Source: an optimization exercise on an open RTL-to-GDS flow (aim: small area). Production flows keep margins and buffers that such runs may drop. Only simulation tests tie the RTL to the original design; equivalence was not proved. The series may have gaps, and a smaller design here may also do less where the tests do not look. Power is estimated from default activity; no workload was simulated.

--- design/flow/design.v ---
module Processing_Element_R0 (input wire [7:0] x, input wire [7:0] w, output wire [14:0] y_n);
    wire n1, n2, n3, n4, n5, n6, n7, n8, n9, n10, n11, n12, n13, n14, n15, n16, n17, n18, n19, n20, n21, n22, n23, n24, n25, n26, n27, n28, n29, n30, n31, n32, n33, n34, n35, n36, n37, n38, n39, n40, n41, n42, n43, n44, n45, n46, n47, n48, n49, n50, n51, n52, n53, n54, n55, n56, n57, n58, n59, n60, n61, n62, n63, n64, n66, n68, n69, n70, n71, n73, n74, n75, n76, n77, n78, n80, n81, n82, n83, n84, n85, n86, n87, n89, n90, n91, n92, n93, n94, n95, n96, n97, n98, n100, n101, n102, n103, n104, n105, n106, n107, n108, n109, n110, n111, n113, n114, n115, n116, n117, n118, n119, n120, n121, n122, n123, n124, n125, n126, n128, n129, n130, n131, n132, n133, n134, n135, n136, n137, n138, n139, n140, n142, n143, n144, n145, n146, n147, n148, n149, n150, n151, n152, n154, n155, n156, n157, n158, n159, n160, n161, n162, n164, n165, n166, n167, n168, n169, n170, n172, n173, n174, n175, n176, n178, n179, n180, n182, n184;
    Gate_NAND2 gn1 (.a(x[0]), .b(w[0]), .y(n1));
    Gate_NAND2 gn2 (.a(x[0]), .b(w[1]), .y(n2));
    Gate_NAND2 gn3 (.a(x[0]), .b(w[2]), .y(n3));
    Gate_NAND2 gn4 (.a(x[0]), .b(w[3]), .y(n4));
    Gate_NAND2 gn5 (.a(x[0]), .b(w[4]), .y(n5));
    Gate_NAND2 gn6 (.a(x[0]), .b(w[5]), .y(n6));
    Gate_NAND2 gn7 (.a(x[0]), .b(w[6]), .y(n7));
    Gate_AND2 gn8 (.a(x[0]), .b(w[7]), .y(n8));
    Gate_NAND2 gn9 (.a(x[1]), .b(w[0]), .y(n9));
    Gate_NAND2 gn10 (.a(x[1]), .b(w[1]), .y(n10));
    Gate_NAND2 gn11 (.a(x[1]), .b(w[2]), .y(n11));
    Gate_NAND2 gn12 (.a(x[1]), .b(w[3]), .y(n12));
    Gate_NAND2 gn13 (.a(x[1]), .b(w[4]), .y(n13));
    Gate_NAND2 gn14 (.a(x[1]), .b(w[5]), .y(n14));
    Gate_NAND2 gn15 (.a(x[1]), .b(w[6]), .y(n15));
    Gate_AND2 gn16 (.a(x[1]), .b(w[7]), .y(n16));
    Gate_NAND2 gn17 (.a(x[2]), .b(w[0]), .y(n17));
    Gate_NAND2 gn18 (.a(x[2]), .b(w[1]), .y(n18));
    Gate_NAND2 gn19 (.a(x[2]), .b(w[2]), .y(n19));
    Gate_NAND2 gn20 (.a(x[2]), .b(w[3]), .y(n20));
    Gate_NAND2 gn21 (.a(x[2]), .b(w[4]), .y(n21));
    Gate_NAND2 gn22 (.a(x[2]), .b(w[5]), .y(n22));
    Gate_NAND2 gn23 (.a(x[2]), .b(w[6]), .y(n23));
    Gate_AND2 gn24 (.a(x[2]), .b(w[7]), .y(n24));
    Gate_NAND2 gn25 (.a(x[3]), .b(w[0]), .y(n25));
    Gate_NAND2 gn26 (.a(x[3]), .b(w[1]), .y(n26));
    Gate_NAND2 gn27 (.a(x[3]), .b(w[2]), .y(n27));
    Gate_NAND2 gn28 (.a(x[3]), .b(w[3]), .y(n28));
    Gate_NAND2 gn29 (.a(x[3]), .b(w[4]), .y(n29));
    Gate_NAND2 gn30 (.a(x[3]), .b(w[5]), .y(n30));
    Gate_NAND2 gn31 (.a(x[3]), .b(w[6]), .y(n31));
    Gate_AND2 gn32 (.a(x[3]), .b(w[7]), .y(n32));
    Gate_NAND2 gn33 (.a(x[4]), .b(w[0]), .y(n33));
    Gate_NAND2 gn34 (.a(x[4]), .b(w[1]), .y(n34));
    Gate_NAND2 gn35 (.a(x[4]), .b(w[2]), .y(n35));
    Gate_NAND2 gn36 (.a(x[4]), .b(w[3]), .y(n36));
    Gate_NAND2 gn37 (.a(x[4]), .b(w[4]), .y(n37));
    Gate_NAND2 gn38 (.a(x[4]), .b(w[5]), .y(n38));
    Gate_NAND2 gn39 (.a(x[4]), .b(w[6]), .y(n39));
    Gate_AND2 gn40 (.a(x[4]), .b(w[7]), .y(n40));
    Gate_NAND2 gn41 (.a(x[5]), .b(w[0]), .y(n41));
    Gate_NAND2 gn42 (.a(x[5]), .b(w[1]), .y(n42));
    Gate_NAND2 gn43 (.a(x[5]), .b(w[2]), .y(n43));
    Gate_NAND2 gn44 (.a(x[5]), .b(w[3]), .y(n44));
    Gate_NAND2 gn45 (.a(x[5]), .b(w[4]), .y(n45));
    Gate_NAND2 gn46 (.a(x[5]), .b(w[5]), .y(n46));
    Gate_NAND2 gn47 (.a(x[5]), .b(w[6]), .y(n47));
    Gate_AND2 gn48 (.a(x[5]), .b(w[7]), .y(n48));
    Gate_NAND2 gn49 (.a(x[6]), .b(w[0]), .y(n49));
    Gate_NAND2 gn50 (.a(x[6]), .b(w[1]), .y(n50));
    Gate_NAND2 gn51 (.a(x[6]), .b(w[2]), .y(n51));
    Gate_NAND2 gn52 (.a(x[6]), .b(w[3]), .y(n52));
    Gate_NAND2 gn53 (.a(x[6]), .b(w[4]), .y(n53));
    Gate_NAND2 gn54 (.a(x[6]), .b(w[5]), .y(n54));
    Gate_NAND2 gn55 (.a(x[6]), .b(w[6]), .y(n55));
    Gate_AND2 gn56 (.a(x[6]), .b(w[7]), .y(n56));
    Gate_AND2 gn57 (.a(x[7]), .b(w[0]), .y(n57));
    Gate_AND2 gn58 (.a(x[7]), .b(w[1]), .y(n58));
    Gate_AND2 gn59 (.a(x[7]), .b(w[2]), .y(n59));
    Gate_AND2 gn60 (.a(x[7]), .b(w[3]), .y(n60));
    Gate_AND2 gn61 (.a(x[7]), .b(w[4]), .y(n61));
    Gate_AND2 gn62 (.a(x[7]), .b(w[5]), .y(n62));
    Gate_AND2 gn63 (.a(x[7]), .b(w[6]), .y(n63));
    Gate_NAND2 gn64 (.a(x[7]), .b(w[7]), .y(n64));
    Gate_INV gn65 (.a(n1), .y(y_n[0]));
    Gate_INV gn66 (.a(n2), .y(n66));
    FA gn67 (.a(n9), .b(n1), .c(n66), .s(y_n[1]), .co(n68));
    Gate_INV gn69 (.a(n3), .y(n69));
    FA gn70 (.a(n10), .b(n17), .c(n2), .s(n70), .co(n71));
    FA gn72 (.a(n69), .b(n68), .c(n70), .s(y_n[2]), .co(n73));
    Gate_INV gn74 (.a(n4), .y(n74));
    FA gn75 (.a(n11), .b(n18), .c(n25), .s(n75), .co(n76));
    FA gn77 (.a(n3), .b(n74), .c(n71), .s(n77), .co(n78));
    FA gn79 (.a(n75), .b(n73), .c(n77), .s(y_n[3]), .co(n80));
    Gate_INV gn81 (.a(n5), .y(n81));
    FA gn82 (.a(n12), .b(n19), .c(n26), .s(n82), .co(n83));
    FA gn84 (.a(n33), .b(n4), .c(n81), .s(n84), .co(n85));
    FA gn86 (.a(n76), .b(n82), .c(n84), .s(n86), .co(n87));
    FA gn88 (.a(n78), .b(n86), .c(n80), .s(y_n[4]), .co(n89));
    Gate_INV gn90 (.a(n6), .y(n90));
    FA gn91 (.a(n13), .b(n20), .c(n27), .s(n91), .co(n92));
    FA gn93 (.a(n34), .b(n41), .c(n5), .s(n93), .co(n94));
    FA gn95 (.a(n90), .b(n83), .c(n85), .s(n95), .co(n96));
    FA gn97 (.a(n91), .b(n93), .c(n87), .s(n97), .co(n98));
    FA gn99 (.a(n95), .b(n97), .c(n89), .s(y_n[5]), .co(n100));
    Gate_INV gn101 (.a(n7), .y(n101));
    FA gn102 (.a(n14), .b(n21), .c(n28), .s(n102), .co(n103));
    FA gn104 (.a(n35), .b(n42), .c(n49), .s(n104), .co(n105));
    FA gn106 (.a(n6), .b(n101), .c(n92), .s(n106), .co(n107));
    FA gn108 (.a(n94), .b(n102), .c(n104), .s(n108), .co(n109));
    FA gn110 (.a(n96), .b(n106), .c(n108), .s(n110), .co(n111));
    FA gn112 (.a(n98), .b(n110), .c(n100), .s(y_n[6]), .co(n113));
    Gate_INV gn114 (.a(n8), .y(n114));
    FA gn115 (.a(n15), .b(n22), .c(n29), .s(n115), .co(n116));
    FA gn117 (.a(n36), .b(n43), .c(n50), .s(n117), .co(n118));
    FA gn119 (.a(n57), .b(n7), .c(n114), .s(n119), .co(n120));
    FA gn121 (.a(n103), .b(n105), .c(n115), .s(n121), .co(n122));
    FA gn123 (.a(n117), .b(n119), .c(n107), .s(n123), .co(n124));
    FA gn125 (.a(n109), .b(n121), .c(n123), .s(n125), .co(n126));
    FA gn127 (.a(n111), .b(n125), .c(n113), .s(y_n[7]), .co(n128));
    FA gn129 (.a(n16), .b(n23), .c(n30), .s(n129), .co(n130));
    FA gn131 (.a(n37), .b(n44), .c(n51), .s(n131), .co(n132));
    FA gn133 (.a(n58), .b(n8), .c(n116), .s(n133), .co(n134));
    FA gn135 (.a(n118), .b(n120), .c(n129), .s(n135), .co(n136));
    FA gn137 (.a(n131), .b(n122), .c(n133), .s(n137), .co(n138));
    FA gn139 (.a(n135), .b(n124), .c(n137), .s(n139), .co(n140));
    FA gn141 (.a(n126), .b(n139), .c(n128), .s(y_n[8]), .co(n142));
    FA gn143 (.a(n24), .b(n31), .c(n38), .s(n143), .co(n144));
    FA gn145 (.a(n45), .b(n52), .c(n59), .s(n145), .co(n146));
    FA gn147 (.a(n130), .b(n132), .c(n143), .s(n147), .co(n148));
    FA gn149 (.a(n145), .b(n134), .c(n136), .s(n149), .co(n150));
    FA gn151 (.a(n147), .b(n138), .c(n149), .s(n151), .co(n152));
    FA gn153 (.a(n140), .b(n151), .c(n142), .s(y_n[9]), .co(n154));
    FA gn155 (.a(n32), .b(n39), .c(n46), .s(n155), .co(n156));
    FA gn157 (.a(n53), .b(n60), .c(n144), .s(n157), .co(n158));
    FA gn159 (.a(n146), .b(n155), .c(n148), .s(n159), .co(n160));
    FA gn161 (.a(n157), .b(n150), .c(n159), .s(n161), .co(n162));
    FA gn163 (.a(n152), .b(n161), .c(n154), .s(y_n[10]), .co(n164));
    FA gn165 (.a(n40), .b(n47), .c(n54), .s(n165), .co(n166));
    FA gn167 (.a(n61), .b(n156), .c(n165), .s(n167), .co(n168));
    FA gn169 (.a(n158), .b(n167), .c(n160), .s(n169), .co(n170));
    FA gn171 (.a(n162), .b(n169), .c(n164), .s(y_n[11]), .co(n172));
    FA gn173 (.a(n48), .b(n55), .c(n62), .s(n173), .co(n174));
    FA gn175 (.a(n166), .b(n173), .c(n168), .s(n175), .co(n176));
    FA gn177 (.a(n175), .b(n170), .c(n172), .s(y_n[12]), .co(n178));
    FA gn179 (.a(n56), .b(n63), .c(n174), .s(n179), .co(n180));
    FA gn181 (.a(n179), .b(n176), .c(n178), .s(y_n[13]), .co(n182));
    FA gn183 (.a(n64), .b(n180), .c(n182), .s(y_n[14]), .co(n184));
endmodule
module Processing_Element_R1 (input wire [7:0] x, input wire [7:0] w, input wire [14:0] pin_n, output wire [15:0] y_n);
    wire n1, n2, n3, n4, n5, n6, n7, n8, n9, n10, n11, n12, n13, n14, n15, n16, n17, n18, n19, n20, n21, n22, n23, n24, n25, n26, n27, n28, n29, n30, n31, n32, n33, n34, n35, n36, n37, n38, n39, n40, n41, n42, n43, n44, n45, n46, n47, n48, n49, n50, n51, n52, n53, n54, n55, n56, n57, n58, n59, n60, n61, n62, n63, n64, n65, n67, n68, n69, n71, n72, n73, n74, n75, n77, n78, n79, n80, n81, n82, n83, n85, n86, n87, n88, n89, n90, n91, n92, n93, n95, n96, n97, n98, n99, n100, n101, n102, n103, n104, n105, n107, n108, n109, n110, n111, n112, n113, n114, n115, n116, n117, n118, n119, n121, n122, n123, n124, n125, n126, n127, n128, n129, n130, n131, n132, n133, n134, n135, n137, n138, n139, n140, n141, n142, n143, n144, n145, n146, n147, n148, n149, n150, n151, n153, n154, n155, n156, n157, n158, n159, n160, n161, n162, n163, n164, n165, n167, n168, n169, n170, n171, n172, n173, n174, n175, n176, n177, n179, n180, n181, n182, n183, n184, n185, n186, n187, n189, n190, n191, n192, n193, n194, n195, n197, n198, n199, n200, n201, n203, n204, n205, n206, n208, n210;
    Gate_NAND2 gn1 (.a(x[0]), .b(w[0]), .y(n1));
    Gate_NAND2 gn2 (.a(x[0]), .b(w[1]), .y(n2));
    Gate_NAND2 gn3 (.a(x[0]), .b(w[2]), .y(n3));
    Gate_NAND2 gn4 (.a(x[0]), .b(w[3]), .y(n4));
    Gate_NAND2 gn5 (.a(x[0]), .b(w[4]), .y(n5));
    Gate_NAND2 gn6 (.a(x[0]), .b(w[5]), .y(n6));
    Gate_NAND2 gn7 (.a(x[0]), .b(w[6]), .y(n7));
    Gate_AND2 gn8 (.a(x[0]), .b(w[7]), .y(n8));
    Gate_NAND2 gn9 (.a(x[1]), .b(w[0]), .y(n9));
    Gate_NAND2 gn10 (.a(x[1]), .b(w[1]), .y(n10));
    Gate_NAND2 gn11 (.a(x[1]), .b(w[2]), .y(n11));
    Gate_NAND2 gn12 (.a(x[1]), .b(w[3]), .y(n12));
    Gate_NAND2 gn13 (.a(x[1]), .b(w[4]), .y(n13));
    Gate_NAND2 gn14 (.a(x[1]), .b(w[5]), .y(n14));
    Gate_NAND2 gn15 (.a(x[1]), .b(w[6]), .y(n15));
    Gate_AND2 gn16 (.a(x[1]), .b(w[7]), .y(n16));
    Gate_NAND2 gn17 (.a(x[2]), .b(w[0]), .y(n17));
    Gate_NAND2 gn18 (.a(x[2]), .b(w[1]), .y(n18));
    Gate_NAND2 gn19 (.a(x[2]), .b(w[2]), .y(n19));
    Gate_NAND2 gn20 (.a(x[2]), .b(w[3]), .y(n20));
    Gate_NAND2 gn21 (.a(x[2]), .b(w[4]), .y(n21));
    Gate_NAND2 gn22 (.a(x[2]), .b(w[5]), .y(n22));
    Gate_NAND2 gn23 (.a(x[2]), .b(w[6]), .y(n23));
    Gate_AND2 gn24 (.a(x[2]), .b(w[7]), .y(n24));
    Gate_NAND2 gn25 (.a(x[3]), .b(w[0]), .y(n25));
    Gate_NAND2 gn26 (.a(x[3]), .b(w[1]), .y(n26));
    Gate_NAND2 gn27 (.a(x[3]), .b(w[2]), .y(n27));
    Gate_NAND2 gn28 (.a(x[3]), .b(w[3]), .y(n28));
    Gate_NAND2 gn29 (.a(x[3]), .b(w[4]), .y(n29));
    Gate_NAND2 gn30 (.a(x[3]), .b(w[5]), .y(n30));
    Gate_NAND2 gn31 (.a(x[3]), .b(w[6]), .y(n31));
    Gate_AND2 gn32 (.a(x[3]), .b(w[7]), .y(n32));
    Gate_NAND2 gn33 (.a(x[4]), .b(w[0]), .y(n33));
    Gate_NAND2 gn34 (.a(x[4]), .b(w[1]), .y(n34));
    Gate_NAND2 gn35 (.a(x[4]), .b(w[2]), .y(n35));
    Gate_NAND2 gn36 (.a(x[4]), .b(w[3]), .y(n36));
    Gate_NAND2 gn37 (.a(x[4]), .b(w[4]), .y(n37));
    Gate_NAND2 gn38 (.a(x[4]), .b(w[5]), .y(n38));
    Gate_NAND2 gn39 (.a(x[4]), .b(w[6]), .y(n39));
    Gate_AND2 gn40 (.a(x[4]), .b(w[7]), .y(n40));
    Gate_NAND2 gn41 (.a(x[5]), .b(w[0]), .y(n41));
    Gate_NAND2 gn42 (.a(x[5]), .b(w[1]), .y(n42));
    Gate_NAND2 gn43 (.a(x[5]), .b(w[2]), .y(n43));
    Gate_NAND2 gn44 (.a(x[5]), .b(w[3]), .y(n44));
    Gate_NAND2 gn45 (.a(x[5]), .b(w[4]), .y(n45));
    Gate_NAND2 gn46 (.a(x[5]), .b(w[5]), .y(n46));
    Gate_NAND2 gn47 (.a(x[5]), .b(w[6]), .y(n47));
    Gate_AND2 gn48 (.a(x[5]), .b(w[7]), .y(n48));
    Gate_NAND2 gn49 (.a(x[6]), .b(w[0]), .y(n49));
    Gate_NAND2 gn50 (.a(x[6]), .b(w[1]), .y(n50));
    Gate_NAND2 gn51 (.a(x[6]), .b(w[2]), .y(n51));
    Gate_NAND2 gn52 (.a(x[6]), .b(w[3]), .y(n52));
    Gate_NAND2 gn53 (.a(x[6]), .b(w[4]), .y(n53));
    Gate_NAND2 gn54 (.a(x[6]), .b(w[5]), .y(n54));
    Gate_NAND2 gn55 (.a(x[6]), .b(w[6]), .y(n55));
    Gate_AND2 gn56 (.a(x[6]), .b(w[7]), .y(n56));
    Gate_AND2 gn57 (.a(x[7]), .b(w[0]), .y(n57));
    Gate_AND2 gn58 (.a(x[7]), .b(w[1]), .y(n58));
    Gate_AND2 gn59 (.a(x[7]), .b(w[2]), .y(n59));
    Gate_AND2 gn60 (.a(x[7]), .b(w[3]), .y(n60));
    Gate_AND2 gn61 (.a(x[7]), .b(w[4]), .y(n61));
    Gate_AND2 gn62 (.a(x[7]), .b(w[5]), .y(n62));
    Gate_AND2 gn63 (.a(x[7]), .b(w[6]), .y(n63));
    Gate_NAND2 gn64 (.a(x[7]), .b(w[7]), .y(n64));
    Gate_INV gn65 (.a(pin_n[14]), .y(n65));
    FA1 gn66 (.a(pin_n[0]), .b(n1), .s(y_n[0]), .co(n67));
    FA1 gn68 (.a(pin_n[1]), .b(n2), .s(n68), .co(n69));
    FA gn70 (.a(n9), .b(n67), .c(n68), .s(y_n[1]), .co(n71));
    FA1 gn72 (.a(pin_n[2]), .b(n3), .s(n72), .co(n73));
    FA gn74 (.a(n10), .b(n17), .c(n69), .s(n74), .co(n75));
    FA gn76 (.a(n72), .b(n71), .c(n74), .s(y_n[2]), .co(n77));
    FA1 gn78 (.a(pin_n[3]), .b(n4), .s(n78), .co(n79));
    FA gn80 (.a(n11), .b(n18), .c(n25), .s(n80), .co(n81));
    FA gn82 (.a(n73), .b(n78), .c(n80), .s(n82), .co(n83));
    FA gn84 (.a(n75), .b(n82), .c(n77), .s(y_n[3]), .co(n85));
    FA1 gn86 (.a(pin_n[4]), .b(n5), .s(n86), .co(n87));
    FA gn88 (.a(n12), .b(n19), .c(n26), .s(n88), .co(n89));
    FA gn90 (.a(n33), .b(n79), .c(n81), .s(n90), .co(n91));
    FA gn92 (.a(n86), .b(n88), .c(n83), .s(n92), .co(n93));
    FA gn94 (.a(n90), .b(n92), .c(n85), .s(y_n[4]), .co(n95));
    FA1 gn96 (.a(pin_n[5]), .b(n6), .s(n96), .co(n97));
    FA gn98 (.a(n13), .b(n20), .c(n27), .s(n98), .co(n99));
    FA gn100 (.a(n34), .b(n41), .c(n87), .s(n100), .co(n101));
    FA gn102 (.a(n89), .b(n96), .c(n98), .s(n102), .co(n103));
    FA gn104 (.a(n91), .b(n100), .c(n102), .s(n104), .co(n105));
    FA gn106 (.a(n93), .b(n104), .c(n95), .s(y_n[5]), .co(n107));
    FA1 gn108 (.a(pin_n[6]), .b(n7), .s(n108), .co(n109));
    FA gn110 (.a(n14), .b(n21), .c(n28), .s(n110), .co(n111));
    FA gn112 (.a(n35), .b(n42), .c(n49), .s(n112), .co(n113));
    FA gn114 (.a(n97), .b(n99), .c(n108), .s(n114), .co(n115));
    FA gn116 (.a(n110), .b(n112), .c(n101), .s(n116), .co(n117));
    FA gn118 (.a(n103), .b(n114), .c(n116), .s(n118), .co(n119));
    FA gn120 (.a(n105), .b(n118), .c(n107), .s(y_n[6]), .co(n121));
    FA1 gn122 (.a(pin_n[7]), .b(n8), .s(n122), .co(n123));
    FA gn124 (.a(n15), .b(n22), .c(n29), .s(n124), .co(n125));
    FA gn126 (.a(n36), .b(n43), .c(n50), .s(n126), .co(n127));
    FA gn128 (.a(n57), .b(n109), .c(n111), .s(n128), .co(n129));
    FA gn130 (.a(n113), .b(n122), .c(n124), .s(n130), .co(n131));
    FA gn132 (.a(n126), .b(n115), .c(n128), .s(n132), .co(n133));
    FA gn134 (.a(n130), .b(n117), .c(n132), .s(n134), .co(n135));
    FA gn136 (.a(n119), .b(n134), .c(n121), .s(y_n[7]), .co(n137));
    FA gn138 (.a(pin_n[8]), .b(n16), .c(n23), .s(n138), .co(n139));
    FA gn140 (.a(n30), .b(n37), .c(n44), .s(n140), .co(n141));
    FA gn142 (.a(n51), .b(n58), .c(n123), .s(n142), .co(n143));
    FA gn144 (.a(n125), .b(n127), .c(n138), .s(n144), .co(n145));
    FA gn146 (.a(n140), .b(n129), .c(n142), .s(n146), .co(n147));
    FA gn148 (.a(n131), .b(n144), .c(n133), .s(n148), .co(n149));
    FA gn150 (.a(n146), .b(n135), .c(n148), .s(n150), .co(n151));
    HA gn152 (.a(n150), .b(n137), .s(y_n[8]), .co(n153));
    FA gn154 (.a(pin_n[9]), .b(n24), .c(n31), .s(n154), .co(n155));
    FA gn156 (.a(n38), .b(n45), .c(n52), .s(n156), .co(n157));
    FA gn158 (.a(n59), .b(n139), .c(n141), .s(n158), .co(n159));
    FA gn160 (.a(n154), .b(n156), .c(n143), .s(n160), .co(n161));
    FA gn162 (.a(n145), .b(n158), .c(n147), .s(n162), .co(n163));
    FA gn164 (.a(n160), .b(n149), .c(n162), .s(n164), .co(n165));
    FA gn166 (.a(n151), .b(n164), .c(n153), .s(y_n[9]), .co(n167));
    FA gn168 (.a(pin_n[10]), .b(n32), .c(n39), .s(n168), .co(n169));
    FA gn170 (.a(n46), .b(n53), .c(n60), .s(n170), .co(n171));
    FA gn172 (.a(n155), .b(n157), .c(n168), .s(n172), .co(n173));
    FA gn174 (.a(n170), .b(n159), .c(n172), .s(n174), .co(n175));
    FA gn176 (.a(n161), .b(n174), .c(n163), .s(n176), .co(n177));
    FA gn178 (.a(n165), .b(n176), .c(n167), .s(y_n[10]), .co(n179));
    FA gn180 (.a(pin_n[11]), .b(n40), .c(n47), .s(n180), .co(n181));
    FA gn182 (.a(n54), .b(n61), .c(n169), .s(n182), .co(n183));
    FA gn184 (.a(n171), .b(n180), .c(n173), .s(n184), .co(n185));
    FA gn186 (.a(n182), .b(n175), .c(n184), .s(n186), .co(n187));
    FA gn188 (.a(n186), .b(n177), .c(n179), .s(y_n[11]), .co(n189));
    FA gn190 (.a(pin_n[12]), .b(n48), .c(n55), .s(n190), .co(n191));
    FA gn192 (.a(n62), .b(n181), .c(n190), .s(n192), .co(n193));
    FA gn194 (.a(n183), .b(n192), .c(n185), .s(n194), .co(n195));
    FA gn196 (.a(n187), .b(n194), .c(n189), .s(y_n[12]), .co(n197));
    FA gn198 (.a(pin_n[13]), .b(n56), .c(n63), .s(n198), .co(n199));
    FA gn200 (.a(n191), .b(n198), .c(n193), .s(n200), .co(n201));
    FA gn202 (.a(n200), .b(n195), .c(n197), .s(y_n[13]), .co(n203));
    Gate_INV gn204 (.a(n65), .y(n204));
    FA gn205 (.a(n204), .b(n64), .c(n199), .s(n205), .co(n206));
    FA gn207 (.a(n205), .b(n201), .c(n203), .s(y_n[14]), .co(n208));
    FA gn209 (.a(n65), .b(n206), .c(n208), .s(y_n[15]), .co(n210));
endmodule
module Processing_Element_R2 (input wire [7:0] x, input wire [7:0] w, input wire [15:0] pin_n, output wire [16:0] y_n);
    wire n1, n2, n3, n4, n5, n6, n7, n8, n9, n10, n11, n12, n13, n14, n15, n16, n17, n18, n19, n20, n21, n22, n23, n24, n25, n26, n27, n28, n29, n30, n31, n32, n33, n34, n35, n36, n37, n38, n39, n40, n41, n42, n43, n44, n45, n46, n47, n48, n49, n50, n51, n52, n53, n54, n55, n56, n57, n58, n59, n60, n61, n62, n63, n64, n65, n67, n68, n69, n71, n72, n73, n74, n75, n77, n78, n79, n80, n81, n82, n83, n85, n86, n87, n88, n89, n90, n91, n92, n93, n95, n96, n97, n98, n99, n100, n101, n102, n103, n104, n105, n107, n108, n109, n110, n111, n112, n113, n114, n115, n116, n117, n118, n119, n121, n122, n123, n124, n125, n126, n127, n128, n129, n130, n131, n132, n133, n134, n135, n137, n138, n139, n140, n141, n142, n143, n144, n145, n146, n147, n148, n149, n150, n151, n153, n154, n155, n156, n157, n158, n159, n160, n161, n162, n163, n164, n165, n167, n168, n169, n170, n171, n172, n173, n174, n175, n176, n177, n179, n180, n181, n182, n183, n184, n185, n186, n187, n189, n190, n191, n192, n193, n194, n195, n197, n198, n199, n200, n201, n203, n204, n205, n207, n209;
    Gate_NAND2 gn1 (.a(x[0]), .b(w[0]), .y(n1));
    Gate_NAND2 gn2 (.a(x[0]), .b(w[1]), .y(n2));
    Gate_NAND2 gn3 (.a(x[0]), .b(w[2]), .y(n3));
    Gate_NAND2 gn4 (.a(x[0]), .b(w[3]), .y(n4));
    Gate_NAND2 gn5 (.a(x[0]), .b(w[4]), .y(n5));
    Gate_NAND2 gn6 (.a(x[0]), .b(w[5]), .y(n6));
    Gate_NAND2 gn7 (.a(x[0]), .b(w[6]), .y(n7));
    Gate_AND2 gn8 (.a(x[0]), .b(w[7]), .y(n8));
    Gate_NAND2 gn9 (.a(x[1]), .b(w[0]), .y(n9));
    Gate_NAND2 gn10 (.a(x[1]), .b(w[1]), .y(n10));
    Gate_NAND2 gn11 (.a(x[1]), .b(w[2]), .y(n11));
    Gate_NAND2 gn12 (.a(x[1]), .b(w[3]), .y(n12));
    Gate_NAND2 gn13 (.a(x[1]), .b(w[4]), .y(n13));
    Gate_NAND2 gn14 (.a(x[1]), .b(w[5]), .y(n14));
    Gate_NAND2 gn15 (.a(x[1]), .b(w[6]), .y(n15));
    Gate_AND2 gn16 (.a(x[1]), .b(w[7]), .y(n16));
    Gate_NAND2 gn17 (.a(x[2]), .b(w[0]), .y(n17));
    Gate_NAND2 gn18 (.a(x[2]), .b(w[1]), .y(n18));
    Gate_NAND2 gn19 (.a(x[2]), .b(w[2]), .y(n19));
    Gate_NAND2 gn20 (.a(x[2]), .b(w[3]), .y(n20));
    Gate_NAND2 gn21 (.a(x[2]), .b(w[4]), .y(n21));
    Gate_NAND2 gn22 (.a(x[2]), .b(w[5]), .y(n22));
    Gate_NAND2 gn23 (.a(x[2]), .b(w[6]), .y(n23));
    Gate_AND2 gn24 (.a(x[2]), .b(w[7]), .y(n24));
    Gate_NAND2 gn25 (.a(x[3]), .b(w[0]), .y(n25));
    Gate_NAND2 gn26 (.a(x[3]), .b(w[1]), .y(n26));
    Gate_NAND2 gn27 (.a(x[3]), .b(w[2]), .y(n27));
    Gate_NAND2 gn28 (.a(x[3]), .b(w[3]), .y(n28));
    Gate_NAND2 gn29 (.a(x[3]), .b(w[4]), .y(n29));
    Gate_NAND2 gn30 (.a(x[3]), .b(w[5]), .y(n30));
    Gate_NAND2 gn31 (.a(x[3]), .b(w[6]), .y(n31));
    Gate_AND2 gn32 (.a(x[3]), .b(w[7]), .y(n32));
    Gate_NAND2 gn33 (.a(x[4]), .b(w[0]), .y(n33));
    Gate_NAND2 gn34 (.a(x[4]), .b(w[1]), .y(n34));
    Gate_NAND2 gn35 (.a(x[4]), .b(w[2]), .y(n35));
    Gate_NAND2 gn36 (.a(x[4]), .b(w[3]), .y(n36));
    Gate_NAND2 gn37 (.a(x[4]), .b(w[4]), .y(n37));
    Gate_NAND2 gn38 (.a(x[4]), .b(w[5]), .y(n38));
    Gate_NAND2 gn39 (.a(x[4]), .b(w[6]), .y(n39));
    Gate_AND2 gn40 (.a(x[4]), .b(w[7]), .y(n40));
    Gate_NAND2 gn41 (.a(x[5]), .b(w[0]), .y(n41));
    Gate_NAND2 gn42 (.a(x[5]), .b(w[1]), .y(n42));
    Gate_NAND2 gn43 (.a(x[5]), .b(w[2]), .y(n43));
    Gate_NAND2 gn44 (.a(x[5]), .b(w[3]), .y(n44));
    Gate_NAND2 gn45 (.a(x[5]), .b(w[4]), .y(n45));
    Gate_NAND2 gn46 (.a(x[5]), .b(w[5]), .y(n46));
    Gate_NAND2 gn47 (.a(x[5]), .b(w[6]), .y(n47));
    Gate_AND2 gn48 (.a(x[5]), .b(w[7]), .y(n48));
    Gate_NAND2 gn49 (.a(x[6]), .b(w[0]), .y(n49));
    Gate_NAND2 gn50 (.a(x[6]), .b(w[1]), .y(n50));
    Gate_NAND2 gn51 (.a(x[6]), .b(w[2]), .y(n51));
    Gate_NAND2 gn52 (.a(x[6]), .b(w[3]), .y(n52));
    Gate_NAND2 gn53 (.a(x[6]), .b(w[4]), .y(n53));
    Gate_NAND2 gn54 (.a(x[6]), .b(w[5]), .y(n54));
    Gate_NAND2 gn55 (.a(x[6]), .b(w[6]), .y(n55));
    Gate_AND2 gn56 (.a(x[6]), .b(w[7]), .y(n56));
    Gate_AND2 gn57 (.a(x[7]), .b(w[0]), .y(n57));
    Gate_AND2 gn58 (.a(x[7]), .b(w[1]), .y(n58));
    Gate_AND2 gn59 (.a(x[7]), .b(w[2]), .y(n59));
    Gate_AND2 gn60 (.a(x[7]), .b(w[3]), .y(n60));
    Gate_AND2 gn61 (.a(x[7]), .b(w[4]), .y(n61));
    Gate_AND2 gn62 (.a(x[7]), .b(w[5]), .y(n62));
    Gate_AND2 gn63 (.a(x[7]), .b(w[6]), .y(n63));
    Gate_NAND2 gn64 (.a(x[7]), .b(w[7]), .y(n64));
    Gate_INV gn65 (.a(pin_n[15]), .y(n65));
    FA1 gn66 (.a(pin_n[0]), .b(n1), .s(y_n[0]), .co(n67));
    FA1 gn68 (.a(pin_n[1]), .b(n2), .s(n68), .co(n69));
    FA gn70 (.a(n9), .b(n67), .c(n68), .s(y_n[1]), .co(n71));
    FA1 gn72 (.a(pin_n[2]), .b(n3), .s(n72), .co(n73));
    FA gn74 (.a(n10), .b(n17), .c(n69), .s(n74), .co(n75));
    FA gn76 (.a(n72), .b(n71), .c(n74), .s(y_n[2]), .co(n77));
    FA1 gn78 (.a(pin_n[3]), .b(n4), .s(n78), .co(n79));
    FA gn80 (.a(n11), .b(n18), .c(n25), .s(n80), .co(n81));
    FA gn82 (.a(n73), .b(n78), .c(n80), .s(n82), .co(n83));
    FA gn84 (.a(n75), .b(n82), .c(n77), .s(y_n[3]), .co(n85));
    FA1 gn86 (.a(pin_n[4]), .b(n5), .s(n86), .co(n87));
    FA gn88 (.a(n12), .b(n19), .c(n26), .s(n88), .co(n89));
    FA gn90 (.a(n33), .b(n79), .c(n81), .s(n90), .co(n91));
    FA gn92 (.a(n86), .b(n88), .c(n83), .s(n92), .co(n93));
    FA gn94 (.a(n90), .b(n92), .c(n85), .s(y_n[4]), .co(n95));
    FA1 gn96 (.a(pin_n[5]), .b(n6), .s(n96), .co(n97));
    FA gn98 (.a(n13), .b(n20), .c(n27), .s(n98), .co(n99));
    FA gn100 (.a(n34), .b(n41), .c(n87), .s(n100), .co(n101));
    FA gn102 (.a(n89), .b(n96), .c(n98), .s(n102), .co(n103));
    FA gn104 (.a(n91), .b(n100), .c(n102), .s(n104), .co(n105));
    FA gn106 (.a(n93), .b(n104), .c(n95), .s(y_n[5]), .co(n107));
    FA1 gn108 (.a(pin_n[6]), .b(n7), .s(n108), .co(n109));
    FA gn110 (.a(n14), .b(n21), .c(n28), .s(n110), .co(n111));
    FA gn112 (.a(n35), .b(n42), .c(n49), .s(n112), .co(n113));
    FA gn114 (.a(n97), .b(n99), .c(n108), .s(n114), .co(n115));
    FA gn116 (.a(n110), .b(n112), .c(n101), .s(n116), .co(n117));
    FA gn118 (.a(n103), .b(n114), .c(n116), .s(n118), .co(n119));
    FA gn120 (.a(n105), .b(n118), .c(n107), .s(y_n[6]), .co(n121));
    FA1 gn122 (.a(pin_n[7]), .b(n8), .s(n122), .co(n123));
    FA gn124 (.a(n15), .b(n22), .c(n29), .s(n124), .co(n125));
    FA gn126 (.a(n36), .b(n43), .c(n50), .s(n126), .co(n127));
    FA gn128 (.a(n57), .b(n109), .c(n111), .s(n128), .co(n129));
    FA gn130 (.a(n113), .b(n122), .c(n124), .s(n130), .co(n131));
    FA gn132 (.a(n126), .b(n115), .c(n128), .s(n132), .co(n133));
    FA gn134 (.a(n130), .b(n117), .c(n132), .s(n134), .co(n135));
    FA gn136 (.a(n119), .b(n134), .c(n121), .s(y_n[7]), .co(n137));
    FA gn138 (.a(pin_n[8]), .b(n16), .c(n23), .s(n138), .co(n139));
    FA gn140 (.a(n30), .b(n37), .c(n44), .s(n140), .co(n141));
    FA gn142 (.a(n51), .b(n58), .c(n123), .s(n142), .co(n143));
    FA gn144 (.a(n125), .b(n127), .c(n138), .s(n144), .co(n145));
    FA gn146 (.a(n140), .b(n129), .c(n142), .s(n146), .co(n147));
    FA gn148 (.a(n131), .b(n144), .c(n133), .s(n148), .co(n149));
    FA gn150 (.a(n146), .b(n135), .c(n148), .s(n150), .co(n151));
    HA gn152 (.a(n150), .b(n137), .s(y_n[8]), .co(n153));
    FA gn154 (.a(pin_n[9]), .b(n24), .c(n31), .s(n154), .co(n155));
    FA gn156 (.a(n38), .b(n45), .c(n52), .s(n156), .co(n157));
    FA gn158 (.a(n59), .b(n139), .c(n141), .s(n158), .co(n159));
    FA gn160 (.a(n154), .b(n156), .c(n143), .s(n160), .co(n161));
    FA gn162 (.a(n145), .b(n158), .c(n147), .s(n162), .co(n163));
    FA gn164 (.a(n160), .b(n149), .c(n162), .s(n164), .co(n165));
    FA gn166 (.a(n151), .b(n164), .c(n153), .s(y_n[9]), .co(n167));
    FA gn168 (.a(pin_n[10]), .b(n32), .c(n39), .s(n168), .co(n169));
    FA gn170 (.a(n46), .b(n53), .c(n60), .s(n170), .co(n171));
    FA gn172 (.a(n155), .b(n157), .c(n168), .s(n172), .co(n173));
    FA gn174 (.a(n170), .b(n159), .c(n172), .s(n174), .co(n175));
    FA gn176 (.a(n161), .b(n174), .c(n163), .s(n176), .co(n177));
    FA gn178 (.a(n165), .b(n176), .c(n167), .s(y_n[10]), .co(n179));
    FA gn180 (.a(pin_n[11]), .b(n40), .c(n47), .s(n180), .co(n181));
    FA gn182 (.a(n54), .b(n61), .c(n169), .s(n182), .co(n183));
    FA gn184 (.a(n171), .b(n180), .c(n173), .s(n184), .co(n185));
    FA gn186 (.a(n182), .b(n175), .c(n184), .s(n186), .co(n187));
    FA gn188 (.a(n186), .b(n177), .c(n179), .s(y_n[11]), .co(n189));
    FA gn190 (.a(pin_n[12]), .b(n48), .c(n55), .s(n190), .co(n191));
    FA gn192 (.a(n62), .b(n181), .c(n190), .s(n192), .co(n193));
    FA gn194 (.a(n183), .b(n192), .c(n185), .s(n194), .co(n195));
    FA gn196 (.a(n187), .b(n194), .c(n189), .s(y_n[12]), .co(n197));
    FA gn198 (.a(pin_n[13]), .b(n56), .c(n63), .s(n198), .co(n199));
    FA gn200 (.a(n191), .b(n198), .c(n193), .s(n200), .co(n201));
    FA gn202 (.a(n200), .b(n195), .c(n197), .s(y_n[13]), .co(n203));
    FA gn204 (.a(pin_n[14]), .b(n64), .c(n199), .s(n204), .co(n205));
    FA gn206 (.a(n204), .b(n201), .c(n203), .s(y_n[14]), .co(n207));
    FA gn208 (.a(n65), .b(n205), .c(n207), .s(y_n[15]), .co(n209));
    Gate_INV gn210 (.a(n209), .y(y_n[16]));
endmodule
module Processing_Element_R3 (input wire [7:0] x, input wire [7:0] w, input wire [16:0] pin_n, output wire [16:0] y_n);
    wire n1, n2, n3, n4, n5, n6, n7, n8, n9, n10, n11, n12, n13, n14, n15, n16, n17, n18, n19, n20, n21, n22, n23, n24, n25, n26, n27, n28, n29, n30, n31, n32, n33, n34, n35, n36, n37, n38, n39, n40, n41, n42, n43, n44, n45, n46, n47, n48, n49, n50, n51, n52, n53, n54, n55, n56, n57, n58, n59, n60, n61, n62, n63, n64, n66, n67, n68, n70, n71, n72, n73, n74, n76, n77, n78, n79, n80, n81, n82, n84, n85, n86, n87, n88, n89, n90, n91, n92, n94, n95, n96, n97, n98, n99, n100, n101, n102, n103, n104, n106, n107, n108, n109, n110, n111, n112, n113, n114, n115, n116, n117, n118, n120, n121, n122, n123, n124, n125, n126, n127, n128, n129, n130, n131, n132, n133, n134, n136, n137, n138, n139, n140, n141, n142, n143, n144, n145, n146, n147, n148, n149, n150, n152, n153, n154, n155, n156, n157, n158, n159, n160, n161, n162, n163, n164, n166, n167, n168, n169, n170, n171, n172, n173, n174, n175, n176, n178, n179, n180, n181, n182, n183, n184, n185, n186, n188, n189, n190, n191, n192, n193, n194, n196, n197, n198, n199, n200, n202, n203, n204, n206, n207, n209, n210, n211;
    Gate_NAND2 gn1 (.a(x[0]), .b(w[0]), .y(n1));
    Gate_NAND2 gn2 (.a(x[0]), .b(w[1]), .y(n2));
    Gate_NAND2 gn3 (.a(x[0]), .b(w[2]), .y(n3));
    Gate_NAND2 gn4 (.a(x[0]), .b(w[3]), .y(n4));
    Gate_NAND2 gn5 (.a(x[0]), .b(w[4]), .y(n5));
    Gate_NAND2 gn6 (.a(x[0]), .b(w[5]), .y(n6));
    Gate_NAND2 gn7 (.a(x[0]), .b(w[6]), .y(n7));
    Gate_AND2 gn8 (.a(x[0]), .b(w[7]), .y(n8));
    Gate_NAND2 gn9 (.a(x[1]), .b(w[0]), .y(n9));
    Gate_NAND2 gn10 (.a(x[1]), .b(w[1]), .y(n10));
    Gate_NAND2 gn11 (.a(x[1]), .b(w[2]), .y(n11));
    Gate_NAND2 gn12 (.a(x[1]), .b(w[3]), .y(n12));
    Gate_NAND2 gn13 (.a(x[1]), .b(w[4]), .y(n13));
    Gate_NAND2 gn14 (.a(x[1]), .b(w[5]), .y(n14));
    Gate_NAND2 gn15 (.a(x[1]), .b(w[6]), .y(n15));
    Gate_AND2 gn16 (.a(x[1]), .b(w[7]), .y(n16));
    Gate_NAND2 gn17 (.a(x[2]), .b(w[0]), .y(n17));
    Gate_NAND2 gn18 (.a(x[2]), .b(w[1]), .y(n18));
    Gate_NAND2 gn19 (.a(x[2]), .b(w[2]), .y(n19));
    Gate_NAND2 gn20 (.a(x[2]), .b(w[3]), .y(n20));
    Gate_NAND2 gn21 (.a(x[2]), .b(w[4]), .y(n21));
    Gate_NAND2 gn22 (.a(x[2]), .b(w[5]), .y(n22));
    Gate_NAND2 gn23 (.a(x[2]), .b(w[6]), .y(n23));
    Gate_AND2 gn24 (.a(x[2]), .b(w[7]), .y(n24));
    Gate_NAND2 gn25 (.a(x[3]), .b(w[0]), .y(n25));
    Gate_NAND2 gn26 (.a(x[3]), .b(w[1]), .y(n26));
    Gate_NAND2 gn27 (.a(x[3]), .b(w[2]), .y(n27));
    Gate_NAND2 gn28 (.a(x[3]), .b(w[3]), .y(n28));
    Gate_NAND2 gn29 (.a(x[3]), .b(w[4]), .y(n29));
    Gate_NAND2 gn30 (.a(x[3]), .b(w[5]), .y(n30));
    Gate_NAND2 gn31 (.a(x[3]), .b(w[6]), .y(n31));
    Gate_AND2 gn32 (.a(x[3]), .b(w[7]), .y(n32));
    Gate_NAND2 gn33 (.a(x[4]), .b(w[0]), .y(n33));
    Gate_NAND2 gn34 (.a(x[4]), .b(w[1]), .y(n34));
    Gate_NAND2 gn35 (.a(x[4]), .b(w[2]), .y(n35));
    Gate_NAND2 gn36 (.a(x[4]), .b(w[3]), .y(n36));
    Gate_NAND2 gn37 (.a(x[4]), .b(w[4]), .y(n37));
    Gate_NAND2 gn38 (.a(x[4]), .b(w[5]), .y(n38));
    Gate_NAND2 gn39 (.a(x[4]), .b(w[6]), .y(n39));
    Gate_AND2 gn40 (.a(x[4]), .b(w[7]), .y(n40));
    Gate_NAND2 gn41 (.a(x[5]), .b(w[0]), .y(n41));
    Gate_NAND2 gn42 (.a(x[5]), .b(w[1]), .y(n42));
    Gate_NAND2 gn43 (.a(x[5]), .b(w[2]), .y(n43));
    Gate_NAND2 gn44 (.a(x[5]), .b(w[3]), .y(n44));
    Gate_NAND2 gn45 (.a(x[5]), .b(w[4]), .y(n45));
    Gate_NAND2 gn46 (.a(x[5]), .b(w[5]), .y(n46));
    Gate_NAND2 gn47 (.a(x[5]), .b(w[6]), .y(n47));
    Gate_AND2 gn48 (.a(x[5]), .b(w[7]), .y(n48));
    Gate_NAND2 gn49 (.a(x[6]), .b(w[0]), .y(n49));
    Gate_NAND2 gn50 (.a(x[6]), .b(w[1]), .y(n50));
    Gate_NAND2 gn51 (.a(x[6]), .b(w[2]), .y(n51));
    Gate_NAND2 gn52 (.a(x[6]), .b(w[3]), .y(n52));
    Gate_NAND2 gn53 (.a(x[6]), .b(w[4]), .y(n53));
    Gate_NAND2 gn54 (.a(x[6]), .b(w[5]), .y(n54));
    Gate_NAND2 gn55 (.a(x[6]), .b(w[6]), .y(n55));
    Gate_AND2 gn56 (.a(x[6]), .b(w[7]), .y(n56));
    Gate_AND2 gn57 (.a(x[7]), .b(w[0]), .y(n57));
    Gate_AND2 gn58 (.a(x[7]), .b(w[1]), .y(n58));
    Gate_AND2 gn59 (.a(x[7]), .b(w[2]), .y(n59));
    Gate_AND2 gn60 (.a(x[7]), .b(w[3]), .y(n60));
    Gate_AND2 gn61 (.a(x[7]), .b(w[4]), .y(n61));
    Gate_AND2 gn62 (.a(x[7]), .b(w[5]), .y(n62));
    Gate_AND2 gn63 (.a(x[7]), .b(w[6]), .y(n63));
    Gate_NAND2 gn64 (.a(x[7]), .b(w[7]), .y(n64));
    FA1 gn65 (.a(pin_n[0]), .b(n1), .s(y_n[0]), .co(n66));
    FA1 gn67 (.a(pin_n[1]), .b(n2), .s(n67), .co(n68));
    FA gn69 (.a(n9), .b(n66), .c(n67), .s(y_n[1]), .co(n70));
    FA1 gn71 (.a(pin_n[2]), .b(n3), .s(n71), .co(n72));
    FA gn73 (.a(n10), .b(n17), .c(n68), .s(n73), .co(n74));
    FA gn75 (.a(n71), .b(n70), .c(n73), .s(y_n[2]), .co(n76));
    FA1 gn77 (.a(pin_n[3]), .b(n4), .s(n77), .co(n78));
    FA gn79 (.a(n11), .b(n18), .c(n25), .s(n79), .co(n80));
    FA gn81 (.a(n72), .b(n77), .c(n79), .s(n81), .co(n82));
    FA gn83 (.a(n74), .b(n81), .c(n76), .s(y_n[3]), .co(n84));
    FA1 gn85 (.a(pin_n[4]), .b(n5), .s(n85), .co(n86));
    FA gn87 (.a(n12), .b(n19), .c(n26), .s(n87), .co(n88));
    FA gn89 (.a(n33), .b(n78), .c(n80), .s(n89), .co(n90));
    FA gn91 (.a(n85), .b(n87), .c(n82), .s(n91), .co(n92));
    FA gn93 (.a(n89), .b(n91), .c(n84), .s(y_n[4]), .co(n94));
    FA1 gn95 (.a(pin_n[5]), .b(n6), .s(n95), .co(n96));
    FA gn97 (.a(n13), .b(n20), .c(n27), .s(n97), .co(n98));
    FA gn99 (.a(n34), .b(n41), .c(n86), .s(n99), .co(n100));
    FA gn101 (.a(n88), .b(n95), .c(n97), .s(n101), .co(n102));
    FA gn103 (.a(n90), .b(n99), .c(n101), .s(n103), .co(n104));
    FA gn105 (.a(n92), .b(n103), .c(n94), .s(y_n[5]), .co(n106));
    FA1 gn107 (.a(pin_n[6]), .b(n7), .s(n107), .co(n108));
    FA gn109 (.a(n14), .b(n21), .c(n28), .s(n109), .co(n110));
    FA gn111 (.a(n35), .b(n42), .c(n49), .s(n111), .co(n112));
    FA gn113 (.a(n96), .b(n98), .c(n107), .s(n113), .co(n114));
    FA gn115 (.a(n109), .b(n111), .c(n100), .s(n115), .co(n116));
    FA gn117 (.a(n102), .b(n113), .c(n115), .s(n117), .co(n118));
    FA gn119 (.a(n104), .b(n117), .c(n106), .s(y_n[6]), .co(n120));
    FA1 gn121 (.a(pin_n[7]), .b(n8), .s(n121), .co(n122));
    FA gn123 (.a(n15), .b(n22), .c(n29), .s(n123), .co(n124));
    FA gn125 (.a(n36), .b(n43), .c(n50), .s(n125), .co(n126));
    FA gn127 (.a(n57), .b(n108), .c(n110), .s(n127), .co(n128));
    FA gn129 (.a(n112), .b(n121), .c(n123), .s(n129), .co(n130));
    FA gn131 (.a(n125), .b(n114), .c(n127), .s(n131), .co(n132));
    FA gn133 (.a(n129), .b(n116), .c(n131), .s(n133), .co(n134));
    FA gn135 (.a(n118), .b(n133), .c(n120), .s(y_n[7]), .co(n136));
    FA gn137 (.a(pin_n[8]), .b(n16), .c(n23), .s(n137), .co(n138));
    FA gn139 (.a(n30), .b(n37), .c(n44), .s(n139), .co(n140));
    FA gn141 (.a(n51), .b(n58), .c(n122), .s(n141), .co(n142));
    FA gn143 (.a(n124), .b(n126), .c(n137), .s(n143), .co(n144));
    FA gn145 (.a(n139), .b(n128), .c(n141), .s(n145), .co(n146));
    FA gn147 (.a(n130), .b(n143), .c(n132), .s(n147), .co(n148));
    FA gn149 (.a(n145), .b(n134), .c(n147), .s(n149), .co(n150));
    HA gn151 (.a(n149), .b(n136), .s(y_n[8]), .co(n152));
    FA gn153 (.a(pin_n[9]), .b(n24), .c(n31), .s(n153), .co(n154));
    FA gn155 (.a(n38), .b(n45), .c(n52), .s(n155), .co(n156));
    FA gn157 (.a(n59), .b(n138), .c(n140), .s(n157), .co(n158));
    FA gn159 (.a(n153), .b(n155), .c(n142), .s(n159), .co(n160));
    FA gn161 (.a(n144), .b(n157), .c(n146), .s(n161), .co(n162));
    FA gn163 (.a(n159), .b(n148), .c(n161), .s(n163), .co(n164));
    FA gn165 (.a(n150), .b(n163), .c(n152), .s(y_n[9]), .co(n166));
    FA gn167 (.a(pin_n[10]), .b(n32), .c(n39), .s(n167), .co(n168));
    FA gn169 (.a(n46), .b(n53), .c(n60), .s(n169), .co(n170));
    FA gn171 (.a(n154), .b(n156), .c(n167), .s(n171), .co(n172));
    FA gn173 (.a(n169), .b(n158), .c(n171), .s(n173), .co(n174));
    FA gn175 (.a(n160), .b(n173), .c(n162), .s(n175), .co(n176));
    FA gn177 (.a(n164), .b(n175), .c(n166), .s(y_n[10]), .co(n178));
    FA gn179 (.a(pin_n[11]), .b(n40), .c(n47), .s(n179), .co(n180));
    FA gn181 (.a(n54), .b(n61), .c(n168), .s(n181), .co(n182));
    FA gn183 (.a(n170), .b(n179), .c(n172), .s(n183), .co(n184));
    FA gn185 (.a(n181), .b(n174), .c(n183), .s(n185), .co(n186));
    FA gn187 (.a(n185), .b(n176), .c(n178), .s(y_n[11]), .co(n188));
    FA gn189 (.a(pin_n[12]), .b(n48), .c(n55), .s(n189), .co(n190));
    FA gn191 (.a(n62), .b(n180), .c(n189), .s(n191), .co(n192));
    FA gn193 (.a(n182), .b(n191), .c(n184), .s(n193), .co(n194));
    FA gn195 (.a(n186), .b(n193), .c(n188), .s(y_n[12]), .co(n196));
    FA gn197 (.a(pin_n[13]), .b(n56), .c(n63), .s(n197), .co(n198));
    FA gn199 (.a(n190), .b(n197), .c(n192), .s(n199), .co(n200));
    FA gn201 (.a(n199), .b(n194), .c(n196), .s(y_n[13]), .co(n202));
    FA gn203 (.a(pin_n[14]), .b(n64), .c(n198), .s(n203), .co(n204));
    FA gn205 (.a(n203), .b(n200), .c(n202), .s(y_n[14]), .co(n206));
    Gate_INV gn207 (.a(pin_n[15]), .y(n207));
    FA gn208 (.a(n207), .b(n204), .c(n206), .s(y_n[15]), .co(n209));
    FA1 gn210 (.a(pin_n[16]), .b(pin_n[15]), .s(n210), .co(n211));
    Gate_XOR2 gn212 (.a(n210), .b(n209), .y(y_n[16]));
endmodule
module Processing_Element_R4 (input wire [7:0] x, input wire [7:0] w, input wire [16:0] pin_n, output wire [17:0] y_n);
    wire n1, n2, n3, n4, n5, n6, n7, n8, n9, n10, n11, n12, n13, n14, n15, n16, n17, n18, n19, n20, n21, n22, n23, n24, n25, n26, n27, n28, n29, n30, n31, n32, n33, n34, n35, n36, n37, n38, n39, n40, n41, n42, n43, n44, n45, n46, n47, n48, n49, n50, n51, n52, n53, n54, n55, n56, n57, n58, n59, n60, n61, n62, n63, n64, n65, n67, n68, n69, n71, n72, n73, n74, n75, n77, n78, n79, n80, n81, n82, n83, n85, n86, n87, n88, n89, n90, n91, n92, n93, n95, n96, n97, n98, n99, n100, n101, n102, n103, n104, n105, n107, n108, n109, n110, n111, n112, n113, n114, n115, n116, n117, n118, n119, n121, n122, n123, n124, n125, n126, n127, n128, n129, n130, n131, n132, n133, n134, n135, n137, n138, n139, n140, n141, n142, n143, n144, n145, n146, n147, n148, n149, n150, n151, n153, n154, n155, n156, n157, n158, n159, n160, n161, n162, n163, n164, n165, n167, n168, n169, n170, n171, n172, n173, n174, n175, n176, n177, n179, n180, n181, n182, n183, n184, n185, n186, n187, n189, n190, n191, n192, n193, n194, n195, n197, n198, n199, n200, n201, n203, n204, n205, n207, n208, n210, n212;
    Gate_NAND2 gn1 (.a(x[0]), .b(w[0]), .y(n1));
    Gate_NAND2 gn2 (.a(x[0]), .b(w[1]), .y(n2));
    Gate_NAND2 gn3 (.a(x[0]), .b(w[2]), .y(n3));
    Gate_NAND2 gn4 (.a(x[0]), .b(w[3]), .y(n4));
    Gate_NAND2 gn5 (.a(x[0]), .b(w[4]), .y(n5));
    Gate_NAND2 gn6 (.a(x[0]), .b(w[5]), .y(n6));
    Gate_NAND2 gn7 (.a(x[0]), .b(w[6]), .y(n7));
    Gate_AND2 gn8 (.a(x[0]), .b(w[7]), .y(n8));
    Gate_NAND2 gn9 (.a(x[1]), .b(w[0]), .y(n9));
    Gate_NAND2 gn10 (.a(x[1]), .b(w[1]), .y(n10));
    Gate_NAND2 gn11 (.a(x[1]), .b(w[2]), .y(n11));
    Gate_NAND2 gn12 (.a(x[1]), .b(w[3]), .y(n12));
    Gate_NAND2 gn13 (.a(x[1]), .b(w[4]), .y(n13));
    Gate_NAND2 gn14 (.a(x[1]), .b(w[5]), .y(n14));
    Gate_NAND2 gn15 (.a(x[1]), .b(w[6]), .y(n15));
    Gate_AND2 gn16 (.a(x[1]), .b(w[7]), .y(n16));
    Gate_NAND2 gn17 (.a(x[2]), .b(w[0]), .y(n17));
    Gate_NAND2 gn18 (.a(x[2]), .b(w[1]), .y(n18));
    Gate_NAND2 gn19 (.a(x[2]), .b(w[2]), .y(n19));
    Gate_NAND2 gn20 (.a(x[2]), .b(w[3]), .y(n20));
    Gate_NAND2 gn21 (.a(x[2]), .b(w[4]), .y(n21));
    Gate_NAND2 gn22 (.a(x[2]), .b(w[5]), .y(n22));
    Gate_NAND2 gn23 (.a(x[2]), .b(w[6]), .y(n23));
    Gate_AND2 gn24 (.a(x[2]), .b(w[7]), .y(n24));
    Gate_NAND2 gn25 (.a(x[3]), .b(w[0]), .y(n25));
    Gate_NAND2 gn26 (.a(x[3]), .b(w[1]), .y(n26));
    Gate_NAND2 gn27 (.a(x[3]), .b(w[2]), .y(n27));
    Gate_NAND2 gn28 (.a(x[3]), .b(w[3]), .y(n28));
    Gate_NAND2 gn29 (.a(x[3]), .b(w[4]), .y(n29));
    Gate_NAND2 gn30 (.a(x[3]), .b(w[5]), .y(n30));
    Gate_NAND2 gn31 (.a(x[3]), .b(w[6]), .y(n31));
    Gate_AND2 gn32 (.a(x[3]), .b(w[7]), .y(n32));
    Gate_NAND2 gn33 (.a(x[4]), .b(w[0]), .y(n33));
    Gate_NAND2 gn34 (.a(x[4]), .b(w[1]), .y(n34));
    Gate_NAND2 gn35 (.a(x[4]), .b(w[2]), .y(n35));
    Gate_NAND2 gn36 (.a(x[4]), .b(w[3]), .y(n36));
    Gate_NAND2 gn37 (.a(x[4]), .b(w[4]), .y(n37));
    Gate_NAND2 gn38 (.a(x[4]), .b(w[5]), .y(n38));
    Gate_NAND2 gn39 (.a(x[4]), .b(w[6]), .y(n39));
    Gate_AND2 gn40 (.a(x[4]), .b(w[7]), .y(n40));
    Gate_NAND2 gn41 (.a(x[5]), .b(w[0]), .y(n41));
    Gate_NAND2 gn42 (.a(x[5]), .b(w[1]), .y(n42));
    Gate_NAND2 gn43 (.a(x[5]), .b(w[2]), .y(n43));
    Gate_NAND2 gn44 (.a(x[5]), .b(w[3]), .y(n44));
    Gate_NAND2 gn45 (.a(x[5]), .b(w[4]), .y(n45));
    Gate_NAND2 gn46 (.a(x[5]), .b(w[5]), .y(n46));
    Gate_NAND2 gn47 (.a(x[5]), .b(w[6]), .y(n47));
    Gate_AND2 gn48 (.a(x[5]), .b(w[7]), .y(n48));
    Gate_NAND2 gn49 (.a(x[6]), .b(w[0]), .y(n49));
    Gate_NAND2 gn50 (.a(x[6]), .b(w[1]), .y(n50));
    Gate_NAND2 gn51 (.a(x[6]), .b(w[2]), .y(n51));
    Gate_NAND2 gn52 (.a(x[6]), .b(w[3]), .y(n52));
    Gate_NAND2 gn53 (.a(x[6]), .b(w[4]), .y(n53));
    Gate_NAND2 gn54 (.a(x[6]), .b(w[5]), .y(n54));
    Gate_NAND2 gn55 (.a(x[6]), .b(w[6]), .y(n55));
    Gate_AND2 gn56 (.a(x[6]), .b(w[7]), .y(n56));
    Gate_AND2 gn57 (.a(x[7]), .b(w[0]), .y(n57));
    Gate_AND2 gn58 (.a(x[7]), .b(w[1]), .y(n58));
    Gate_AND2 gn59 (.a(x[7]), .b(w[2]), .y(n59));
    Gate_AND2 gn60 (.a(x[7]), .b(w[3]), .y(n60));
    Gate_AND2 gn61 (.a(x[7]), .b(w[4]), .y(n61));
    Gate_AND2 gn62 (.a(x[7]), .b(w[5]), .y(n62));
    Gate_AND2 gn63 (.a(x[7]), .b(w[6]), .y(n63));
    Gate_NAND2 gn64 (.a(x[7]), .b(w[7]), .y(n64));
    Gate_INV gn65 (.a(pin_n[16]), .y(n65));
    FA1 gn66 (.a(pin_n[0]), .b(n1), .s(y_n[0]), .co(n67));
    FA1 gn68 (.a(pin_n[1]), .b(n2), .s(n68), .co(n69));
    FA gn70 (.a(n9), .b(n67), .c(n68), .s(y_n[1]), .co(n71));
    FA1 gn72 (.a(pin_n[2]), .b(n3), .s(n72), .co(n73));
    FA gn74 (.a(n10), .b(n17), .c(n69), .s(n74), .co(n75));
    FA gn76 (.a(n72), .b(n71), .c(n74), .s(y_n[2]), .co(n77));
    FA1 gn78 (.a(pin_n[3]), .b(n4), .s(n78), .co(n79));
    FA gn80 (.a(n11), .b(n18), .c(n25), .s(n80), .co(n81));
    FA gn82 (.a(n73), .b(n78), .c(n80), .s(n82), .co(n83));
    FA gn84 (.a(n75), .b(n82), .c(n77), .s(y_n[3]), .co(n85));
    FA1 gn86 (.a(pin_n[4]), .b(n5), .s(n86), .co(n87));
    FA gn88 (.a(n12), .b(n19), .c(n26), .s(n88), .co(n89));
    FA gn90 (.a(n33), .b(n79), .c(n81), .s(n90), .co(n91));
    FA gn92 (.a(n86), .b(n88), .c(n83), .s(n92), .co(n93));
    FA gn94 (.a(n90), .b(n92), .c(n85), .s(y_n[4]), .co(n95));
    FA1 gn96 (.a(pin_n[5]), .b(n6), .s(n96), .co(n97));
    FA gn98 (.a(n13), .b(n20), .c(n27), .s(n98), .co(n99));
    FA gn100 (.a(n34), .b(n41), .c(n87), .s(n100), .co(n101));
    FA gn102 (.a(n89), .b(n96), .c(n98), .s(n102), .co(n103));
    FA gn104 (.a(n91), .b(n100), .c(n102), .s(n104), .co(n105));
    FA gn106 (.a(n93), .b(n104), .c(n95), .s(y_n[5]), .co(n107));
    FA1 gn108 (.a(pin_n[6]), .b(n7), .s(n108), .co(n109));
    FA gn110 (.a(n14), .b(n21), .c(n28), .s(n110), .co(n111));
    FA gn112 (.a(n35), .b(n42), .c(n49), .s(n112), .co(n113));
    FA gn114 (.a(n97), .b(n99), .c(n108), .s(n114), .co(n115));
    FA gn116 (.a(n110), .b(n112), .c(n101), .s(n116), .co(n117));
    FA gn118 (.a(n103), .b(n114), .c(n116), .s(n118), .co(n119));
    FA gn120 (.a(n105), .b(n118), .c(n107), .s(y_n[6]), .co(n121));
    FA1 gn122 (.a(pin_n[7]), .b(n8), .s(n122), .co(n123));
    FA gn124 (.a(n15), .b(n22), .c(n29), .s(n124), .co(n125));
    FA gn126 (.a(n36), .b(n43), .c(n50), .s(n126), .co(n127));
    FA gn128 (.a(n57), .b(n109), .c(n111), .s(n128), .co(n129));
    FA gn130 (.a(n113), .b(n122), .c(n124), .s(n130), .co(n131));
    FA gn132 (.a(n126), .b(n115), .c(n128), .s(n132), .co(n133));
    FA gn134 (.a(n130), .b(n117), .c(n132), .s(n134), .co(n135));
    FA gn136 (.a(n119), .b(n134), .c(n121), .s(y_n[7]), .co(n137));
    FA gn138 (.a(pin_n[8]), .b(n16), .c(n23), .s(n138), .co(n139));
    FA gn140 (.a(n30), .b(n37), .c(n44), .s(n140), .co(n141));
    FA gn142 (.a(n51), .b(n58), .c(n123), .s(n142), .co(n143));
    FA gn144 (.a(n125), .b(n127), .c(n138), .s(n144), .co(n145));
    FA gn146 (.a(n140), .b(n129), .c(n142), .s(n146), .co(n147));
    FA gn148 (.a(n131), .b(n144), .c(n133), .s(n148), .co(n149));
    FA gn150 (.a(n146), .b(n135), .c(n148), .s(n150), .co(n151));
    HA gn152 (.a(n150), .b(n137), .s(y_n[8]), .co(n153));
    FA gn154 (.a(pin_n[9]), .b(n24), .c(n31), .s(n154), .co(n155));
    FA gn156 (.a(n38), .b(n45), .c(n52), .s(n156), .co(n157));
    FA gn158 (.a(n59), .b(n139), .c(n141), .s(n158), .co(n159));
    FA gn160 (.a(n154), .b(n156), .c(n143), .s(n160), .co(n161));
    FA gn162 (.a(n145), .b(n158), .c(n147), .s(n162), .co(n163));
    FA gn164 (.a(n160), .b(n149), .c(n162), .s(n164), .co(n165));
    FA gn166 (.a(n151), .b(n164), .c(n153), .s(y_n[9]), .co(n167));
    FA gn168 (.a(pin_n[10]), .b(n32), .c(n39), .s(n168), .co(n169));
    FA gn170 (.a(n46), .b(n53), .c(n60), .s(n170), .co(n171));
    FA gn172 (.a(n155), .b(n157), .c(n168), .s(n172), .co(n173));
    FA gn174 (.a(n170), .b(n159), .c(n172), .s(n174), .co(n175));
    FA gn176 (.a(n161), .b(n174), .c(n163), .s(n176), .co(n177));
    FA gn178 (.a(n165), .b(n176), .c(n167), .s(y_n[10]), .co(n179));
    FA gn180 (.a(pin_n[11]), .b(n40), .c(n47), .s(n180), .co(n181));
    FA gn182 (.a(n54), .b(n61), .c(n169), .s(n182), .co(n183));
    FA gn184 (.a(n171), .b(n180), .c(n173), .s(n184), .co(n185));
    FA gn186 (.a(n182), .b(n175), .c(n184), .s(n186), .co(n187));
    FA gn188 (.a(n186), .b(n177), .c(n179), .s(y_n[11]), .co(n189));
    FA gn190 (.a(pin_n[12]), .b(n48), .c(n55), .s(n190), .co(n191));
    FA gn192 (.a(n62), .b(n181), .c(n190), .s(n192), .co(n193));
    FA gn194 (.a(n183), .b(n192), .c(n185), .s(n194), .co(n195));
    FA gn196 (.a(n187), .b(n194), .c(n189), .s(y_n[12]), .co(n197));
    FA gn198 (.a(pin_n[13]), .b(n56), .c(n63), .s(n198), .co(n199));
    FA gn200 (.a(n191), .b(n198), .c(n193), .s(n200), .co(n201));
    FA gn202 (.a(n200), .b(n195), .c(n197), .s(y_n[13]), .co(n203));
    FA gn204 (.a(pin_n[14]), .b(n64), .c(n199), .s(n204), .co(n205));
    FA gn206 (.a(n204), .b(n201), .c(n203), .s(y_n[14]), .co(n207));
    Gate_INV gn208 (.a(pin_n[15]), .y(n208));
    FA gn209 (.a(n208), .b(n205), .c(n207), .s(y_n[15]), .co(n210));
    FA gn211 (.a(pin_n[15]), .b(n65), .c(n210), .s(y_n[16]), .co(n212));
    Gate_INV gn213 (.a(n212), .y(y_n[17]));
endmodule
module Processing_Element_R5 (input wire [7:0] x, input wire [7:0] w, input wire [17:0] pin_n, output wire [17:0] y_n);
    wire n1, n2, n3, n4, n5, n6, n7, n8, n9, n10, n11, n12, n13, n14, n15, n16, n17, n18, n19, n20, n21, n22, n23, n24, n25, n26, n27, n28, n29, n30, n31, n32, n33, n34, n35, n36, n37, n38, n39, n40, n41, n42, n43, n44, n45, n46, n47, n48, n49, n50, n51, n52, n53, n54, n55, n56, n57, n58, n59, n60, n61, n62, n63, n64, n66, n67, n68, n70, n71, n72, n73, n74, n76, n77, n78, n79, n80, n81, n82, n84, n85, n86, n87, n88, n89, n90, n91, n92, n94, n95, n96, n97, n98, n99, n100, n101, n102, n103, n104, n106, n107, n108, n109, n110, n111, n112, n113, n114, n115, n116, n117, n118, n120, n121, n122, n123, n124, n125, n126, n127, n128, n129, n130, n131, n132, n133, n134, n136, n137, n138, n139, n140, n141, n142, n143, n144, n145, n146, n147, n148, n149, n150, n152, n153, n154, n155, n156, n157, n158, n159, n160, n161, n162, n163, n164, n166, n167, n168, n169, n170, n171, n172, n173, n174, n175, n176, n178, n179, n180, n181, n182, n183, n184, n185, n186, n188, n189, n190, n191, n192, n193, n194, n196, n197, n198, n199, n200, n202, n203, n204, n206, n207, n209, n210, n212, n213, n214;
    Gate_NAND2 gn1 (.a(x[0]), .b(w[0]), .y(n1));
    Gate_NAND2 gn2 (.a(x[0]), .b(w[1]), .y(n2));
    Gate_NAND2 gn3 (.a(x[0]), .b(w[2]), .y(n3));
    Gate_NAND2 gn4 (.a(x[0]), .b(w[3]), .y(n4));
    Gate_NAND2 gn5 (.a(x[0]), .b(w[4]), .y(n5));
    Gate_NAND2 gn6 (.a(x[0]), .b(w[5]), .y(n6));
    Gate_NAND2 gn7 (.a(x[0]), .b(w[6]), .y(n7));
    Gate_AND2 gn8 (.a(x[0]), .b(w[7]), .y(n8));
    Gate_NAND2 gn9 (.a(x[1]), .b(w[0]), .y(n9));
    Gate_NAND2 gn10 (.a(x[1]), .b(w[1]), .y(n10));
    Gate_NAND2 gn11 (.a(x[1]), .b(w[2]), .y(n11));
    Gate_NAND2 gn12 (.a(x[1]), .b(w[3]), .y(n12));
    Gate_NAND2 gn13 (.a(x[1]), .b(w[4]), .y(n13));
    Gate_NAND2 gn14 (.a(x[1]), .b(w[5]), .y(n14));
    Gate_NAND2 gn15 (.a(x[1]), .b(w[6]), .y(n15));
    Gate_AND2 gn16 (.a(x[1]), .b(w[7]), .y(n16));
    Gate_NAND2 gn17 (.a(x[2]), .b(w[0]), .y(n17));
    Gate_NAND2 gn18 (.a(x[2]), .b(w[1]), .y(n18));
    Gate_NAND2 gn19 (.a(x[2]), .b(w[2]), .y(n19));
    Gate_NAND2 gn20 (.a(x[2]), .b(w[3]), .y(n20));
    Gate_NAND2 gn21 (.a(x[2]), .b(w[4]), .y(n21));
    Gate_NAND2 gn22 (.a(x[2]), .b(w[5]), .y(n22));
    Gate_NAND2 gn23 (.a(x[2]), .b(w[6]), .y(n23));
    Gate_AND2 gn24 (.a(x[2]), .b(w[7]), .y(n24));
    Gate_NAND2 gn25 (.a(x[3]), .b(w[0]), .y(n25));
    Gate_NAND2 gn26 (.a(x[3]), .b(w[1]), .y(n26));
    Gate_NAND2 gn27 (.a(x[3]), .b(w[2]), .y(n27));
    Gate_NAND2 gn28 (.a(x[3]), .b(w[3]), .y(n28));
    Gate_NAND2 gn29 (.a(x[3]), .b(w[4]), .y(n29));
    Gate_NAND2 gn30 (.a(x[3]), .b(w[5]), .y(n30));
    Gate_NAND2 gn31 (.a(x[3]), .b(w[6]), .y(n31));
    Gate_AND2 gn32 (.a(x[3]), .b(w[7]), .y(n32));
    Gate_NAND2 gn33 (.a(x[4]), .b(w[0]), .y(n33));
    Gate_NAND2 gn34 (.a(x[4]), .b(w[1]), .y(n34));
    Gate_NAND2 gn35 (.a(x[4]), .b(w[2]), .y(n35));
    Gate_NAND2 gn36 (.a(x[4]), .b(w[3]), .y(n36));
    Gate_NAND2 gn37 (.a(x[4]), .b(w[4]), .y(n37));
    Gate_NAND2 gn38 (.a(x[4]), .b(w[5]), .y(n38));
    Gate_NAND2 gn39 (.a(x[4]), .b(w[6]), .y(n39));
    Gate_AND2 gn40 (.a(x[4]), .b(w[7]), .y(n40));
    Gate_NAND2 gn41 (.a(x[5]), .b(w[0]), .y(n41));
    Gate_NAND2 gn42 (.a(x[5]), .b(w[1]), .y(n42));
    Gate_NAND2 gn43 (.a(x[5]), .b(w[2]), .y(n43));
    Gate_NAND2 gn44 (.a(x[5]), .b(w[3]), .y(n44));
    Gate_NAND2 gn45 (.a(x[5]), .b(w[4]), .y(n45));
    Gate_NAND2 gn46 (.a(x[5]), .b(w[5]), .y(n46));
    Gate_NAND2 gn47 (.a(x[5]), .b(w[6]), .y(n47));
    Gate_AND2 gn48 (.a(x[5]), .b(w[7]), .y(n48));
    Gate_NAND2 gn49 (.a(x[6]), .b(w[0]), .y(n49));
    Gate_NAND2 gn50 (.a(x[6]), .b(w[1]), .y(n50));
    Gate_NAND2 gn51 (.a(x[6]), .b(w[2]), .y(n51));
    Gate_NAND2 gn52 (.a(x[6]), .b(w[3]), .y(n52));
    Gate_NAND2 gn53 (.a(x[6]), .b(w[4]), .y(n53));
    Gate_NAND2 gn54 (.a(x[6]), .b(w[5]), .y(n54));
    Gate_NAND2 gn55 (.a(x[6]), .b(w[6]), .y(n55));
    Gate_AND2 gn56 (.a(x[6]), .b(w[7]), .y(n56));
    Gate_AND2 gn57 (.a(x[7]), .b(w[0]), .y(n57));
    Gate_AND2 gn58 (.a(x[7]), .b(w[1]), .y(n58));
    Gate_AND2 gn59 (.a(x[7]), .b(w[2]), .y(n59));
    Gate_AND2 gn60 (.a(x[7]), .b(w[3]), .y(n60));
    Gate_AND2 gn61 (.a(x[7]), .b(w[4]), .y(n61));
    Gate_AND2 gn62 (.a(x[7]), .b(w[5]), .y(n62));
    Gate_AND2 gn63 (.a(x[7]), .b(w[6]), .y(n63));
    Gate_NAND2 gn64 (.a(x[7]), .b(w[7]), .y(n64));
    HA gn65 (.a(pin_n[0]), .b(n1), .s(y_n[0]), .co(n66));
    FA1 gn67 (.a(pin_n[1]), .b(n2), .s(n67), .co(n68));
    FA gn69 (.a(n9), .b(n66), .c(n67), .s(y_n[1]), .co(n70));
    FA1 gn71 (.a(pin_n[2]), .b(n3), .s(n71), .co(n72));
    FA gn73 (.a(n10), .b(n17), .c(n68), .s(n73), .co(n74));
    FA gn75 (.a(n71), .b(n70), .c(n73), .s(y_n[2]), .co(n76));
    FA1 gn77 (.a(pin_n[3]), .b(n4), .s(n77), .co(n78));
    FA gn79 (.a(n11), .b(n18), .c(n25), .s(n79), .co(n80));
    FA gn81 (.a(n72), .b(n77), .c(n79), .s(n81), .co(n82));
    FA gn83 (.a(n74), .b(n81), .c(n76), .s(y_n[3]), .co(n84));
    FA1 gn85 (.a(pin_n[4]), .b(n5), .s(n85), .co(n86));
    FA gn87 (.a(n12), .b(n19), .c(n26), .s(n87), .co(n88));
    FA gn89 (.a(n33), .b(n78), .c(n80), .s(n89), .co(n90));
    FA gn91 (.a(n85), .b(n87), .c(n82), .s(n91), .co(n92));
    FA gn93 (.a(n89), .b(n91), .c(n84), .s(y_n[4]), .co(n94));
    FA1 gn95 (.a(pin_n[5]), .b(n6), .s(n95), .co(n96));
    FA gn97 (.a(n13), .b(n20), .c(n27), .s(n97), .co(n98));
    FA gn99 (.a(n34), .b(n41), .c(n86), .s(n99), .co(n100));
    FA gn101 (.a(n88), .b(n95), .c(n97), .s(n101), .co(n102));
    FA gn103 (.a(n90), .b(n99), .c(n101), .s(n103), .co(n104));
    FA gn105 (.a(n92), .b(n103), .c(n94), .s(y_n[5]), .co(n106));
    FA1 gn107 (.a(pin_n[6]), .b(n7), .s(n107), .co(n108));
    FA gn109 (.a(n14), .b(n21), .c(n28), .s(n109), .co(n110));
    FA gn111 (.a(n35), .b(n42), .c(n49), .s(n111), .co(n112));
    FA gn113 (.a(n96), .b(n98), .c(n107), .s(n113), .co(n114));
    FA gn115 (.a(n109), .b(n111), .c(n100), .s(n115), .co(n116));
    FA gn117 (.a(n102), .b(n113), .c(n115), .s(n117), .co(n118));
    FA gn119 (.a(n104), .b(n117), .c(n106), .s(y_n[6]), .co(n120));
    FA1 gn121 (.a(pin_n[7]), .b(n8), .s(n121), .co(n122));
    FA gn123 (.a(n15), .b(n22), .c(n29), .s(n123), .co(n124));
    FA gn125 (.a(n36), .b(n43), .c(n50), .s(n125), .co(n126));
    FA gn127 (.a(n57), .b(n108), .c(n110), .s(n127), .co(n128));
    FA gn129 (.a(n112), .b(n121), .c(n123), .s(n129), .co(n130));
    FA gn131 (.a(n125), .b(n114), .c(n127), .s(n131), .co(n132));
    FA gn133 (.a(n129), .b(n116), .c(n131), .s(n133), .co(n134));
    FA gn135 (.a(n118), .b(n133), .c(n120), .s(y_n[7]), .co(n136));
    FA gn137 (.a(pin_n[8]), .b(n16), .c(n23), .s(n137), .co(n138));
    FA gn139 (.a(n30), .b(n37), .c(n44), .s(n139), .co(n140));
    FA gn141 (.a(n51), .b(n58), .c(n122), .s(n141), .co(n142));
    FA gn143 (.a(n124), .b(n126), .c(n137), .s(n143), .co(n144));
    FA gn145 (.a(n139), .b(n128), .c(n141), .s(n145), .co(n146));
    FA gn147 (.a(n130), .b(n143), .c(n132), .s(n147), .co(n148));
    FA gn149 (.a(n145), .b(n134), .c(n147), .s(n149), .co(n150));
    HA gn151 (.a(n149), .b(n136), .s(y_n[8]), .co(n152));
    FA gn153 (.a(pin_n[9]), .b(n24), .c(n31), .s(n153), .co(n154));
    FA gn155 (.a(n38), .b(n45), .c(n52), .s(n155), .co(n156));
    FA gn157 (.a(n59), .b(n138), .c(n140), .s(n157), .co(n158));
    FA gn159 (.a(n153), .b(n155), .c(n142), .s(n159), .co(n160));
    FA gn161 (.a(n144), .b(n157), .c(n146), .s(n161), .co(n162));
    FA gn163 (.a(n159), .b(n148), .c(n161), .s(n163), .co(n164));
    FA gn165 (.a(n150), .b(n163), .c(n152), .s(y_n[9]), .co(n166));
    FA gn167 (.a(pin_n[10]), .b(n32), .c(n39), .s(n167), .co(n168));
    FA gn169 (.a(n46), .b(n53), .c(n60), .s(n169), .co(n170));
    FA gn171 (.a(n154), .b(n156), .c(n167), .s(n171), .co(n172));
    FA gn173 (.a(n169), .b(n158), .c(n171), .s(n173), .co(n174));
    FA gn175 (.a(n160), .b(n173), .c(n162), .s(n175), .co(n176));
    FA gn177 (.a(n164), .b(n175), .c(n166), .s(y_n[10]), .co(n178));
    FA gn179 (.a(pin_n[11]), .b(n40), .c(n47), .s(n179), .co(n180));
    FA gn181 (.a(n54), .b(n61), .c(n168), .s(n181), .co(n182));
    FA gn183 (.a(n170), .b(n179), .c(n172), .s(n183), .co(n184));
    FA gn185 (.a(n181), .b(n174), .c(n183), .s(n185), .co(n186));
    FA gn187 (.a(n185), .b(n176), .c(n178), .s(y_n[11]), .co(n188));
    FA gn189 (.a(pin_n[12]), .b(n48), .c(n55), .s(n189), .co(n190));
    FA gn191 (.a(n62), .b(n180), .c(n189), .s(n191), .co(n192));
    FA gn193 (.a(n182), .b(n191), .c(n184), .s(n193), .co(n194));
    FA gn195 (.a(n186), .b(n193), .c(n188), .s(y_n[12]), .co(n196));
    FA gn197 (.a(pin_n[13]), .b(n56), .c(n63), .s(n197), .co(n198));
    FA gn199 (.a(n190), .b(n197), .c(n192), .s(n199), .co(n200));
    FA gn201 (.a(n199), .b(n194), .c(n196), .s(y_n[13]), .co(n202));
    FA gn203 (.a(pin_n[14]), .b(n64), .c(n198), .s(n203), .co(n204));
    FA gn205 (.a(n203), .b(n200), .c(n202), .s(y_n[14]), .co(n206));
    Gate_INV gn207 (.a(pin_n[15]), .y(n207));
    FA gn208 (.a(n207), .b(n204), .c(n206), .s(y_n[15]), .co(n209));
    Gate_INV gn210 (.a(pin_n[16]), .y(n210));
    FA gn211 (.a(pin_n[15]), .b(n210), .c(n209), .s(y_n[16]), .co(n212));
    FA1 gn213 (.a(pin_n[17]), .b(pin_n[16]), .s(n213), .co(n214));
    Gate_XOR2 gn215 (.a(n213), .b(n212), .y(y_n[17]));
endmodule
module FA (input wire a, input wire b, input wire c, output wire s, output wire co);
    assign s  = a ^ b ^ c;
    assign co = (a & b) | (a & c) | (b & c);
endmodule
module FA1 (input wire a, input wire b, output wire s, output wire co);
    Gate_XNOR2 gs (.a(a), .b(b), .y(s));
    Gate_OR2   gc (.a(a), .b(b), .y(co));
endmodule
module Gate_XNOR2 (input wire a, input wire b, output wire y);
    assign y = ~(a ^ b);
endmodule
module Gate_OR2 (input wire a, input wire b, output wire y);
    assign y = a | b;
endmodule
module Gate_NOR2 (input wire a, input wire b, output wire y);
    assign y = ~(a | b);
endmodule
module Gate_A21O (input wire a1, input wire a2, input wire b, output wire y);
    assign y = (a1 & a2) | b;
endmodule
module HA (input wire a, input wire b, output wire s, output wire co);
    assign s  = a ^ b;
    assign co = a & b;
endmodule
module Gate_AND2 (input wire a, input wire b, output wire y);
    assign y = a & b;
endmodule
module Gate_NAND2 (input wire a, input wire b, output wire y);
    assign y = ~(a & b);
endmodule
module Gate_INV (input wire a, output wire y);
    assign y = ~a;
endmodule
module Gate_XOR2 (input wire a, input wire b, output wire y);
    assign y = a ^ b;
endmodule
module Gate_XOR3 (input wire a, input wire b, input wire c, output wire y);
    assign y = a ^ b ^ c;
endmodule
module Hold_Mux (input wire q, input wire d, input wire h, input wire l, output wire y);
    assign y = (q & h) | (d & l);
endmodule
module Hold_Mux_N (input wire q, input wire d, input wire h_n, input wire l_n, output wire y);
    assign y = (q | h_n) & (d | l_n);
endmodule
module Hold_Mux_I (input wire q, input wire d_n, input wire h, input wire l_n, output wire y);
    wire t;
    Gate_NOR2 gt (.a(d_n), .b(l_n), .y(t));
    Gate_A21O gy (.a1(q), .a2(h), .b(t), .y(y));
endmodule
module Normalization (
    input  wire [17:0] In,        
    input  wire [4:0]  J,         
    input  wire        T_zero,    
    input  wire [17:0] M,         
    input  wire        M_full,    
    input  wire [17:0] H,         
    input  wire [7:0]  Z,
    output wire [7:0]  Out
);
    wire f4_0, f4_1, f4_2, f4_3, f4_4, f4_5, f4_6, f4_7, f4_8, f4_9, f4_10, f4_11, f4_12, f4_13, f4_14, f4_15, f4_16, f4_17, f4_18, f4_19, f4_20, f4_21, f4_22, f3_0, f3_1, f3_2, f3_3, f3_4, f3_5, f3_6, f3_7, f3_8, f3_9, f3_10, f3_11, f3_12, f3_13, f3_14, f2_0, f2_1, f2_2, f2_3, f2_4, f2_5, f2_6, f2_7, f2_8, f2_9, f2_10, f1_0, f1_1, f1_2, f1_3, f1_4, f1_5, f1_6, f1_7, f1_8, f0_0, f0_1, f0_2, f0_3, f0_4, f0_5, f0_6, f0_7, i_0, i_1, i_2, i_3, i_4, i_5, i_6, i_7;
    Gate_NAND2 gf4_0 (.a(In[9]), .b(J[4]), .y(f4_0));
    Gate_NAND2 gf4_1 (.a(In[10]), .b(J[4]), .y(f4_1));
    Gate_NAND2 gf4_2 (.a(In[11]), .b(J[4]), .y(f4_2));
    Gate_NAND2 gf4_3 (.a(In[12]), .b(J[4]), .y(f4_3));
    Gate_NAND2 gf4_4 (.a(In[13]), .b(J[4]), .y(f4_4));
    Gate_NAND2 gf4_5 (.a(In[14]), .b(J[4]), .y(f4_5));
    Gate_NAND2 gf4_6 (.a(In[15]), .b(J[4]), .y(f4_6));
    Gate_MUX2I gf4_7 (.a(In[0]), .b(In[16]), .s(J[4]), .y(f4_7));
    Gate_MUX2I gf4_8 (.a(In[1]), .b(In[17]), .s(J[4]), .y(f4_8));
    Gate_MUX2I gf4_9 (.a(In[2]), .b(In[17]), .s(J[4]), .y(f4_9));
    Gate_MUX2I gf4_10 (.a(In[3]), .b(In[17]), .s(J[4]), .y(f4_10));
    Gate_MUX2I gf4_11 (.a(In[4]), .b(In[17]), .s(J[4]), .y(f4_11));
    Gate_MUX2I gf4_12 (.a(In[5]), .b(In[17]), .s(J[4]), .y(f4_12));
    Gate_MUX2I gf4_13 (.a(In[6]), .b(In[17]), .s(J[4]), .y(f4_13));
    Gate_MUX2I gf4_14 (.a(In[7]), .b(In[17]), .s(J[4]), .y(f4_14));
    Gate_MUX2I gf4_15 (.a(In[8]), .b(In[17]), .s(J[4]), .y(f4_15));
    Gate_MUX2I gf4_16 (.a(In[9]), .b(In[17]), .s(J[4]), .y(f4_16));
    Gate_MUX2I gf4_17 (.a(In[10]), .b(In[17]), .s(J[4]), .y(f4_17));
    Gate_MUX2I gf4_18 (.a(In[11]), .b(In[17]), .s(J[4]), .y(f4_18));
    Gate_MUX2I gf4_19 (.a(In[12]), .b(In[17]), .s(J[4]), .y(f4_19));
    Gate_MUX2I gf4_20 (.a(In[13]), .b(In[17]), .s(J[4]), .y(f4_20));
    Gate_MUX2I gf4_21 (.a(In[14]), .b(In[17]), .s(J[4]), .y(f4_21));
    Gate_MUX2I gf4_22 (.a(In[15]), .b(In[17]), .s(J[4]), .y(f4_22));
    Gate_MUX2I gf3_0 (.a(f4_0), .b(f4_8), .s(J[3]), .y(f3_0));
    Gate_MUX2I gf3_1 (.a(f4_1), .b(f4_9), .s(J[3]), .y(f3_1));
    Gate_MUX2I gf3_2 (.a(f4_2), .b(f4_10), .s(J[3]), .y(f3_2));
    Gate_MUX2I gf3_3 (.a(f4_3), .b(f4_11), .s(J[3]), .y(f3_3));
    Gate_MUX2I gf3_4 (.a(f4_4), .b(f4_12), .s(J[3]), .y(f3_4));
    Gate_MUX2I gf3_5 (.a(f4_5), .b(f4_13), .s(J[3]), .y(f3_5));
    Gate_MUX2I gf3_6 (.a(f4_6), .b(f4_14), .s(J[3]), .y(f3_6));
    Gate_MUX2I gf3_7 (.a(f4_7), .b(f4_15), .s(J[3]), .y(f3_7));
    Gate_MUX2I gf3_8 (.a(f4_8), .b(f4_16), .s(J[3]), .y(f3_8));
    Gate_MUX2I gf3_9 (.a(f4_9), .b(f4_17), .s(J[3]), .y(f3_9));
    Gate_MUX2I gf3_10 (.a(f4_10), .b(f4_18), .s(J[3]), .y(f3_10));
    Gate_MUX2I gf3_11 (.a(f4_11), .b(f4_19), .s(J[3]), .y(f3_11));
    Gate_MUX2I gf3_12 (.a(f4_12), .b(f4_20), .s(J[3]), .y(f3_12));
    Gate_MUX2I gf3_13 (.a(f4_13), .b(f4_21), .s(J[3]), .y(f3_13));
    Gate_MUX2I gf3_14 (.a(f4_14), .b(f4_22), .s(J[3]), .y(f3_14));
    Gate_MUX2I gf2_0 (.a(f3_0), .b(f3_4), .s(J[2]), .y(f2_0));
    Gate_MUX2I gf2_1 (.a(f3_1), .b(f3_5), .s(J[2]), .y(f2_1));
    Gate_MUX2I gf2_2 (.a(f3_2), .b(f3_6), .s(J[2]), .y(f2_2));
    Gate_MUX2I gf2_3 (.a(f3_3), .b(f3_7), .s(J[2]), .y(f2_3));
    Gate_MUX2I gf2_4 (.a(f3_4), .b(f3_8), .s(J[2]), .y(f2_4));
    Gate_MUX2I gf2_5 (.a(f3_5), .b(f3_9), .s(J[2]), .y(f2_5));
    Gate_MUX2I gf2_6 (.a(f3_6), .b(f3_10), .s(J[2]), .y(f2_6));
    Gate_MUX2I gf2_7 (.a(f3_7), .b(f3_11), .s(J[2]), .y(f2_7));
    Gate_MUX2I gf2_8 (.a(f3_8), .b(f3_12), .s(J[2]), .y(f2_8));
    Gate_MUX2I gf2_9 (.a(f3_9), .b(f3_13), .s(J[2]), .y(f2_9));
    Gate_MUX2I gf2_10 (.a(f3_10), .b(f3_14), .s(J[2]), .y(f2_10));
    Gate_MUX2I gf1_0 (.a(f2_0), .b(f2_2), .s(J[1]), .y(f1_0));
    Gate_MUX2I gf1_1 (.a(f2_1), .b(f2_3), .s(J[1]), .y(f1_1));
    Gate_MUX2I gf1_2 (.a(f2_2), .b(f2_4), .s(J[1]), .y(f1_2));
    Gate_MUX2I gf1_3 (.a(f2_3), .b(f2_5), .s(J[1]), .y(f1_3));
    Gate_MUX2I gf1_4 (.a(f2_4), .b(f2_6), .s(J[1]), .y(f1_4));
    Gate_MUX2I gf1_5 (.a(f2_5), .b(f2_7), .s(J[1]), .y(f1_5));
    Gate_MUX2I gf1_6 (.a(f2_6), .b(f2_8), .s(J[1]), .y(f1_6));
    Gate_MUX2I gf1_7 (.a(f2_7), .b(f2_9), .s(J[1]), .y(f1_7));
    Gate_MUX2I gf1_8 (.a(f2_8), .b(f2_10), .s(J[1]), .y(f1_8));
    Gate_MUX2I gf0_0 (.a(f1_0), .b(f1_1), .s(J[0]), .y(f0_0));
    Gate_MUX2I gf0_1 (.a(f1_1), .b(f1_2), .s(J[0]), .y(f0_1));
    Gate_MUX2I gf0_2 (.a(f1_2), .b(f1_3), .s(J[0]), .y(f0_2));
    Gate_MUX2I gf0_3 (.a(f1_3), .b(f1_4), .s(J[0]), .y(f0_3));
    Gate_MUX2I gf0_4 (.a(f1_4), .b(f1_5), .s(J[0]), .y(f0_4));
    Gate_MUX2I gf0_5 (.a(f1_5), .b(f1_6), .s(J[0]), .y(f0_5));
    Gate_MUX2I gf0_6 (.a(f1_6), .b(f1_7), .s(J[0]), .y(f0_6));
    Gate_MUX2I gf0_7 (.a(f1_7), .b(f1_8), .s(J[0]), .y(f0_7));
    Gate_INV gi_0 (.a(f0_0), .y(i_0));
    Gate_INV gi_1 (.a(f0_1), .y(i_1));
    Gate_INV gi_2 (.a(f0_2), .y(i_2));
    Gate_INV gi_3 (.a(f0_3), .y(i_3));
    Gate_INV gi_4 (.a(f0_4), .y(i_4));
    Gate_INV gi_5 (.a(f0_5), .y(i_5));
    Gate_INV gi_6 (.a(f0_6), .y(i_6));
    Gate_INV gi_7 (.a(f0_7), .y(i_7));
    wire [7:0]  tl  = T_zero ? 8'd0 : {i_7, i_6, i_5, i_4, i_3, i_2, i_1, i_0};
    wire z10 = ~|(In & M);
    wire o10 = M_full & (&(In | ~M));
    wire t18 = |(In & H);
    wire t7  = tl[7];
    wire [7:0] lo = {1'b0, tl[6:0]} + {1'b0, Z[6:0]};
    wire c7  = lo[7];
    wire u7  = t7 ^ Z[7] ^ c7;
    wire d_zero  = (Z[7] == c7);
    wire d_plus  = c7 & ~Z[7];
    wire d_minus = Z[7] & ~c7;
    wire in_range = (d_zero  & ((z10 & ~t18 & ~t7) | (o10 & t18 & t7))) |
                    (d_plus  & o10 & t18) |
                    (d_minus & z10 & ~t18);
    wire wrap = (d_plus & ~t18 & o10 & t7) | (d_minus & t18 & z10 & ~t7);
    wire neg = t18 ^ wrap;
    assign Out = in_range ? {u7, lo[6:0]} : (neg ? 8'h80 : 8'h7f);
endmodule
module Shift_Decode (
    input  wire [7:0]  ShiftAmmount,
    output wire [4:0]  J,
    output wire        T_zero,
    output wire [17:0] M,
    output wire        M_full,
    output wire [17:0] H
);
    wire signed [7:0] s = ShiftAmmount;
    wire [7:0] j7 = 8'd7 - ShiftAmmount;
    assign T_zero = (s >= 8'sd8);
    assign J      = (s <= -8'sd18) ? 5'd25 : j7[4:0];
    assign M_full = (s <= 8'sd8);
    genvar m;
    generate
        for (m = 0; m < 17; m = m + 1) begin : g_mask
            assign M[m] = (s <= 17 - m) && (s >= 8 - m);
            assign H[m] = (s == 18 - m);
        end
    endgenerate
    assign M[17] = (s <= 8'sd0);
    assign H[17] = (s <= 8'sd1);
endmodule
module Gate_MUX2I (input wire a, input wire b, input wire s, output wire y);
    assign y = ~(s ? b : a);
endmodule
module Gate_ANDN (input wire a, input wire b, output wire y);
    assign y = a & ~b;
endmodule
module Gate_ORN (input wire a, input wire b, output wire y);
    assign y = a | ~b;
endmodule
module Systolic_MMU_Top (
    input  wire        CLK,
    input  wire        ASYNC_RST,
    input  wire        SYNC_RST,
    input  wire        EN,
    input  wire        LOAD,
    input  wire [47:0] Inputs,
    input  wire [7:0]  ShiftAmmount,
    input  wire [7:0]  Z,
    output wire [47:0] Out
);
    wire hold_s = ~EN;                               
    wire load_s = EN & ~SYNC_RST;
    wire load_s_n = ~load_s;
    wire hold_w = ~(EN & (SYNC_RST | LOAD));         
    wire load_w = EN & ~SYNC_RST & LOAD;
    wire hold_c = ~(EN & (SYNC_RST | ~LOAD));        
    wire load_c = EN & ~SYNC_RST & ~LOAD;
    wire hold_c_n = ~hold_c;
    wire load_c_n = ~load_c;
    wire [4:0]  nj;
    wire        nt_zero, nm_full;
    wire [17:0] nm, nh;
    Shift_Decode shift_decode (.ShiftAmmount(ShiftAmmount), .J(nj), .T_zero(nt_zero), .M(nm), .M_full(nm_full), .H(nh));
    reg  [7:0] sk_0_0;
    wire [7:0] sk_0_0_d;
    Hold_Mux sk_0_0_m [7:0] (.q(sk_0_0), .d(Inputs[7:0]), .h(hold_s), .l(load_s), .y(sk_0_0_d));
    always @(posedge CLK or negedge ASYNC_RST)
        if (~ASYNC_RST) sk_0_0 <= 8'd0;
        else sk_0_0 <= sk_0_0_d;
    reg  [7:0] sk_1_0;
    wire [7:0] sk_1_0_d;
    Hold_Mux sk_1_0_m [7:0] (.q(sk_1_0), .d(Inputs[15:8]), .h(hold_s), .l(load_s), .y(sk_1_0_d));
    always @(posedge CLK or negedge ASYNC_RST)
        if (~ASYNC_RST) sk_1_0 <= 8'd0;
        else sk_1_0 <= sk_1_0_d;
    reg  [7:0] sk_1_1;
    wire [7:0] sk_1_1_d;
    Hold_Mux sk_1_1_m [7:0] (.q(sk_1_1), .d(sk_1_0), .h(hold_s), .l(load_s), .y(sk_1_1_d));
    always @(posedge CLK or negedge ASYNC_RST)
        if (~ASYNC_RST) sk_1_1 <= 8'd0;
        else sk_1_1 <= sk_1_1_d;
    reg  [7:0] sk_2_0;
    wire [7:0] sk_2_0_d;
    Hold_Mux sk_2_0_m [7:0] (.q(sk_2_0), .d(Inputs[23:16]), .h(hold_s), .l(load_s), .y(sk_2_0_d));
    always @(posedge CLK or negedge ASYNC_RST)
        if (~ASYNC_RST) sk_2_0 <= 8'd0;
        else sk_2_0 <= sk_2_0_d;
    reg  [7:0] sk_2_1;
    wire [7:0] sk_2_1_d;
    Hold_Mux sk_2_1_m [7:0] (.q(sk_2_1), .d(sk_2_0), .h(hold_s), .l(load_s), .y(sk_2_1_d));
    always @(posedge CLK or negedge ASYNC_RST)
        if (~ASYNC_RST) sk_2_1 <= 8'd0;
        else sk_2_1 <= sk_2_1_d;
    reg  [7:0] sk_2_2;
    wire [7:0] sk_2_2_d;
    Hold_Mux sk_2_2_m [7:0] (.q(sk_2_2), .d(sk_2_1), .h(hold_s), .l(load_s), .y(sk_2_2_d));
    always @(posedge CLK or negedge ASYNC_RST)
        if (~ASYNC_RST) sk_2_2 <= 8'd0;
        else sk_2_2 <= sk_2_2_d;
    reg  [7:0] sk_3_0;
    wire [7:0] sk_3_0_d;
    Hold_Mux sk_3_0_m [7:0] (.q(sk_3_0), .d(Inputs[31:24]), .h(hold_s), .l(load_s), .y(sk_3_0_d));
    always @(posedge CLK or negedge ASYNC_RST)
        if (~ASYNC_RST) sk_3_0 <= 8'd0;
        else sk_3_0 <= sk_3_0_d;
    reg  [7:0] sk_3_1;
    wire [7:0] sk_3_1_d;
    Hold_Mux sk_3_1_m [7:0] (.q(sk_3_1), .d(sk_3_0), .h(hold_s), .l(load_s), .y(sk_3_1_d));
    always @(posedge CLK or negedge ASYNC_RST)
        if (~ASYNC_RST) sk_3_1 <= 8'd0;
        else sk_3_1 <= sk_3_1_d;
    reg  [7:0] sk_3_2;
    wire [7:0] sk_3_2_d;
    Hold_Mux sk_3_2_m [7:0] (.q(sk_3_2), .d(sk_3_1), .h(hold_s), .l(load_s), .y(sk_3_2_d));
    always @(posedge CLK or negedge ASYNC_RST)
        if (~ASYNC_RST) sk_3_2 <= 8'd0;
        else sk_3_2 <= sk_3_2_d;
    reg  [7:0] sk_3_3;
    wire [7:0] sk_3_3_d;
    Hold_Mux sk_3_3_m [7:0] (.q(sk_3_3), .d(sk_3_2), .h(hold_s), .l(load_s), .y(sk_3_3_d));
    always @(posedge CLK or negedge ASYNC_RST)
        if (~ASYNC_RST) sk_3_3 <= 8'd0;
        else sk_3_3 <= sk_3_3_d;
    reg  [7:0] sk_4_0;
    wire [7:0] sk_4_0_d;
    Hold_Mux sk_4_0_m [7:0] (.q(sk_4_0), .d(Inputs[39:32]), .h(hold_s), .l(load_s), .y(sk_4_0_d));
    always @(posedge CLK or negedge ASYNC_RST)
        if (~ASYNC_RST) sk_4_0 <= 8'd0;
        else sk_4_0 <= sk_4_0_d;
    reg  [7:0] sk_4_1;
    wire [7:0] sk_4_1_d;
    Hold_Mux sk_4_1_m [7:0] (.q(sk_4_1), .d(sk_4_0), .h(hold_s), .l(load_s), .y(sk_4_1_d));
    always @(posedge CLK or negedge ASYNC_RST)
        if (~ASYNC_RST) sk_4_1 <= 8'd0;
        else sk_4_1 <= sk_4_1_d;
    reg  [7:0] sk_4_2;
    wire [7:0] sk_4_2_d;
    Hold_Mux sk_4_2_m [7:0] (.q(sk_4_2), .d(sk_4_1), .h(hold_s), .l(load_s), .y(sk_4_2_d));
    always @(posedge CLK or negedge ASYNC_RST)
        if (~ASYNC_RST) sk_4_2 <= 8'd0;
        else sk_4_2 <= sk_4_2_d;
    reg  [7:0] sk_4_3;
    wire [7:0] sk_4_3_d;
    Hold_Mux sk_4_3_m [7:0] (.q(sk_4_3), .d(sk_4_2), .h(hold_s), .l(load_s), .y(sk_4_3_d));
    always @(posedge CLK or negedge ASYNC_RST)
        if (~ASYNC_RST) sk_4_3 <= 8'd0;
        else sk_4_3 <= sk_4_3_d;
    reg  [7:0] sk_4_4;
    wire [7:0] sk_4_4_d;
    Hold_Mux sk_4_4_m [7:0] (.q(sk_4_4), .d(sk_4_3), .h(hold_s), .l(load_s), .y(sk_4_4_d));
    always @(posedge CLK or negedge ASYNC_RST)
        if (~ASYNC_RST) sk_4_4 <= 8'd0;
        else sk_4_4 <= sk_4_4_d;
    reg  [7:0] sk_5_0;
    wire [7:0] sk_5_0_d;
    Hold_Mux sk_5_0_m [7:0] (.q(sk_5_0), .d(Inputs[47:40]), .h(hold_s), .l(load_s), .y(sk_5_0_d));
    always @(posedge CLK or negedge ASYNC_RST)
        if (~ASYNC_RST) sk_5_0 <= 8'd0;
        else sk_5_0 <= sk_5_0_d;
    reg  [7:0] sk_5_1;
    wire [7:0] sk_5_1_d;
    Hold_Mux sk_5_1_m [7:0] (.q(sk_5_1), .d(sk_5_0), .h(hold_s), .l(load_s), .y(sk_5_1_d));
    always @(posedge CLK or negedge ASYNC_RST)
        if (~ASYNC_RST) sk_5_1 <= 8'd0;
        else sk_5_1 <= sk_5_1_d;
    reg  [7:0] sk_5_2;
    wire [7:0] sk_5_2_d;
    Hold_Mux sk_5_2_m [7:0] (.q(sk_5_2), .d(sk_5_1), .h(hold_s), .l(load_s), .y(sk_5_2_d));
    always @(posedge CLK or negedge ASYNC_RST)
        if (~ASYNC_RST) sk_5_2 <= 8'd0;
        else sk_5_2 <= sk_5_2_d;
    reg  [7:0] sk_5_3;
    wire [7:0] sk_5_3_d;
    Hold_Mux sk_5_3_m [7:0] (.q(sk_5_3), .d(sk_5_2), .h(hold_s), .l(load_s), .y(sk_5_3_d));
    always @(posedge CLK or negedge ASYNC_RST)
        if (~ASYNC_RST) sk_5_3 <= 8'd0;
        else sk_5_3 <= sk_5_3_d;
    reg  [7:0] sk_5_4;
    wire [7:0] sk_5_4_d;
    Hold_Mux sk_5_4_m [7:0] (.q(sk_5_4), .d(sk_5_3), .h(hold_s), .l(load_s), .y(sk_5_4_d));
    always @(posedge CLK or negedge ASYNC_RST)
        if (~ASYNC_RST) sk_5_4 <= 8'd0;
        else sk_5_4 <= sk_5_4_d;
    reg  [7:0] sk_5_5;
    wire [7:0] sk_5_5_d;
    Hold_Mux sk_5_5_m [7:0] (.q(sk_5_5), .d(sk_5_4), .h(hold_s), .l(load_s), .y(sk_5_5_d));
    always @(posedge CLK or negedge ASYNC_RST)
        if (~ASYNC_RST) sk_5_5 <= 8'd0;
        else sk_5_5 <= sk_5_5_d;
    reg  [7:0] w_0_0;
    wire [7:0] w_0_0_d;
    Hold_Mux w_0_0_m [7:0] (.q(w_0_0), .d(Inputs[7:0]), .h(hold_w), .l(load_w), .y(w_0_0_d));
    always @(posedge CLK or negedge ASYNC_RST)
        if (~ASYNC_RST) w_0_0 <= 8'd0;
        else w_0_0 <= w_0_0_d;
    reg  [7:0] w_0_1;
    wire [7:0] w_0_1_d;
    Hold_Mux w_0_1_m [7:0] (.q(w_0_1), .d(w_0_0), .h(hold_w), .l(load_w), .y(w_0_1_d));
    always @(posedge CLK or negedge ASYNC_RST)
        if (~ASYNC_RST) w_0_1 <= 8'd0;
        else w_0_1 <= w_0_1_d;
    reg  [7:0] w_0_2;
    wire [7:0] w_0_2_d;
    Hold_Mux w_0_2_m [7:0] (.q(w_0_2), .d(w_0_1), .h(hold_w), .l(load_w), .y(w_0_2_d));
    always @(posedge CLK or negedge ASYNC_RST)
        if (~ASYNC_RST) w_0_2 <= 8'd0;
        else w_0_2 <= w_0_2_d;
    reg  [7:0] w_0_3;
    wire [7:0] w_0_3_d;
    Hold_Mux w_0_3_m [7:0] (.q(w_0_3), .d(w_0_2), .h(hold_w), .l(load_w), .y(w_0_3_d));
    always @(posedge CLK or negedge ASYNC_RST)
        if (~ASYNC_RST) w_0_3 <= 8'd0;
        else w_0_3 <= w_0_3_d;
    reg  [7:0] w_0_4;
    wire [7:0] w_0_4_d;
    Hold_Mux w_0_4_m [7:0] (.q(w_0_4), .d(w_0_3), .h(hold_w), .l(load_w), .y(w_0_4_d));
    always @(posedge CLK or negedge ASYNC_RST)
        if (~ASYNC_RST) w_0_4 <= 8'd0;
        else w_0_4 <= w_0_4_d;
    reg  [7:0] w_0_5;
    wire [7:0] w_0_5_d;
    Hold_Mux w_0_5_m [7:0] (.q(w_0_5), .d(w_0_4), .h(hold_w), .l(load_w), .y(w_0_5_d));
    always @(posedge CLK or negedge ASYNC_RST)
        if (~ASYNC_RST) w_0_5 <= 8'd0;
        else w_0_5 <= w_0_5_d;
    reg  [7:0] w_1_0;
    wire [7:0] w_1_0_d;
    Hold_Mux w_1_0_m [7:0] (.q(w_1_0), .d(Inputs[15:8]), .h(hold_w), .l(load_w), .y(w_1_0_d));
    always @(posedge CLK or negedge ASYNC_RST)
        if (~ASYNC_RST) w_1_0 <= 8'd0;
        else w_1_0 <= w_1_0_d;
    reg  [7:0] w_1_1;
    wire [7:0] w_1_1_d;
    Hold_Mux w_1_1_m [7:0] (.q(w_1_1), .d(w_1_0), .h(hold_w), .l(load_w), .y(w_1_1_d));
    always @(posedge CLK or negedge ASYNC_RST)
        if (~ASYNC_RST) w_1_1 <= 8'd0;
        else w_1_1 <= w_1_1_d;
    reg  [7:0] w_1_2;
    wire [7:0] w_1_2_d;
    Hold_Mux w_1_2_m [7:0] (.q(w_1_2), .d(w_1_1), .h(hold_w), .l(load_w), .y(w_1_2_d));
    always @(posedge CLK or negedge ASYNC_RST)
        if (~ASYNC_RST) w_1_2 <= 8'd0;
        else w_1_2 <= w_1_2_d;
    reg  [7:0] w_1_3;
    wire [7:0] w_1_3_d;
    Hold_Mux w_1_3_m [7:0] (.q(w_1_3), .d(w_1_2), .h(hold_w), .l(load_w), .y(w_1_3_d));
    always @(posedge CLK or negedge ASYNC_RST)
        if (~ASYNC_RST) w_1_3 <= 8'd0;
        else w_1_3 <= w_1_3_d;
    reg  [7:0] w_1_4;
    wire [7:0] w_1_4_d;
    Hold_Mux w_1_4_m [7:0] (.q(w_1_4), .d(w_1_3), .h(hold_w), .l(load_w), .y(w_1_4_d));
    always @(posedge CLK or negedge ASYNC_RST)
        if (~ASYNC_RST) w_1_4 <= 8'd0;
        else w_1_4 <= w_1_4_d;
    reg  [7:0] w_1_5;
    wire [7:0] w_1_5_d;
    Hold_Mux w_1_5_m [7:0] (.q(w_1_5), .d(w_1_4), .h(hold_w), .l(load_w), .y(w_1_5_d));
    always @(posedge CLK or negedge ASYNC_RST)
        if (~ASYNC_RST) w_1_5 <= 8'd0;
        else w_1_5 <= w_1_5_d;
    reg  [7:0] w_2_0;
    wire [7:0] w_2_0_d;
    Hold_Mux w_2_0_m [7:0] (.q(w_2_0), .d(Inputs[23:16]), .h(hold_w), .l(load_w), .y(w_2_0_d));
    always @(posedge CLK or negedge ASYNC_RST)
        if (~ASYNC_RST) w_2_0 <= 8'd0;
        else w_2_0 <= w_2_0_d;
    reg  [7:0] w_2_1;
    wire [7:0] w_2_1_d;
    Hold_Mux w_2_1_m [7:0] (.q(w_2_1), .d(w_2_0), .h(hold_w), .l(load_w), .y(w_2_1_d));
    always @(posedge CLK or negedge ASYNC_RST)
        if (~ASYNC_RST) w_2_1 <= 8'd0;
        else w_2_1 <= w_2_1_d;
    reg  [7:0] w_2_2;
    wire [7:0] w_2_2_d;
    Hold_Mux w_2_2_m [7:0] (.q(w_2_2), .d(w_2_1), .h(hold_w), .l(load_w), .y(w_2_2_d));
    always @(posedge CLK or negedge ASYNC_RST)
        if (~ASYNC_RST) w_2_2 <= 8'd0;
        else w_2_2 <= w_2_2_d;
    reg  [7:0] w_2_3;
    wire [7:0] w_2_3_d;
    Hold_Mux w_2_3_m [7:0] (.q(w_2_3), .d(w_2_2), .h(hold_w), .l(load_w), .y(w_2_3_d));
    always @(posedge CLK or negedge ASYNC_RST)
        if (~ASYNC_RST) w_2_3 <= 8'd0;
        else w_2_3 <= w_2_3_d;
    reg  [7:0] w_2_4;
    wire [7:0] w_2_4_d;
    Hold_Mux w_2_4_m [7:0] (.q(w_2_4), .d(w_2_3), .h(hold_w), .l(load_w), .y(w_2_4_d));
    always @(posedge CLK or negedge ASYNC_RST)
        if (~ASYNC_RST) w_2_4 <= 8'd0;
        else w_2_4 <= w_2_4_d;
    reg  [7:0] w_2_5;
    wire [7:0] w_2_5_d;
    Hold_Mux w_2_5_m [7:0] (.q(w_2_5), .d(w_2_4), .h(hold_w), .l(load_w), .y(w_2_5_d));
    always @(posedge CLK or negedge ASYNC_RST)
        if (~ASYNC_RST) w_2_5 <= 8'd0;
        else w_2_5 <= w_2_5_d;
    reg  [7:0] w_3_0;
    wire [7:0] w_3_0_d;
    Hold_Mux w_3_0_m [7:0] (.q(w_3_0), .d(Inputs[31:24]), .h(hold_w), .l(load_w), .y(w_3_0_d));
    always @(posedge CLK or negedge ASYNC_RST)
        if (~ASYNC_RST) w_3_0 <= 8'd0;
        else w_3_0 <= w_3_0_d;
    reg  [7:0] w_3_1;
    wire [7:0] w_3_1_d;
    Hold_Mux w_3_1_m [7:0] (.q(w_3_1), .d(w_3_0), .h(hold_w), .l(load_w), .y(w_3_1_d));
    always @(posedge CLK or negedge ASYNC_RST)
        if (~ASYNC_RST) w_3_1 <= 8'd0;
        else w_3_1 <= w_3_1_d;
    reg  [7:0] w_3_2;
    wire [7:0] w_3_2_d;
    Hold_Mux w_3_2_m [7:0] (.q(w_3_2), .d(w_3_1), .h(hold_w), .l(load_w), .y(w_3_2_d));
    always @(posedge CLK or negedge ASYNC_RST)
        if (~ASYNC_RST) w_3_2 <= 8'd0;
        else w_3_2 <= w_3_2_d;
    reg  [7:0] w_3_3;
    wire [7:0] w_3_3_d;
    Hold_Mux w_3_3_m [7:0] (.q(w_3_3), .d(w_3_2), .h(hold_w), .l(load_w), .y(w_3_3_d));
    always @(posedge CLK or negedge ASYNC_RST)
        if (~ASYNC_RST) w_3_3 <= 8'd0;
        else w_3_3 <= w_3_3_d;
    reg  [7:0] w_3_4;
    wire [7:0] w_3_4_d;
    Hold_Mux w_3_4_m [7:0] (.q(w_3_4), .d(w_3_3), .h(hold_w), .l(load_w), .y(w_3_4_d));
    always @(posedge CLK or negedge ASYNC_RST)
        if (~ASYNC_RST) w_3_4 <= 8'd0;
        else w_3_4 <= w_3_4_d;
    reg  [7:0] w_3_5;
    wire [7:0] w_3_5_d;
    Hold_Mux w_3_5_m [7:0] (.q(w_3_5), .d(w_3_4), .h(hold_w), .l(load_w), .y(w_3_5_d));
    always @(posedge CLK or negedge ASYNC_RST)
        if (~ASYNC_RST) w_3_5 <= 8'd0;
        else w_3_5 <= w_3_5_d;
    reg  [7:0] w_4_0;
    wire [7:0] w_4_0_d;
    Hold_Mux w_4_0_m [7:0] (.q(w_4_0), .d(Inputs[39:32]), .h(hold_w), .l(load_w), .y(w_4_0_d));
    always @(posedge CLK or negedge ASYNC_RST)
        if (~ASYNC_RST) w_4_0 <= 8'd0;
        else w_4_0 <= w_4_0_d;
    reg  [7:0] w_4_1;
    wire [7:0] w_4_1_d;
    Hold_Mux w_4_1_m [7:0] (.q(w_4_1), .d(w_4_0), .h(hold_w), .l(load_w), .y(w_4_1_d));
    always @(posedge CLK or negedge ASYNC_RST)
        if (~ASYNC_RST) w_4_1 <= 8'd0;
        else w_4_1 <= w_4_1_d;
    reg  [7:0] w_4_2;
    wire [7:0] w_4_2_d;
    Hold_Mux w_4_2_m [7:0] (.q(w_4_2), .d(w_4_1), .h(hold_w), .l(load_w), .y(w_4_2_d));
    always @(posedge CLK or negedge ASYNC_RST)
        if (~ASYNC_RST) w_4_2 <= 8'd0;
        else w_4_2 <= w_4_2_d;
    reg  [7:0] w_4_3;
    wire [7:0] w_4_3_d;
    Hold_Mux w_4_3_m [7:0] (.q(w_4_3), .d(w_4_2), .h(hold_w), .l(load_w), .y(w_4_3_d));
    always @(posedge CLK or negedge ASYNC_RST)
        if (~ASYNC_RST) w_4_3 <= 8'd0;
        else w_4_3 <= w_4_3_d;
    reg  [7:0] w_4_4;
    wire [7:0] w_4_4_d;
    Hold_Mux w_4_4_m [7:0] (.q(w_4_4), .d(w_4_3), .h(hold_w), .l(load_w), .y(w_4_4_d));
    always @(posedge CLK or negedge ASYNC_RST)
        if (~ASYNC_RST) w_4_4 <= 8'd0;
        else w_4_4 <= w_4_4_d;
    reg  [7:0] w_4_5;
    wire [7:0] w_4_5_d;
    Hold_Mux w_4_5_m [7:0] (.q(w_4_5), .d(w_4_4), .h(hold_w), .l(load_w), .y(w_4_5_d));
    always @(posedge CLK or negedge ASYNC_RST)
        if (~ASYNC_RST) w_4_5 <= 8'd0;
        else w_4_5 <= w_4_5_d;
    reg  [7:0] w_5_0;
    wire [7:0] w_5_0_d;
    Hold_Mux w_5_0_m [7:0] (.q(w_5_0), .d(Inputs[47:40]), .h(hold_w), .l(load_w), .y(w_5_0_d));
    always @(posedge CLK or negedge ASYNC_RST)
        if (~ASYNC_RST) w_5_0 <= 8'd0;
        else w_5_0 <= w_5_0_d;
    reg  [7:0] w_5_1;
    wire [7:0] w_5_1_d;
    Hold_Mux w_5_1_m [7:0] (.q(w_5_1), .d(w_5_0), .h(hold_w), .l(load_w), .y(w_5_1_d));
    always @(posedge CLK or negedge ASYNC_RST)
        if (~ASYNC_RST) w_5_1 <= 8'd0;
        else w_5_1 <= w_5_1_d;
    reg  [7:0] w_5_2;
    wire [7:0] w_5_2_d;
    Hold_Mux w_5_2_m [7:0] (.q(w_5_2), .d(w_5_1), .h(hold_w), .l(load_w), .y(w_5_2_d));
    always @(posedge CLK or negedge ASYNC_RST)
        if (~ASYNC_RST) w_5_2 <= 8'd0;
        else w_5_2 <= w_5_2_d;
    reg  [7:0] w_5_3;
    wire [7:0] w_5_3_d;
    Hold_Mux w_5_3_m [7:0] (.q(w_5_3), .d(w_5_2), .h(hold_w), .l(load_w), .y(w_5_3_d));
    always @(posedge CLK or negedge ASYNC_RST)
        if (~ASYNC_RST) w_5_3 <= 8'd0;
        else w_5_3 <= w_5_3_d;
    reg  [7:0] w_5_4;
    wire [7:0] w_5_4_d;
    Hold_Mux w_5_4_m [7:0] (.q(w_5_4), .d(w_5_3), .h(hold_w), .l(load_w), .y(w_5_4_d));
    always @(posedge CLK or negedge ASYNC_RST)
        if (~ASYNC_RST) w_5_4 <= 8'd0;
        else w_5_4 <= w_5_4_d;
    reg  [7:0] w_5_5;
    wire [7:0] w_5_5_d;
    Hold_Mux w_5_5_m [7:0] (.q(w_5_5), .d(w_5_4), .h(hold_w), .l(load_w), .y(w_5_5_d));
    always @(posedge CLK or negedge ASYNC_RST)
        if (~ASYNC_RST) w_5_5 <= 8'd0;
        else w_5_5 <= w_5_5_d;
    wire [7:0] x_0_0 = sk_0_0;
    reg  [7:0] a_0_0;
    wire [7:0] a_0_0_d;
    Hold_Mux a_0_0_m [7:0] (.q(a_0_0), .d(x_0_0), .h(hold_c), .l(load_c), .y(a_0_0_d));
    always @(posedge CLK or negedge ASYNC_RST)
        if (~ASYNC_RST) a_0_0 <= 8'd0;
        else a_0_0 <= a_0_0_d;
    wire [7:0] x_0_1 = a_0_0;
    reg  [7:0] a_0_1;
    wire [7:0] a_0_1_d;
    Hold_Mux a_0_1_m [7:0] (.q(a_0_1), .d(x_0_1), .h(hold_c), .l(load_c), .y(a_0_1_d));
    always @(posedge CLK or negedge ASYNC_RST)
        if (~ASYNC_RST) a_0_1 <= 8'd0;
        else a_0_1 <= a_0_1_d;
    wire [7:0] x_0_2 = a_0_1;
    reg  [7:0] a_0_2;
    wire [7:0] a_0_2_d;
    Hold_Mux a_0_2_m [7:0] (.q(a_0_2), .d(x_0_2), .h(hold_c), .l(load_c), .y(a_0_2_d));
    always @(posedge CLK or negedge ASYNC_RST)
        if (~ASYNC_RST) a_0_2 <= 8'd0;
        else a_0_2 <= a_0_2_d;
    wire [7:0] x_0_3 = a_0_2;
    reg  [7:0] a_0_3;
    wire [7:0] a_0_3_d;
    Hold_Mux a_0_3_m [7:0] (.q(a_0_3), .d(x_0_3), .h(hold_c), .l(load_c), .y(a_0_3_d));
    always @(posedge CLK or negedge ASYNC_RST)
        if (~ASYNC_RST) a_0_3 <= 8'd0;
        else a_0_3 <= a_0_3_d;
    wire [7:0] x_0_4 = a_0_3;
    reg  [7:0] a_0_4;
    wire [7:0] a_0_4_d;
    Hold_Mux a_0_4_m [7:0] (.q(a_0_4), .d(x_0_4), .h(hold_c), .l(load_c), .y(a_0_4_d));
    always @(posedge CLK or negedge ASYNC_RST)
        if (~ASYNC_RST) a_0_4 <= 8'd0;
        else a_0_4 <= a_0_4_d;
    wire [7:0] x_0_5 = a_0_4;
    wire [7:0] x_1_0 = sk_1_1;
    reg  [7:0] a_1_0;
    wire [7:0] a_1_0_d;
    Hold_Mux a_1_0_m [7:0] (.q(a_1_0), .d(x_1_0), .h(hold_c), .l(load_c), .y(a_1_0_d));
    always @(posedge CLK or negedge ASYNC_RST)
        if (~ASYNC_RST) a_1_0 <= 8'd0;
        else a_1_0 <= a_1_0_d;
    wire [7:0] x_1_1 = a_1_0;
    reg  [7:0] a_1_1;
    wire [7:0] a_1_1_d;
    Hold_Mux a_1_1_m [7:0] (.q(a_1_1), .d(x_1_1), .h(hold_c), .l(load_c), .y(a_1_1_d));
    always @(posedge CLK or negedge ASYNC_RST)
        if (~ASYNC_RST) a_1_1 <= 8'd0;
        else a_1_1 <= a_1_1_d;
    wire [7:0] x_1_2 = a_1_1;
    reg  [7:0] a_1_2;
    wire [7:0] a_1_2_d;
    Hold_Mux a_1_2_m [7:0] (.q(a_1_2), .d(x_1_2), .h(hold_c), .l(load_c), .y(a_1_2_d));
    always @(posedge CLK or negedge ASYNC_RST)
        if (~ASYNC_RST) a_1_2 <= 8'd0;
        else a_1_2 <= a_1_2_d;
    wire [7:0] x_1_3 = a_1_2;
    reg  [7:0] a_1_3;
    wire [7:0] a_1_3_d;
    Hold_Mux a_1_3_m [7:0] (.q(a_1_3), .d(x_1_3), .h(hold_c), .l(load_c), .y(a_1_3_d));
    always @(posedge CLK or negedge ASYNC_RST)
        if (~ASYNC_RST) a_1_3 <= 8'd0;
        else a_1_3 <= a_1_3_d;
    wire [7:0] x_1_4 = a_1_3;
    reg  [7:0] a_1_4;
    wire [7:0] a_1_4_d;
    Hold_Mux a_1_4_m [7:0] (.q(a_1_4), .d(x_1_4), .h(hold_c), .l(load_c), .y(a_1_4_d));
    always @(posedge CLK or negedge ASYNC_RST)
        if (~ASYNC_RST) a_1_4 <= 8'd0;
        else a_1_4 <= a_1_4_d;
    wire [7:0] x_1_5 = a_1_4;
    wire [7:0] x_2_0 = sk_2_2;
    reg  [7:0] a_2_0;
    wire [7:0] a_2_0_d;
    Hold_Mux a_2_0_m [7:0] (.q(a_2_0), .d(x_2_0), .h(hold_c), .l(load_c), .y(a_2_0_d));
    always @(posedge CLK or negedge ASYNC_RST)
        if (~ASYNC_RST) a_2_0 <= 8'd0;
        else a_2_0 <= a_2_0_d;
    wire [7:0] x_2_1 = a_2_0;
    reg  [7:0] a_2_1;
    wire [7:0] a_2_1_d;
    Hold_Mux a_2_1_m [7:0] (.q(a_2_1), .d(x_2_1), .h(hold_c), .l(load_c), .y(a_2_1_d));
    always @(posedge CLK or negedge ASYNC_RST)
        if (~ASYNC_RST) a_2_1 <= 8'd0;
        else a_2_1 <= a_2_1_d;
    wire [7:0] x_2_2 = a_2_1;
    reg  [7:0] a_2_2;
    wire [7:0] a_2_2_d;
    Hold_Mux a_2_2_m [7:0] (.q(a_2_2), .d(x_2_2), .h(hold_c), .l(load_c), .y(a_2_2_d));
    always @(posedge CLK or negedge ASYNC_RST)
        if (~ASYNC_RST) a_2_2 <= 8'd0;
        else a_2_2 <= a_2_2_d;
    wire [7:0] x_2_3 = a_2_2;
    reg  [7:0] a_2_3;
    wire [7:0] a_2_3_d;
    Hold_Mux a_2_3_m [7:0] (.q(a_2_3), .d(x_2_3), .h(hold_c), .l(load_c), .y(a_2_3_d));
    always @(posedge CLK or negedge ASYNC_RST)
        if (~ASYNC_RST) a_2_3 <= 8'd0;
        else a_2_3 <= a_2_3_d;
    wire [7:0] x_2_4 = a_2_3;
    reg  [7:0] a_2_4;
    wire [7:0] a_2_4_d;
    Hold_Mux a_2_4_m [7:0] (.q(a_2_4), .d(x_2_4), .h(hold_c), .l(load_c), .y(a_2_4_d));
    always @(posedge CLK or negedge ASYNC_RST)
        if (~ASYNC_RST) a_2_4 <= 8'd0;
        else a_2_4 <= a_2_4_d;
    wire [7:0] x_2_5 = a_2_4;
    wire [7:0] x_3_0 = sk_3_3;
    reg  [7:0] a_3_0;
    wire [7:0] a_3_0_d;
    Hold_Mux a_3_0_m [7:0] (.q(a_3_0), .d(x_3_0), .h(hold_c), .l(load_c), .y(a_3_0_d));
    always @(posedge CLK or negedge ASYNC_RST)
        if (~ASYNC_RST) a_3_0 <= 8'd0;
        else a_3_0 <= a_3_0_d;
    wire [7:0] x_3_1 = a_3_0;
    reg  [7:0] a_3_1;
    wire [7:0] a_3_1_d;
    Hold_Mux a_3_1_m [7:0] (.q(a_3_1), .d(x_3_1), .h(hold_c), .l(load_c), .y(a_3_1_d));
    always @(posedge CLK or negedge ASYNC_RST)
        if (~ASYNC_RST) a_3_1 <= 8'd0;
        else a_3_1 <= a_3_1_d;
    wire [7:0] x_3_2 = a_3_1;
    reg  [7:0] a_3_2;
    wire [7:0] a_3_2_d;
    Hold_Mux a_3_2_m [7:0] (.q(a_3_2), .d(x_3_2), .h(hold_c), .l(load_c), .y(a_3_2_d));
    always @(posedge CLK or negedge ASYNC_RST)
        if (~ASYNC_RST) a_3_2 <= 8'd0;
        else a_3_2 <= a_3_2_d;
    wire [7:0] x_3_3 = a_3_2;
    reg  [7:0] a_3_3;
    wire [7:0] a_3_3_d;
    Hold_Mux a_3_3_m [7:0] (.q(a_3_3), .d(x_3_3), .h(hold_c), .l(load_c), .y(a_3_3_d));
    always @(posedge CLK or negedge ASYNC_RST)
        if (~ASYNC_RST) a_3_3 <= 8'd0;
        else a_3_3 <= a_3_3_d;
    wire [7:0] x_3_4 = a_3_3;
    reg  [7:0] a_3_4;
    wire [7:0] a_3_4_d;
    Hold_Mux a_3_4_m [7:0] (.q(a_3_4), .d(x_3_4), .h(hold_c), .l(load_c), .y(a_3_4_d));
    always @(posedge CLK or negedge ASYNC_RST)
        if (~ASYNC_RST) a_3_4 <= 8'd0;
        else a_3_4 <= a_3_4_d;
    wire [7:0] x_3_5 = a_3_4;
    wire [7:0] x_4_0 = sk_4_4;
    reg  [7:0] a_4_0;
    wire [7:0] a_4_0_d;
    Hold_Mux a_4_0_m [7:0] (.q(a_4_0), .d(x_4_0), .h(hold_c), .l(load_c), .y(a_4_0_d));
    always @(posedge CLK or negedge ASYNC_RST)
        if (~ASYNC_RST) a_4_0 <= 8'd0;
        else a_4_0 <= a_4_0_d;
    wire [7:0] x_4_1 = a_4_0;
    reg  [7:0] a_4_1;
    wire [7:0] a_4_1_d;
    Hold_Mux a_4_1_m [7:0] (.q(a_4_1), .d(x_4_1), .h(hold_c), .l(load_c), .y(a_4_1_d));
    always @(posedge CLK or negedge ASYNC_RST)
        if (~ASYNC_RST) a_4_1 <= 8'd0;
        else a_4_1 <= a_4_1_d;
    wire [7:0] x_4_2 = a_4_1;
    reg  [7:0] a_4_2;
    wire [7:0] a_4_2_d;
    Hold_Mux a_4_2_m [7:0] (.q(a_4_2), .d(x_4_2), .h(hold_c), .l(load_c), .y(a_4_2_d));
    always @(posedge CLK or negedge ASYNC_RST)
        if (~ASYNC_RST) a_4_2 <= 8'd0;
        else a_4_2 <= a_4_2_d;
    wire [7:0] x_4_3 = a_4_2;
    reg  [7:0] a_4_3;
    wire [7:0] a_4_3_d;
    Hold_Mux a_4_3_m [7:0] (.q(a_4_3), .d(x_4_3), .h(hold_c), .l(load_c), .y(a_4_3_d));
    always @(posedge CLK or negedge ASYNC_RST)
        if (~ASYNC_RST) a_4_3 <= 8'd0;
        else a_4_3 <= a_4_3_d;
    wire [7:0] x_4_4 = a_4_3;
    reg  [7:0] a_4_4;
    wire [7:0] a_4_4_d;
    Hold_Mux a_4_4_m [7:0] (.q(a_4_4), .d(x_4_4), .h(hold_c), .l(load_c), .y(a_4_4_d));
    always @(posedge CLK or negedge ASYNC_RST)
        if (~ASYNC_RST) a_4_4 <= 8'd0;
        else a_4_4 <= a_4_4_d;
    wire [7:0] x_4_5 = a_4_4;
    wire [7:0] x_5_0 = sk_5_5;
    reg  [7:0] a_5_0;
    wire [7:0] a_5_0_d;
    Hold_Mux a_5_0_m [7:0] (.q(a_5_0), .d(x_5_0), .h(hold_c), .l(load_c), .y(a_5_0_d));
    always @(posedge CLK or negedge ASYNC_RST)
        if (~ASYNC_RST) a_5_0 <= 8'd0;
        else a_5_0 <= a_5_0_d;
    wire [7:0] x_5_1 = a_5_0;
    reg  [7:0] a_5_1;
    wire [7:0] a_5_1_d;
    Hold_Mux a_5_1_m [7:0] (.q(a_5_1), .d(x_5_1), .h(hold_c), .l(load_c), .y(a_5_1_d));
    always @(posedge CLK or negedge ASYNC_RST)
        if (~ASYNC_RST) a_5_1 <= 8'd0;
        else a_5_1 <= a_5_1_d;
    wire [7:0] x_5_2 = a_5_1;
    reg  [7:0] a_5_2;
    wire [7:0] a_5_2_d;
    Hold_Mux a_5_2_m [7:0] (.q(a_5_2), .d(x_5_2), .h(hold_c), .l(load_c), .y(a_5_2_d));
    always @(posedge CLK or negedge ASYNC_RST)
        if (~ASYNC_RST) a_5_2 <= 8'd0;
        else a_5_2 <= a_5_2_d;
    wire [7:0] x_5_3 = a_5_2;
    reg  [7:0] a_5_3;
    wire [7:0] a_5_3_d;
    Hold_Mux a_5_3_m [7:0] (.q(a_5_3), .d(x_5_3), .h(hold_c), .l(load_c), .y(a_5_3_d));
    always @(posedge CLK or negedge ASYNC_RST)
        if (~ASYNC_RST) a_5_3 <= 8'd0;
        else a_5_3 <= a_5_3_d;
    wire [7:0] x_5_4 = a_5_3;
    reg  [7:0] a_5_4;
    wire [7:0] a_5_4_d;
    Hold_Mux a_5_4_m [7:0] (.q(a_5_4), .d(x_5_4), .h(hold_c), .l(load_c), .y(a_5_4_d));
    always @(posedge CLK or negedge ASYNC_RST)
        if (~ASYNC_RST) a_5_4 <= 8'd0;
        else a_5_4 <= a_5_4_d;
    wire [7:0] x_5_5 = a_5_4;
    wire [14:0] mn_0_0;
    Processing_Element_R0 mac_0_0 (.x(x_0_0), .w(w_0_0), .y_n(mn_0_0));
    reg  [14:0] pn_0_0;
    wire [14:0] pn_0_0_d;
    Hold_Mux pn_0_0_m [14:0] (.q(pn_0_0), .d(mn_0_0), .h(hold_c), .l(load_c), .y(pn_0_0_d));
    always @(posedge CLK or negedge ASYNC_RST)
        if (~ASYNC_RST) pn_0_0 <= 15'd0;
        else pn_0_0 <= pn_0_0_d;
    wire [14:0] mn_0_1;
    Processing_Element_R0 mac_0_1 (.x(x_0_1), .w(w_0_1), .y_n(mn_0_1));
    reg  [14:0] pn_0_1;
    wire [14:0] pn_0_1_d;
    Hold_Mux pn_0_1_m [14:0] (.q(pn_0_1), .d(mn_0_1), .h(hold_c), .l(load_c), .y(pn_0_1_d));
    always @(posedge CLK or negedge ASYNC_RST)
        if (~ASYNC_RST) pn_0_1 <= 15'd0;
        else pn_0_1 <= pn_0_1_d;
    wire [14:0] mn_0_2;
    Processing_Element_R0 mac_0_2 (.x(x_0_2), .w(w_0_2), .y_n(mn_0_2));
    reg  [14:0] pn_0_2;
    wire [14:0] pn_0_2_d;
    Hold_Mux pn_0_2_m [14:0] (.q(pn_0_2), .d(mn_0_2), .h(hold_c), .l(load_c), .y(pn_0_2_d));
    always @(posedge CLK or negedge ASYNC_RST)
        if (~ASYNC_RST) pn_0_2 <= 15'd0;
        else pn_0_2 <= pn_0_2_d;
    wire [14:0] mn_0_3;
    Processing_Element_R0 mac_0_3 (.x(x_0_3), .w(w_0_3), .y_n(mn_0_3));
    reg  [14:0] pn_0_3;
    wire [14:0] pn_0_3_d;
    Hold_Mux pn_0_3_m [14:0] (.q(pn_0_3), .d(mn_0_3), .h(hold_c), .l(load_c), .y(pn_0_3_d));
    always @(posedge CLK or negedge ASYNC_RST)
        if (~ASYNC_RST) pn_0_3 <= 15'd0;
        else pn_0_3 <= pn_0_3_d;
    wire [14:0] mn_0_4;
    Processing_Element_R0 mac_0_4 (.x(x_0_4), .w(w_0_4), .y_n(mn_0_4));
    reg  [14:0] pn_0_4;
    wire [14:0] pn_0_4_d;
    Hold_Mux pn_0_4_m [14:0] (.q(pn_0_4), .d(mn_0_4), .h(hold_c), .l(load_c), .y(pn_0_4_d));
    always @(posedge CLK or negedge ASYNC_RST)
        if (~ASYNC_RST) pn_0_4 <= 15'd0;
        else pn_0_4 <= pn_0_4_d;
    wire [14:0] mn_0_5;
    Processing_Element_R0 mac_0_5 (.x(x_0_5), .w(w_0_5), .y_n(mn_0_5));
    reg  [14:0] pn_0_5;
    wire [14:0] pn_0_5_d;
    Hold_Mux pn_0_5_m [14:0] (.q(pn_0_5), .d(mn_0_5), .h(hold_c), .l(load_c), .y(pn_0_5_d));
    always @(posedge CLK or negedge ASYNC_RST)
        if (~ASYNC_RST) pn_0_5 <= 15'd0;
        else pn_0_5 <= pn_0_5_d;
    wire [15:0] mn_1_0;
    Processing_Element_R1 mac_1_0 (.x(x_1_0), .w(w_1_0), .pin_n(pn_0_0), .y_n(mn_1_0));
    reg  [15:0] pn_1_0;
    wire [15:0] pn_1_0_d;
    Hold_Mux pn_1_0_m [15:0] (.q(pn_1_0), .d(mn_1_0), .h(hold_c), .l(load_c), .y(pn_1_0_d));
    always @(posedge CLK or negedge ASYNC_RST)
        if (~ASYNC_RST) pn_1_0 <= 16'd0;
        else pn_1_0 <= pn_1_0_d;
    wire [15:0] mn_1_1;
    Processing_Element_R1 mac_1_1 (.x(x_1_1), .w(w_1_1), .pin_n(pn_0_1), .y_n(mn_1_1));
    reg  [15:0] pn_1_1;
    wire [15:0] pn_1_1_d;
    Hold_Mux pn_1_1_m [15:0] (.q(pn_1_1), .d(mn_1_1), .h(hold_c), .l(load_c), .y(pn_1_1_d));
    always @(posedge CLK or negedge ASYNC_RST)
        if (~ASYNC_RST) pn_1_1 <= 16'd0;
        else pn_1_1 <= pn_1_1_d;
    wire [15:0] mn_1_2;
    Processing_Element_R1 mac_1_2 (.x(x_1_2), .w(w_1_2), .pin_n(pn_0_2), .y_n(mn_1_2));
    reg  [15:0] pn_1_2;
    wire [15:0] pn_1_2_d;
    Hold_Mux pn_1_2_m [15:0] (.q(pn_1_2), .d(mn_1_2), .h(hold_c), .l(load_c), .y(pn_1_2_d));
    always @(posedge CLK or negedge ASYNC_RST)
        if (~ASYNC_RST) pn_1_2 <= 16'd0;
        else pn_1_2 <= pn_1_2_d;
    wire [15:0] mn_1_3;
    Processing_Element_R1 mac_1_3 (.x(x_1_3), .w(w_1_3), .pin_n(pn_0_3), .y_n(mn_1_3));
    reg  [15:0] pn_1_3;
    wire [15:0] pn_1_3_d;
    Hold_Mux pn_1_3_m [15:0] (.q(pn_1_3), .d(mn_1_3), .h(hold_c), .l(load_c), .y(pn_1_3_d));
    always @(posedge CLK or negedge ASYNC_RST)
        if (~ASYNC_RST) pn_1_3 <= 16'd0;
        else pn_1_3 <= pn_1_3_d;
    wire [15:0] mn_1_4;
    Processing_Element_R1 mac_1_4 (.x(x_1_4), .w(w_1_4), .pin_n(pn_0_4), .y_n(mn_1_4));
    reg  [15:0] pn_1_4;
    wire [15:0] pn_1_4_d;
    Hold_Mux pn_1_4_m [15:0] (.q(pn_1_4), .d(mn_1_4), .h(hold_c), .l(load_c), .y(pn_1_4_d));
    always @(posedge CLK or negedge ASYNC_RST)
        if (~ASYNC_RST) pn_1_4 <= 16'd0;
        else pn_1_4 <= pn_1_4_d;
    wire [15:0] mn_1_5;
    Processing_Element_R1 mac_1_5 (.x(x_1_5), .w(w_1_5), .pin_n(pn_0_5), .y_n(mn_1_5));
    reg  [15:0] pn_1_5;
    wire [15:0] pn_1_5_d;
    Hold_Mux pn_1_5_m [15:0] (.q(pn_1_5), .d(mn_1_5), .h(hold_c), .l(load_c), .y(pn_1_5_d));
    always @(posedge CLK or negedge ASYNC_RST)
        if (~ASYNC_RST) pn_1_5 <= 16'd0;
        else pn_1_5 <= pn_1_5_d;
    wire [16:0] mn_2_0;
    Processing_Element_R2 mac_2_0 (.x(x_2_0), .w(w_2_0), .pin_n(pn_1_0), .y_n(mn_2_0));
    reg  [16:0] pn_2_0;
    wire [16:0] pn_2_0_d;
    Hold_Mux pn_2_0_m [16:0] (.q(pn_2_0), .d(mn_2_0), .h(hold_c), .l(load_c), .y(pn_2_0_d));
    always @(posedge CLK or negedge ASYNC_RST)
        if (~ASYNC_RST) pn_2_0 <= 17'd0;
        else pn_2_0 <= pn_2_0_d;
    wire [16:0] mn_2_1;
    Processing_Element_R2 mac_2_1 (.x(x_2_1), .w(w_2_1), .pin_n(pn_1_1), .y_n(mn_2_1));
    reg  [16:0] pn_2_1;
    wire [16:0] pn_2_1_d;
    Hold_Mux pn_2_1_m [16:0] (.q(pn_2_1), .d(mn_2_1), .h(hold_c), .l(load_c), .y(pn_2_1_d));
    always @(posedge CLK or negedge ASYNC_RST)
        if (~ASYNC_RST) pn_2_1 <= 17'd0;
        else pn_2_1 <= pn_2_1_d;
    wire [16:0] mn_2_2;
    Processing_Element_R2 mac_2_2 (.x(x_2_2), .w(w_2_2), .pin_n(pn_1_2), .y_n(mn_2_2));
    reg  [16:0] pn_2_2;
    wire [16:0] pn_2_2_d;
    Hold_Mux pn_2_2_m [16:0] (.q(pn_2_2), .d(mn_2_2), .h(hold_c), .l(load_c), .y(pn_2_2_d));
    always @(posedge CLK or negedge ASYNC_RST)
        if (~ASYNC_RST) pn_2_2 <= 17'd0;
        else pn_2_2 <= pn_2_2_d;
    wire [16:0] mn_2_3;
    Processing_Element_R2 mac_2_3 (.x(x_2_3), .w(w_2_3), .pin_n(pn_1_3), .y_n(mn_2_3));
    reg  [16:0] pn_2_3;
    wire [16:0] pn_2_3_d;
    Hold_Mux pn_2_3_m [16:0] (.q(pn_2_3), .d(mn_2_3), .h(hold_c), .l(load_c), .y(pn_2_3_d));
    always @(posedge CLK or negedge ASYNC_RST)
        if (~ASYNC_RST) pn_2_3 <= 17'd0;
        else pn_2_3 <= pn_2_3_d;
    wire [16:0] mn_2_4;
    Processing_Element_R2 mac_2_4 (.x(x_2_4), .w(w_2_4), .pin_n(pn_1_4), .y_n(mn_2_4));
    reg  [16:0] pn_2_4;
    wire [16:0] pn_2_4_d;
    Hold_Mux pn_2_4_m [16:0] (.q(pn_2_4), .d(mn_2_4), .h(hold_c), .l(load_c), .y(pn_2_4_d));
    always @(posedge CLK or negedge ASYNC_RST)
        if (~ASYNC_RST) pn_2_4 <= 17'd0;
        else pn_2_4 <= pn_2_4_d;
    wire [16:0] mn_2_5;
    Processing_Element_R2 mac_2_5 (.x(x_2_5), .w(w_2_5), .pin_n(pn_1_5), .y_n(mn_2_5));
    reg  [16:0] pn_2_5;
    wire [16:0] pn_2_5_d;
    Hold_Mux pn_2_5_m [16:0] (.q(pn_2_5), .d(mn_2_5), .h(hold_c), .l(load_c), .y(pn_2_5_d));
    always @(posedge CLK or negedge ASYNC_RST)
        if (~ASYNC_RST) pn_2_5 <= 17'd0;
        else pn_2_5 <= pn_2_5_d;
    wire [16:0] mn_3_0;
    Processing_Element_R3 mac_3_0 (.x(x_3_0), .w(w_3_0), .pin_n(pn_2_0), .y_n(mn_3_0));
    reg  [16:0] pn_3_0;
    wire [16:0] pn_3_0_d;
    Hold_Mux pn_3_0_m [16:0] (.q(pn_3_0), .d(mn_3_0), .h(hold_c), .l(load_c), .y(pn_3_0_d));
    always @(posedge CLK or negedge ASYNC_RST)
        if (~ASYNC_RST) pn_3_0 <= 17'd0;
        else pn_3_0 <= pn_3_0_d;
    wire [16:0] mn_3_1;
    Processing_Element_R3 mac_3_1 (.x(x_3_1), .w(w_3_1), .pin_n(pn_2_1), .y_n(mn_3_1));
    reg  [16:0] pn_3_1;
    wire [16:0] pn_3_1_d;
    Hold_Mux pn_3_1_m [16:0] (.q(pn_3_1), .d(mn_3_1), .h(hold_c), .l(load_c), .y(pn_3_1_d));
    always @(posedge CLK or negedge ASYNC_RST)
        if (~ASYNC_RST) pn_3_1 <= 17'd0;
        else pn_3_1 <= pn_3_1_d;
    wire [16:0] mn_3_2;
    Processing_Element_R3 mac_3_2 (.x(x_3_2), .w(w_3_2), .pin_n(pn_2_2), .y_n(mn_3_2));
    reg  [16:0] pn_3_2;
    wire [16:0] pn_3_2_d;
    Hold_Mux pn_3_2_m [16:0] (.q(pn_3_2), .d(mn_3_2), .h(hold_c), .l(load_c), .y(pn_3_2_d));
    always @(posedge CLK or negedge ASYNC_RST)
        if (~ASYNC_RST) pn_3_2 <= 17'd0;
        else pn_3_2 <= pn_3_2_d;
    wire [16:0] mn_3_3;
    Processing_Element_R3 mac_3_3 (.x(x_3_3), .w(w_3_3), .pin_n(pn_2_3), .y_n(mn_3_3));
    reg  [16:0] pn_3_3;
    wire [16:0] pn_3_3_d;
    Hold_Mux pn_3_3_m [16:0] (.q(pn_3_3), .d(mn_3_3), .h(hold_c), .l(load_c), .y(pn_3_3_d));
    always @(posedge CLK or negedge ASYNC_RST)
        if (~ASYNC_RST) pn_3_3 <= 17'd0;
        else pn_3_3 <= pn_3_3_d;
    wire [16:0] mn_3_4;
    Processing_Element_R3 mac_3_4 (.x(x_3_4), .w(w_3_4), .pin_n(pn_2_4), .y_n(mn_3_4));
    reg  [16:0] pn_3_4;
    wire [16:0] pn_3_4_d;
    Hold_Mux pn_3_4_m [16:0] (.q(pn_3_4), .d(mn_3_4), .h(hold_c), .l(load_c), .y(pn_3_4_d));
    always @(posedge CLK or negedge ASYNC_RST)
        if (~ASYNC_RST) pn_3_4 <= 17'd0;
        else pn_3_4 <= pn_3_4_d;
    wire [16:0] mn_3_5;
    Processing_Element_R3 mac_3_5 (.x(x_3_5), .w(w_3_5), .pin_n(pn_2_5), .y_n(mn_3_5));
    reg  [16:0] pn_3_5;
    wire [16:0] pn_3_5_d;
    Hold_Mux pn_3_5_m [16:0] (.q(pn_3_5), .d(mn_3_5), .h(hold_c), .l(load_c), .y(pn_3_5_d));
    always @(posedge CLK or negedge ASYNC_RST)
        if (~ASYNC_RST) pn_3_5 <= 17'd0;
        else pn_3_5 <= pn_3_5_d;
    wire [17:0] mn_4_0;
    Processing_Element_R4 mac_4_0 (.x(x_4_0), .w(w_4_0), .pin_n(pn_3_0), .y_n(mn_4_0));
    reg  [17:0] pn_4_0;
    wire [17:0] pn_4_0_d;
    Hold_Mux pn_4_0_m [17:0] (.q(pn_4_0), .d(mn_4_0), .h(hold_c), .l(load_c), .y(pn_4_0_d));
    always @(posedge CLK or negedge ASYNC_RST)
        if (~ASYNC_RST) pn_4_0 <= 18'd0;
        else pn_4_0 <= pn_4_0_d;
    wire [17:0] mn_4_1;
    Processing_Element_R4 mac_4_1 (.x(x_4_1), .w(w_4_1), .pin_n(pn_3_1), .y_n(mn_4_1));
    reg  [17:0] pn_4_1;
    wire [17:0] pn_4_1_d;
    Hold_Mux pn_4_1_m [17:0] (.q(pn_4_1), .d(mn_4_1), .h(hold_c), .l(load_c), .y(pn_4_1_d));
    always @(posedge CLK or negedge ASYNC_RST)
        if (~ASYNC_RST) pn_4_1 <= 18'd0;
        else pn_4_1 <= pn_4_1_d;
    wire [17:0] mn_4_2;
    Processing_Element_R4 mac_4_2 (.x(x_4_2), .w(w_4_2), .pin_n(pn_3_2), .y_n(mn_4_2));
    reg  [17:0] pn_4_2;
    wire [17:0] pn_4_2_d;
    Hold_Mux pn_4_2_m [17:0] (.q(pn_4_2), .d(mn_4_2), .h(hold_c), .l(load_c), .y(pn_4_2_d));
    always @(posedge CLK or negedge ASYNC_RST)
        if (~ASYNC_RST) pn_4_2 <= 18'd0;
        else pn_4_2 <= pn_4_2_d;
    wire [17:0] mn_4_3;
    Processing_Element_R4 mac_4_3 (.x(x_4_3), .w(w_4_3), .pin_n(pn_3_3), .y_n(mn_4_3));
    reg  [17:0] pn_4_3;
    wire [17:0] pn_4_3_d;
    Hold_Mux pn_4_3_m [17:0] (.q(pn_4_3), .d(mn_4_3), .h(hold_c), .l(load_c), .y(pn_4_3_d));
    always @(posedge CLK or negedge ASYNC_RST)
        if (~ASYNC_RST) pn_4_3 <= 18'd0;
        else pn_4_3 <= pn_4_3_d;
    wire [17:0] mn_4_4;
    Processing_Element_R4 mac_4_4 (.x(x_4_4), .w(w_4_4), .pin_n(pn_3_4), .y_n(mn_4_4));
    reg  [17:0] pn_4_4;
    wire [17:0] pn_4_4_d;
    Hold_Mux pn_4_4_m [17:0] (.q(pn_4_4), .d(mn_4_4), .h(hold_c), .l(load_c), .y(pn_4_4_d));
    always @(posedge CLK or negedge ASYNC_RST)
        if (~ASYNC_RST) pn_4_4 <= 18'd0;
        else pn_4_4 <= pn_4_4_d;
    wire [17:0] mn_4_5;
    Processing_Element_R4 mac_4_5 (.x(x_4_5), .w(w_4_5), .pin_n(pn_3_5), .y_n(mn_4_5));
    reg  [17:0] pn_4_5;
    wire [17:0] pn_4_5_d;
    Hold_Mux pn_4_5_m [17:0] (.q(pn_4_5), .d(mn_4_5), .h(hold_c), .l(load_c), .y(pn_4_5_d));
    always @(posedge CLK or negedge ASYNC_RST)
        if (~ASYNC_RST) pn_4_5 <= 18'd0;
        else pn_4_5 <= pn_4_5_d;
    wire [17:0] mn_5_0;
    Processing_Element_R5 mac_5_0 (.x(x_5_0), .w(w_5_0), .pin_n(pn_4_0), .y_n(mn_5_0));
    reg  [17:0] pn_5_0;
    wire [17:0] pn_5_0_d;
    Hold_Mux_N pn_5_0_m [17:0] (.q(pn_5_0), .d(mn_5_0), .h_n(hold_c_n), .l_n(load_c_n), .y(pn_5_0_d));
    always @(posedge CLK or negedge ASYNC_RST)
        if (~ASYNC_RST) pn_5_0 <= {18{1'b1}};
        else pn_5_0 <= pn_5_0_d;
    wire [17:0] mn_5_1;
    Processing_Element_R5 mac_5_1 (.x(x_5_1), .w(w_5_1), .pin_n(pn_4_1), .y_n(mn_5_1));
    reg  [17:0] pn_5_1;
    wire [17:0] pn_5_1_d;
    Hold_Mux_N pn_5_1_m [17:0] (.q(pn_5_1), .d(mn_5_1), .h_n(hold_c_n), .l_n(load_c_n), .y(pn_5_1_d));
    always @(posedge CLK or negedge ASYNC_RST)
        if (~ASYNC_RST) pn_5_1 <= {18{1'b1}};
        else pn_5_1 <= pn_5_1_d;
    wire [17:0] mn_5_2;
    Processing_Element_R5 mac_5_2 (.x(x_5_2), .w(w_5_2), .pin_n(pn_4_2), .y_n(mn_5_2));
    reg  [17:0] pn_5_2;
    wire [17:0] pn_5_2_d;
    Hold_Mux_N pn_5_2_m [17:0] (.q(pn_5_2), .d(mn_5_2), .h_n(hold_c_n), .l_n(load_c_n), .y(pn_5_2_d));
    always @(posedge CLK or negedge ASYNC_RST)
        if (~ASYNC_RST) pn_5_2 <= {18{1'b1}};
        else pn_5_2 <= pn_5_2_d;
    wire [17:0] mn_5_3;
    Processing_Element_R5 mac_5_3 (.x(x_5_3), .w(w_5_3), .pin_n(pn_4_3), .y_n(mn_5_3));
    reg  [17:0] pn_5_3;
    wire [17:0] pn_5_3_d;
    Hold_Mux_N pn_5_3_m [17:0] (.q(pn_5_3), .d(mn_5_3), .h_n(hold_c_n), .l_n(load_c_n), .y(pn_5_3_d));
    always @(posedge CLK or negedge ASYNC_RST)
        if (~ASYNC_RST) pn_5_3 <= {18{1'b1}};
        else pn_5_3 <= pn_5_3_d;
    wire [17:0] mn_5_4;
    Processing_Element_R5 mac_5_4 (.x(x_5_4), .w(w_5_4), .pin_n(pn_4_4), .y_n(mn_5_4));
    reg  [17:0] pn_5_4;
    wire [17:0] pn_5_4_d;
    Hold_Mux_N pn_5_4_m [17:0] (.q(pn_5_4), .d(mn_5_4), .h_n(hold_c_n), .l_n(load_c_n), .y(pn_5_4_d));
    always @(posedge CLK or negedge ASYNC_RST)
        if (~ASYNC_RST) pn_5_4 <= {18{1'b1}};
        else pn_5_4 <= pn_5_4_d;
    wire [17:0] mn_5_5;
    Processing_Element_R5 mac_5_5 (.x(x_5_5), .w(w_5_5), .pin_n(pn_4_5), .y_n(mn_5_5));
    reg  [17:0] pn_5_5;
    wire [17:0] pn_5_5_d;
    Hold_Mux_N pn_5_5_m [17:0] (.q(pn_5_5), .d(mn_5_5), .h_n(hold_c_n), .l_n(load_c_n), .y(pn_5_5_d));
    always @(posedge CLK or negedge ASYNC_RST)
        if (~ASYNC_RST) pn_5_5 <= {18{1'b1}};
        else pn_5_5 <= pn_5_5_d;
    reg  [17:0] d_0_0;
    wire [17:0] d_0_0_d;
    Hold_Mux_I d_0_0_m [17:0] (.q(d_0_0), .d_n(pn_5_0), .h(hold_s), .l_n(load_s_n), .y(d_0_0_d));
    always @(posedge CLK or negedge ASYNC_RST)
        if (~ASYNC_RST) d_0_0 <= 18'd0;
        else d_0_0 <= d_0_0_d;
    reg  [17:0] d_0_1;
    wire [17:0] d_0_1_d;
    Hold_Mux d_0_1_m [17:0] (.q(d_0_1), .d(d_0_0), .h(hold_s), .l(load_s), .y(d_0_1_d));
    always @(posedge CLK or negedge ASYNC_RST)
        if (~ASYNC_RST) d_0_1 <= 18'd0;
        else d_0_1 <= d_0_1_d;
    reg  [17:0] d_0_2;
    wire [17:0] d_0_2_d;
    Hold_Mux d_0_2_m [17:0] (.q(d_0_2), .d(d_0_1), .h(hold_s), .l(load_s), .y(d_0_2_d));
    always @(posedge CLK or negedge ASYNC_RST)
        if (~ASYNC_RST) d_0_2 <= 18'd0;
        else d_0_2 <= d_0_2_d;
    reg  [17:0] d_0_3;
    wire [17:0] d_0_3_d;
    Hold_Mux d_0_3_m [17:0] (.q(d_0_3), .d(d_0_2), .h(hold_s), .l(load_s), .y(d_0_3_d));
    always @(posedge CLK or negedge ASYNC_RST)
        if (~ASYNC_RST) d_0_3 <= 18'd0;
        else d_0_3 <= d_0_3_d;
    reg  [17:0] d_0_4;
    wire [17:0] d_0_4_d;
    Hold_Mux d_0_4_m [17:0] (.q(d_0_4), .d(d_0_3), .h(hold_s), .l(load_s), .y(d_0_4_d));
    always @(posedge CLK or negedge ASYNC_RST)
        if (~ASYNC_RST) d_0_4 <= 18'd0;
        else d_0_4 <= d_0_4_d;
    reg  [17:0] d_0_5;
    wire [17:0] d_0_5_d;
    Hold_Mux d_0_5_m [17:0] (.q(d_0_5), .d(d_0_4), .h(hold_s), .l(load_s), .y(d_0_5_d));
    always @(posedge CLK or negedge ASYNC_RST)
        if (~ASYNC_RST) d_0_5 <= 18'd0;
        else d_0_5 <= d_0_5_d;
    Normalization norm_0 (.In(d_0_5), .J(nj), .T_zero(nt_zero), .M(nm), .M_full(nm_full), .H(nh), .Z(Z), .Out(Out[7:0]));
    reg  [17:0] d_1_0;
    wire [17:0] d_1_0_d;
    Hold_Mux_I d_1_0_m [17:0] (.q(d_1_0), .d_n(pn_5_1), .h(hold_s), .l_n(load_s_n), .y(d_1_0_d));
    always @(posedge CLK or negedge ASYNC_RST)
        if (~ASYNC_RST) d_1_0 <= 18'd0;
        else d_1_0 <= d_1_0_d;
    reg  [17:0] d_1_1;
    wire [17:0] d_1_1_d;
    Hold_Mux d_1_1_m [17:0] (.q(d_1_1), .d(d_1_0), .h(hold_s), .l(load_s), .y(d_1_1_d));
    always @(posedge CLK or negedge ASYNC_RST)
        if (~ASYNC_RST) d_1_1 <= 18'd0;
        else d_1_1 <= d_1_1_d;
    reg  [17:0] d_1_2;
    wire [17:0] d_1_2_d;
    Hold_Mux d_1_2_m [17:0] (.q(d_1_2), .d(d_1_1), .h(hold_s), .l(load_s), .y(d_1_2_d));
    always @(posedge CLK or negedge ASYNC_RST)
        if (~ASYNC_RST) d_1_2 <= 18'd0;
        else d_1_2 <= d_1_2_d;
    reg  [17:0] d_1_3;
    wire [17:0] d_1_3_d;
    Hold_Mux d_1_3_m [17:0] (.q(d_1_3), .d(d_1_2), .h(hold_s), .l(load_s), .y(d_1_3_d));
    always @(posedge CLK or negedge ASYNC_RST)
        if (~ASYNC_RST) d_1_3 <= 18'd0;
        else d_1_3 <= d_1_3_d;
    reg  [17:0] d_1_4;
    wire [17:0] d_1_4_d;
    Hold_Mux d_1_4_m [17:0] (.q(d_1_4), .d(d_1_3), .h(hold_s), .l(load_s), .y(d_1_4_d));
    always @(posedge CLK or negedge ASYNC_RST)
        if (~ASYNC_RST) d_1_4 <= 18'd0;
        else d_1_4 <= d_1_4_d;
    Normalization norm_1 (.In(d_1_4), .J(nj), .T_zero(nt_zero), .M(nm), .M_full(nm_full), .H(nh), .Z(Z), .Out(Out[15:8]));
    reg  [17:0] d_2_0;
    wire [17:0] d_2_0_d;
    Hold_Mux_I d_2_0_m [17:0] (.q(d_2_0), .d_n(pn_5_2), .h(hold_s), .l_n(load_s_n), .y(d_2_0_d));
    always @(posedge CLK or negedge ASYNC_RST)
        if (~ASYNC_RST) d_2_0 <= 18'd0;
        else d_2_0 <= d_2_0_d;
    reg  [17:0] d_2_1;
    wire [17:0] d_2_1_d;
    Hold_Mux d_2_1_m [17:0] (.q(d_2_1), .d(d_2_0), .h(hold_s), .l(load_s), .y(d_2_1_d));
    always @(posedge CLK or negedge ASYNC_RST)
        if (~ASYNC_RST) d_2_1 <= 18'd0;
        else d_2_1 <= d_2_1_d;
    reg  [17:0] d_2_2;
    wire [17:0] d_2_2_d;
    Hold_Mux d_2_2_m [17:0] (.q(d_2_2), .d(d_2_1), .h(hold_s), .l(load_s), .y(d_2_2_d));
    always @(posedge CLK or negedge ASYNC_RST)
        if (~ASYNC_RST) d_2_2 <= 18'd0;
        else d_2_2 <= d_2_2_d;
    reg  [17:0] d_2_3;
    wire [17:0] d_2_3_d;
    Hold_Mux d_2_3_m [17:0] (.q(d_2_3), .d(d_2_2), .h(hold_s), .l(load_s), .y(d_2_3_d));
    always @(posedge CLK or negedge ASYNC_RST)
        if (~ASYNC_RST) d_2_3 <= 18'd0;
        else d_2_3 <= d_2_3_d;
    Normalization norm_2 (.In(d_2_3), .J(nj), .T_zero(nt_zero), .M(nm), .M_full(nm_full), .H(nh), .Z(Z), .Out(Out[23:16]));
    reg  [17:0] d_3_0;
    wire [17:0] d_3_0_d;
    Hold_Mux_I d_3_0_m [17:0] (.q(d_3_0), .d_n(pn_5_3), .h(hold_s), .l_n(load_s_n), .y(d_3_0_d));
    always @(posedge CLK or negedge ASYNC_RST)
        if (~ASYNC_RST) d_3_0 <= 18'd0;
        else d_3_0 <= d_3_0_d;
    reg  [17:0] d_3_1;
    wire [17:0] d_3_1_d;
    Hold_Mux d_3_1_m [17:0] (.q(d_3_1), .d(d_3_0), .h(hold_s), .l(load_s), .y(d_3_1_d));
    always @(posedge CLK or negedge ASYNC_RST)
        if (~ASYNC_RST) d_3_1 <= 18'd0;
        else d_3_1 <= d_3_1_d;
    reg  [17:0] d_3_2;
    wire [17:0] d_3_2_d;
    Hold_Mux d_3_2_m [17:0] (.q(d_3_2), .d(d_3_1), .h(hold_s), .l(load_s), .y(d_3_2_d));
    always @(posedge CLK or negedge ASYNC_RST)
        if (~ASYNC_RST) d_3_2 <= 18'd0;
        else d_3_2 <= d_3_2_d;
    Normalization norm_3 (.In(d_3_2), .J(nj), .T_zero(nt_zero), .M(nm), .M_full(nm_full), .H(nh), .Z(Z), .Out(Out[31:24]));
    reg  [17:0] d_4_0;
    wire [17:0] d_4_0_d;
    Hold_Mux_I d_4_0_m [17:0] (.q(d_4_0), .d_n(pn_5_4), .h(hold_s), .l_n(load_s_n), .y(d_4_0_d));
    always @(posedge CLK or negedge ASYNC_RST)
        if (~ASYNC_RST) d_4_0 <= 18'd0;
        else d_4_0 <= d_4_0_d;
    reg  [17:0] d_4_1;
    wire [17:0] d_4_1_d;
    Hold_Mux d_4_1_m [17:0] (.q(d_4_1), .d(d_4_0), .h(hold_s), .l(load_s), .y(d_4_1_d));
    always @(posedge CLK or negedge ASYNC_RST)
        if (~ASYNC_RST) d_4_1 <= 18'd0;
        else d_4_1 <= d_4_1_d;
    Normalization norm_4 (.In(d_4_1), .J(nj), .T_zero(nt_zero), .M(nm), .M_full(nm_full), .H(nh), .Z(Z), .Out(Out[39:32]));
    reg  [17:0] d_5_0;
    wire [17:0] d_5_0_d;
    Hold_Mux_I d_5_0_m [17:0] (.q(d_5_0), .d_n(pn_5_5), .h(hold_s), .l_n(load_s_n), .y(d_5_0_d));
    always @(posedge CLK or negedge ASYNC_RST)
        if (~ASYNC_RST) d_5_0 <= 18'd0;
        else d_5_0 <= d_5_0_d;
    Normalization norm_5 (.In(d_5_0), .J(nj), .T_zero(nt_zero), .M(nm), .M_full(nm_full), .H(nh), .Z(Z), .Out(Out[47:40]));
endmodule
--- design/flow/run.sh ---
#!/bin/bash
# synth_recipe.tcl (not shown) runs the flow's synth.tcl, then flattens the netlist and writes it again
# the make line also repeats each setting of config.mk as NAME=value (left out here)
make -C /OpenROAD-flow-scripts/flow DESIGN_CONFIG=/design/flow/config.mk WORK_HOME=/design/flow/orfs CLKGATE_MAP_FILE= SYNTH_SCRIPT=/design/flow/synth_recipe.tcl finish
--- design/flow/config.mk ---
export PLATFORM = sky130hd
export DESIGN_NAME = Systolic_MMU_Top
export DESIGN_NICKNAME = Systolic_MMU_Top
export VERILOG_FILES = /design/flow/design.v
export SDC_FILE = /design/flow/constraint.sdc
export NUM_CORES = 4
export LEC_CHECK = 0
export CAP_MARGIN = 20
export CORE_MARGIN = 2
export CORE_UTILIZATION = 55
export CTS_BUF_LIST = sky130_fd_sc_hd__clkbuf_8
export CTS_CLUSTER_DIAMETER = 60
export CTS_CLUSTER_SIZE = 14
export SLEW_MARGIN = 20
export SYNTH_HIERARCHICAL = 1
--- design/flow/constraint.sdc ---
create_clock -name core_clock -period 12.0 [get_ports {CLK}]
set_input_delay 2.4000 -clock core_clock [delete_from_list [all_inputs] [get_ports {CLK}]]
set_output_delay 2.4000 -clock core_clock [all_outputs]
set_load 0.01 [all_outputs]
Run 1, metal 3:
Scale bar: 100 um.
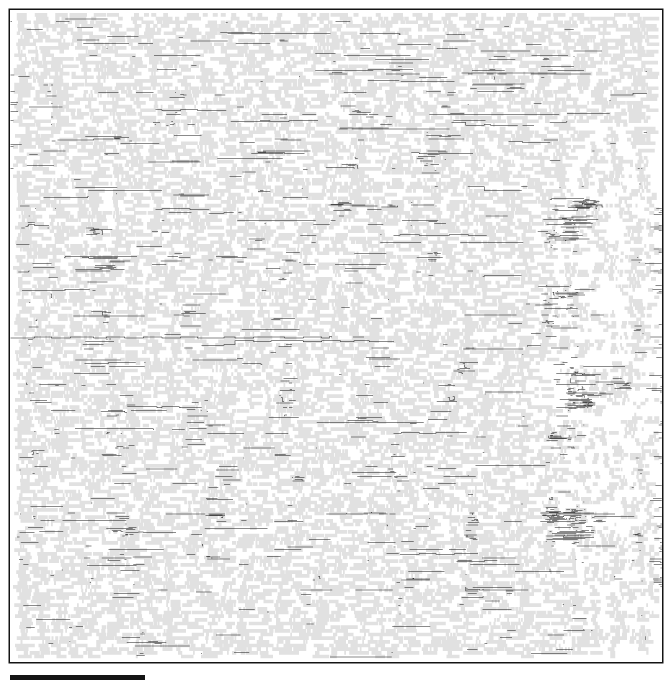
621 nets have wire on it. The layer holds 3.7% of the routed length. The layer carries 11200 um of wire. The longest straight run is 96.1 um.
met3 global-route usage: 2.787%
DR vias: 80340
Routed Wire Length: 301.5 mm

Run 1, placement view:
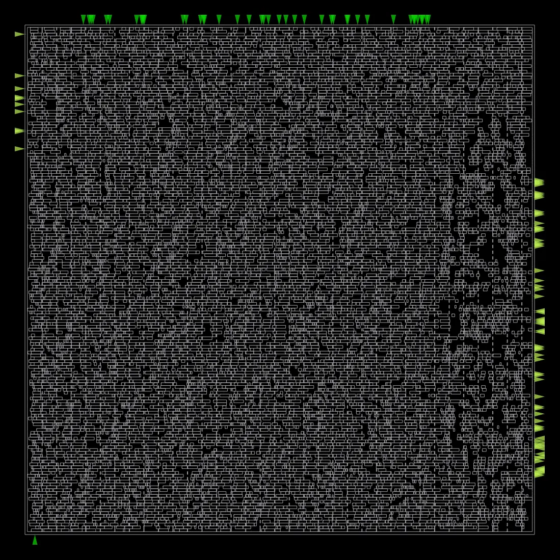
Core ar.: 229500 um^2
Non-Filler Instances: 13470

Run 1, pin placement:
Pins as bars across the die edge, other pins in gray.
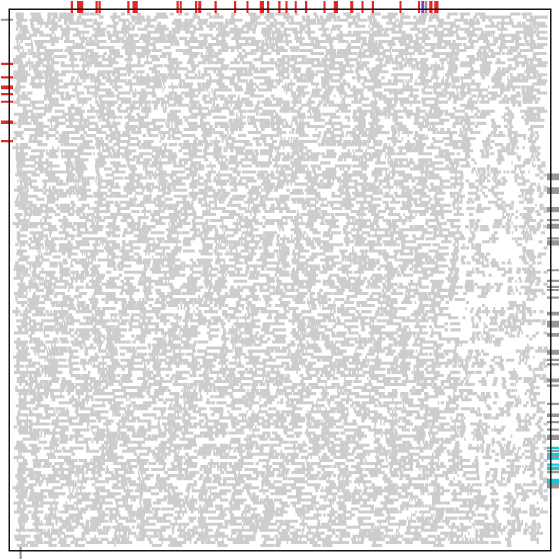
Key: purple = SYNC_RST [pins 1, direction input, edge top]; cyan = Z [pins 8, direction input, edge right]; red = Inputs [pins 48, direction input, edge 39 top, 9 left]
All pins by edge: 64 right, 42 top, 10 left, 1 bottom.
width of the die: 483.7 um
die height: 483.7 um

==> results.sh, run 1 <==
export IMPL_ctsLongestPathBuffers=3
export IMPL_critPathMaxStageDelay_ns=0.65
export IMPL_rows=176
export IMPL_hold_depth=1
export IMPL_min_to="d_0_1[16]$_DFF_PN0_"
export IMPL_clk_latency_ns=1.03
export IMPL_htreeDepth=4
export IMPL_timing_rr_start="w_5_2[1]$_DFF_PN0_"
export IMPL_reg2reg_depth=20
export IMPL_worstHoldPathType="register to register"
export IMPL_p_per_area_nw_per_um2=102.4
export IMPL_p_seq_share_pct=45.0
export IMPL_met2_usage_pct=44.88
export IMPL_buffer_area_share_pct=1.609
export IMPL_port_buffers=116
export IMPL_power_frac_clock_pct=29.2
export IMPL_finalNetCount=12710
export IMPL_seq_cell_count=1680
export IMPL_die_area_um2=234000
export IMPL_whs_ns=0.4615
export IMPL_cp_slowest_cell="clkdlybuf4s50_1"
export IMPL_antenna_found_initial=1
export IMPL_dp_cells=13150
export IMPL_gp_congestion=0.8699
export IMPL_power_uw=13990
export IMPL_pin_count=117
export IMPL_final_common_cell="fa_1"
export IMPL_drc_errors=0
export IMPL_ctsHoldBuffers=0
export IMPL_path_cells="clkdlybuf4s50_1 > buf_4 > inv_1 > ha_1 > nand2b_4 > buf_12 > mux2i_1 > mux2i_1 > mux2i_1 > mux2i_1 > mux2i_1 > inv_1 > nor2b_1 > ha_1 > a21o_1 > a21oi_1 > nand2_1 > a21oi_1 > inv_1 > ha_1 > a21oi_1 > o31ai_4 > mux2i_1 > clkdlybuf4s50_1"
export IMPL_clock_area_share_pct=2.847
export IMPL_comb_power_uw=3600
export IMPL_nClkBuffers=185
export IMPL_drt_iter0_drc=4732
export IMPL_gr_total_overflow=0
export IMPL_n_all_buffers=210
export IMPL_grt_first_pass_wirelength_mm=501.7
export IMPL_worst_pin_slew_ns=1.165
export IMPL_cp_endpoint="Out[46]"
export IMPL_rsz0062_at_grt="false"
export IMPL_power_frac_comb_pct=25.8
export IMPL_critical_path_class="input port to output pin"
export IMPL_hold_violations=0
export IMPL_post_route_util_pct=59.52
export IMPL_power_clock_uw=4090
export IMPL_place_area_um2=132700
export IMPL_grt_pass1_vias=88160
export IMPL_yosysWarnings=7
export IMPL_final_cell_mix="fa_1, nand2_1, dfrtp_1, a22o_1, and2_1"
export IMPL_multi_input_area_share_pct=61.08
export IMPL_dpl_hpwl_mm=221.6
export IMPL_hp_start="d_0_0[16]$_DFF_PN0_"
export IMPL_startpoint_type="input port"
export IMPL_drv_cap=0
export IMPL_endpoint_kind="output pin"
export IMPL_syn_instance_count=9928
export IMPL_syn_mean_instance_area_um2=12.75
export IMPL_critPathArrivalTime_ns=8.88
export IMPL_timing_final_crit_share_pct=94.04
export IMPL_met1_usage_pct=36.96
export IMPL_critPathMaxFanout=49
export IMPL_start_util_pct=55.16
export IMPL_crit_start="ShiftAmmount[3]"
export IMPL_nWellTaps=3026
export IMPL_critPathBufInv=7
export IMPL_cts_resized=0
export IMPL_fin_area_um2=136600
export IMPL_power_leakage_uw=0.05412
export IMPL_status="no timing/DRC/antenna violations"
export IMPL_dominant_cells="multi-input combinational cells"
export IMPL_cp_top_family="buffers and inverters"
export IMPL_p_int_uw=9421
--- run 2 (diff from run 1) ---
--- a/design/flow/config.mk
+++ b/design/flow/config.mk
@@ -9,7 +9,7 @@
 export CORE_MARGIN = 2
 export CORE_UTILIZATION = 55
-export CTS_BUF_LIST = sky130_fd_sc_hd__clkbuf_8
-export CTS_CLUSTER_DIAMETER = 60
-export CTS_CLUSTER_SIZE = 14
+export CTS_BUF_LIST = sky130_fd_sc_hd__clkbuf_16
+export CTS_CLUSTER_DIAMETER = 100
+export CTS_CLUSTER_SIZE = 30
 export SLEW_MARGIN = 20
 export SYNTH_HIERARCHICAL = 1
Run 2, placement view:
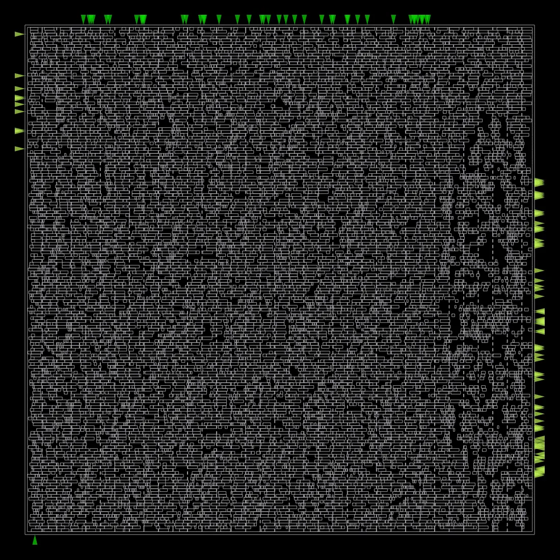
Util after Layout: 59.06%
num tapcells: 3026

Run 2, metal layers overlaid:
Scale bar: 100 um. Two of the layers only.
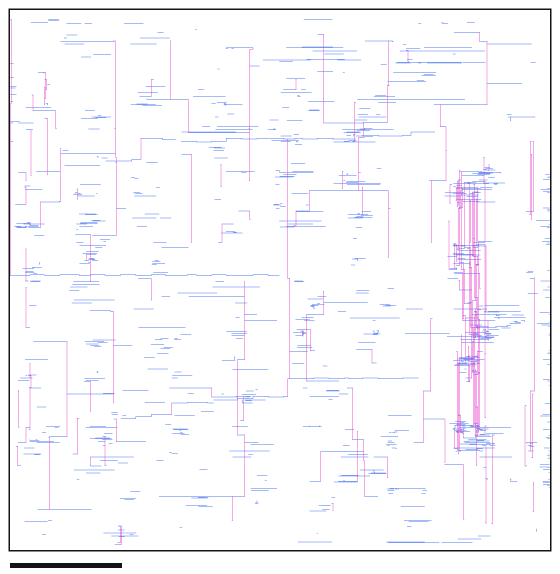
Key: blue = metal 3 [wire length 10500 um]; magenta = metal 4 [wire length 6710 um]
Routed Wire Length: 299.3 mm
GRT Overall Usage: 26.29%

==> run 2 against run 1 <==
Compared with the run above:
- core utilization down 0.46 points
- register-to-register slack got worse by 0.07 ns
- sequential power about the same
- setup slack got worse by 0.015 ns
- flip-flop and latch count unchanged
- critical path depth rose by 2
- final area shrank 0.77%
- fmax shrank 0.14%
- routed wire length down 0.71%
- final cell count shrank 1.2%
- area after synthesis unchanged
- synthesized cell count unchanged
- critical path type unchanged
- critical endpoint unchanged
==> results.sh, run 2 <==
export IMPL_status="no timing/DRC/antenna violations"
export IMPL_cp_endpoint="Out[46]"
export IMPL_critPathMaxStageDelay_ns=0.58
export IMPL_seq_area_um2=42180
export IMPL_startpoint_type="input port"
export IMPL_worst_pin_slew_ns=1.150
export IMPL_hold_violations=0
export IMPL_met2_usage_pct=44.84
export IMPL_root_buffer="clkbuf_16"
export IMPL_finalNonFillerCells=13300
export IMPL_grt_max_degree=213
export IMPL_final_common_cell="fa_1"
export IMPL_cp_depth=26
export IMPL_p_seq_uw=6300
export IMPL_slew_headroom_pct=23.02
export IMPL_busiest_layer="met2"
export IMPL_port_buffers=116
export IMPL_syn_mean_instance_area_um2=12.75
export IMPL_power_uw=13390
export IMPL_place_area_um2=132700
export IMPL_sw_frac_of_total_pct=32.54
export IMPL_critPathMaxFanout=49
export IMPL_hp_start="d_4_0[8]$_DFF_PN0_"
export IMPL_antenna_left=0
export IMPL_p_int_uw=9032
export IMPL_peakVddDrop_mv=0.1353
export IMPL_finalNetCount=12620
export IMPL_n_all_buffers=210
export IMPL_critPathMostFrequentCell="mux2i_1"
export IMPL_power_leakage_uw=0.05343
export IMPL_drt_wirelength_per_cell_um=22.50
export IMPL_dieWidth_um=483.7
export IMPL_dr_wl_met3_mm=10.54
export IMPL_drt_iter0_drc=4925
export IMPL_fin_area_um2=135500
export IMPL_rows=176
export IMPL_timing_final_crit_share_pct=94.17
export IMPL_multi_input_area_share_pct=61.55
export IMPL_syn_nets=12340
export IMPL_whs_ns=0.4764
export IMPL_die_y_um=483.7
export IMPL_cp_slowest_cell="clkdlybuf4s50_1"
export IMPL_grt_pass1_vias=87180
export IMPL_cp_top_family="buffers and inverters"
export IMPL_dp_cells=13150
export IMPL_route_top_layer_used="met4"
export IMPL_fin_ws_ns=0.6998
export IMPL_gr_total_overflow=0
export IMPL_multi_input_gates=7946
export IMPL_wl_met1_mm=132.1
export IMPL_detail_route_first_pass_iterations=8
export IMPL_p_per_area_nw_per_um2=98.79
export IMPL_multiInputGateArea_um2=83420
export IMPL_start_util_pct=55.16
export IMPL_cts_sinks=1680
export IMPL_nFillCells=18570
export IMPL_clock_area_share_pct=2.097
export IMPL_setup_tns_ns=0
export IMPL_critical_path_class="input port to output pin"
export IMPL_antenna_cells=2
export IMPL_timing_rr_start="a_5_1[0]$_DFF_PN0_"
export IMPL_hold_depth=1
export IMPL_max_freq_mhz=88.49
export IMPL_met3_usage_pct=2.435
export IMPL_pin_count=117
export IMPL_reg2reg_depth=20
export IMPL_comb_power_uw=3600
export IMPL_core_area_um2=229500
export IMPL_grt_first_pass_wirelength_mm=498.4
export IMPL_ctsLongestPathBuffers=3
export IMPL_crit_start="ShiftAmmount[4]"
export IMPL_rsz0062_at_grt="false"
export IMPL_p_seq_share_pct=47.1
export IMPL_worstHoldPathType="register to register"
export IMPL_seq_cell_count=1680
export IMPL_min_to="d_4_1[8]$_DFF_PN0_"
export IMPL_power_switching_uw=4356
export IMPL_reg2reg_slack_ns=4.14
export IMPL_dpl_hpwl_mm=221.6
export IMPL_final_cell_mix="fa_1, nand2_1, dfrtp_1, a22o_1, and2_1"
export IMPL_endpoint_kind="output pin"
export IMPL_htreeDepth=3
export IMPL_ctsHoldBuffers=0
export IMPL_nClkBuffers=84
export IMPL_dominant_cells="multi-input combinational cells"
export IMPL_vias=79500
export IMPL_cp_required_ns=9.60
export IMPL_gp_congestion=0.8699
export IMPL_power_frac_comb_pct=26.9
export IMPL_critPathBufInv=7
export IMPL_die_area_um2=234000
export IMPL_syn_instance_count=9928
export IMPL_r2r_end="pn_5_2[17]$_DFF_PN1_"
export IMPL_antenna_found_initial=1
export IMPL_drc_errors=0
export IMPL_yosysWarnings=7
export IMPL_seq_area_share_pct=31.12
export IMPL_inverters=290
export IMPL_buffer_area_share_pct=1.621
export IMPL_critPathArrivalTime_ns=8.90
export IMPL_met1_usage_pct=36.91
export IMPL_cts_resized=0
export IMPL_drv_cap=0
Run 2, clock network drawn from the DEF:
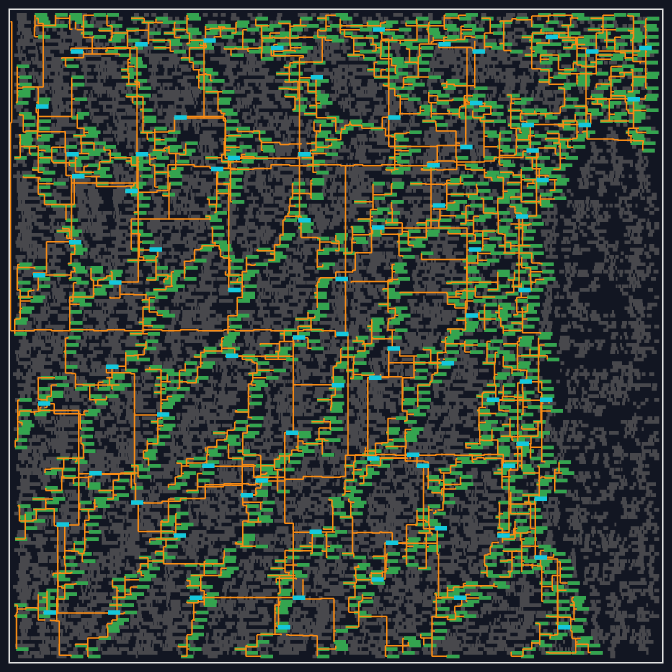
Key: orange = clock wires [length 19700 um]; green = flip-flops [count 1680]; cyan = clock drivers [count 82]
Position of the flops: all over the die.
Clk Latency, worst-skew pair: 0.78 ns
Clk pwr share: 26.0%
clock skew: 0.05536 ns
Clk. pwr: 3490 uW

--- run 3 (diff from run 2) ---
--- a/design/flow/config.mk
+++ b/design/flow/config.mk
@@ -6,5 +6,5 @@
 export NUM_CORES = 4
 export LEC_CHECK = 0
-export CAP_MARGIN = 20
+export CAP_MARGIN = 5
 export CORE_MARGIN = 2
 export CORE_UTILIZATION = 55
@@ -12,4 +12,4 @@
 export CTS_CLUSTER_DIAMETER = 100
 export CTS_CLUSTER_SIZE = 30
-export SLEW_MARGIN = 20
+export SLEW_MARGIN = 5
 export SYNTH_HIERARCHICAL = 1
Run 3, placement view:
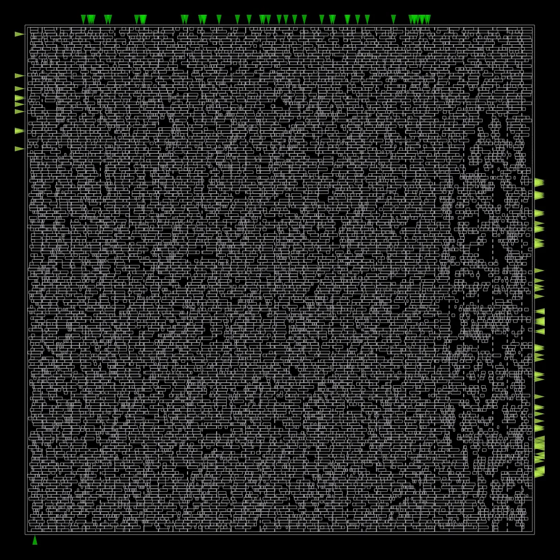
number of sequential cells: 1680
row cnt: 176
Util after Layout: 59.06%
fill count: 18570
Non-Filler Instances: 13300

Run 3, metal layers overlaid:
Scale bar: 100 um. Two of the layers only.
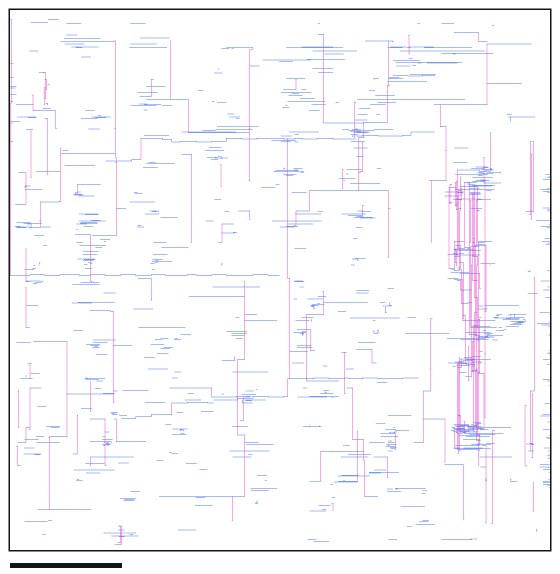
Key: blue = metal 3 [wire length 10300 um]; magenta = metal 4 [wire length 6800 um]
DR vias: 79370
Avg WL per Cell: 22.50 um
Routed Wire Length: 299.2 mm

==> run 3 against run 2 <==
Compared with the run above:
- final area hardly changed
- largest power group unchanged
- highest routed layer unchanged
- clock skew is 0.00066 ns higher
- register-to-register slack about the same
- critical endpoint unchanged
- die area is the same
==> results.sh, run 3 <==
export IMPL_status="no timing/DRC/antenna violations"
export IMPL_die_area_um2=234000
export IMPL_detail_route_first_pass_iterations=6
export IMPL_p_per_area_nw_per_um2=98.78
export IMPL_hp_start="d_4_0[8]$_DFF_PN0_"
export IMPL_core_area_um2=229500
export IMPL_hold_violations=0
export IMPL_slew_headroom_pct=13.54
export IMPL_antenna_found_initial=1
export IMPL_port_buffers=116
export IMPL_wl_met1_mm=132.4
export IMPL_setup_tns_ns=0
export IMPL_endpoint_kind="output pin"
export IMPL_gr_total_overflow=0
export IMPL_met1_usage_pct=36.91
export IMPL_seq_area_share_pct=31.12
export IMPL_ctsLongestPathBuffers=3
export IMPL_syn_nets=12340
export IMPL_fin_area_um2=135500
export IMPL_critPathArrivalTime_ns=8.88
export IMPL_antenna_cells=2
export IMPL_p_int_uw=9032
export IMPL_top_power_group="registers"
export IMPL_cp_depth=26
export IMPL_multi_input_area_share_pct=61.55
export IMPL_cts_resized=0
export IMPL_grt_usage_pct=26.29
export IMPL_comb_power_uw=3600
export IMPL_multiInputGateArea_um2=83410
export IMPL_critPathBufInv=7
export IMPL_setup_viol=0
export IMPL_n_all_buffers=210
export IMPL_worst_pin_slew_ns=1.297
export IMPL_gp_congestion=0.8699
export IMPL_whs_ns=0.4762
export IMPL_grt_max_degree=213
export IMPL_sw_frac_of_total_pct=32.53
export IMPL_peakVddDrop_mv=0.1342
export IMPL_grt_first_pass_wirelength_mm=498.4
export IMPL_die_y_um=483.7
export IMPL_cp_required_ns=9.60
export IMPL_met2_usage_pct=44.84
export IMPL_dieWidth_um=483.7
export IMPL_max_freq_mhz=88.65
export IMPL_critPathMostFrequentCell="mux2i_1"
export IMPL_power_leakage_uw=0.05343
export IMPL_critical_path_class="input port to output pin"
export IMPL_power_clock_uw=3490
export IMPL_final_common_cell="fa_1"
export IMPL_drv_cap=0
export IMPL_syn_instance_count=9928
export IMPL_startpoint_type="input port"
export IMPL_drt_iter0_drc=4858
export IMPL_inverters=290
export IMPL_cp_slowest_cell="clkdlybuf4s50_1"
export IMPL_fin_ws_ns=0.7196
export IMPL_place_area_um2=132700
export IMPL_cts_sinks=1680
export IMPL_antenna_left=0
export IMPL_p_seq_uw=6300
export IMPL_reg2reg_slack_ns=4.14
export IMPL_reg2reg_depth=20
export IMPL_busiest_layer="met2"
export IMPL_dp_cells=13150
export IMPL_drc_errors=0
export IMPL_root_buffer="clkbuf_16"
export IMPL_min_to="d_4_1[8]$_DFF_PN0_"
export IMPL_ctsHoldBuffers=0
export IMPL_start_util_pct=55.16
export IMPL_nClkBuffers=84
export IMPL_clock_area_share_pct=2.097
export IMPL_power_frac_comb_pct=26.9
export IMPL_worstHoldPathType="register to register"
export IMPL_finalNetCount=12620
export IMPL_critPathMaxFanout=49
export IMPL_critPathMaxStageDelay_ns=0.58
export IMPL_timing_final_crit_share_pct=94.00
export IMPL_seq_area_um2=42180
export IMPL_hold_depth=1
export IMPL_met3_usage_pct=2.435
export IMPL_dominant_cells="multi-input combinational cells"
export IMPL_grt_pass1_vias=87180
export IMPL_dr_wl_met3_mm=10.26
export IMPL_crit_start="ShiftAmmount[4]"
export IMPL_cp_top_family="buffers and inverters"
export IMPL_dpl_hpwl_mm=221.6
export IMPL_cp_endpoint="Out[46]"
export IMPL_maxSlewViolCount=0
export IMPL_htreeDepth=3
export IMPL_power_switching_uw=4355
export IMPL_timing_rr_start="w_5_2[1]$_DFF_PN0_"
export IMPL_pin_count=117
export IMPL_nWellTaps=3026
export IMPL_syn_mean_instance_area_um2=12.75
export IMPL_multi_input_gates=7946
export IMPL_power_uw=13390
export IMPL_route_top_layer_used="met4"
export IMPL_rsz0062_at_grt="false"
export IMPL_yosysWarnings=7
export IMPL_clk_latency_ns=0.78
export IMPL_buffer_area_share_pct=1.621
export IMPL_r2r_end="pn_5_2[17]$_DFF_PN1_"
Run 3, clock network drawn from the DEF:
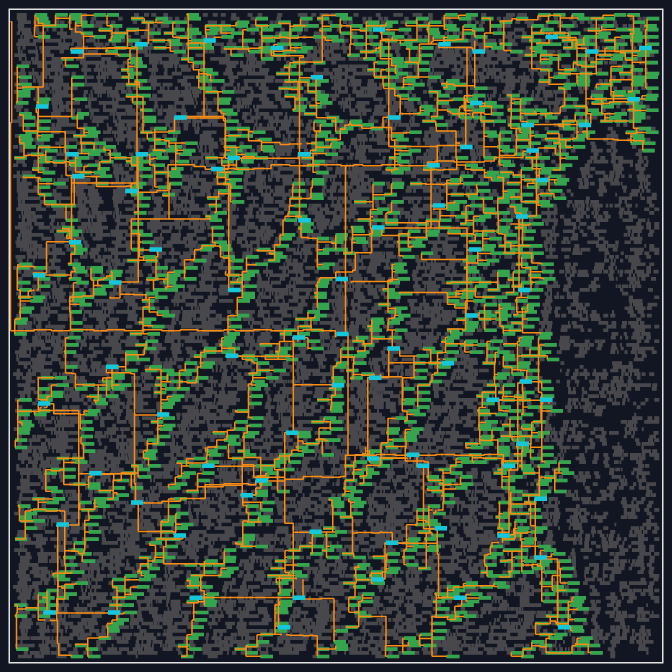
clock skew: 0.05602 ns
Clk pwr share: 26.1%

--- run 4 (diff from run 3) ---
--- a/design/flow/design.v
+++ b/design/flow/design.v
@@ -901,5 +901,5 @@
     output wire [7:0]  Out
 );
-    wire f4_0, f4_1, f4_2, f4_3, f4_4, f4_5, f4_6, f4_7, f4_8, f4_9, f4_10, f4_11, f4_12, f4_13, f4_14, f4_15, f4_16, f4_17, f4_18, f4_19, f4_20, f4_21, f4_22, f3_0, f3_1, f3_2, f3_3, f3_4, f3_5, f3_6, f3_7, f3_8, f3_9, f3_10, f3_11, f3_12, f3_13, f3_14, f2_0, f2_1, f2_2, f2_3, f2_4, f2_5, f2_6, f2_7, f2_8, f2_9, f2_10, f1_0, f1_1, f1_2, f1_3, f1_4, f1_5, f1_6, f1_7, f1_8, f0_0, f0_1, f0_2, f0_3, f0_4, f0_5, f0_6, f0_7, i_0, i_1, i_2, i_3, i_4, i_5, i_6, i_7;
+    wire f4_0, f4_1, f4_2, f4_3, f4_4, f4_5, f4_6, f4_7, f4_8, f4_9, f4_10, f4_11, f4_12, f4_13, f4_14, f4_15, f4_16, f4_17, f4_18, f4_19, f4_20, f4_21, f4_22, f3_0, f3_1, f3_2, f3_3, f3_4, f3_5, f3_6, f3_7, f3_8, f3_9, f3_10, f3_11, f3_12, f3_13, f3_14, f2_0, f2_1, f2_2, f2_3, f2_4, f2_5, f2_6, f2_7, f2_8, f2_9, f2_10, f1_0, f1_1, f1_2, f1_3, f1_4, f1_5, f1_6, f1_7, f1_8, f0_0, f0_1, f0_2, f0_3, f0_4, f0_5, f0_6, f0_7;
     Gate_NAND2 gf4_0 (.a(In[9]), .b(J[4]), .y(f4_0));
     Gate_NAND2 gf4_1 (.a(In[10]), .b(J[4]), .y(f4_1));
@@ -968,29 +968,29 @@
     Gate_MUX2I gf0_6 (.a(f1_6), .b(f1_7), .s(J[0]), .y(f0_6));
     Gate_MUX2I gf0_7 (.a(f1_7), .b(f1_8), .s(J[0]), .y(f0_7));
-    Gate_INV gi_0 (.a(f0_0), .y(i_0));
-    Gate_INV gi_1 (.a(f0_1), .y(i_1));
-    Gate_INV gi_2 (.a(f0_2), .y(i_2));
-    Gate_INV gi_3 (.a(f0_3), .y(i_3));
-    Gate_INV gi_4 (.a(f0_4), .y(i_4));
-    Gate_INV gi_5 (.a(f0_5), .y(i_5));
-    Gate_INV gi_6 (.a(f0_6), .y(i_6));
-    Gate_INV gi_7 (.a(f0_7), .y(i_7));
-    wire [7:0]  tl  = T_zero ? 8'd0 : {i_7, i_6, i_5, i_4, i_3, i_2, i_1, i_0};
-    wire z10 = ~|(In & M);
-    wire o10 = M_full & (&(In | ~M));
-    wire t18 = |(In & H);
-    wire t7  = tl[7];
-    wire [7:0] lo = {1'b0, tl[6:0]} + {1'b0, Z[6:0]};
-    wire c7  = lo[7];
-    wire u7  = t7 ^ Z[7] ^ c7;
-    wire d_zero  = (Z[7] == c7);
-    wire d_plus  = c7 & ~Z[7];
-    wire d_minus = Z[7] & ~c7;
-    wire in_range = (d_zero  & ((z10 & ~t18 & ~t7) | (o10 & t18 & t7))) |
-                    (d_plus  & o10 & t18) |
-                    (d_minus & z10 & ~t18);
-    wire wrap = (d_plus & ~t18 & o10 & t7) | (d_minus & t18 & z10 & ~t7);
-    wire neg = t18 ^ wrap;
-    assign Out = in_range ? {u7, lo[6:0]} : (neg ? 8'h80 : 8'h7f);
+    wire [7:0] tl;    
+    Gate_NOR2 gtl0 (.a(f0_0), .b(T_zero), .y(tl[0]));
+    Gate_NOR2 gtl1 (.a(f0_1), .b(T_zero), .y(tl[1]));
+    Gate_NOR2 gtl2 (.a(f0_2), .b(T_zero), .y(tl[2]));
+    Gate_NOR2 gtl3 (.a(f0_3), .b(T_zero), .y(tl[3]));
+    Gate_NOR2 gtl4 (.a(f0_4), .b(T_zero), .y(tl[4]));
+    Gate_NOR2 gtl5 (.a(f0_5), .b(T_zero), .y(tl[5]));
+    Gate_NOR2 gtl6 (.a(f0_6), .b(T_zero), .y(tl[6]));
+    Gate_NOR2 gtl7 (.a(f0_7), .b(T_zero), .y(tl[7]));
+    wire z10, o10, t18;
+    Norm_Flags flags (.In(In), .M(M), .M_full(M_full), .H(H), .z10(z10), .o10(o10), .t18(t18));
+    wire [6:0] lo;
+    wire [7:0] cy;
+    HA ad0 (.a(tl[0]), .b(Z[0]), .s(lo[0]), .co(cy[1]));
+    FA ad [5:0] (.a(tl[6:1]), .b(Z[6:1]), .c(cy[6:1]), .s(lo[6:1]), .co(cy[7:2]));
+    wire c7 = cy[7];
+    wire t7 = tl[7];
+    wire u7x, u7;
+    Gate_XOR2 x7a (.a(t7), .b(Z[7]), .y(u7x));
+    Gate_XOR2 x7b (.a(u7x), .b(c7), .y(u7));
+    wire in_range, sat_lo, sat_hi;
+    Norm_Range range (.z10(z10), .o10(o10), .t18(t18), .t7(t7), .c7(c7), .z7(Z[7]),
+                      .in_range(in_range), .sat_lo(sat_lo), .sat_hi(sat_hi));
+    Gate_A21O go [6:0] (.a1(lo), .a2(in_range), .b(sat_lo), .y(Out[6:0]));
+    Gate_A21O go7 (.a1(u7), .a2(in_range), .b(sat_hi), .y(Out[7]));
 endmodule
 module Shift_Decode (
@@ -1002,18 +1002,61 @@
     output wire [17:0] H
 );
-    wire signed [7:0] s = ShiftAmmount;
+    wire [27:0] le, gt;
+    Shift_Thermometer therm (.s(ShiftAmmount), .le(le));
+    Gate_INV ginv [27:0] (.a(le), .y(gt));
     wire [7:0] j7 = 8'd7 - ShiftAmmount;
-    assign T_zero = (s >= 8'sd8);
-    assign J      = (s <= -8'sd18) ? 5'd25 : j7[4:0];
-    assign M_full = (s <= 8'sd8);
+    wire signed [7:0] s = ShiftAmmount;
+    wire far_right = (s <= -8'sd18);
+    assign J      = far_right ? 5'd25 : j7[4:0];
+    assign T_zero = gt[16];                   
+    assign M_full = le[17];                   
     genvar m;
     generate
         for (m = 0; m < 17; m = m + 1) begin : g_mask
-            assign M[m] = (s <= 17 - m) && (s >= 8 - m);
-            assign H[m] = (s == 18 - m);
+            Gate_NOR2 gm (.a(gt[26 - m]), .b(le[16 - m]), .y(M[m]));
+            Gate_NOR2 gh (.a(gt[27 - m]), .b(le[26 - m]), .y(H[m]));
+        end
+    endgenerate
+    assign M[17] = le[9];                     
+    assign H[17] = le[10];                    
+endmodule
+module Shift_Thermometer (input wire signed [7:0] s, output wire [27:0] le);
+    genvar i;
+    generate
+        for (i = 0; i < 28; i = i + 1) begin : g_le
+            assign le[i] = (s <= i - 9);
         end
     endgenerate
-    assign M[17] = (s <= 8'sd0);
-    assign H[17] = (s <= 8'sd1);
+endmodule
+module Norm_Flags (
+    input  wire [17:0] In,
+    input  wire [17:0] M,
+    input  wire        M_full,
+    input  wire [17:0] H,
+    output wire        z10,
+    output wire        o10,
+    output wire        t18
+);
+    assign z10 = ~|(In & M);
+    assign o10 = M_full & (&(In | ~M));
+    assign t18 = |(In & H);
+endmodule
+module Norm_Range (
+    input  wire z10, input wire o10, input wire t18, input wire t7,
+    input  wire c7, input wire z7,
+    output wire in_range,
+    output wire sat_lo,      
+    output wire sat_hi       
+);
+    wire d_zero  = (z7 == c7);
+    wire d_plus  = c7 & ~z7;
+    wire d_minus = z7 & ~c7;
+    assign in_range = (d_zero  & ((z10 & ~t18 & ~t7) | (o10 & t18 & t7))) |
+                      (d_plus  & o10 & t18) |
+                      (d_minus & z10 & ~t18);
+    wire wrap = (d_plus & ~t18 & o10 & t7) | (d_minus & t18 & z10 & ~t7);
+    wire neg = t18 ^ wrap;
+    assign sat_lo = ~in_range & ~neg;
+    assign sat_hi = ~in_range & neg;
 endmodule
 module Gate_MUX2I (input wire a, input wire b, input wire s, output wire y);
--- a/design/flow/config.mk
+++ b/design/flow/config.mk
@@ -6,5 +6,5 @@
 export NUM_CORES = 4
 export LEC_CHECK = 0
-export CAP_MARGIN = 5
+export CAP_MARGIN = 20
 export CORE_MARGIN = 2
 export CORE_UTILIZATION = 55
@@ -12,4 +12,4 @@
 export CTS_CLUSTER_DIAMETER = 100
 export CTS_CLUSTER_SIZE = 30
-export SLEW_MARGIN = 5
+export SLEW_MARGIN = 20
 export SYNTH_HIERARCHICAL = 1
Run 4, pin placement:
Pins as bars across the die edge, other pins in gray.
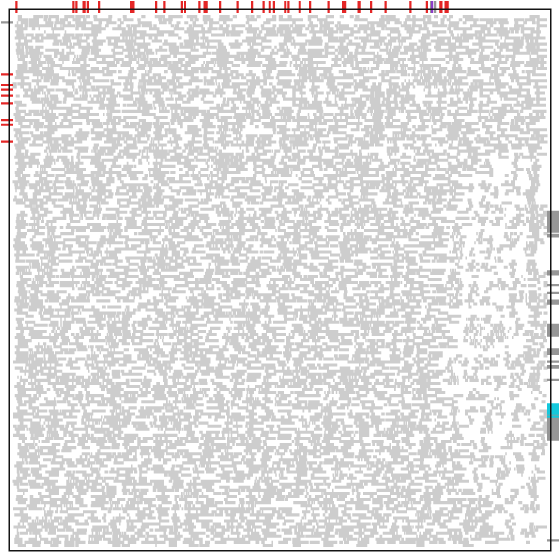
port bufs: 116
die height: 480.5 um

Run 4, metal 3:
Scale bar: 100 um.
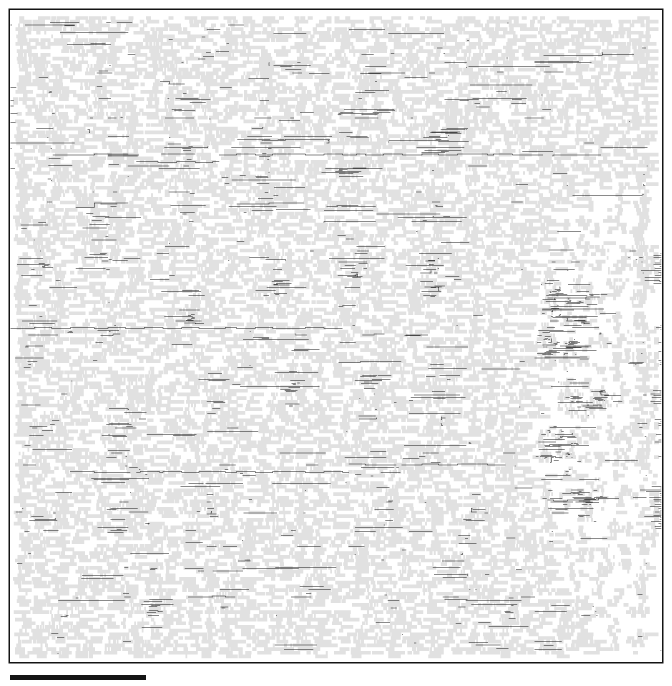
The layer carries 10500 um of wire. The longest straight run is 59.6 um. The layer holds 3.6% of the routed length.
DR vias: 78630
Routed Wire Length: 293.8 mm
met3 global-route usage: 2.333%

==> run 4 against run 3 <==
Compared with the run above:
- via count down 0.93%
- first-iteration DRC count shrank 4.4%
- final area shrank 1.1%
- fmax is 3.5% lower
- global-route usage is essentially flat
- core utilization is 0.42 points higher
- register-to-register slack worse by 0.07 ns
- sequential power hardly changed
- total power grew 1.8%
- synthesized cell count is 1.8% lower
- area after synthesis shrank 1.3%
- critical path type unchanged
==> results.sh, run 4 <==
export IMPL_clk_latency_ns=0.79
export IMPL_die_area_um2=230900
export IMPL_sw_frac_of_total_pct=32.90
export IMPL_syn_nets=12150
export IMPL_status="no timing/DRC/antenna violations"
export IMPL_nClkBuffers=88
export IMPL_met1_usage_pct=37.40
export IMPL_p_int_uw=9145
export IMPL_skew_ns=0.04735
export IMPL_power_leakage_uw=0.05231
export IMPL_start_util_pct=55.43
export IMPL_dp_cells=12940
export IMPL_core_area_um2=225300
export IMPL_dpl_hpwl_mm=214.2
export IMPL_max_freq_mhz=85.53
export IMPL_pin_count=117
export IMPL_syn_mean_instance_area_um2=12.81
export IMPL_multiInputGateArea_um2=81870
export IMPL_fin_area_um2=134000
export IMPL_grt_pass1_vias=85750
export IMPL_fin_ws_ns=0.3088
export IMPL_busiest_layer="met2"
export IMPL_drc_errors=0
export IMPL_p_per_area_nw_per_um2=101.7
export IMPL_top_power_group="registers"
export IMPL_reg2reg_slack_ns=4.07
export IMPL_detail_route_first_pass_iterations=6
export IMPL_rsz0062_at_grt="true"
export IMPL_seq_area_share_pct=31.47
export IMPL_seq_cell_count=1680
export IMPL_multi_input_area_share_pct=61.09
export IMPL_cp_depth=27
export IMPL_power_frac_clock_pct=26.3
export IMPL_slew_headroom_pct=19.65
export IMPL_cts_sinks=1680
export IMPL_n_all_buffers=210
export IMPL_ctsLongestPathBuffers=3
export IMPL_nWellTaps=2992
export IMPL_seq_area_um2=42180
export IMPL_timing_final_crit_share_pct=97.43
export IMPL_dieWidth_um=480.5
Run 4, metal layers overlaid:
Scale bar: 100 um. Two of the layers only.
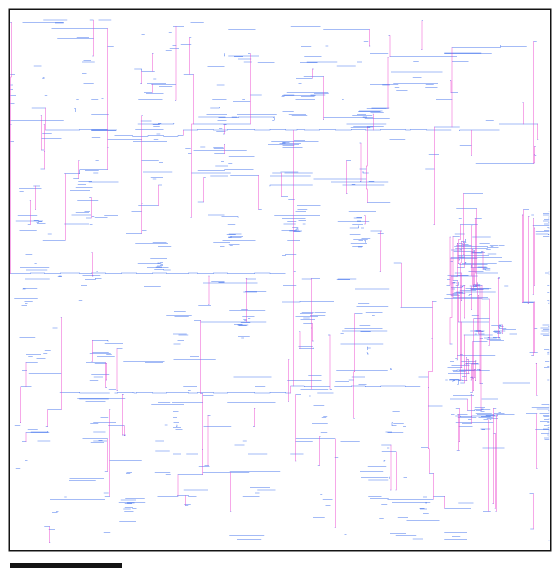
Key: magenta = metal 4 [wire length 6090 um]; blue = metal 3 [wire length 10500 um]
Avg WL per Cell: 22.43 um
GRT Overall Usage: 26.24%

==> run 5: too many edits to list; what changed since run 4 <==
design/flow/design.v: 2073 -> 2537 lines; modules unchanged: 23
  Processing_Element_R0: edited, 131 -> 123 lines
  Processing_Element_R1: edited, 141 -> 141 lines
  Processing_Element_R2: edited, 141 -> 141 lines
  Processing_Element_R3: edited, 142 -> 142 lines
  Processing_Element_R4: edited, 143 -> 143 lines
  Processing_Element_R5: edited, 144 -> 144 lines
  Hold_Mux_S: new, 3 lines
  Systolic_MMU_Top: edited, 1003 -> 1472 lines
==> module Processing_Element_R3 as of run 5 <==
module Processing_Element_R3 (input wire [7:0] x, input wire [7:0] w, input wire [16:0] pin_n, output wire [16:0] y_n);
    wire n1, n2, n3, n4, n5, n6, n7, n8, n9, n10, n11, n12, n13, n14, n15, n16, n17, n18, n19, n20, n21, n22, n23, n24, n25, n26, n27, n28, n29, n30, n31, n32, n33, n34, n35, n36, n37, n38, n39, n40, n41, n42, n43, n44, n45, n46, n47, n48, n49, n50, n51, n52, n53, n54, n55, n56, n57, n58, n59, n60, n61, n62, n63, n64, n66, n67, n68, n70, n71, n72, n73, n74, n76, n77, n78, n79, n80, n81, n82, n84, n85, n86, n87, n88, n89, n90, n91, n92, n94, n95, n96, n97, n98, n99, n100, n101, n102, n103, n104, n106, n107, n108, n109, n110, n111, n112, n113, n114, n115, n116, n117, n118, n120, n121, n122, n123, n124, n125, n126, n127, n128, n129, n130, n131, n132, n133, n134, n136, n137, n138, n139, n140, n141, n142, n143, n144, n145, n146, n147, n148, n149, n150, n152, n153, n154, n155, n156, n157, n158, n159, n160, n161, n162, n163, n164, n166, n167, n168, n169, n170, n171, n172, n173, n174, n175, n176, n178, n179, n180, n181, n182, n183, n184, n185, n186, n188, n189, n190, n191, n192, n193, n194, n196, n197, n198, n199, n200, n202, n203, n204, n206, n207, n209, n210, n212;
    Gate_NAND2 gn1 (.a(x[0]), .b(w[0]), .y(n1));
    Gate_NAND2 gn2 (.a(x[0]), .b(w[1]), .y(n2));
    Gate_NAND2 gn3 (.a(x[0]), .b(w[2]), .y(n3));
    Gate_NAND2 gn4 (.a(x[0]), .b(w[3]), .y(n4));
    Gate_NAND2 gn5 (.a(x[0]), .b(w[4]), .y(n5));
    Gate_NAND2 gn6 (.a(x[0]), .b(w[5]), .y(n6));
    Gate_NAND2 gn7 (.a(x[0]), .b(w[6]), .y(n7));
    Gate_AND2 gn8 (.a(x[0]), .b(w[7]), .y(n8));
    Gate_NAND2 gn9 (.a(x[1]), .b(w[0]), .y(n9));
    Gate_NAND2 gn10 (.a(x[1]), .b(w[1]), .y(n10));
    Gate_NAND2 gn11 (.a(x[1]), .b(w[2]), .y(n11));
    Gate_NAND2 gn12 (.a(x[1]), .b(w[3]), .y(n12));
    Gate_NAND2 gn13 (.a(x[1]), .b(w[4]), .y(n13));
    Gate_NAND2 gn14 (.a(x[1]), .b(w[5]), .y(n14));
    Gate_NAND2 gn15 (.a(x[1]), .b(w[6]), .y(n15));
    Gate_AND2 gn16 (.a(x[1]), .b(w[7]), .y(n16));
    Gate_NAND2 gn17 (.a(x[2]), .b(w[0]), .y(n17));
    Gate_NAND2 gn18 (.a(x[2]), .b(w[1]), .y(n18));
    Gate_NAND2 gn19 (.a(x[2]), .b(w[2]), .y(n19));
    Gate_NAND2 gn20 (.a(x[2]), .b(w[3]), .y(n20));
    Gate_NAND2 gn21 (.a(x[2]), .b(w[4]), .y(n21));
    Gate_NAND2 gn22 (.a(x[2]), .b(w[5]), .y(n22));
    Gate_NAND2 gn23 (.a(x[2]), .b(w[6]), .y(n23));
    Gate_AND2 gn24 (.a(x[2]), .b(w[7]), .y(n24));
    Gate_NAND2 gn25 (.a(x[3]), .b(w[0]), .y(n25));
    Gate_NAND2 gn26 (.a(x[3]), .b(w[1]), .y(n26));
    Gate_NAND2 gn27 (.a(x[3]), .b(w[2]), .y(n27));
    Gate_NAND2 gn28 (.a(x[3]), .b(w[3]), .y(n28));
    Gate_NAND2 gn29 (.a(x[3]), .b(w[4]), .y(n29));
    Gate_NAND2 gn30 (.a(x[3]), .b(w[5]), .y(n30));
    Gate_NAND2 gn31 (.a(x[3]), .b(w[6]), .y(n31));
    Gate_AND2 gn32 (.a(x[3]), .b(w[7]), .y(n32));
    Gate_NAND2 gn33 (.a(x[4]), .b(w[0]), .y(n33));
    Gate_NAND2 gn34 (.a(x[4]), .b(w[1]), .y(n34));
    Gate_NAND2 gn35 (.a(x[4]), .b(w[2]), .y(n35));
    Gate_NAND2 gn36 (.a(x[4]), .b(w[3]), .y(n36));
    Gate_NAND2 gn37 (.a(x[4]), .b(w[4]), .y(n37));
    Gate_NAND2 gn38 (.a(x[4]), .b(w[5]), .y(n38));
    Gate_NAND2 gn39 (.a(x[4]), .b(w[6]), .y(n39));
    Gate_AND2 gn40 (.a(x[4]), .b(w[7]), .y(n40));
    Gate_NAND2 gn41 (.a(x[5]), .b(w[0]), .y(n41));
    Gate_NAND2 gn42 (.a(x[5]), .b(w[1]), .y(n42));
    Gate_NAND2 gn43 (.a(x[5]), .b(w[2]), .y(n43));
    Gate_NAND2 gn44 (.a(x[5]), .b(w[3]), .y(n44));
    Gate_NAND2 gn45 (.a(x[5]), .b(w[4]), .y(n45));
    Gate_NAND2 gn46 (.a(x[5]), .b(w[5]), .y(n46));
    Gate_NAND2 gn47 (.a(x[5]), .b(w[6]), .y(n47));
    Gate_AND2 gn48 (.a(x[5]), .b(w[7]), .y(n48));
    Gate_NAND2 gn49 (.a(x[6]), .b(w[0]), .y(n49));
    Gate_NAND2 gn50 (.a(x[6]), .b(w[1]), .y(n50));
    Gate_NAND2 gn51 (.a(x[6]), .b(w[2]), .y(n51));
    Gate_NAND2 gn52 (.a(x[6]), .b(w[3]), .y(n52));
    Gate_NAND2 gn53 (.a(x[6]), .b(w[4]), .y(n53));
    Gate_NAND2 gn54 (.a(x[6]), .b(w[5]), .y(n54));
    Gate_NAND2 gn55 (.a(x[6]), .b(w[6]), .y(n55));
    Gate_AND2 gn56 (.a(x[6]), .b(w[7]), .y(n56));
    Gate_AND2 gn57 (.a(x[7]), .b(w[0]), .y(n57));
    Gate_AND2 gn58 (.a(x[7]), .b(w[1]), .y(n58));
    Gate_AND2 gn59 (.a(x[7]), .b(w[2]), .y(n59));
    Gate_AND2 gn60 (.a(x[7]), .b(w[3]), .y(n60));
    Gate_AND2 gn61 (.a(x[7]), .b(w[4]), .y(n61));
    Gate_AND2 gn62 (.a(x[7]), .b(w[5]), .y(n62));
    Gate_AND2 gn63 (.a(x[7]), .b(w[6]), .y(n63));
    Gate_NAND2 gn64 (.a(x[7]), .b(w[7]), .y(n64));
    HA gn65 (.a(pin_n[0]), .b(n1), .s(y_n[0]), .co(n66));
    FA gn67 (.a(pin_n[1]), .b(n2), .c(n9), .s(n67), .co(n68));
    HA gn69 (.a(n66), .b(n67), .s(y_n[1]), .co(n70));
    FA gn71 (.a(pin_n[2]), .b(n3), .c(n10), .s(n71), .co(n72));
    FA gn73 (.a(n17), .b(n68), .c(n71), .s(n73), .co(n74));
    HA gn75 (.a(n70), .b(n73), .s(y_n[2]), .co(n76));
    FA gn77 (.a(pin_n[3]), .b(n4), .c(n11), .s(n77), .co(n78));
    FA gn79 (.a(n18), .b(n25), .c(n72), .s(n79), .co(n80));
    FA gn81 (.a(n77), .b(n74), .c(n79), .s(n81), .co(n82));
    HA gn83 (.a(n76), .b(n81), .s(y_n[3]), .co(n84));
    FA gn85 (.a(pin_n[4]), .b(n5), .c(n12), .s(n85), .co(n86));
    FA gn87 (.a(n19), .b(n26), .c(n33), .s(n87), .co(n88));
    FA gn89 (.a(n78), .b(n85), .c(n87), .s(n89), .co(n90));
    FA gn91 (.a(n80), .b(n89), .c(n82), .s(n91), .co(n92));
    HA gn93 (.a(n84), .b(n91), .s(y_n[4]), .co(n94));
    FA gn95 (.a(pin_n[5]), .b(n6), .c(n13), .s(n95), .co(n96));
    FA gn97 (.a(n20), .b(n27), .c(n34), .s(n97), .co(n98));
    FA gn99 (.a(n41), .b(n86), .c(n88), .s(n99), .co(n100));
    FA gn101 (.a(n95), .b(n97), .c(n90), .s(n101), .co(n102));
    FA gn103 (.a(n99), .b(n101), .c(n92), .s(n103), .co(n104));
    HA gn105 (.a(n94), .b(n103), .s(y_n[5]), .co(n106));
    FA gn107 (.a(pin_n[6]), .b(n7), .c(n14), .s(n107), .co(n108));
    FA gn109 (.a(n21), .b(n28), .c(n35), .s(n109), .co(n110));
    FA gn111 (.a(n42), .b(n49), .c(n96), .s(n111), .co(n112));
    FA gn113 (.a(n98), .b(n107), .c(n109), .s(n113), .co(n114));
    FA gn115 (.a(n100), .b(n111), .c(n113), .s(n115), .co(n116));
    FA gn117 (.a(n102), .b(n115), .c(n104), .s(n117), .co(n118));
    HA gn119 (.a(n106), .b(n117), .s(y_n[6]), .co(n120));
    FA gn121 (.a(pin_n[7]), .b(n8), .c(n15), .s(n121), .co(n122));
    FA gn123 (.a(n22), .b(n29), .c(n36), .s(n123), .co(n124));
    FA gn125 (.a(n43), .b(n50), .c(n57), .s(n125), .co(n126));
    FA gn127 (.a(n108), .b(n110), .c(n121), .s(n127), .co(n128));
    FA gn129 (.a(n123), .b(n125), .c(n112), .s(n129), .co(n130));
    FA gn131 (.a(n114), .b(n127), .c(n129), .s(n131), .co(n132));
    FA gn133 (.a(n116), .b(n131), .c(n118), .s(n133), .co(n134));
    HA gn135 (.a(n120), .b(n133), .s(y_n[7]), .co(n136));
    FA1 gn137 (.a(pin_n[8]), .b(n16), .s(n137), .co(n138));
    FA gn139 (.a(n23), .b(n30), .c(n37), .s(n139), .co(n140));
    FA gn141 (.a(n44), .b(n51), .c(n58), .s(n141), .co(n142));
    FA gn143 (.a(n122), .b(n124), .c(n126), .s(n143), .co(n144));
    FA gn145 (.a(n137), .b(n139), .c(n141), .s(n145), .co(n146));
    FA gn147 (.a(n128), .b(n143), .c(n145), .s(n147), .co(n148));
    FA gn149 (.a(n130), .b(n147), .c(n132), .s(n149), .co(n150));
    FA gn151 (.a(n149), .b(n134), .c(n136), .s(y_n[8]), .co(n152));
    FA gn153 (.a(pin_n[9]), .b(n24), .c(n31), .s(n153), .co(n154));
    FA gn155 (.a(n38), .b(n45), .c(n52), .s(n155), .co(n156));
    FA gn157 (.a(n59), .b(n138), .c(n140), .s(n157), .co(n158));
    FA gn159 (.a(n142), .b(n153), .c(n155), .s(n159), .co(n160));
    FA gn161 (.a(n144), .b(n146), .c(n157), .s(n161), .co(n162));
    FA gn163 (.a(n159), .b(n148), .c(n161), .s(n163), .co(n164));
    FA gn165 (.a(n163), .b(n150), .c(n152), .s(y_n[9]), .co(n166));
    FA gn167 (.a(pin_n[10]), .b(n32), .c(n39), .s(n167), .co(n168));
    FA gn169 (.a(n46), .b(n53), .c(n60), .s(n169), .co(n170));
    FA gn171 (.a(n154), .b(n156), .c(n167), .s(n171), .co(n172));
    FA gn173 (.a(n169), .b(n158), .c(n160), .s(n173), .co(n174));
    FA gn175 (.a(n171), .b(n162), .c(n173), .s(n175), .co(n176));
    FA gn177 (.a(n164), .b(n175), .c(n166), .s(y_n[10]), .co(n178));
    FA gn179 (.a(pin_n[11]), .b(n40), .c(n47), .s(n179), .co(n180));
    FA gn181 (.a(n54), .b(n61), .c(n168), .s(n181), .co(n182));
    FA gn183 (.a(n170), .b(n179), .c(n172), .s(n183), .co(n184));
    FA gn185 (.a(n181), .b(n174), .c(n183), .s(n185), .co(n186));
    FA gn187 (.a(n176), .b(n185), .c(n178), .s(y_n[11]), .co(n188));
    FA gn189 (.a(pin_n[12]), .b(n48), .c(n55), .s(n189), .co(n190));
    FA gn191 (.a(n62), .b(n180), .c(n189), .s(n191), .co(n192));
    FA gn193 (.a(n182), .b(n191), .c(n184), .s(n193), .co(n194));
    FA gn195 (.a(n186), .b(n193), .c(n188), .s(y_n[12]), .co(n196));
    FA gn197 (.a(pin_n[13]), .b(n56), .c(n63), .s(n197), .co(n198));
    FA gn199 (.a(n190), .b(n197), .c(n192), .s(n199), .co(n200));
    FA gn201 (.a(n199), .b(n194), .c(n196), .s(y_n[13]), .co(n202));
    FA gn203 (.a(pin_n[14]), .b(n64), .c(n198), .s(n203), .co(n204));
    FA gn205 (.a(n203), .b(n200), .c(n202), .s(y_n[14]), .co(n206));
    Gate_INV gn207 (.a(pin_n[15]), .y(n207));
    FA gn208 (.a(n207), .b(n204), .c(n206), .s(y_n[15]), .co(n209));
    Gate_INV gn210 (.a(pin_n[16]), .y(n210));
    FA gn211 (.a(pin_n[15]), .b(n210), .c(n209), .s(y_n[16]), .co(n212));
endmodule
==> module Hold_Mux_S as of run 5 <==
module Hold_Mux_S (input wire q, input wire d, input wire h, input wire l, input wire c, output wire y);
    assign y = (q & h) | (d & l) | c;
endmodule
--- a/design/flow/config.mk
+++ b/design/flow/config.mk
@@ -10,5 +10,5 @@
 export CORE_UTILIZATION = 55
 export CTS_BUF_LIST = sky130_fd_sc_hd__clkbuf_16
-export CTS_CLUSTER_DIAMETER = 100
+export CTS_CLUSTER_DIAMETER = 60
 export CTS_CLUSTER_SIZE = 30
 export SLEW_MARGIN = 20
Run 5, placement view:
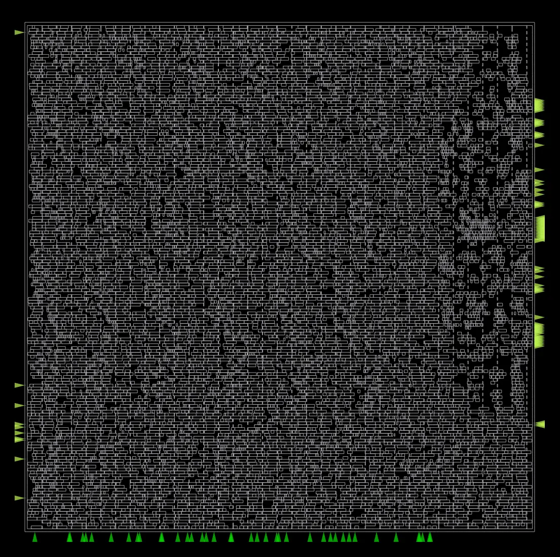
fill count: 17770
Non-Filler Instances: 13030
Util after Layout: 60.49%

Run 5, metal layers overlaid:
Scale bar: 100 um. Two of the layers only.
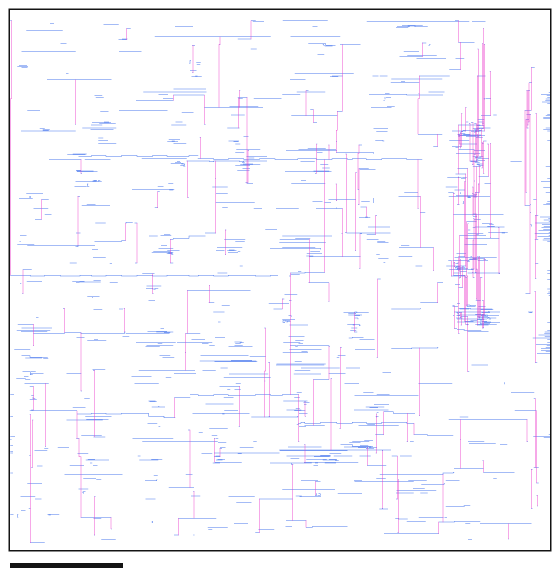
Key: magenta = metal 4 [wire length 6900 um]; blue = metal 3 [wire length 11500 um]
Routed Wire Length: 291.6 mm
GRT Overall Usage: 26.16%
Avg WL per Cell: 22.39 um

==> run 5 against run 4 <==
Compared with the run above:
- via count down 0.50%
- clock-buffer cell count is 63 higher
- global-route usage shrank 0.079 points
- critical path depth is the same
- setup slack better by 0.052 ns
- routed wire length down 0.74%
- first-iteration DRC count rose by 2.7%
- total power is 15% higher
- register-to-register slack got worse by 0.05 ns
- worst hold slack lost 0.0039 ns
- critical endpoint is now Out[15]
- still clean
- final area grew 1.4%
==> results.sh, run 5 <==
export IMPL_timing_final_crit_share_pct=96.99
export IMPL_port_buffers=116
export IMPL_pin_count=117
export IMPL_busiest_layer="met2"
export IMPL_yosysWarnings=7
export IMPL_setup_tns_ns=0
export IMPL_syn_mean_instance_area_um2=13.02
export IMPL_dominant_cells="multi-input combinational cells"
export IMPL_min_to="sk_2_2[6]$_DFF_PN0_"
export IMPL_ctsLongestPathBuffers=3
export IMPL_syn_instance_count=9536
export IMPL_whs_ns=0.4789
export IMPL_cts_sinks=1680
export IMPL_fin_area_um2=135900
export IMPL_power_clock_uw=5370
export IMPL_critical_path_class="input port to output pin"
export IMPL_p_per_area_nw_per_um2=115.6
export IMPL_cp_endpoint="Out[15]"
export IMPL_hold_depth=1
export IMPL_power_leakage_uw=0.05488
export IMPL_cp_top_family="adder cells"
export IMPL_critPathMostFrequentCell="fa_1"
export IMPL_buffer_area_share_pct=1.689
export IMPL_timing_rr_start="sk_5_5[0]$_DFF_PN0_"
export IMPL_drt_iter0_drc=4772
export IMPL_sw_frac_of_total_pct=32.44
export IMPL_rows=174
export IMPL_die_y_um=479.0
export IMPL_met2_usage_pct=43.57
export IMPL_status="no timing/DRC/antenna violations"
export IMPL_rsz0062_at_grt="true"
export IMPL_n_all_buffers=220
export IMPL_comb_power_uw=3920
export IMPL_dieWidth_um=479.0
export IMPL_final_common_cell="fa_1"
export IMPL_power_frac_comb_pct=24.9
export IMPL_grt_first_pass_wirelength_mm=484.9
export IMPL_dp_cells=12730
export IMPL_cp_depth=27
export IMPL_nWellTaps=2992
export IMPL_met3_usage_pct=3.042
export IMPL_cp_slowest_cell="clkdlybuf4s50_1"
export IMPL_detail_route_first_pass_iterations=6
export IMPL_peakVddDrop_mv=0.1292
export IMPL_seq_area_um2=42230
export IMPL_syn_nets=12110
export IMPL_multiInputGateArea_um2=81130
export IMPL_ctsHoldBuffers=0
export IMPL_clock_area_share_pct=4.152
export IMPL_grt_pass1_vias=85260
export IMPL_power_switching_uw=5099
export IMPL_critPathMaxStageDelay_ns=0.49
export IMPL_critPathBufInv=5
export IMPL_critPathMaxFanout=30
export IMPL_hold_violations=0
export IMPL_final_cell_mix="fa_1, nand2_1, dfrtp_1, a22o_1, and2_1"
export IMPL_p_int_uw=10620
export IMPL_seq_area_share_pct=31.07
export IMPL_reg2reg_slack_ns=4.02
export IMPL_hp_start="sk_2_1[6]$_DFF_PN0_"
export IMPL_seq_cell_count=1680
export IMPL_place_area_um2=130100
export IMPL_finalNetCount=12480
export IMPL_fin_ws_ns=0.3609
export IMPL_p_seq_share_pct=40.9
export IMPL_r2r_end="pn_5_0[17]$_DFF_PN1_"
export IMPL_dpl_hpwl_mm=210.8
Run 5, clock network drawn from the DEF:
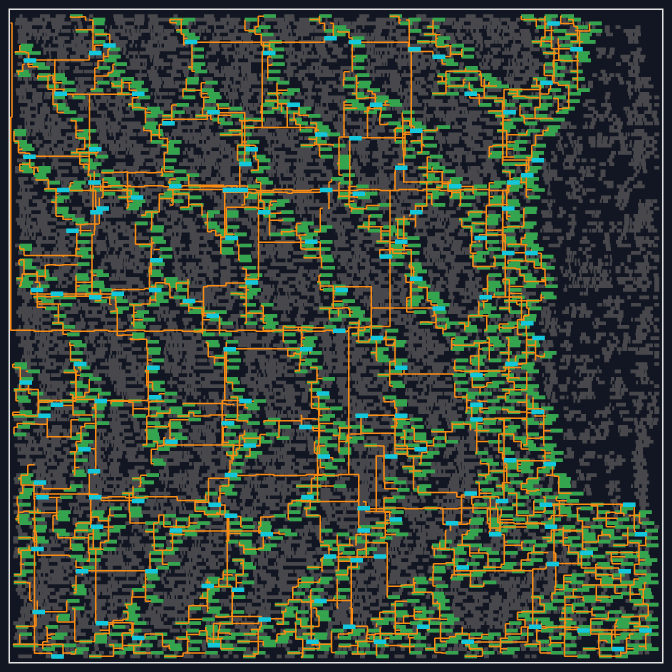
clock skew: 0.05700 ns
Clk pwr share: 34.2%
Clk Latency, worst-skew pair: 0.85 ns

--- run 6 (diff from run 5) ---
--- a/design/flow/config.mk
+++ b/design/flow/config.mk
@@ -10,6 +10,7 @@
 export CORE_UTILIZATION = 55
 export CTS_BUF_LIST = sky130_fd_sc_hd__clkbuf_16
-export CTS_CLUSTER_DIAMETER = 60
+export CTS_CLUSTER_DIAMETER = 100
 export CTS_CLUSTER_SIZE = 30
+export PLACE_DENSITY = 0.75
 export SLEW_MARGIN = 20
 export SYNTH_HIERARCHICAL = 1
Run 6, placement view:
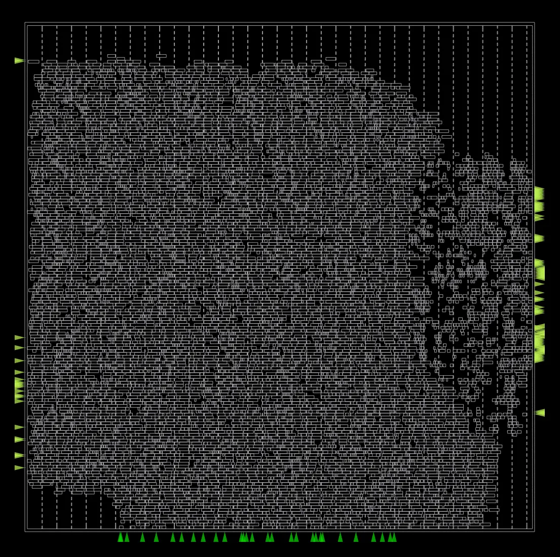
Util after Layout: 59.26%
row cnt: 174

Run 6, metal layers overlaid:
Scale bar: 100 um. Two of the layers only.
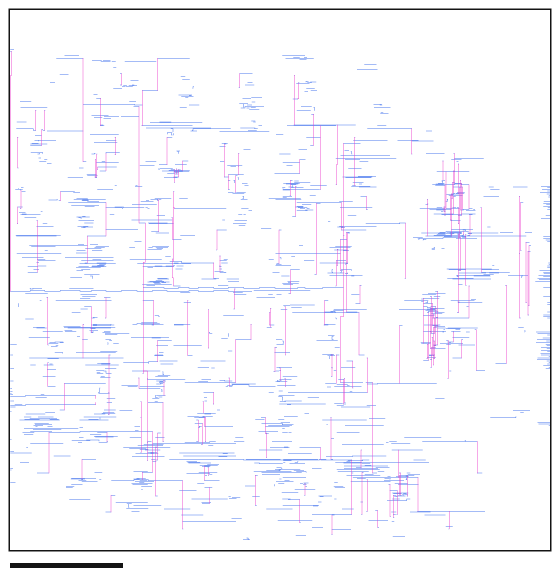
Key: blue = metal 3 [wire length 13700 um]; magenta = metal 4 [wire length 5610 um]
Avg WL per Cell: 22.34 um
GRT Overall Usage: 25.47%
Routed Wire Length: 287.8 mm
DR vias: 79350

==> run 6 against run 5 <==
Compared with the run above:
- die area is the same
- final area down 2.0%
- global-route usage is 0.69 points lower
- flip-flop and latch count unchanged
- area after synthesis stayed put
- register-to-register slack worse by 0.02 ns
- fmax down 0.99%
- routed wire length down 1.3%
- first-iteration DRC count is 29% higher
- critical endpoint is now Out[32]
- largest cell class unchanged
==> results.sh, run 6 <==
export IMPL_grt_max_degree=239
export IMPL_skew_ns=0.04236
export IMPL_maxSlewViolCount=0
export IMPL_nClkBuffers=77
export IMPL_p_int_uw=9228
export IMPL_antenna_found_initial=3
export IMPL_finalNonFillerCells=12880
export IMPL_critPathMaxStageDelay_ns=0.48
export IMPL_p_seq_uw=6430
export IMPL_port_buffers=116
export IMPL_busiest_layer="met2"
export IMPL_hold_depth=1
export IMPL_finalNetCount=12410
export IMPL_crit_start="ShiftAmmount[4]"
export IMPL_cp_required_ns=9.60
export IMPL_timing_final_crit_share_pct=97.96
export IMPL_peakVddDrop_mv=0.1075
export IMPL_fin_area_um2=133100
export IMPL_reg2reg_slack_ns=4.00
export IMPL_power_uw=13710
export IMPL_critical_path_class="input port to output pin"
export IMPL_drv_cap=0
export IMPL_start_util_pct=55.24
export IMPL_ctsLongestPathBuffers=3
export IMPL_hold_violations=0
export IMPL_multiInputGateArea_um2=81190
export IMPL_setup_tns_ns=0
export IMPL_status="no timing/DRC/antenna violations"
export IMPL_gr_total_overflow=0
export IMPL_critPathBufInv=7
export IMPL_min_to="d_1_3[3]$_DFF_PN0_"
export IMPL_wl_met1_mm=123.5
export IMPL_cp_endpoint="Out[32]"
export IMPL_htreeDepth=3
export IMPL_grt_first_pass_wirelength_mm=476.5
export IMPL_power_clock_uw=3340
export IMPL_dr_wl_met3_mm=13.65
export IMPL_fin_ws_ns=0.2444
export IMPL_gp_congestion=0.8809
export IMPL_slew_headroom_pct=13.54
export IMPL_nWellTaps=2992
export IMPL_setup_viol=0
export IMPL_nFillCells=17730
export IMPL_route_top_layer_used="met5"
export IMPL_final_cell_mix="fa_1, nand2_1, dfrtp_1, a22o_1, and2_1"
export IMPL_syn_mean_instance_area_um2=13.02
export IMPL_p_per_area_nw_per_um2=103.0
export IMPL_drt_iter0_drc=6140
export IMPL_met1_usage_pct=35.73
export IMPL_sw_frac_of_total_pct=32.70
Run 6, pin placement:
Pins as bars across the die edge, other pins in gray.
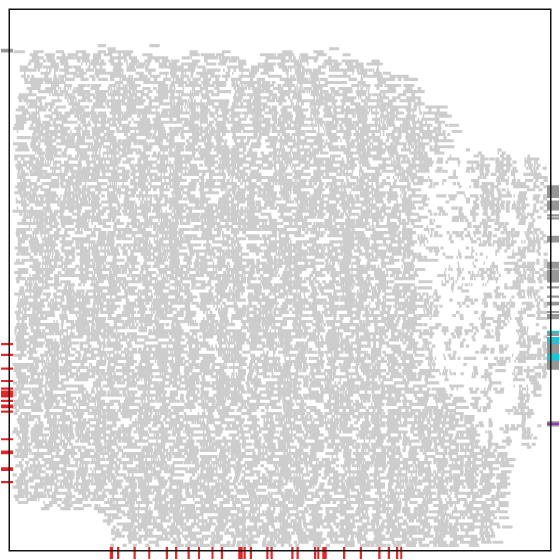
width of the die: 479.0 um
die height: 479.0 um

--- run 7 (diff from run 6) ---
--- a/design/flow/config.mk
+++ b/design/flow/config.mk
@@ -12,5 +12,4 @@
 export CTS_CLUSTER_DIAMETER = 100
 export CTS_CLUSTER_SIZE = 30
-export PLACE_DENSITY = 0.75
 export SLEW_MARGIN = 20
 export SYNTH_HIERARCHICAL = 1
Run 7, clock network drawn from the DEF:
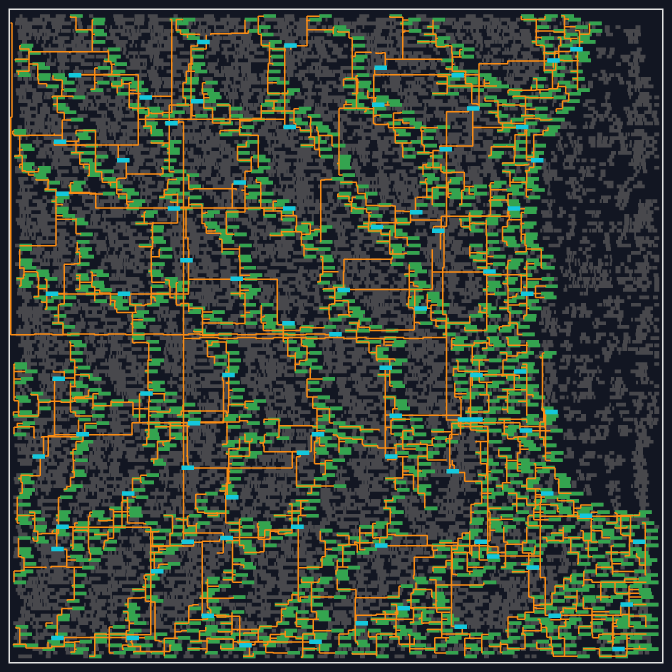
clock skew: 0.06966 ns
Clk pwr share: 25.4%

Run 7, pin placement:
Pins as bars across the die edge, other pins in gray.
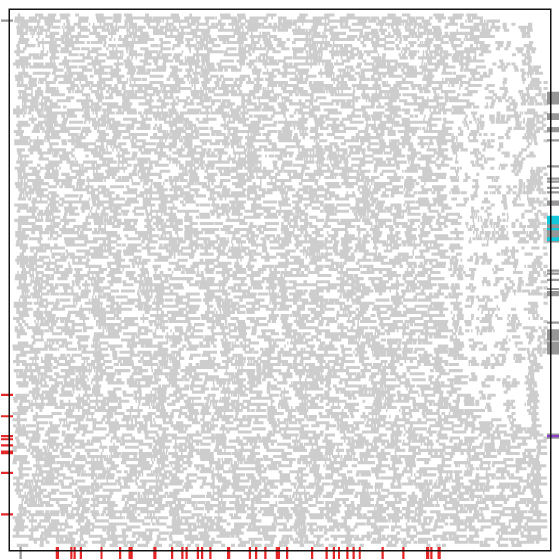
Key: red = Inputs [pins 48, direction input, edge 39 bottom, 9 left]; cyan = Z [pins 8, direction input, edge right]; purple = SYNC_RST [pins 1, direction input, edge right]
All pins by edge: 67 right, 40 bottom, 10 left.

==> run 7 against run 6 <==
Compared with the run above:
- sequential power barely moved
- largest power group unchanged
- still clean
- via count fell by 2.2%
- first-iteration DRC count fell by 21%
- fmax rose by 1.0%
- clock-buffer cell count rose by 5
- clock skew rose by 0.027 ns
- critical path depth fell by 2
- die area did not move
- global-route usage rose by 0.54 points
- worst hold slack got worse by 0.032 ns
==> results.sh, run 7 <==
export IMPL_sw_frac_of_total_pct=32.97
export IMPL_timing_rr_start="a_5_0[0]$_DFF_PN0_"
export IMPL_multi_input_gates=7621
export IMPL_power_clock_uw=3520
export IMPL_clk_latency_ns=0.80
export IMPL_post_route_util_pct=59.26
export IMPL_critPathBufInv=5
export IMPL_reg2reg_depth=20
export IMPL_p_seq_uw=6430
export IMPL_nWellTaps=2992
export IMPL_drc_errors=0
export IMPL_route_top_layer_used="met4"
export IMPL_detail_route_first_pass_iterations=7
export IMPL_cp_depth=27
export IMPL_cp_required_ns=9.60
export IMPL_grt_max_degree=193
export IMPL_peakVddDrop_mv=0.1156
export IMPL_cp_endpoint="Out[15]"
export IMPL_critPathMostFrequentCell="fa_1"
export IMPL_syn_nets=12110
export IMPL_reg2reg_slack_ns=3.99
export IMPL_status="no timing/DRC/antenna violations"
export IMPL_syn_mean_instance_area_um2=13.02
export IMPL_port_buffers=116
export IMPL_dieWidth_um=479.0
export IMPL_htreeDepth=3
export IMPL_crit_start="ShiftAmmount[4]"
export IMPL_final_cell_mix="fa_1, nand2_1, dfrtp_1, a22o_1, and2_1"
export IMPL_busiest_layer="met2"
export IMPL_whs_ns=0.4558
export IMPL_syn_instance_count=9536
export IMPL_ctsLongestPathBuffers=3
export IMPL_die_y_um=479.0
export IMPL_max_freq_mhz=85.94
export IMPL_finalNetCount=12410
export IMPL_met1_usage_pct=37.21
export IMPL_rows=174
export IMPL_multiInputGateArea_um2=81130
export IMPL_setup_tns_ns=0
export IMPL_slew_headroom_pct=24.16
export IMPL_critPathArrivalTime_ns=9.24
export IMPL_hp_start="d_1_0[13]$_DFF_PN0_"
export IMPL_yosysWarnings=7
export IMPL_comb_power_uw=3910
export IMPL_dpl_hpwl_mm=210.8
export IMPL_grt_pass1_vias=84390
export IMPL_p_int_uw=9292
export IMPL_dp_cells=12730
export IMPL_power_switching_uw=4571
export IMPL_startpoint_type="input port"
export IMPL_dominant_cells="multi-input combinational cells"
export IMPL_cts_sinks=1680
export IMPL_multi_input_area_share_pct=60.94
export IMPL_pin_count=117
export IMPL_p_seq_share_pct=46.4
export IMPL_seq_cell_count=1680
export IMPL_die_area_um2=229500
export IMPL_power_frac_comb_pct=28.2
export IMPL_nFillCells=18000
export IMPL_place_area_um2=130100
export IMPL_power_leakage_uw=0.05360
export IMPL_clock_area_share_pct=2.163
export IMPL_buffer_area_share_pct=1.719
export IMPL_wl_met1_mm=130.4
export IMPL_nClkBuffers=82
export IMPL_seq_area_share_pct=31.72
export IMPL_inverters=230
export IMPL_fin_ws_ns=0.3639
export IMPL_worst_pin_slew_ns=1.138
export IMPL_antenna_found_initial=1
export IMPL_seq_area_um2=42230
export IMPL_cp_slowest_cell="clkdlybuf4s50_1"
Run 7, metal 3:
Scale bar: 100 um.
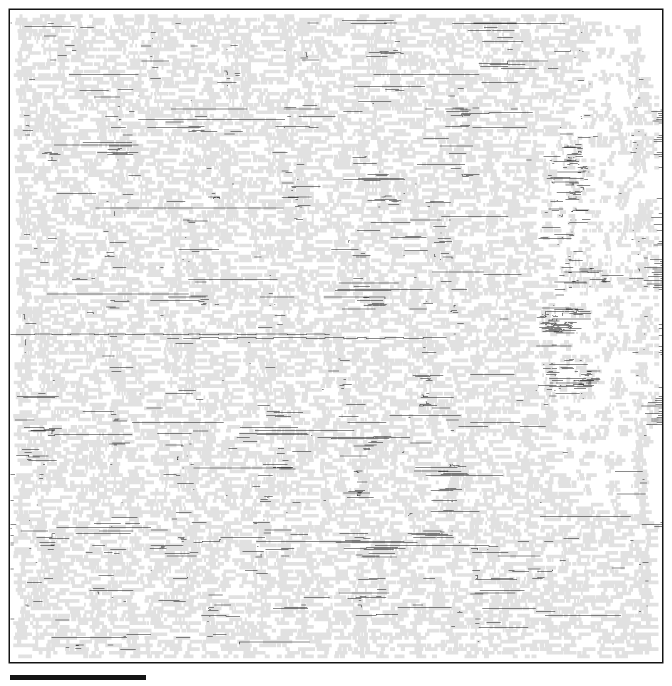
The wires run mostly horizontal. The layer carries 10400 um of wire. The longest straight run is 138 um. The layer holds 3.6% of the routed length.
Routed Wire Length: 290.7 mm
DR vias: 77580
met3 global-route usage: 2.334%

## Run 8: large edit since run 7, in outline
design/flow/design.v: 2537 -> 2434 lines; modules unchanged: 28
  Processing_Element_R1: edited, 141 -> 251 lines
  Systolic_MMU_Top: edited, 1472 -> 1382 lines
  removed: Processing_Element_R0
--- a/design/flow/config.mk
+++ b/design/flow/config.mk
@@ -12,4 +12,5 @@
 export CTS_CLUSTER_DIAMETER = 100
 export CTS_CLUSTER_SIZE = 30
+export GPL_TIMING_DRIVEN = 0
 export SLEW_MARGIN = 20
 export SYNTH_HIERARCHICAL = 1
Run 8, metal 3:
Scale bar: 100 um.
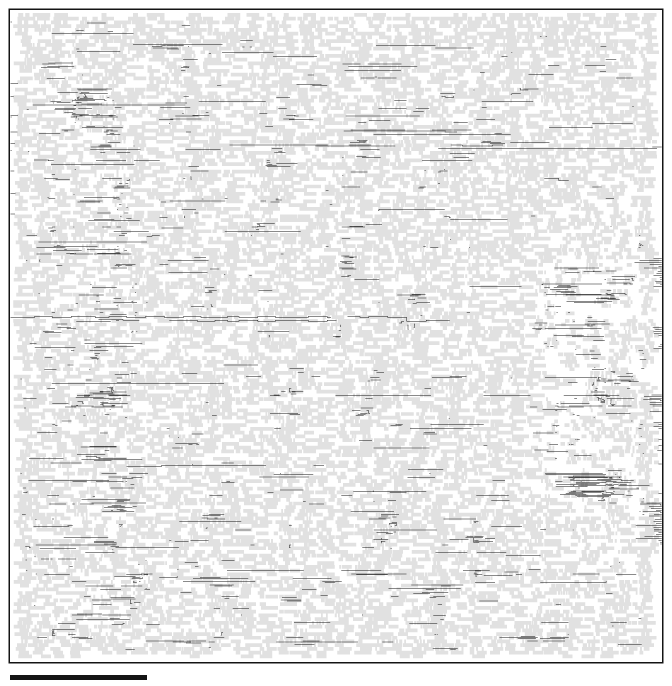
The longest straight run is 159 um. 700 nets have wire on it. The layer holds 3.9% of the routed length. The layer carries 11600 um of wire.
met3 global-route usage: 2.468%
DR vias: 77620
Routed Wire Length: 300.0 mm

Run 8, pin placement:
Pins as bars across the die edge, other pins in gray.
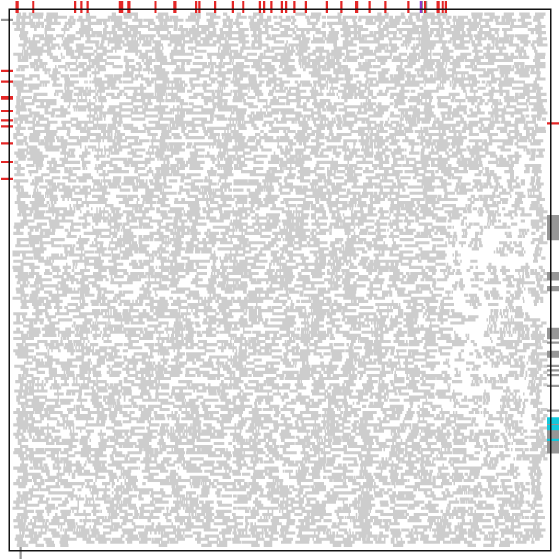
Key: cyan = Z [pins 8, direction input, edge right]; red = Inputs [pins 48, direction input, edge 37 top, 10 left, 1 right]; purple = SYNC_RST [pins 1, direction input, edge top]
All pins by edge: 65 right, 40 top, 11 left, 1 bottom.
die height: 475.5 um
width of the die: 475.5 um

==> run 8 against run 7 <==
Compared with the run above:
- clock-buffer cell count down 1
- final area up 0.81%
- largest cell class unchanged
- combinational power down 15%
- critical path depth down 1
- still clean on timing, DRC and antenna
==> results.sh, run 8 <==
export IMPL_status="no timing/DRC/antenna violations"
export IMPL_peakVddDrop_mv=0.1290
export IMPL_dp_cells=12650
export IMPL_nWellTaps=2975
export IMPL_nFillCells=17750
export IMPL_sw_frac_of_total_pct=32.15
export IMPL_cts_resized=12
export IMPL_hold_depth=1
export IMPL_seq_area_share_pct=30.82
export IMPL_cp_endpoint="Out[2]"
export IMPL_antenna_found_initial=1
export IMPL_p_per_area_nw_per_um2=97.18
export IMPL_drt_iter0_drc=5387
export IMPL_critPathMaxStageDelay_ns=0.57
export IMPL_critPathArrivalTime_ns=9.33
export IMPL_antenna_left=0
export IMPL_power_leakage_uw=0.05285
export IMPL_setup_tns_ns=0
export IMPL_hp_start="d_1_3[9]$_DFF_PN0_"
export IMPL_multiInputGateArea_um2=80320
export IMPL_reg2reg_slack_ns=3.96
export IMPL_final_common_cell="fa_1"
export IMPL_power_frac_clock_pct=26.9
export IMPL_nClkBuffers=81
export IMPL_top_power_group="registers"
export IMPL_gp_congestion=0.8858
export IMPL_min_to="d_1_4[9]$_DFF_PN0_"
export IMPL_seq_area_um2=41370
export IMPL_rsz0062_at_grt="false"
export IMPL_inverters=218
export IMPL_max_freq_mhz=85.26
export IMPL_final_cell_mix="fa_1, nand2_1, dfrtp_1, a22o_1, and2_1"
export IMPL_worstHoldPathType="register to register"
export IMPL_critPathMostFrequentCell="fa_1"
export IMPL_drc_errors=0
export IMPL_grt_pass1_vias=84200
export IMPL_p_int_uw=8850
export IMPL_setup_viol=0
export IMPL_r2r_end="pn_5_4[17]$_DFF_PN1_"
export IMPL_p_seq_share_pct=47.7
export IMPL_whs_ns=0.4783
export IMPL_dpl_hpwl_mm=226.3
export IMPL_dr_wl_met3_mm=11.65
export IMPL_power_frac_comb_pct=25.4
export IMPL_port_buffers=116
export IMPL_power_clock_uw=3510
export IMPL_htreeDepth=3
export IMPL_gr_total_overflow=0
export IMPL_detail_route_first_pass_iterations=6
export IMPL_drt_wirelength_per_cell_um=23.42
export IMPL_met1_usage_pct=39.24
export IMPL_critPathBufInv=5
export IMPL_multi_input_area_share_pct=59.84
export IMPL_start_util_pct=55.17
export IMPL_place_area_um2=131100
export IMPL_busiest_layer="met2"
export IMPL_timing_rr_start="a_5_3[1]$_DFF_PN0_"
export IMPL_critPathMaxFanout=24
export IMPL_endpoint_kind="output pin"
export IMPL_comb_power_uw=3320
export IMPL_hold_violations=0
export IMPL_met2_usage_pct=45.22
export IMPL_antenna_cells=2
export IMPL_fin_ws_ns=0.2706
export IMPL_route_top_layer_used="met4"
export IMPL_syn_mean_instance_area_um2=13.01
export IMPL_power_uw=13040
export IMPL_p_seq_uw=6220
export IMPL_grt_usage_pct=27.25
export IMPL_cp_required_ns=9.60
export IMPL_ctsHoldBuffers=0
export IMPL_slew_headroom_pct=23.94
export IMPL_ctsLongestPathBuffers=3
export IMPL_root_buffer="clkbuf_16"
export IMPL_reg2reg_depth=20
export IMPL_multi_input_gates=7533
export IMPL_clock_area_share_pct=2.165
export IMPL_grt_max_degree=152
export IMPL_critical_path_class="input port to output pin"
Run 8, placement view:
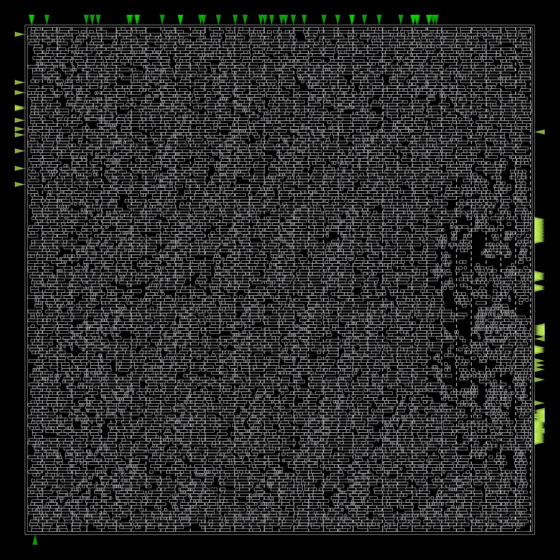
Non-Filler Instances: 12810
row cnt: 173
Util after Layout: 60.56%
number of sequential cells: 1646

--- run 9 (diff from run 8) ---
--- a/design/flow/config.mk
+++ b/design/flow/config.mk
@@ -12,5 +12,4 @@
 export CTS_CLUSTER_DIAMETER = 100
 export CTS_CLUSTER_SIZE = 30
-export GPL_TIMING_DRIVEN = 0
 export SLEW_MARGIN = 20
 export SYNTH_HIERARCHICAL = 1
Run 9, metal 3:
Scale bar: 100 um.
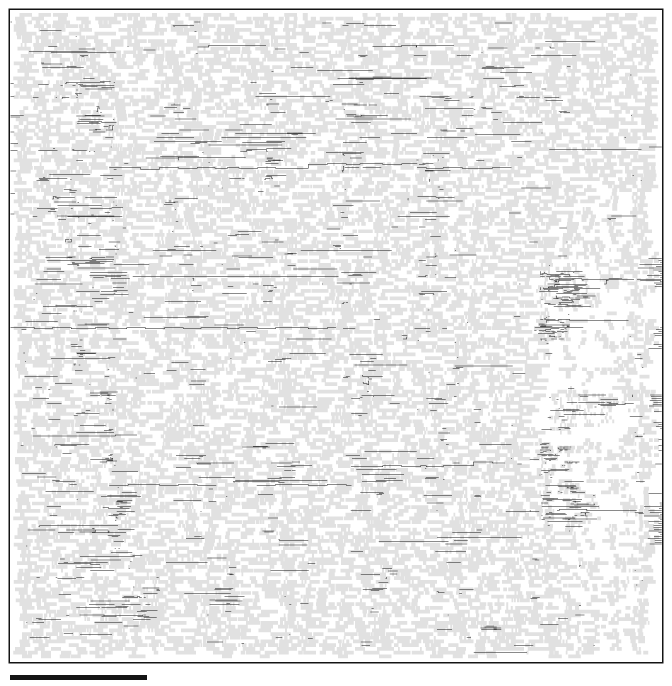
DR vias: 77430
Routed Wire Length: 300.3 mm

Run 9, clock network drawn from the DEF:
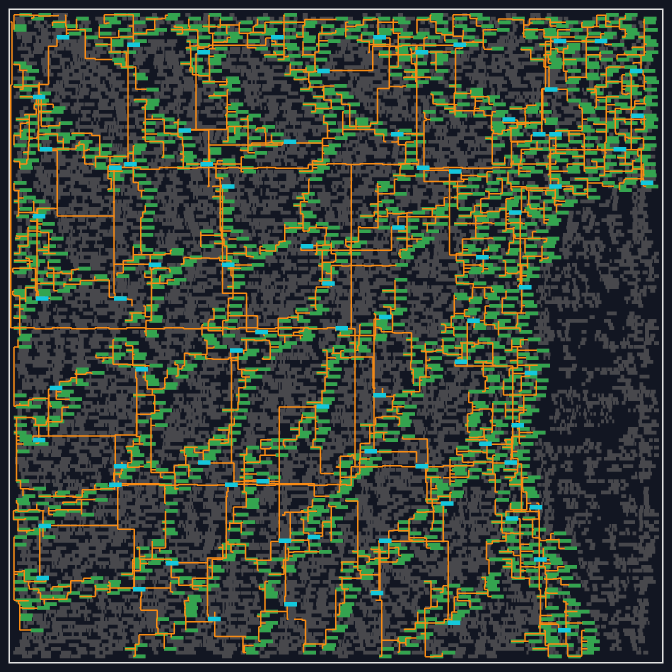
Clk Latency, worst-skew pair: 0.78 ns
Clk. pwr: 3470 uW

==> run 9 against run 8 <==
Compared with the run above:
- still clean on timing, DRC and antenna
- worst hold slack improved by 0.0037 ns
- sequential power about the same
- non-clock buffer count decreased by 66
- global-route usage increased by 0.087 points
- sequential share of layout area increased by 0.67 points
- clock-buffer cell count decreased by 2
- die area unchanged
- clock power decreased by 1%
- total power decreased by 0.40%
- final area decreased by 2.1%
- combinational power about the same
- clock skew decreased by 0.0081 ns
- highest routed layer unchanged
==> results.sh, run 9 <==
export IMPL_status="no timing/DRC/antenna violations"
export IMPL_critical_path_class="input port to output pin"
export IMPL_power_frac_comb_pct=25.5
export IMPL_grt_usage_pct=27.33
export IMPL_die_area_um2=226100
export IMPL_seq_cell_count=1646
export IMPL_cts_sinks=1646
export IMPL_cp_depth=28
export IMPL_setup_viol=0
export IMPL_fin_area_um2=131300
export IMPL_root_buffer="clkbuf_16"
export IMPL_cp_top_family="adder cells"
export IMPL_power_uw=12990
export IMPL_power_switching_uw=4210
export IMPL_clock_area_share_pct=2.192
export IMPL_yosysWarnings=7
export IMPL_route_top_layer_used="met4"
export IMPL_skew_ns=0.03962
export IMPL_dieWidth_um=475.5
export IMPL_nFillCells=17810
export IMPL_p_seq_share_pct=47.9
export IMPL_r2r_end="pn_5_0[17]$_DFF_PN1_"
export IMPL_nClkBuffers=79
export IMPL_top_power_group="registers"
export IMPL_drt_wirelength_per_cell_um=23.58
export IMPL_min_to="d_2_2[16]$_DFF_PN0_"
export IMPL_fin_ws_ns=0.3362
export IMPL_cts_resized=0
export IMPL_hold_depth=1
export IMPL_timing_final_crit_share_pct=97.20
export IMPL_port_buffers=116
export IMPL_start_util_pct=55.17
export IMPL_met3_usage_pct=2.511
export IMPL_drv_cap=0
export IMPL_syn_instance_count=9402
export IMPL_pin_count=117
export IMPL_power_leakage_uw=0.05160
export IMPL_htreeDepth=3
export IMPL_grt_max_degree=210
export IMPL_startpoint_type="input port"
export IMPL_gp_congestion=0.8955
export IMPL_antenna_left=0
export IMPL_antenna_found_initial=1
export IMPL_slew_headroom_pct=26.75
export IMPL_detail_route_first_pass_iterations=6
Run 9, placement view:
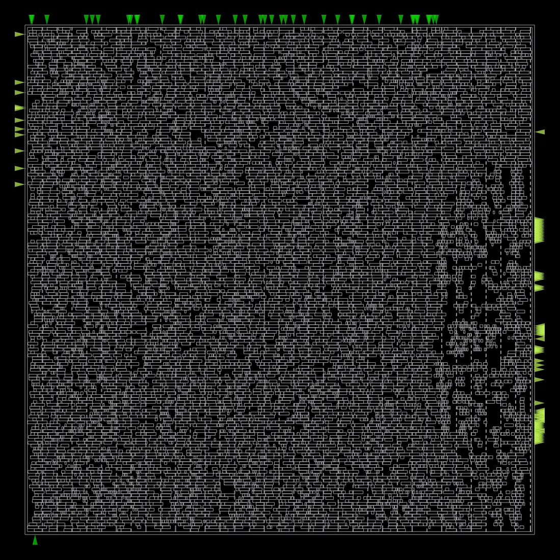
Core ar.: 221700 um^2
Non-Filler Instances: 12740
sequential share of cell area: 31.50%
num tapcells: 2975
Util after Layout: 59.26%

[separate check: timing with driven ports]
In the flow no input, the clock included, has a driving cell. The finished layouts below were timed again as built, in two steps. Step 1, drivers: a clkbuf_16 drives CLK and a buf_2 each remaining input, both assumed. Step 2 times the ports against the registers' clock, not the clock port: input delays grow and output delays shrink by t, the midpoint of the rising clock arrivals with the driver on. Slacks: ideal / step 1 / step 2; pairs: ideal / step 1.
| run | t (ns) | slack for setup (ns) | worst data-port slew with drivers (ns) |
|---|---|---|---|
| run 1 | 1.080 | 0.715 / 0.686 / 0.686 | 0.08 |
| run 2 | 0.836 | 0.700 / 0.672 / 0.672 | 0.08 |
| run 3 | 0.837 | 0.720 / 0.692 / 0.692 | 0.08 |
| run 4 | 0.842 | 0.309 / 0.282 / 0.282 | 0.09 |
| run 5 | 0.909 | 0.361 / 0.331 / 0.331 | 0.08 |
| run 6 | 0.843 | 0.244 / 0.215 / 0.215 | 0.16 |
| run 7 | 0.852 | 0.364 / 0.334 / 0.334 | 0.08 |
| run 8 | 0.852 | 0.271 / 0.243 / 0.243 | 0.08 |
| run 9 | 0.855 | 0.336 / 0.310 / 0.310 | 0.08 |
After both steps setup and hold are still met in every run listed.
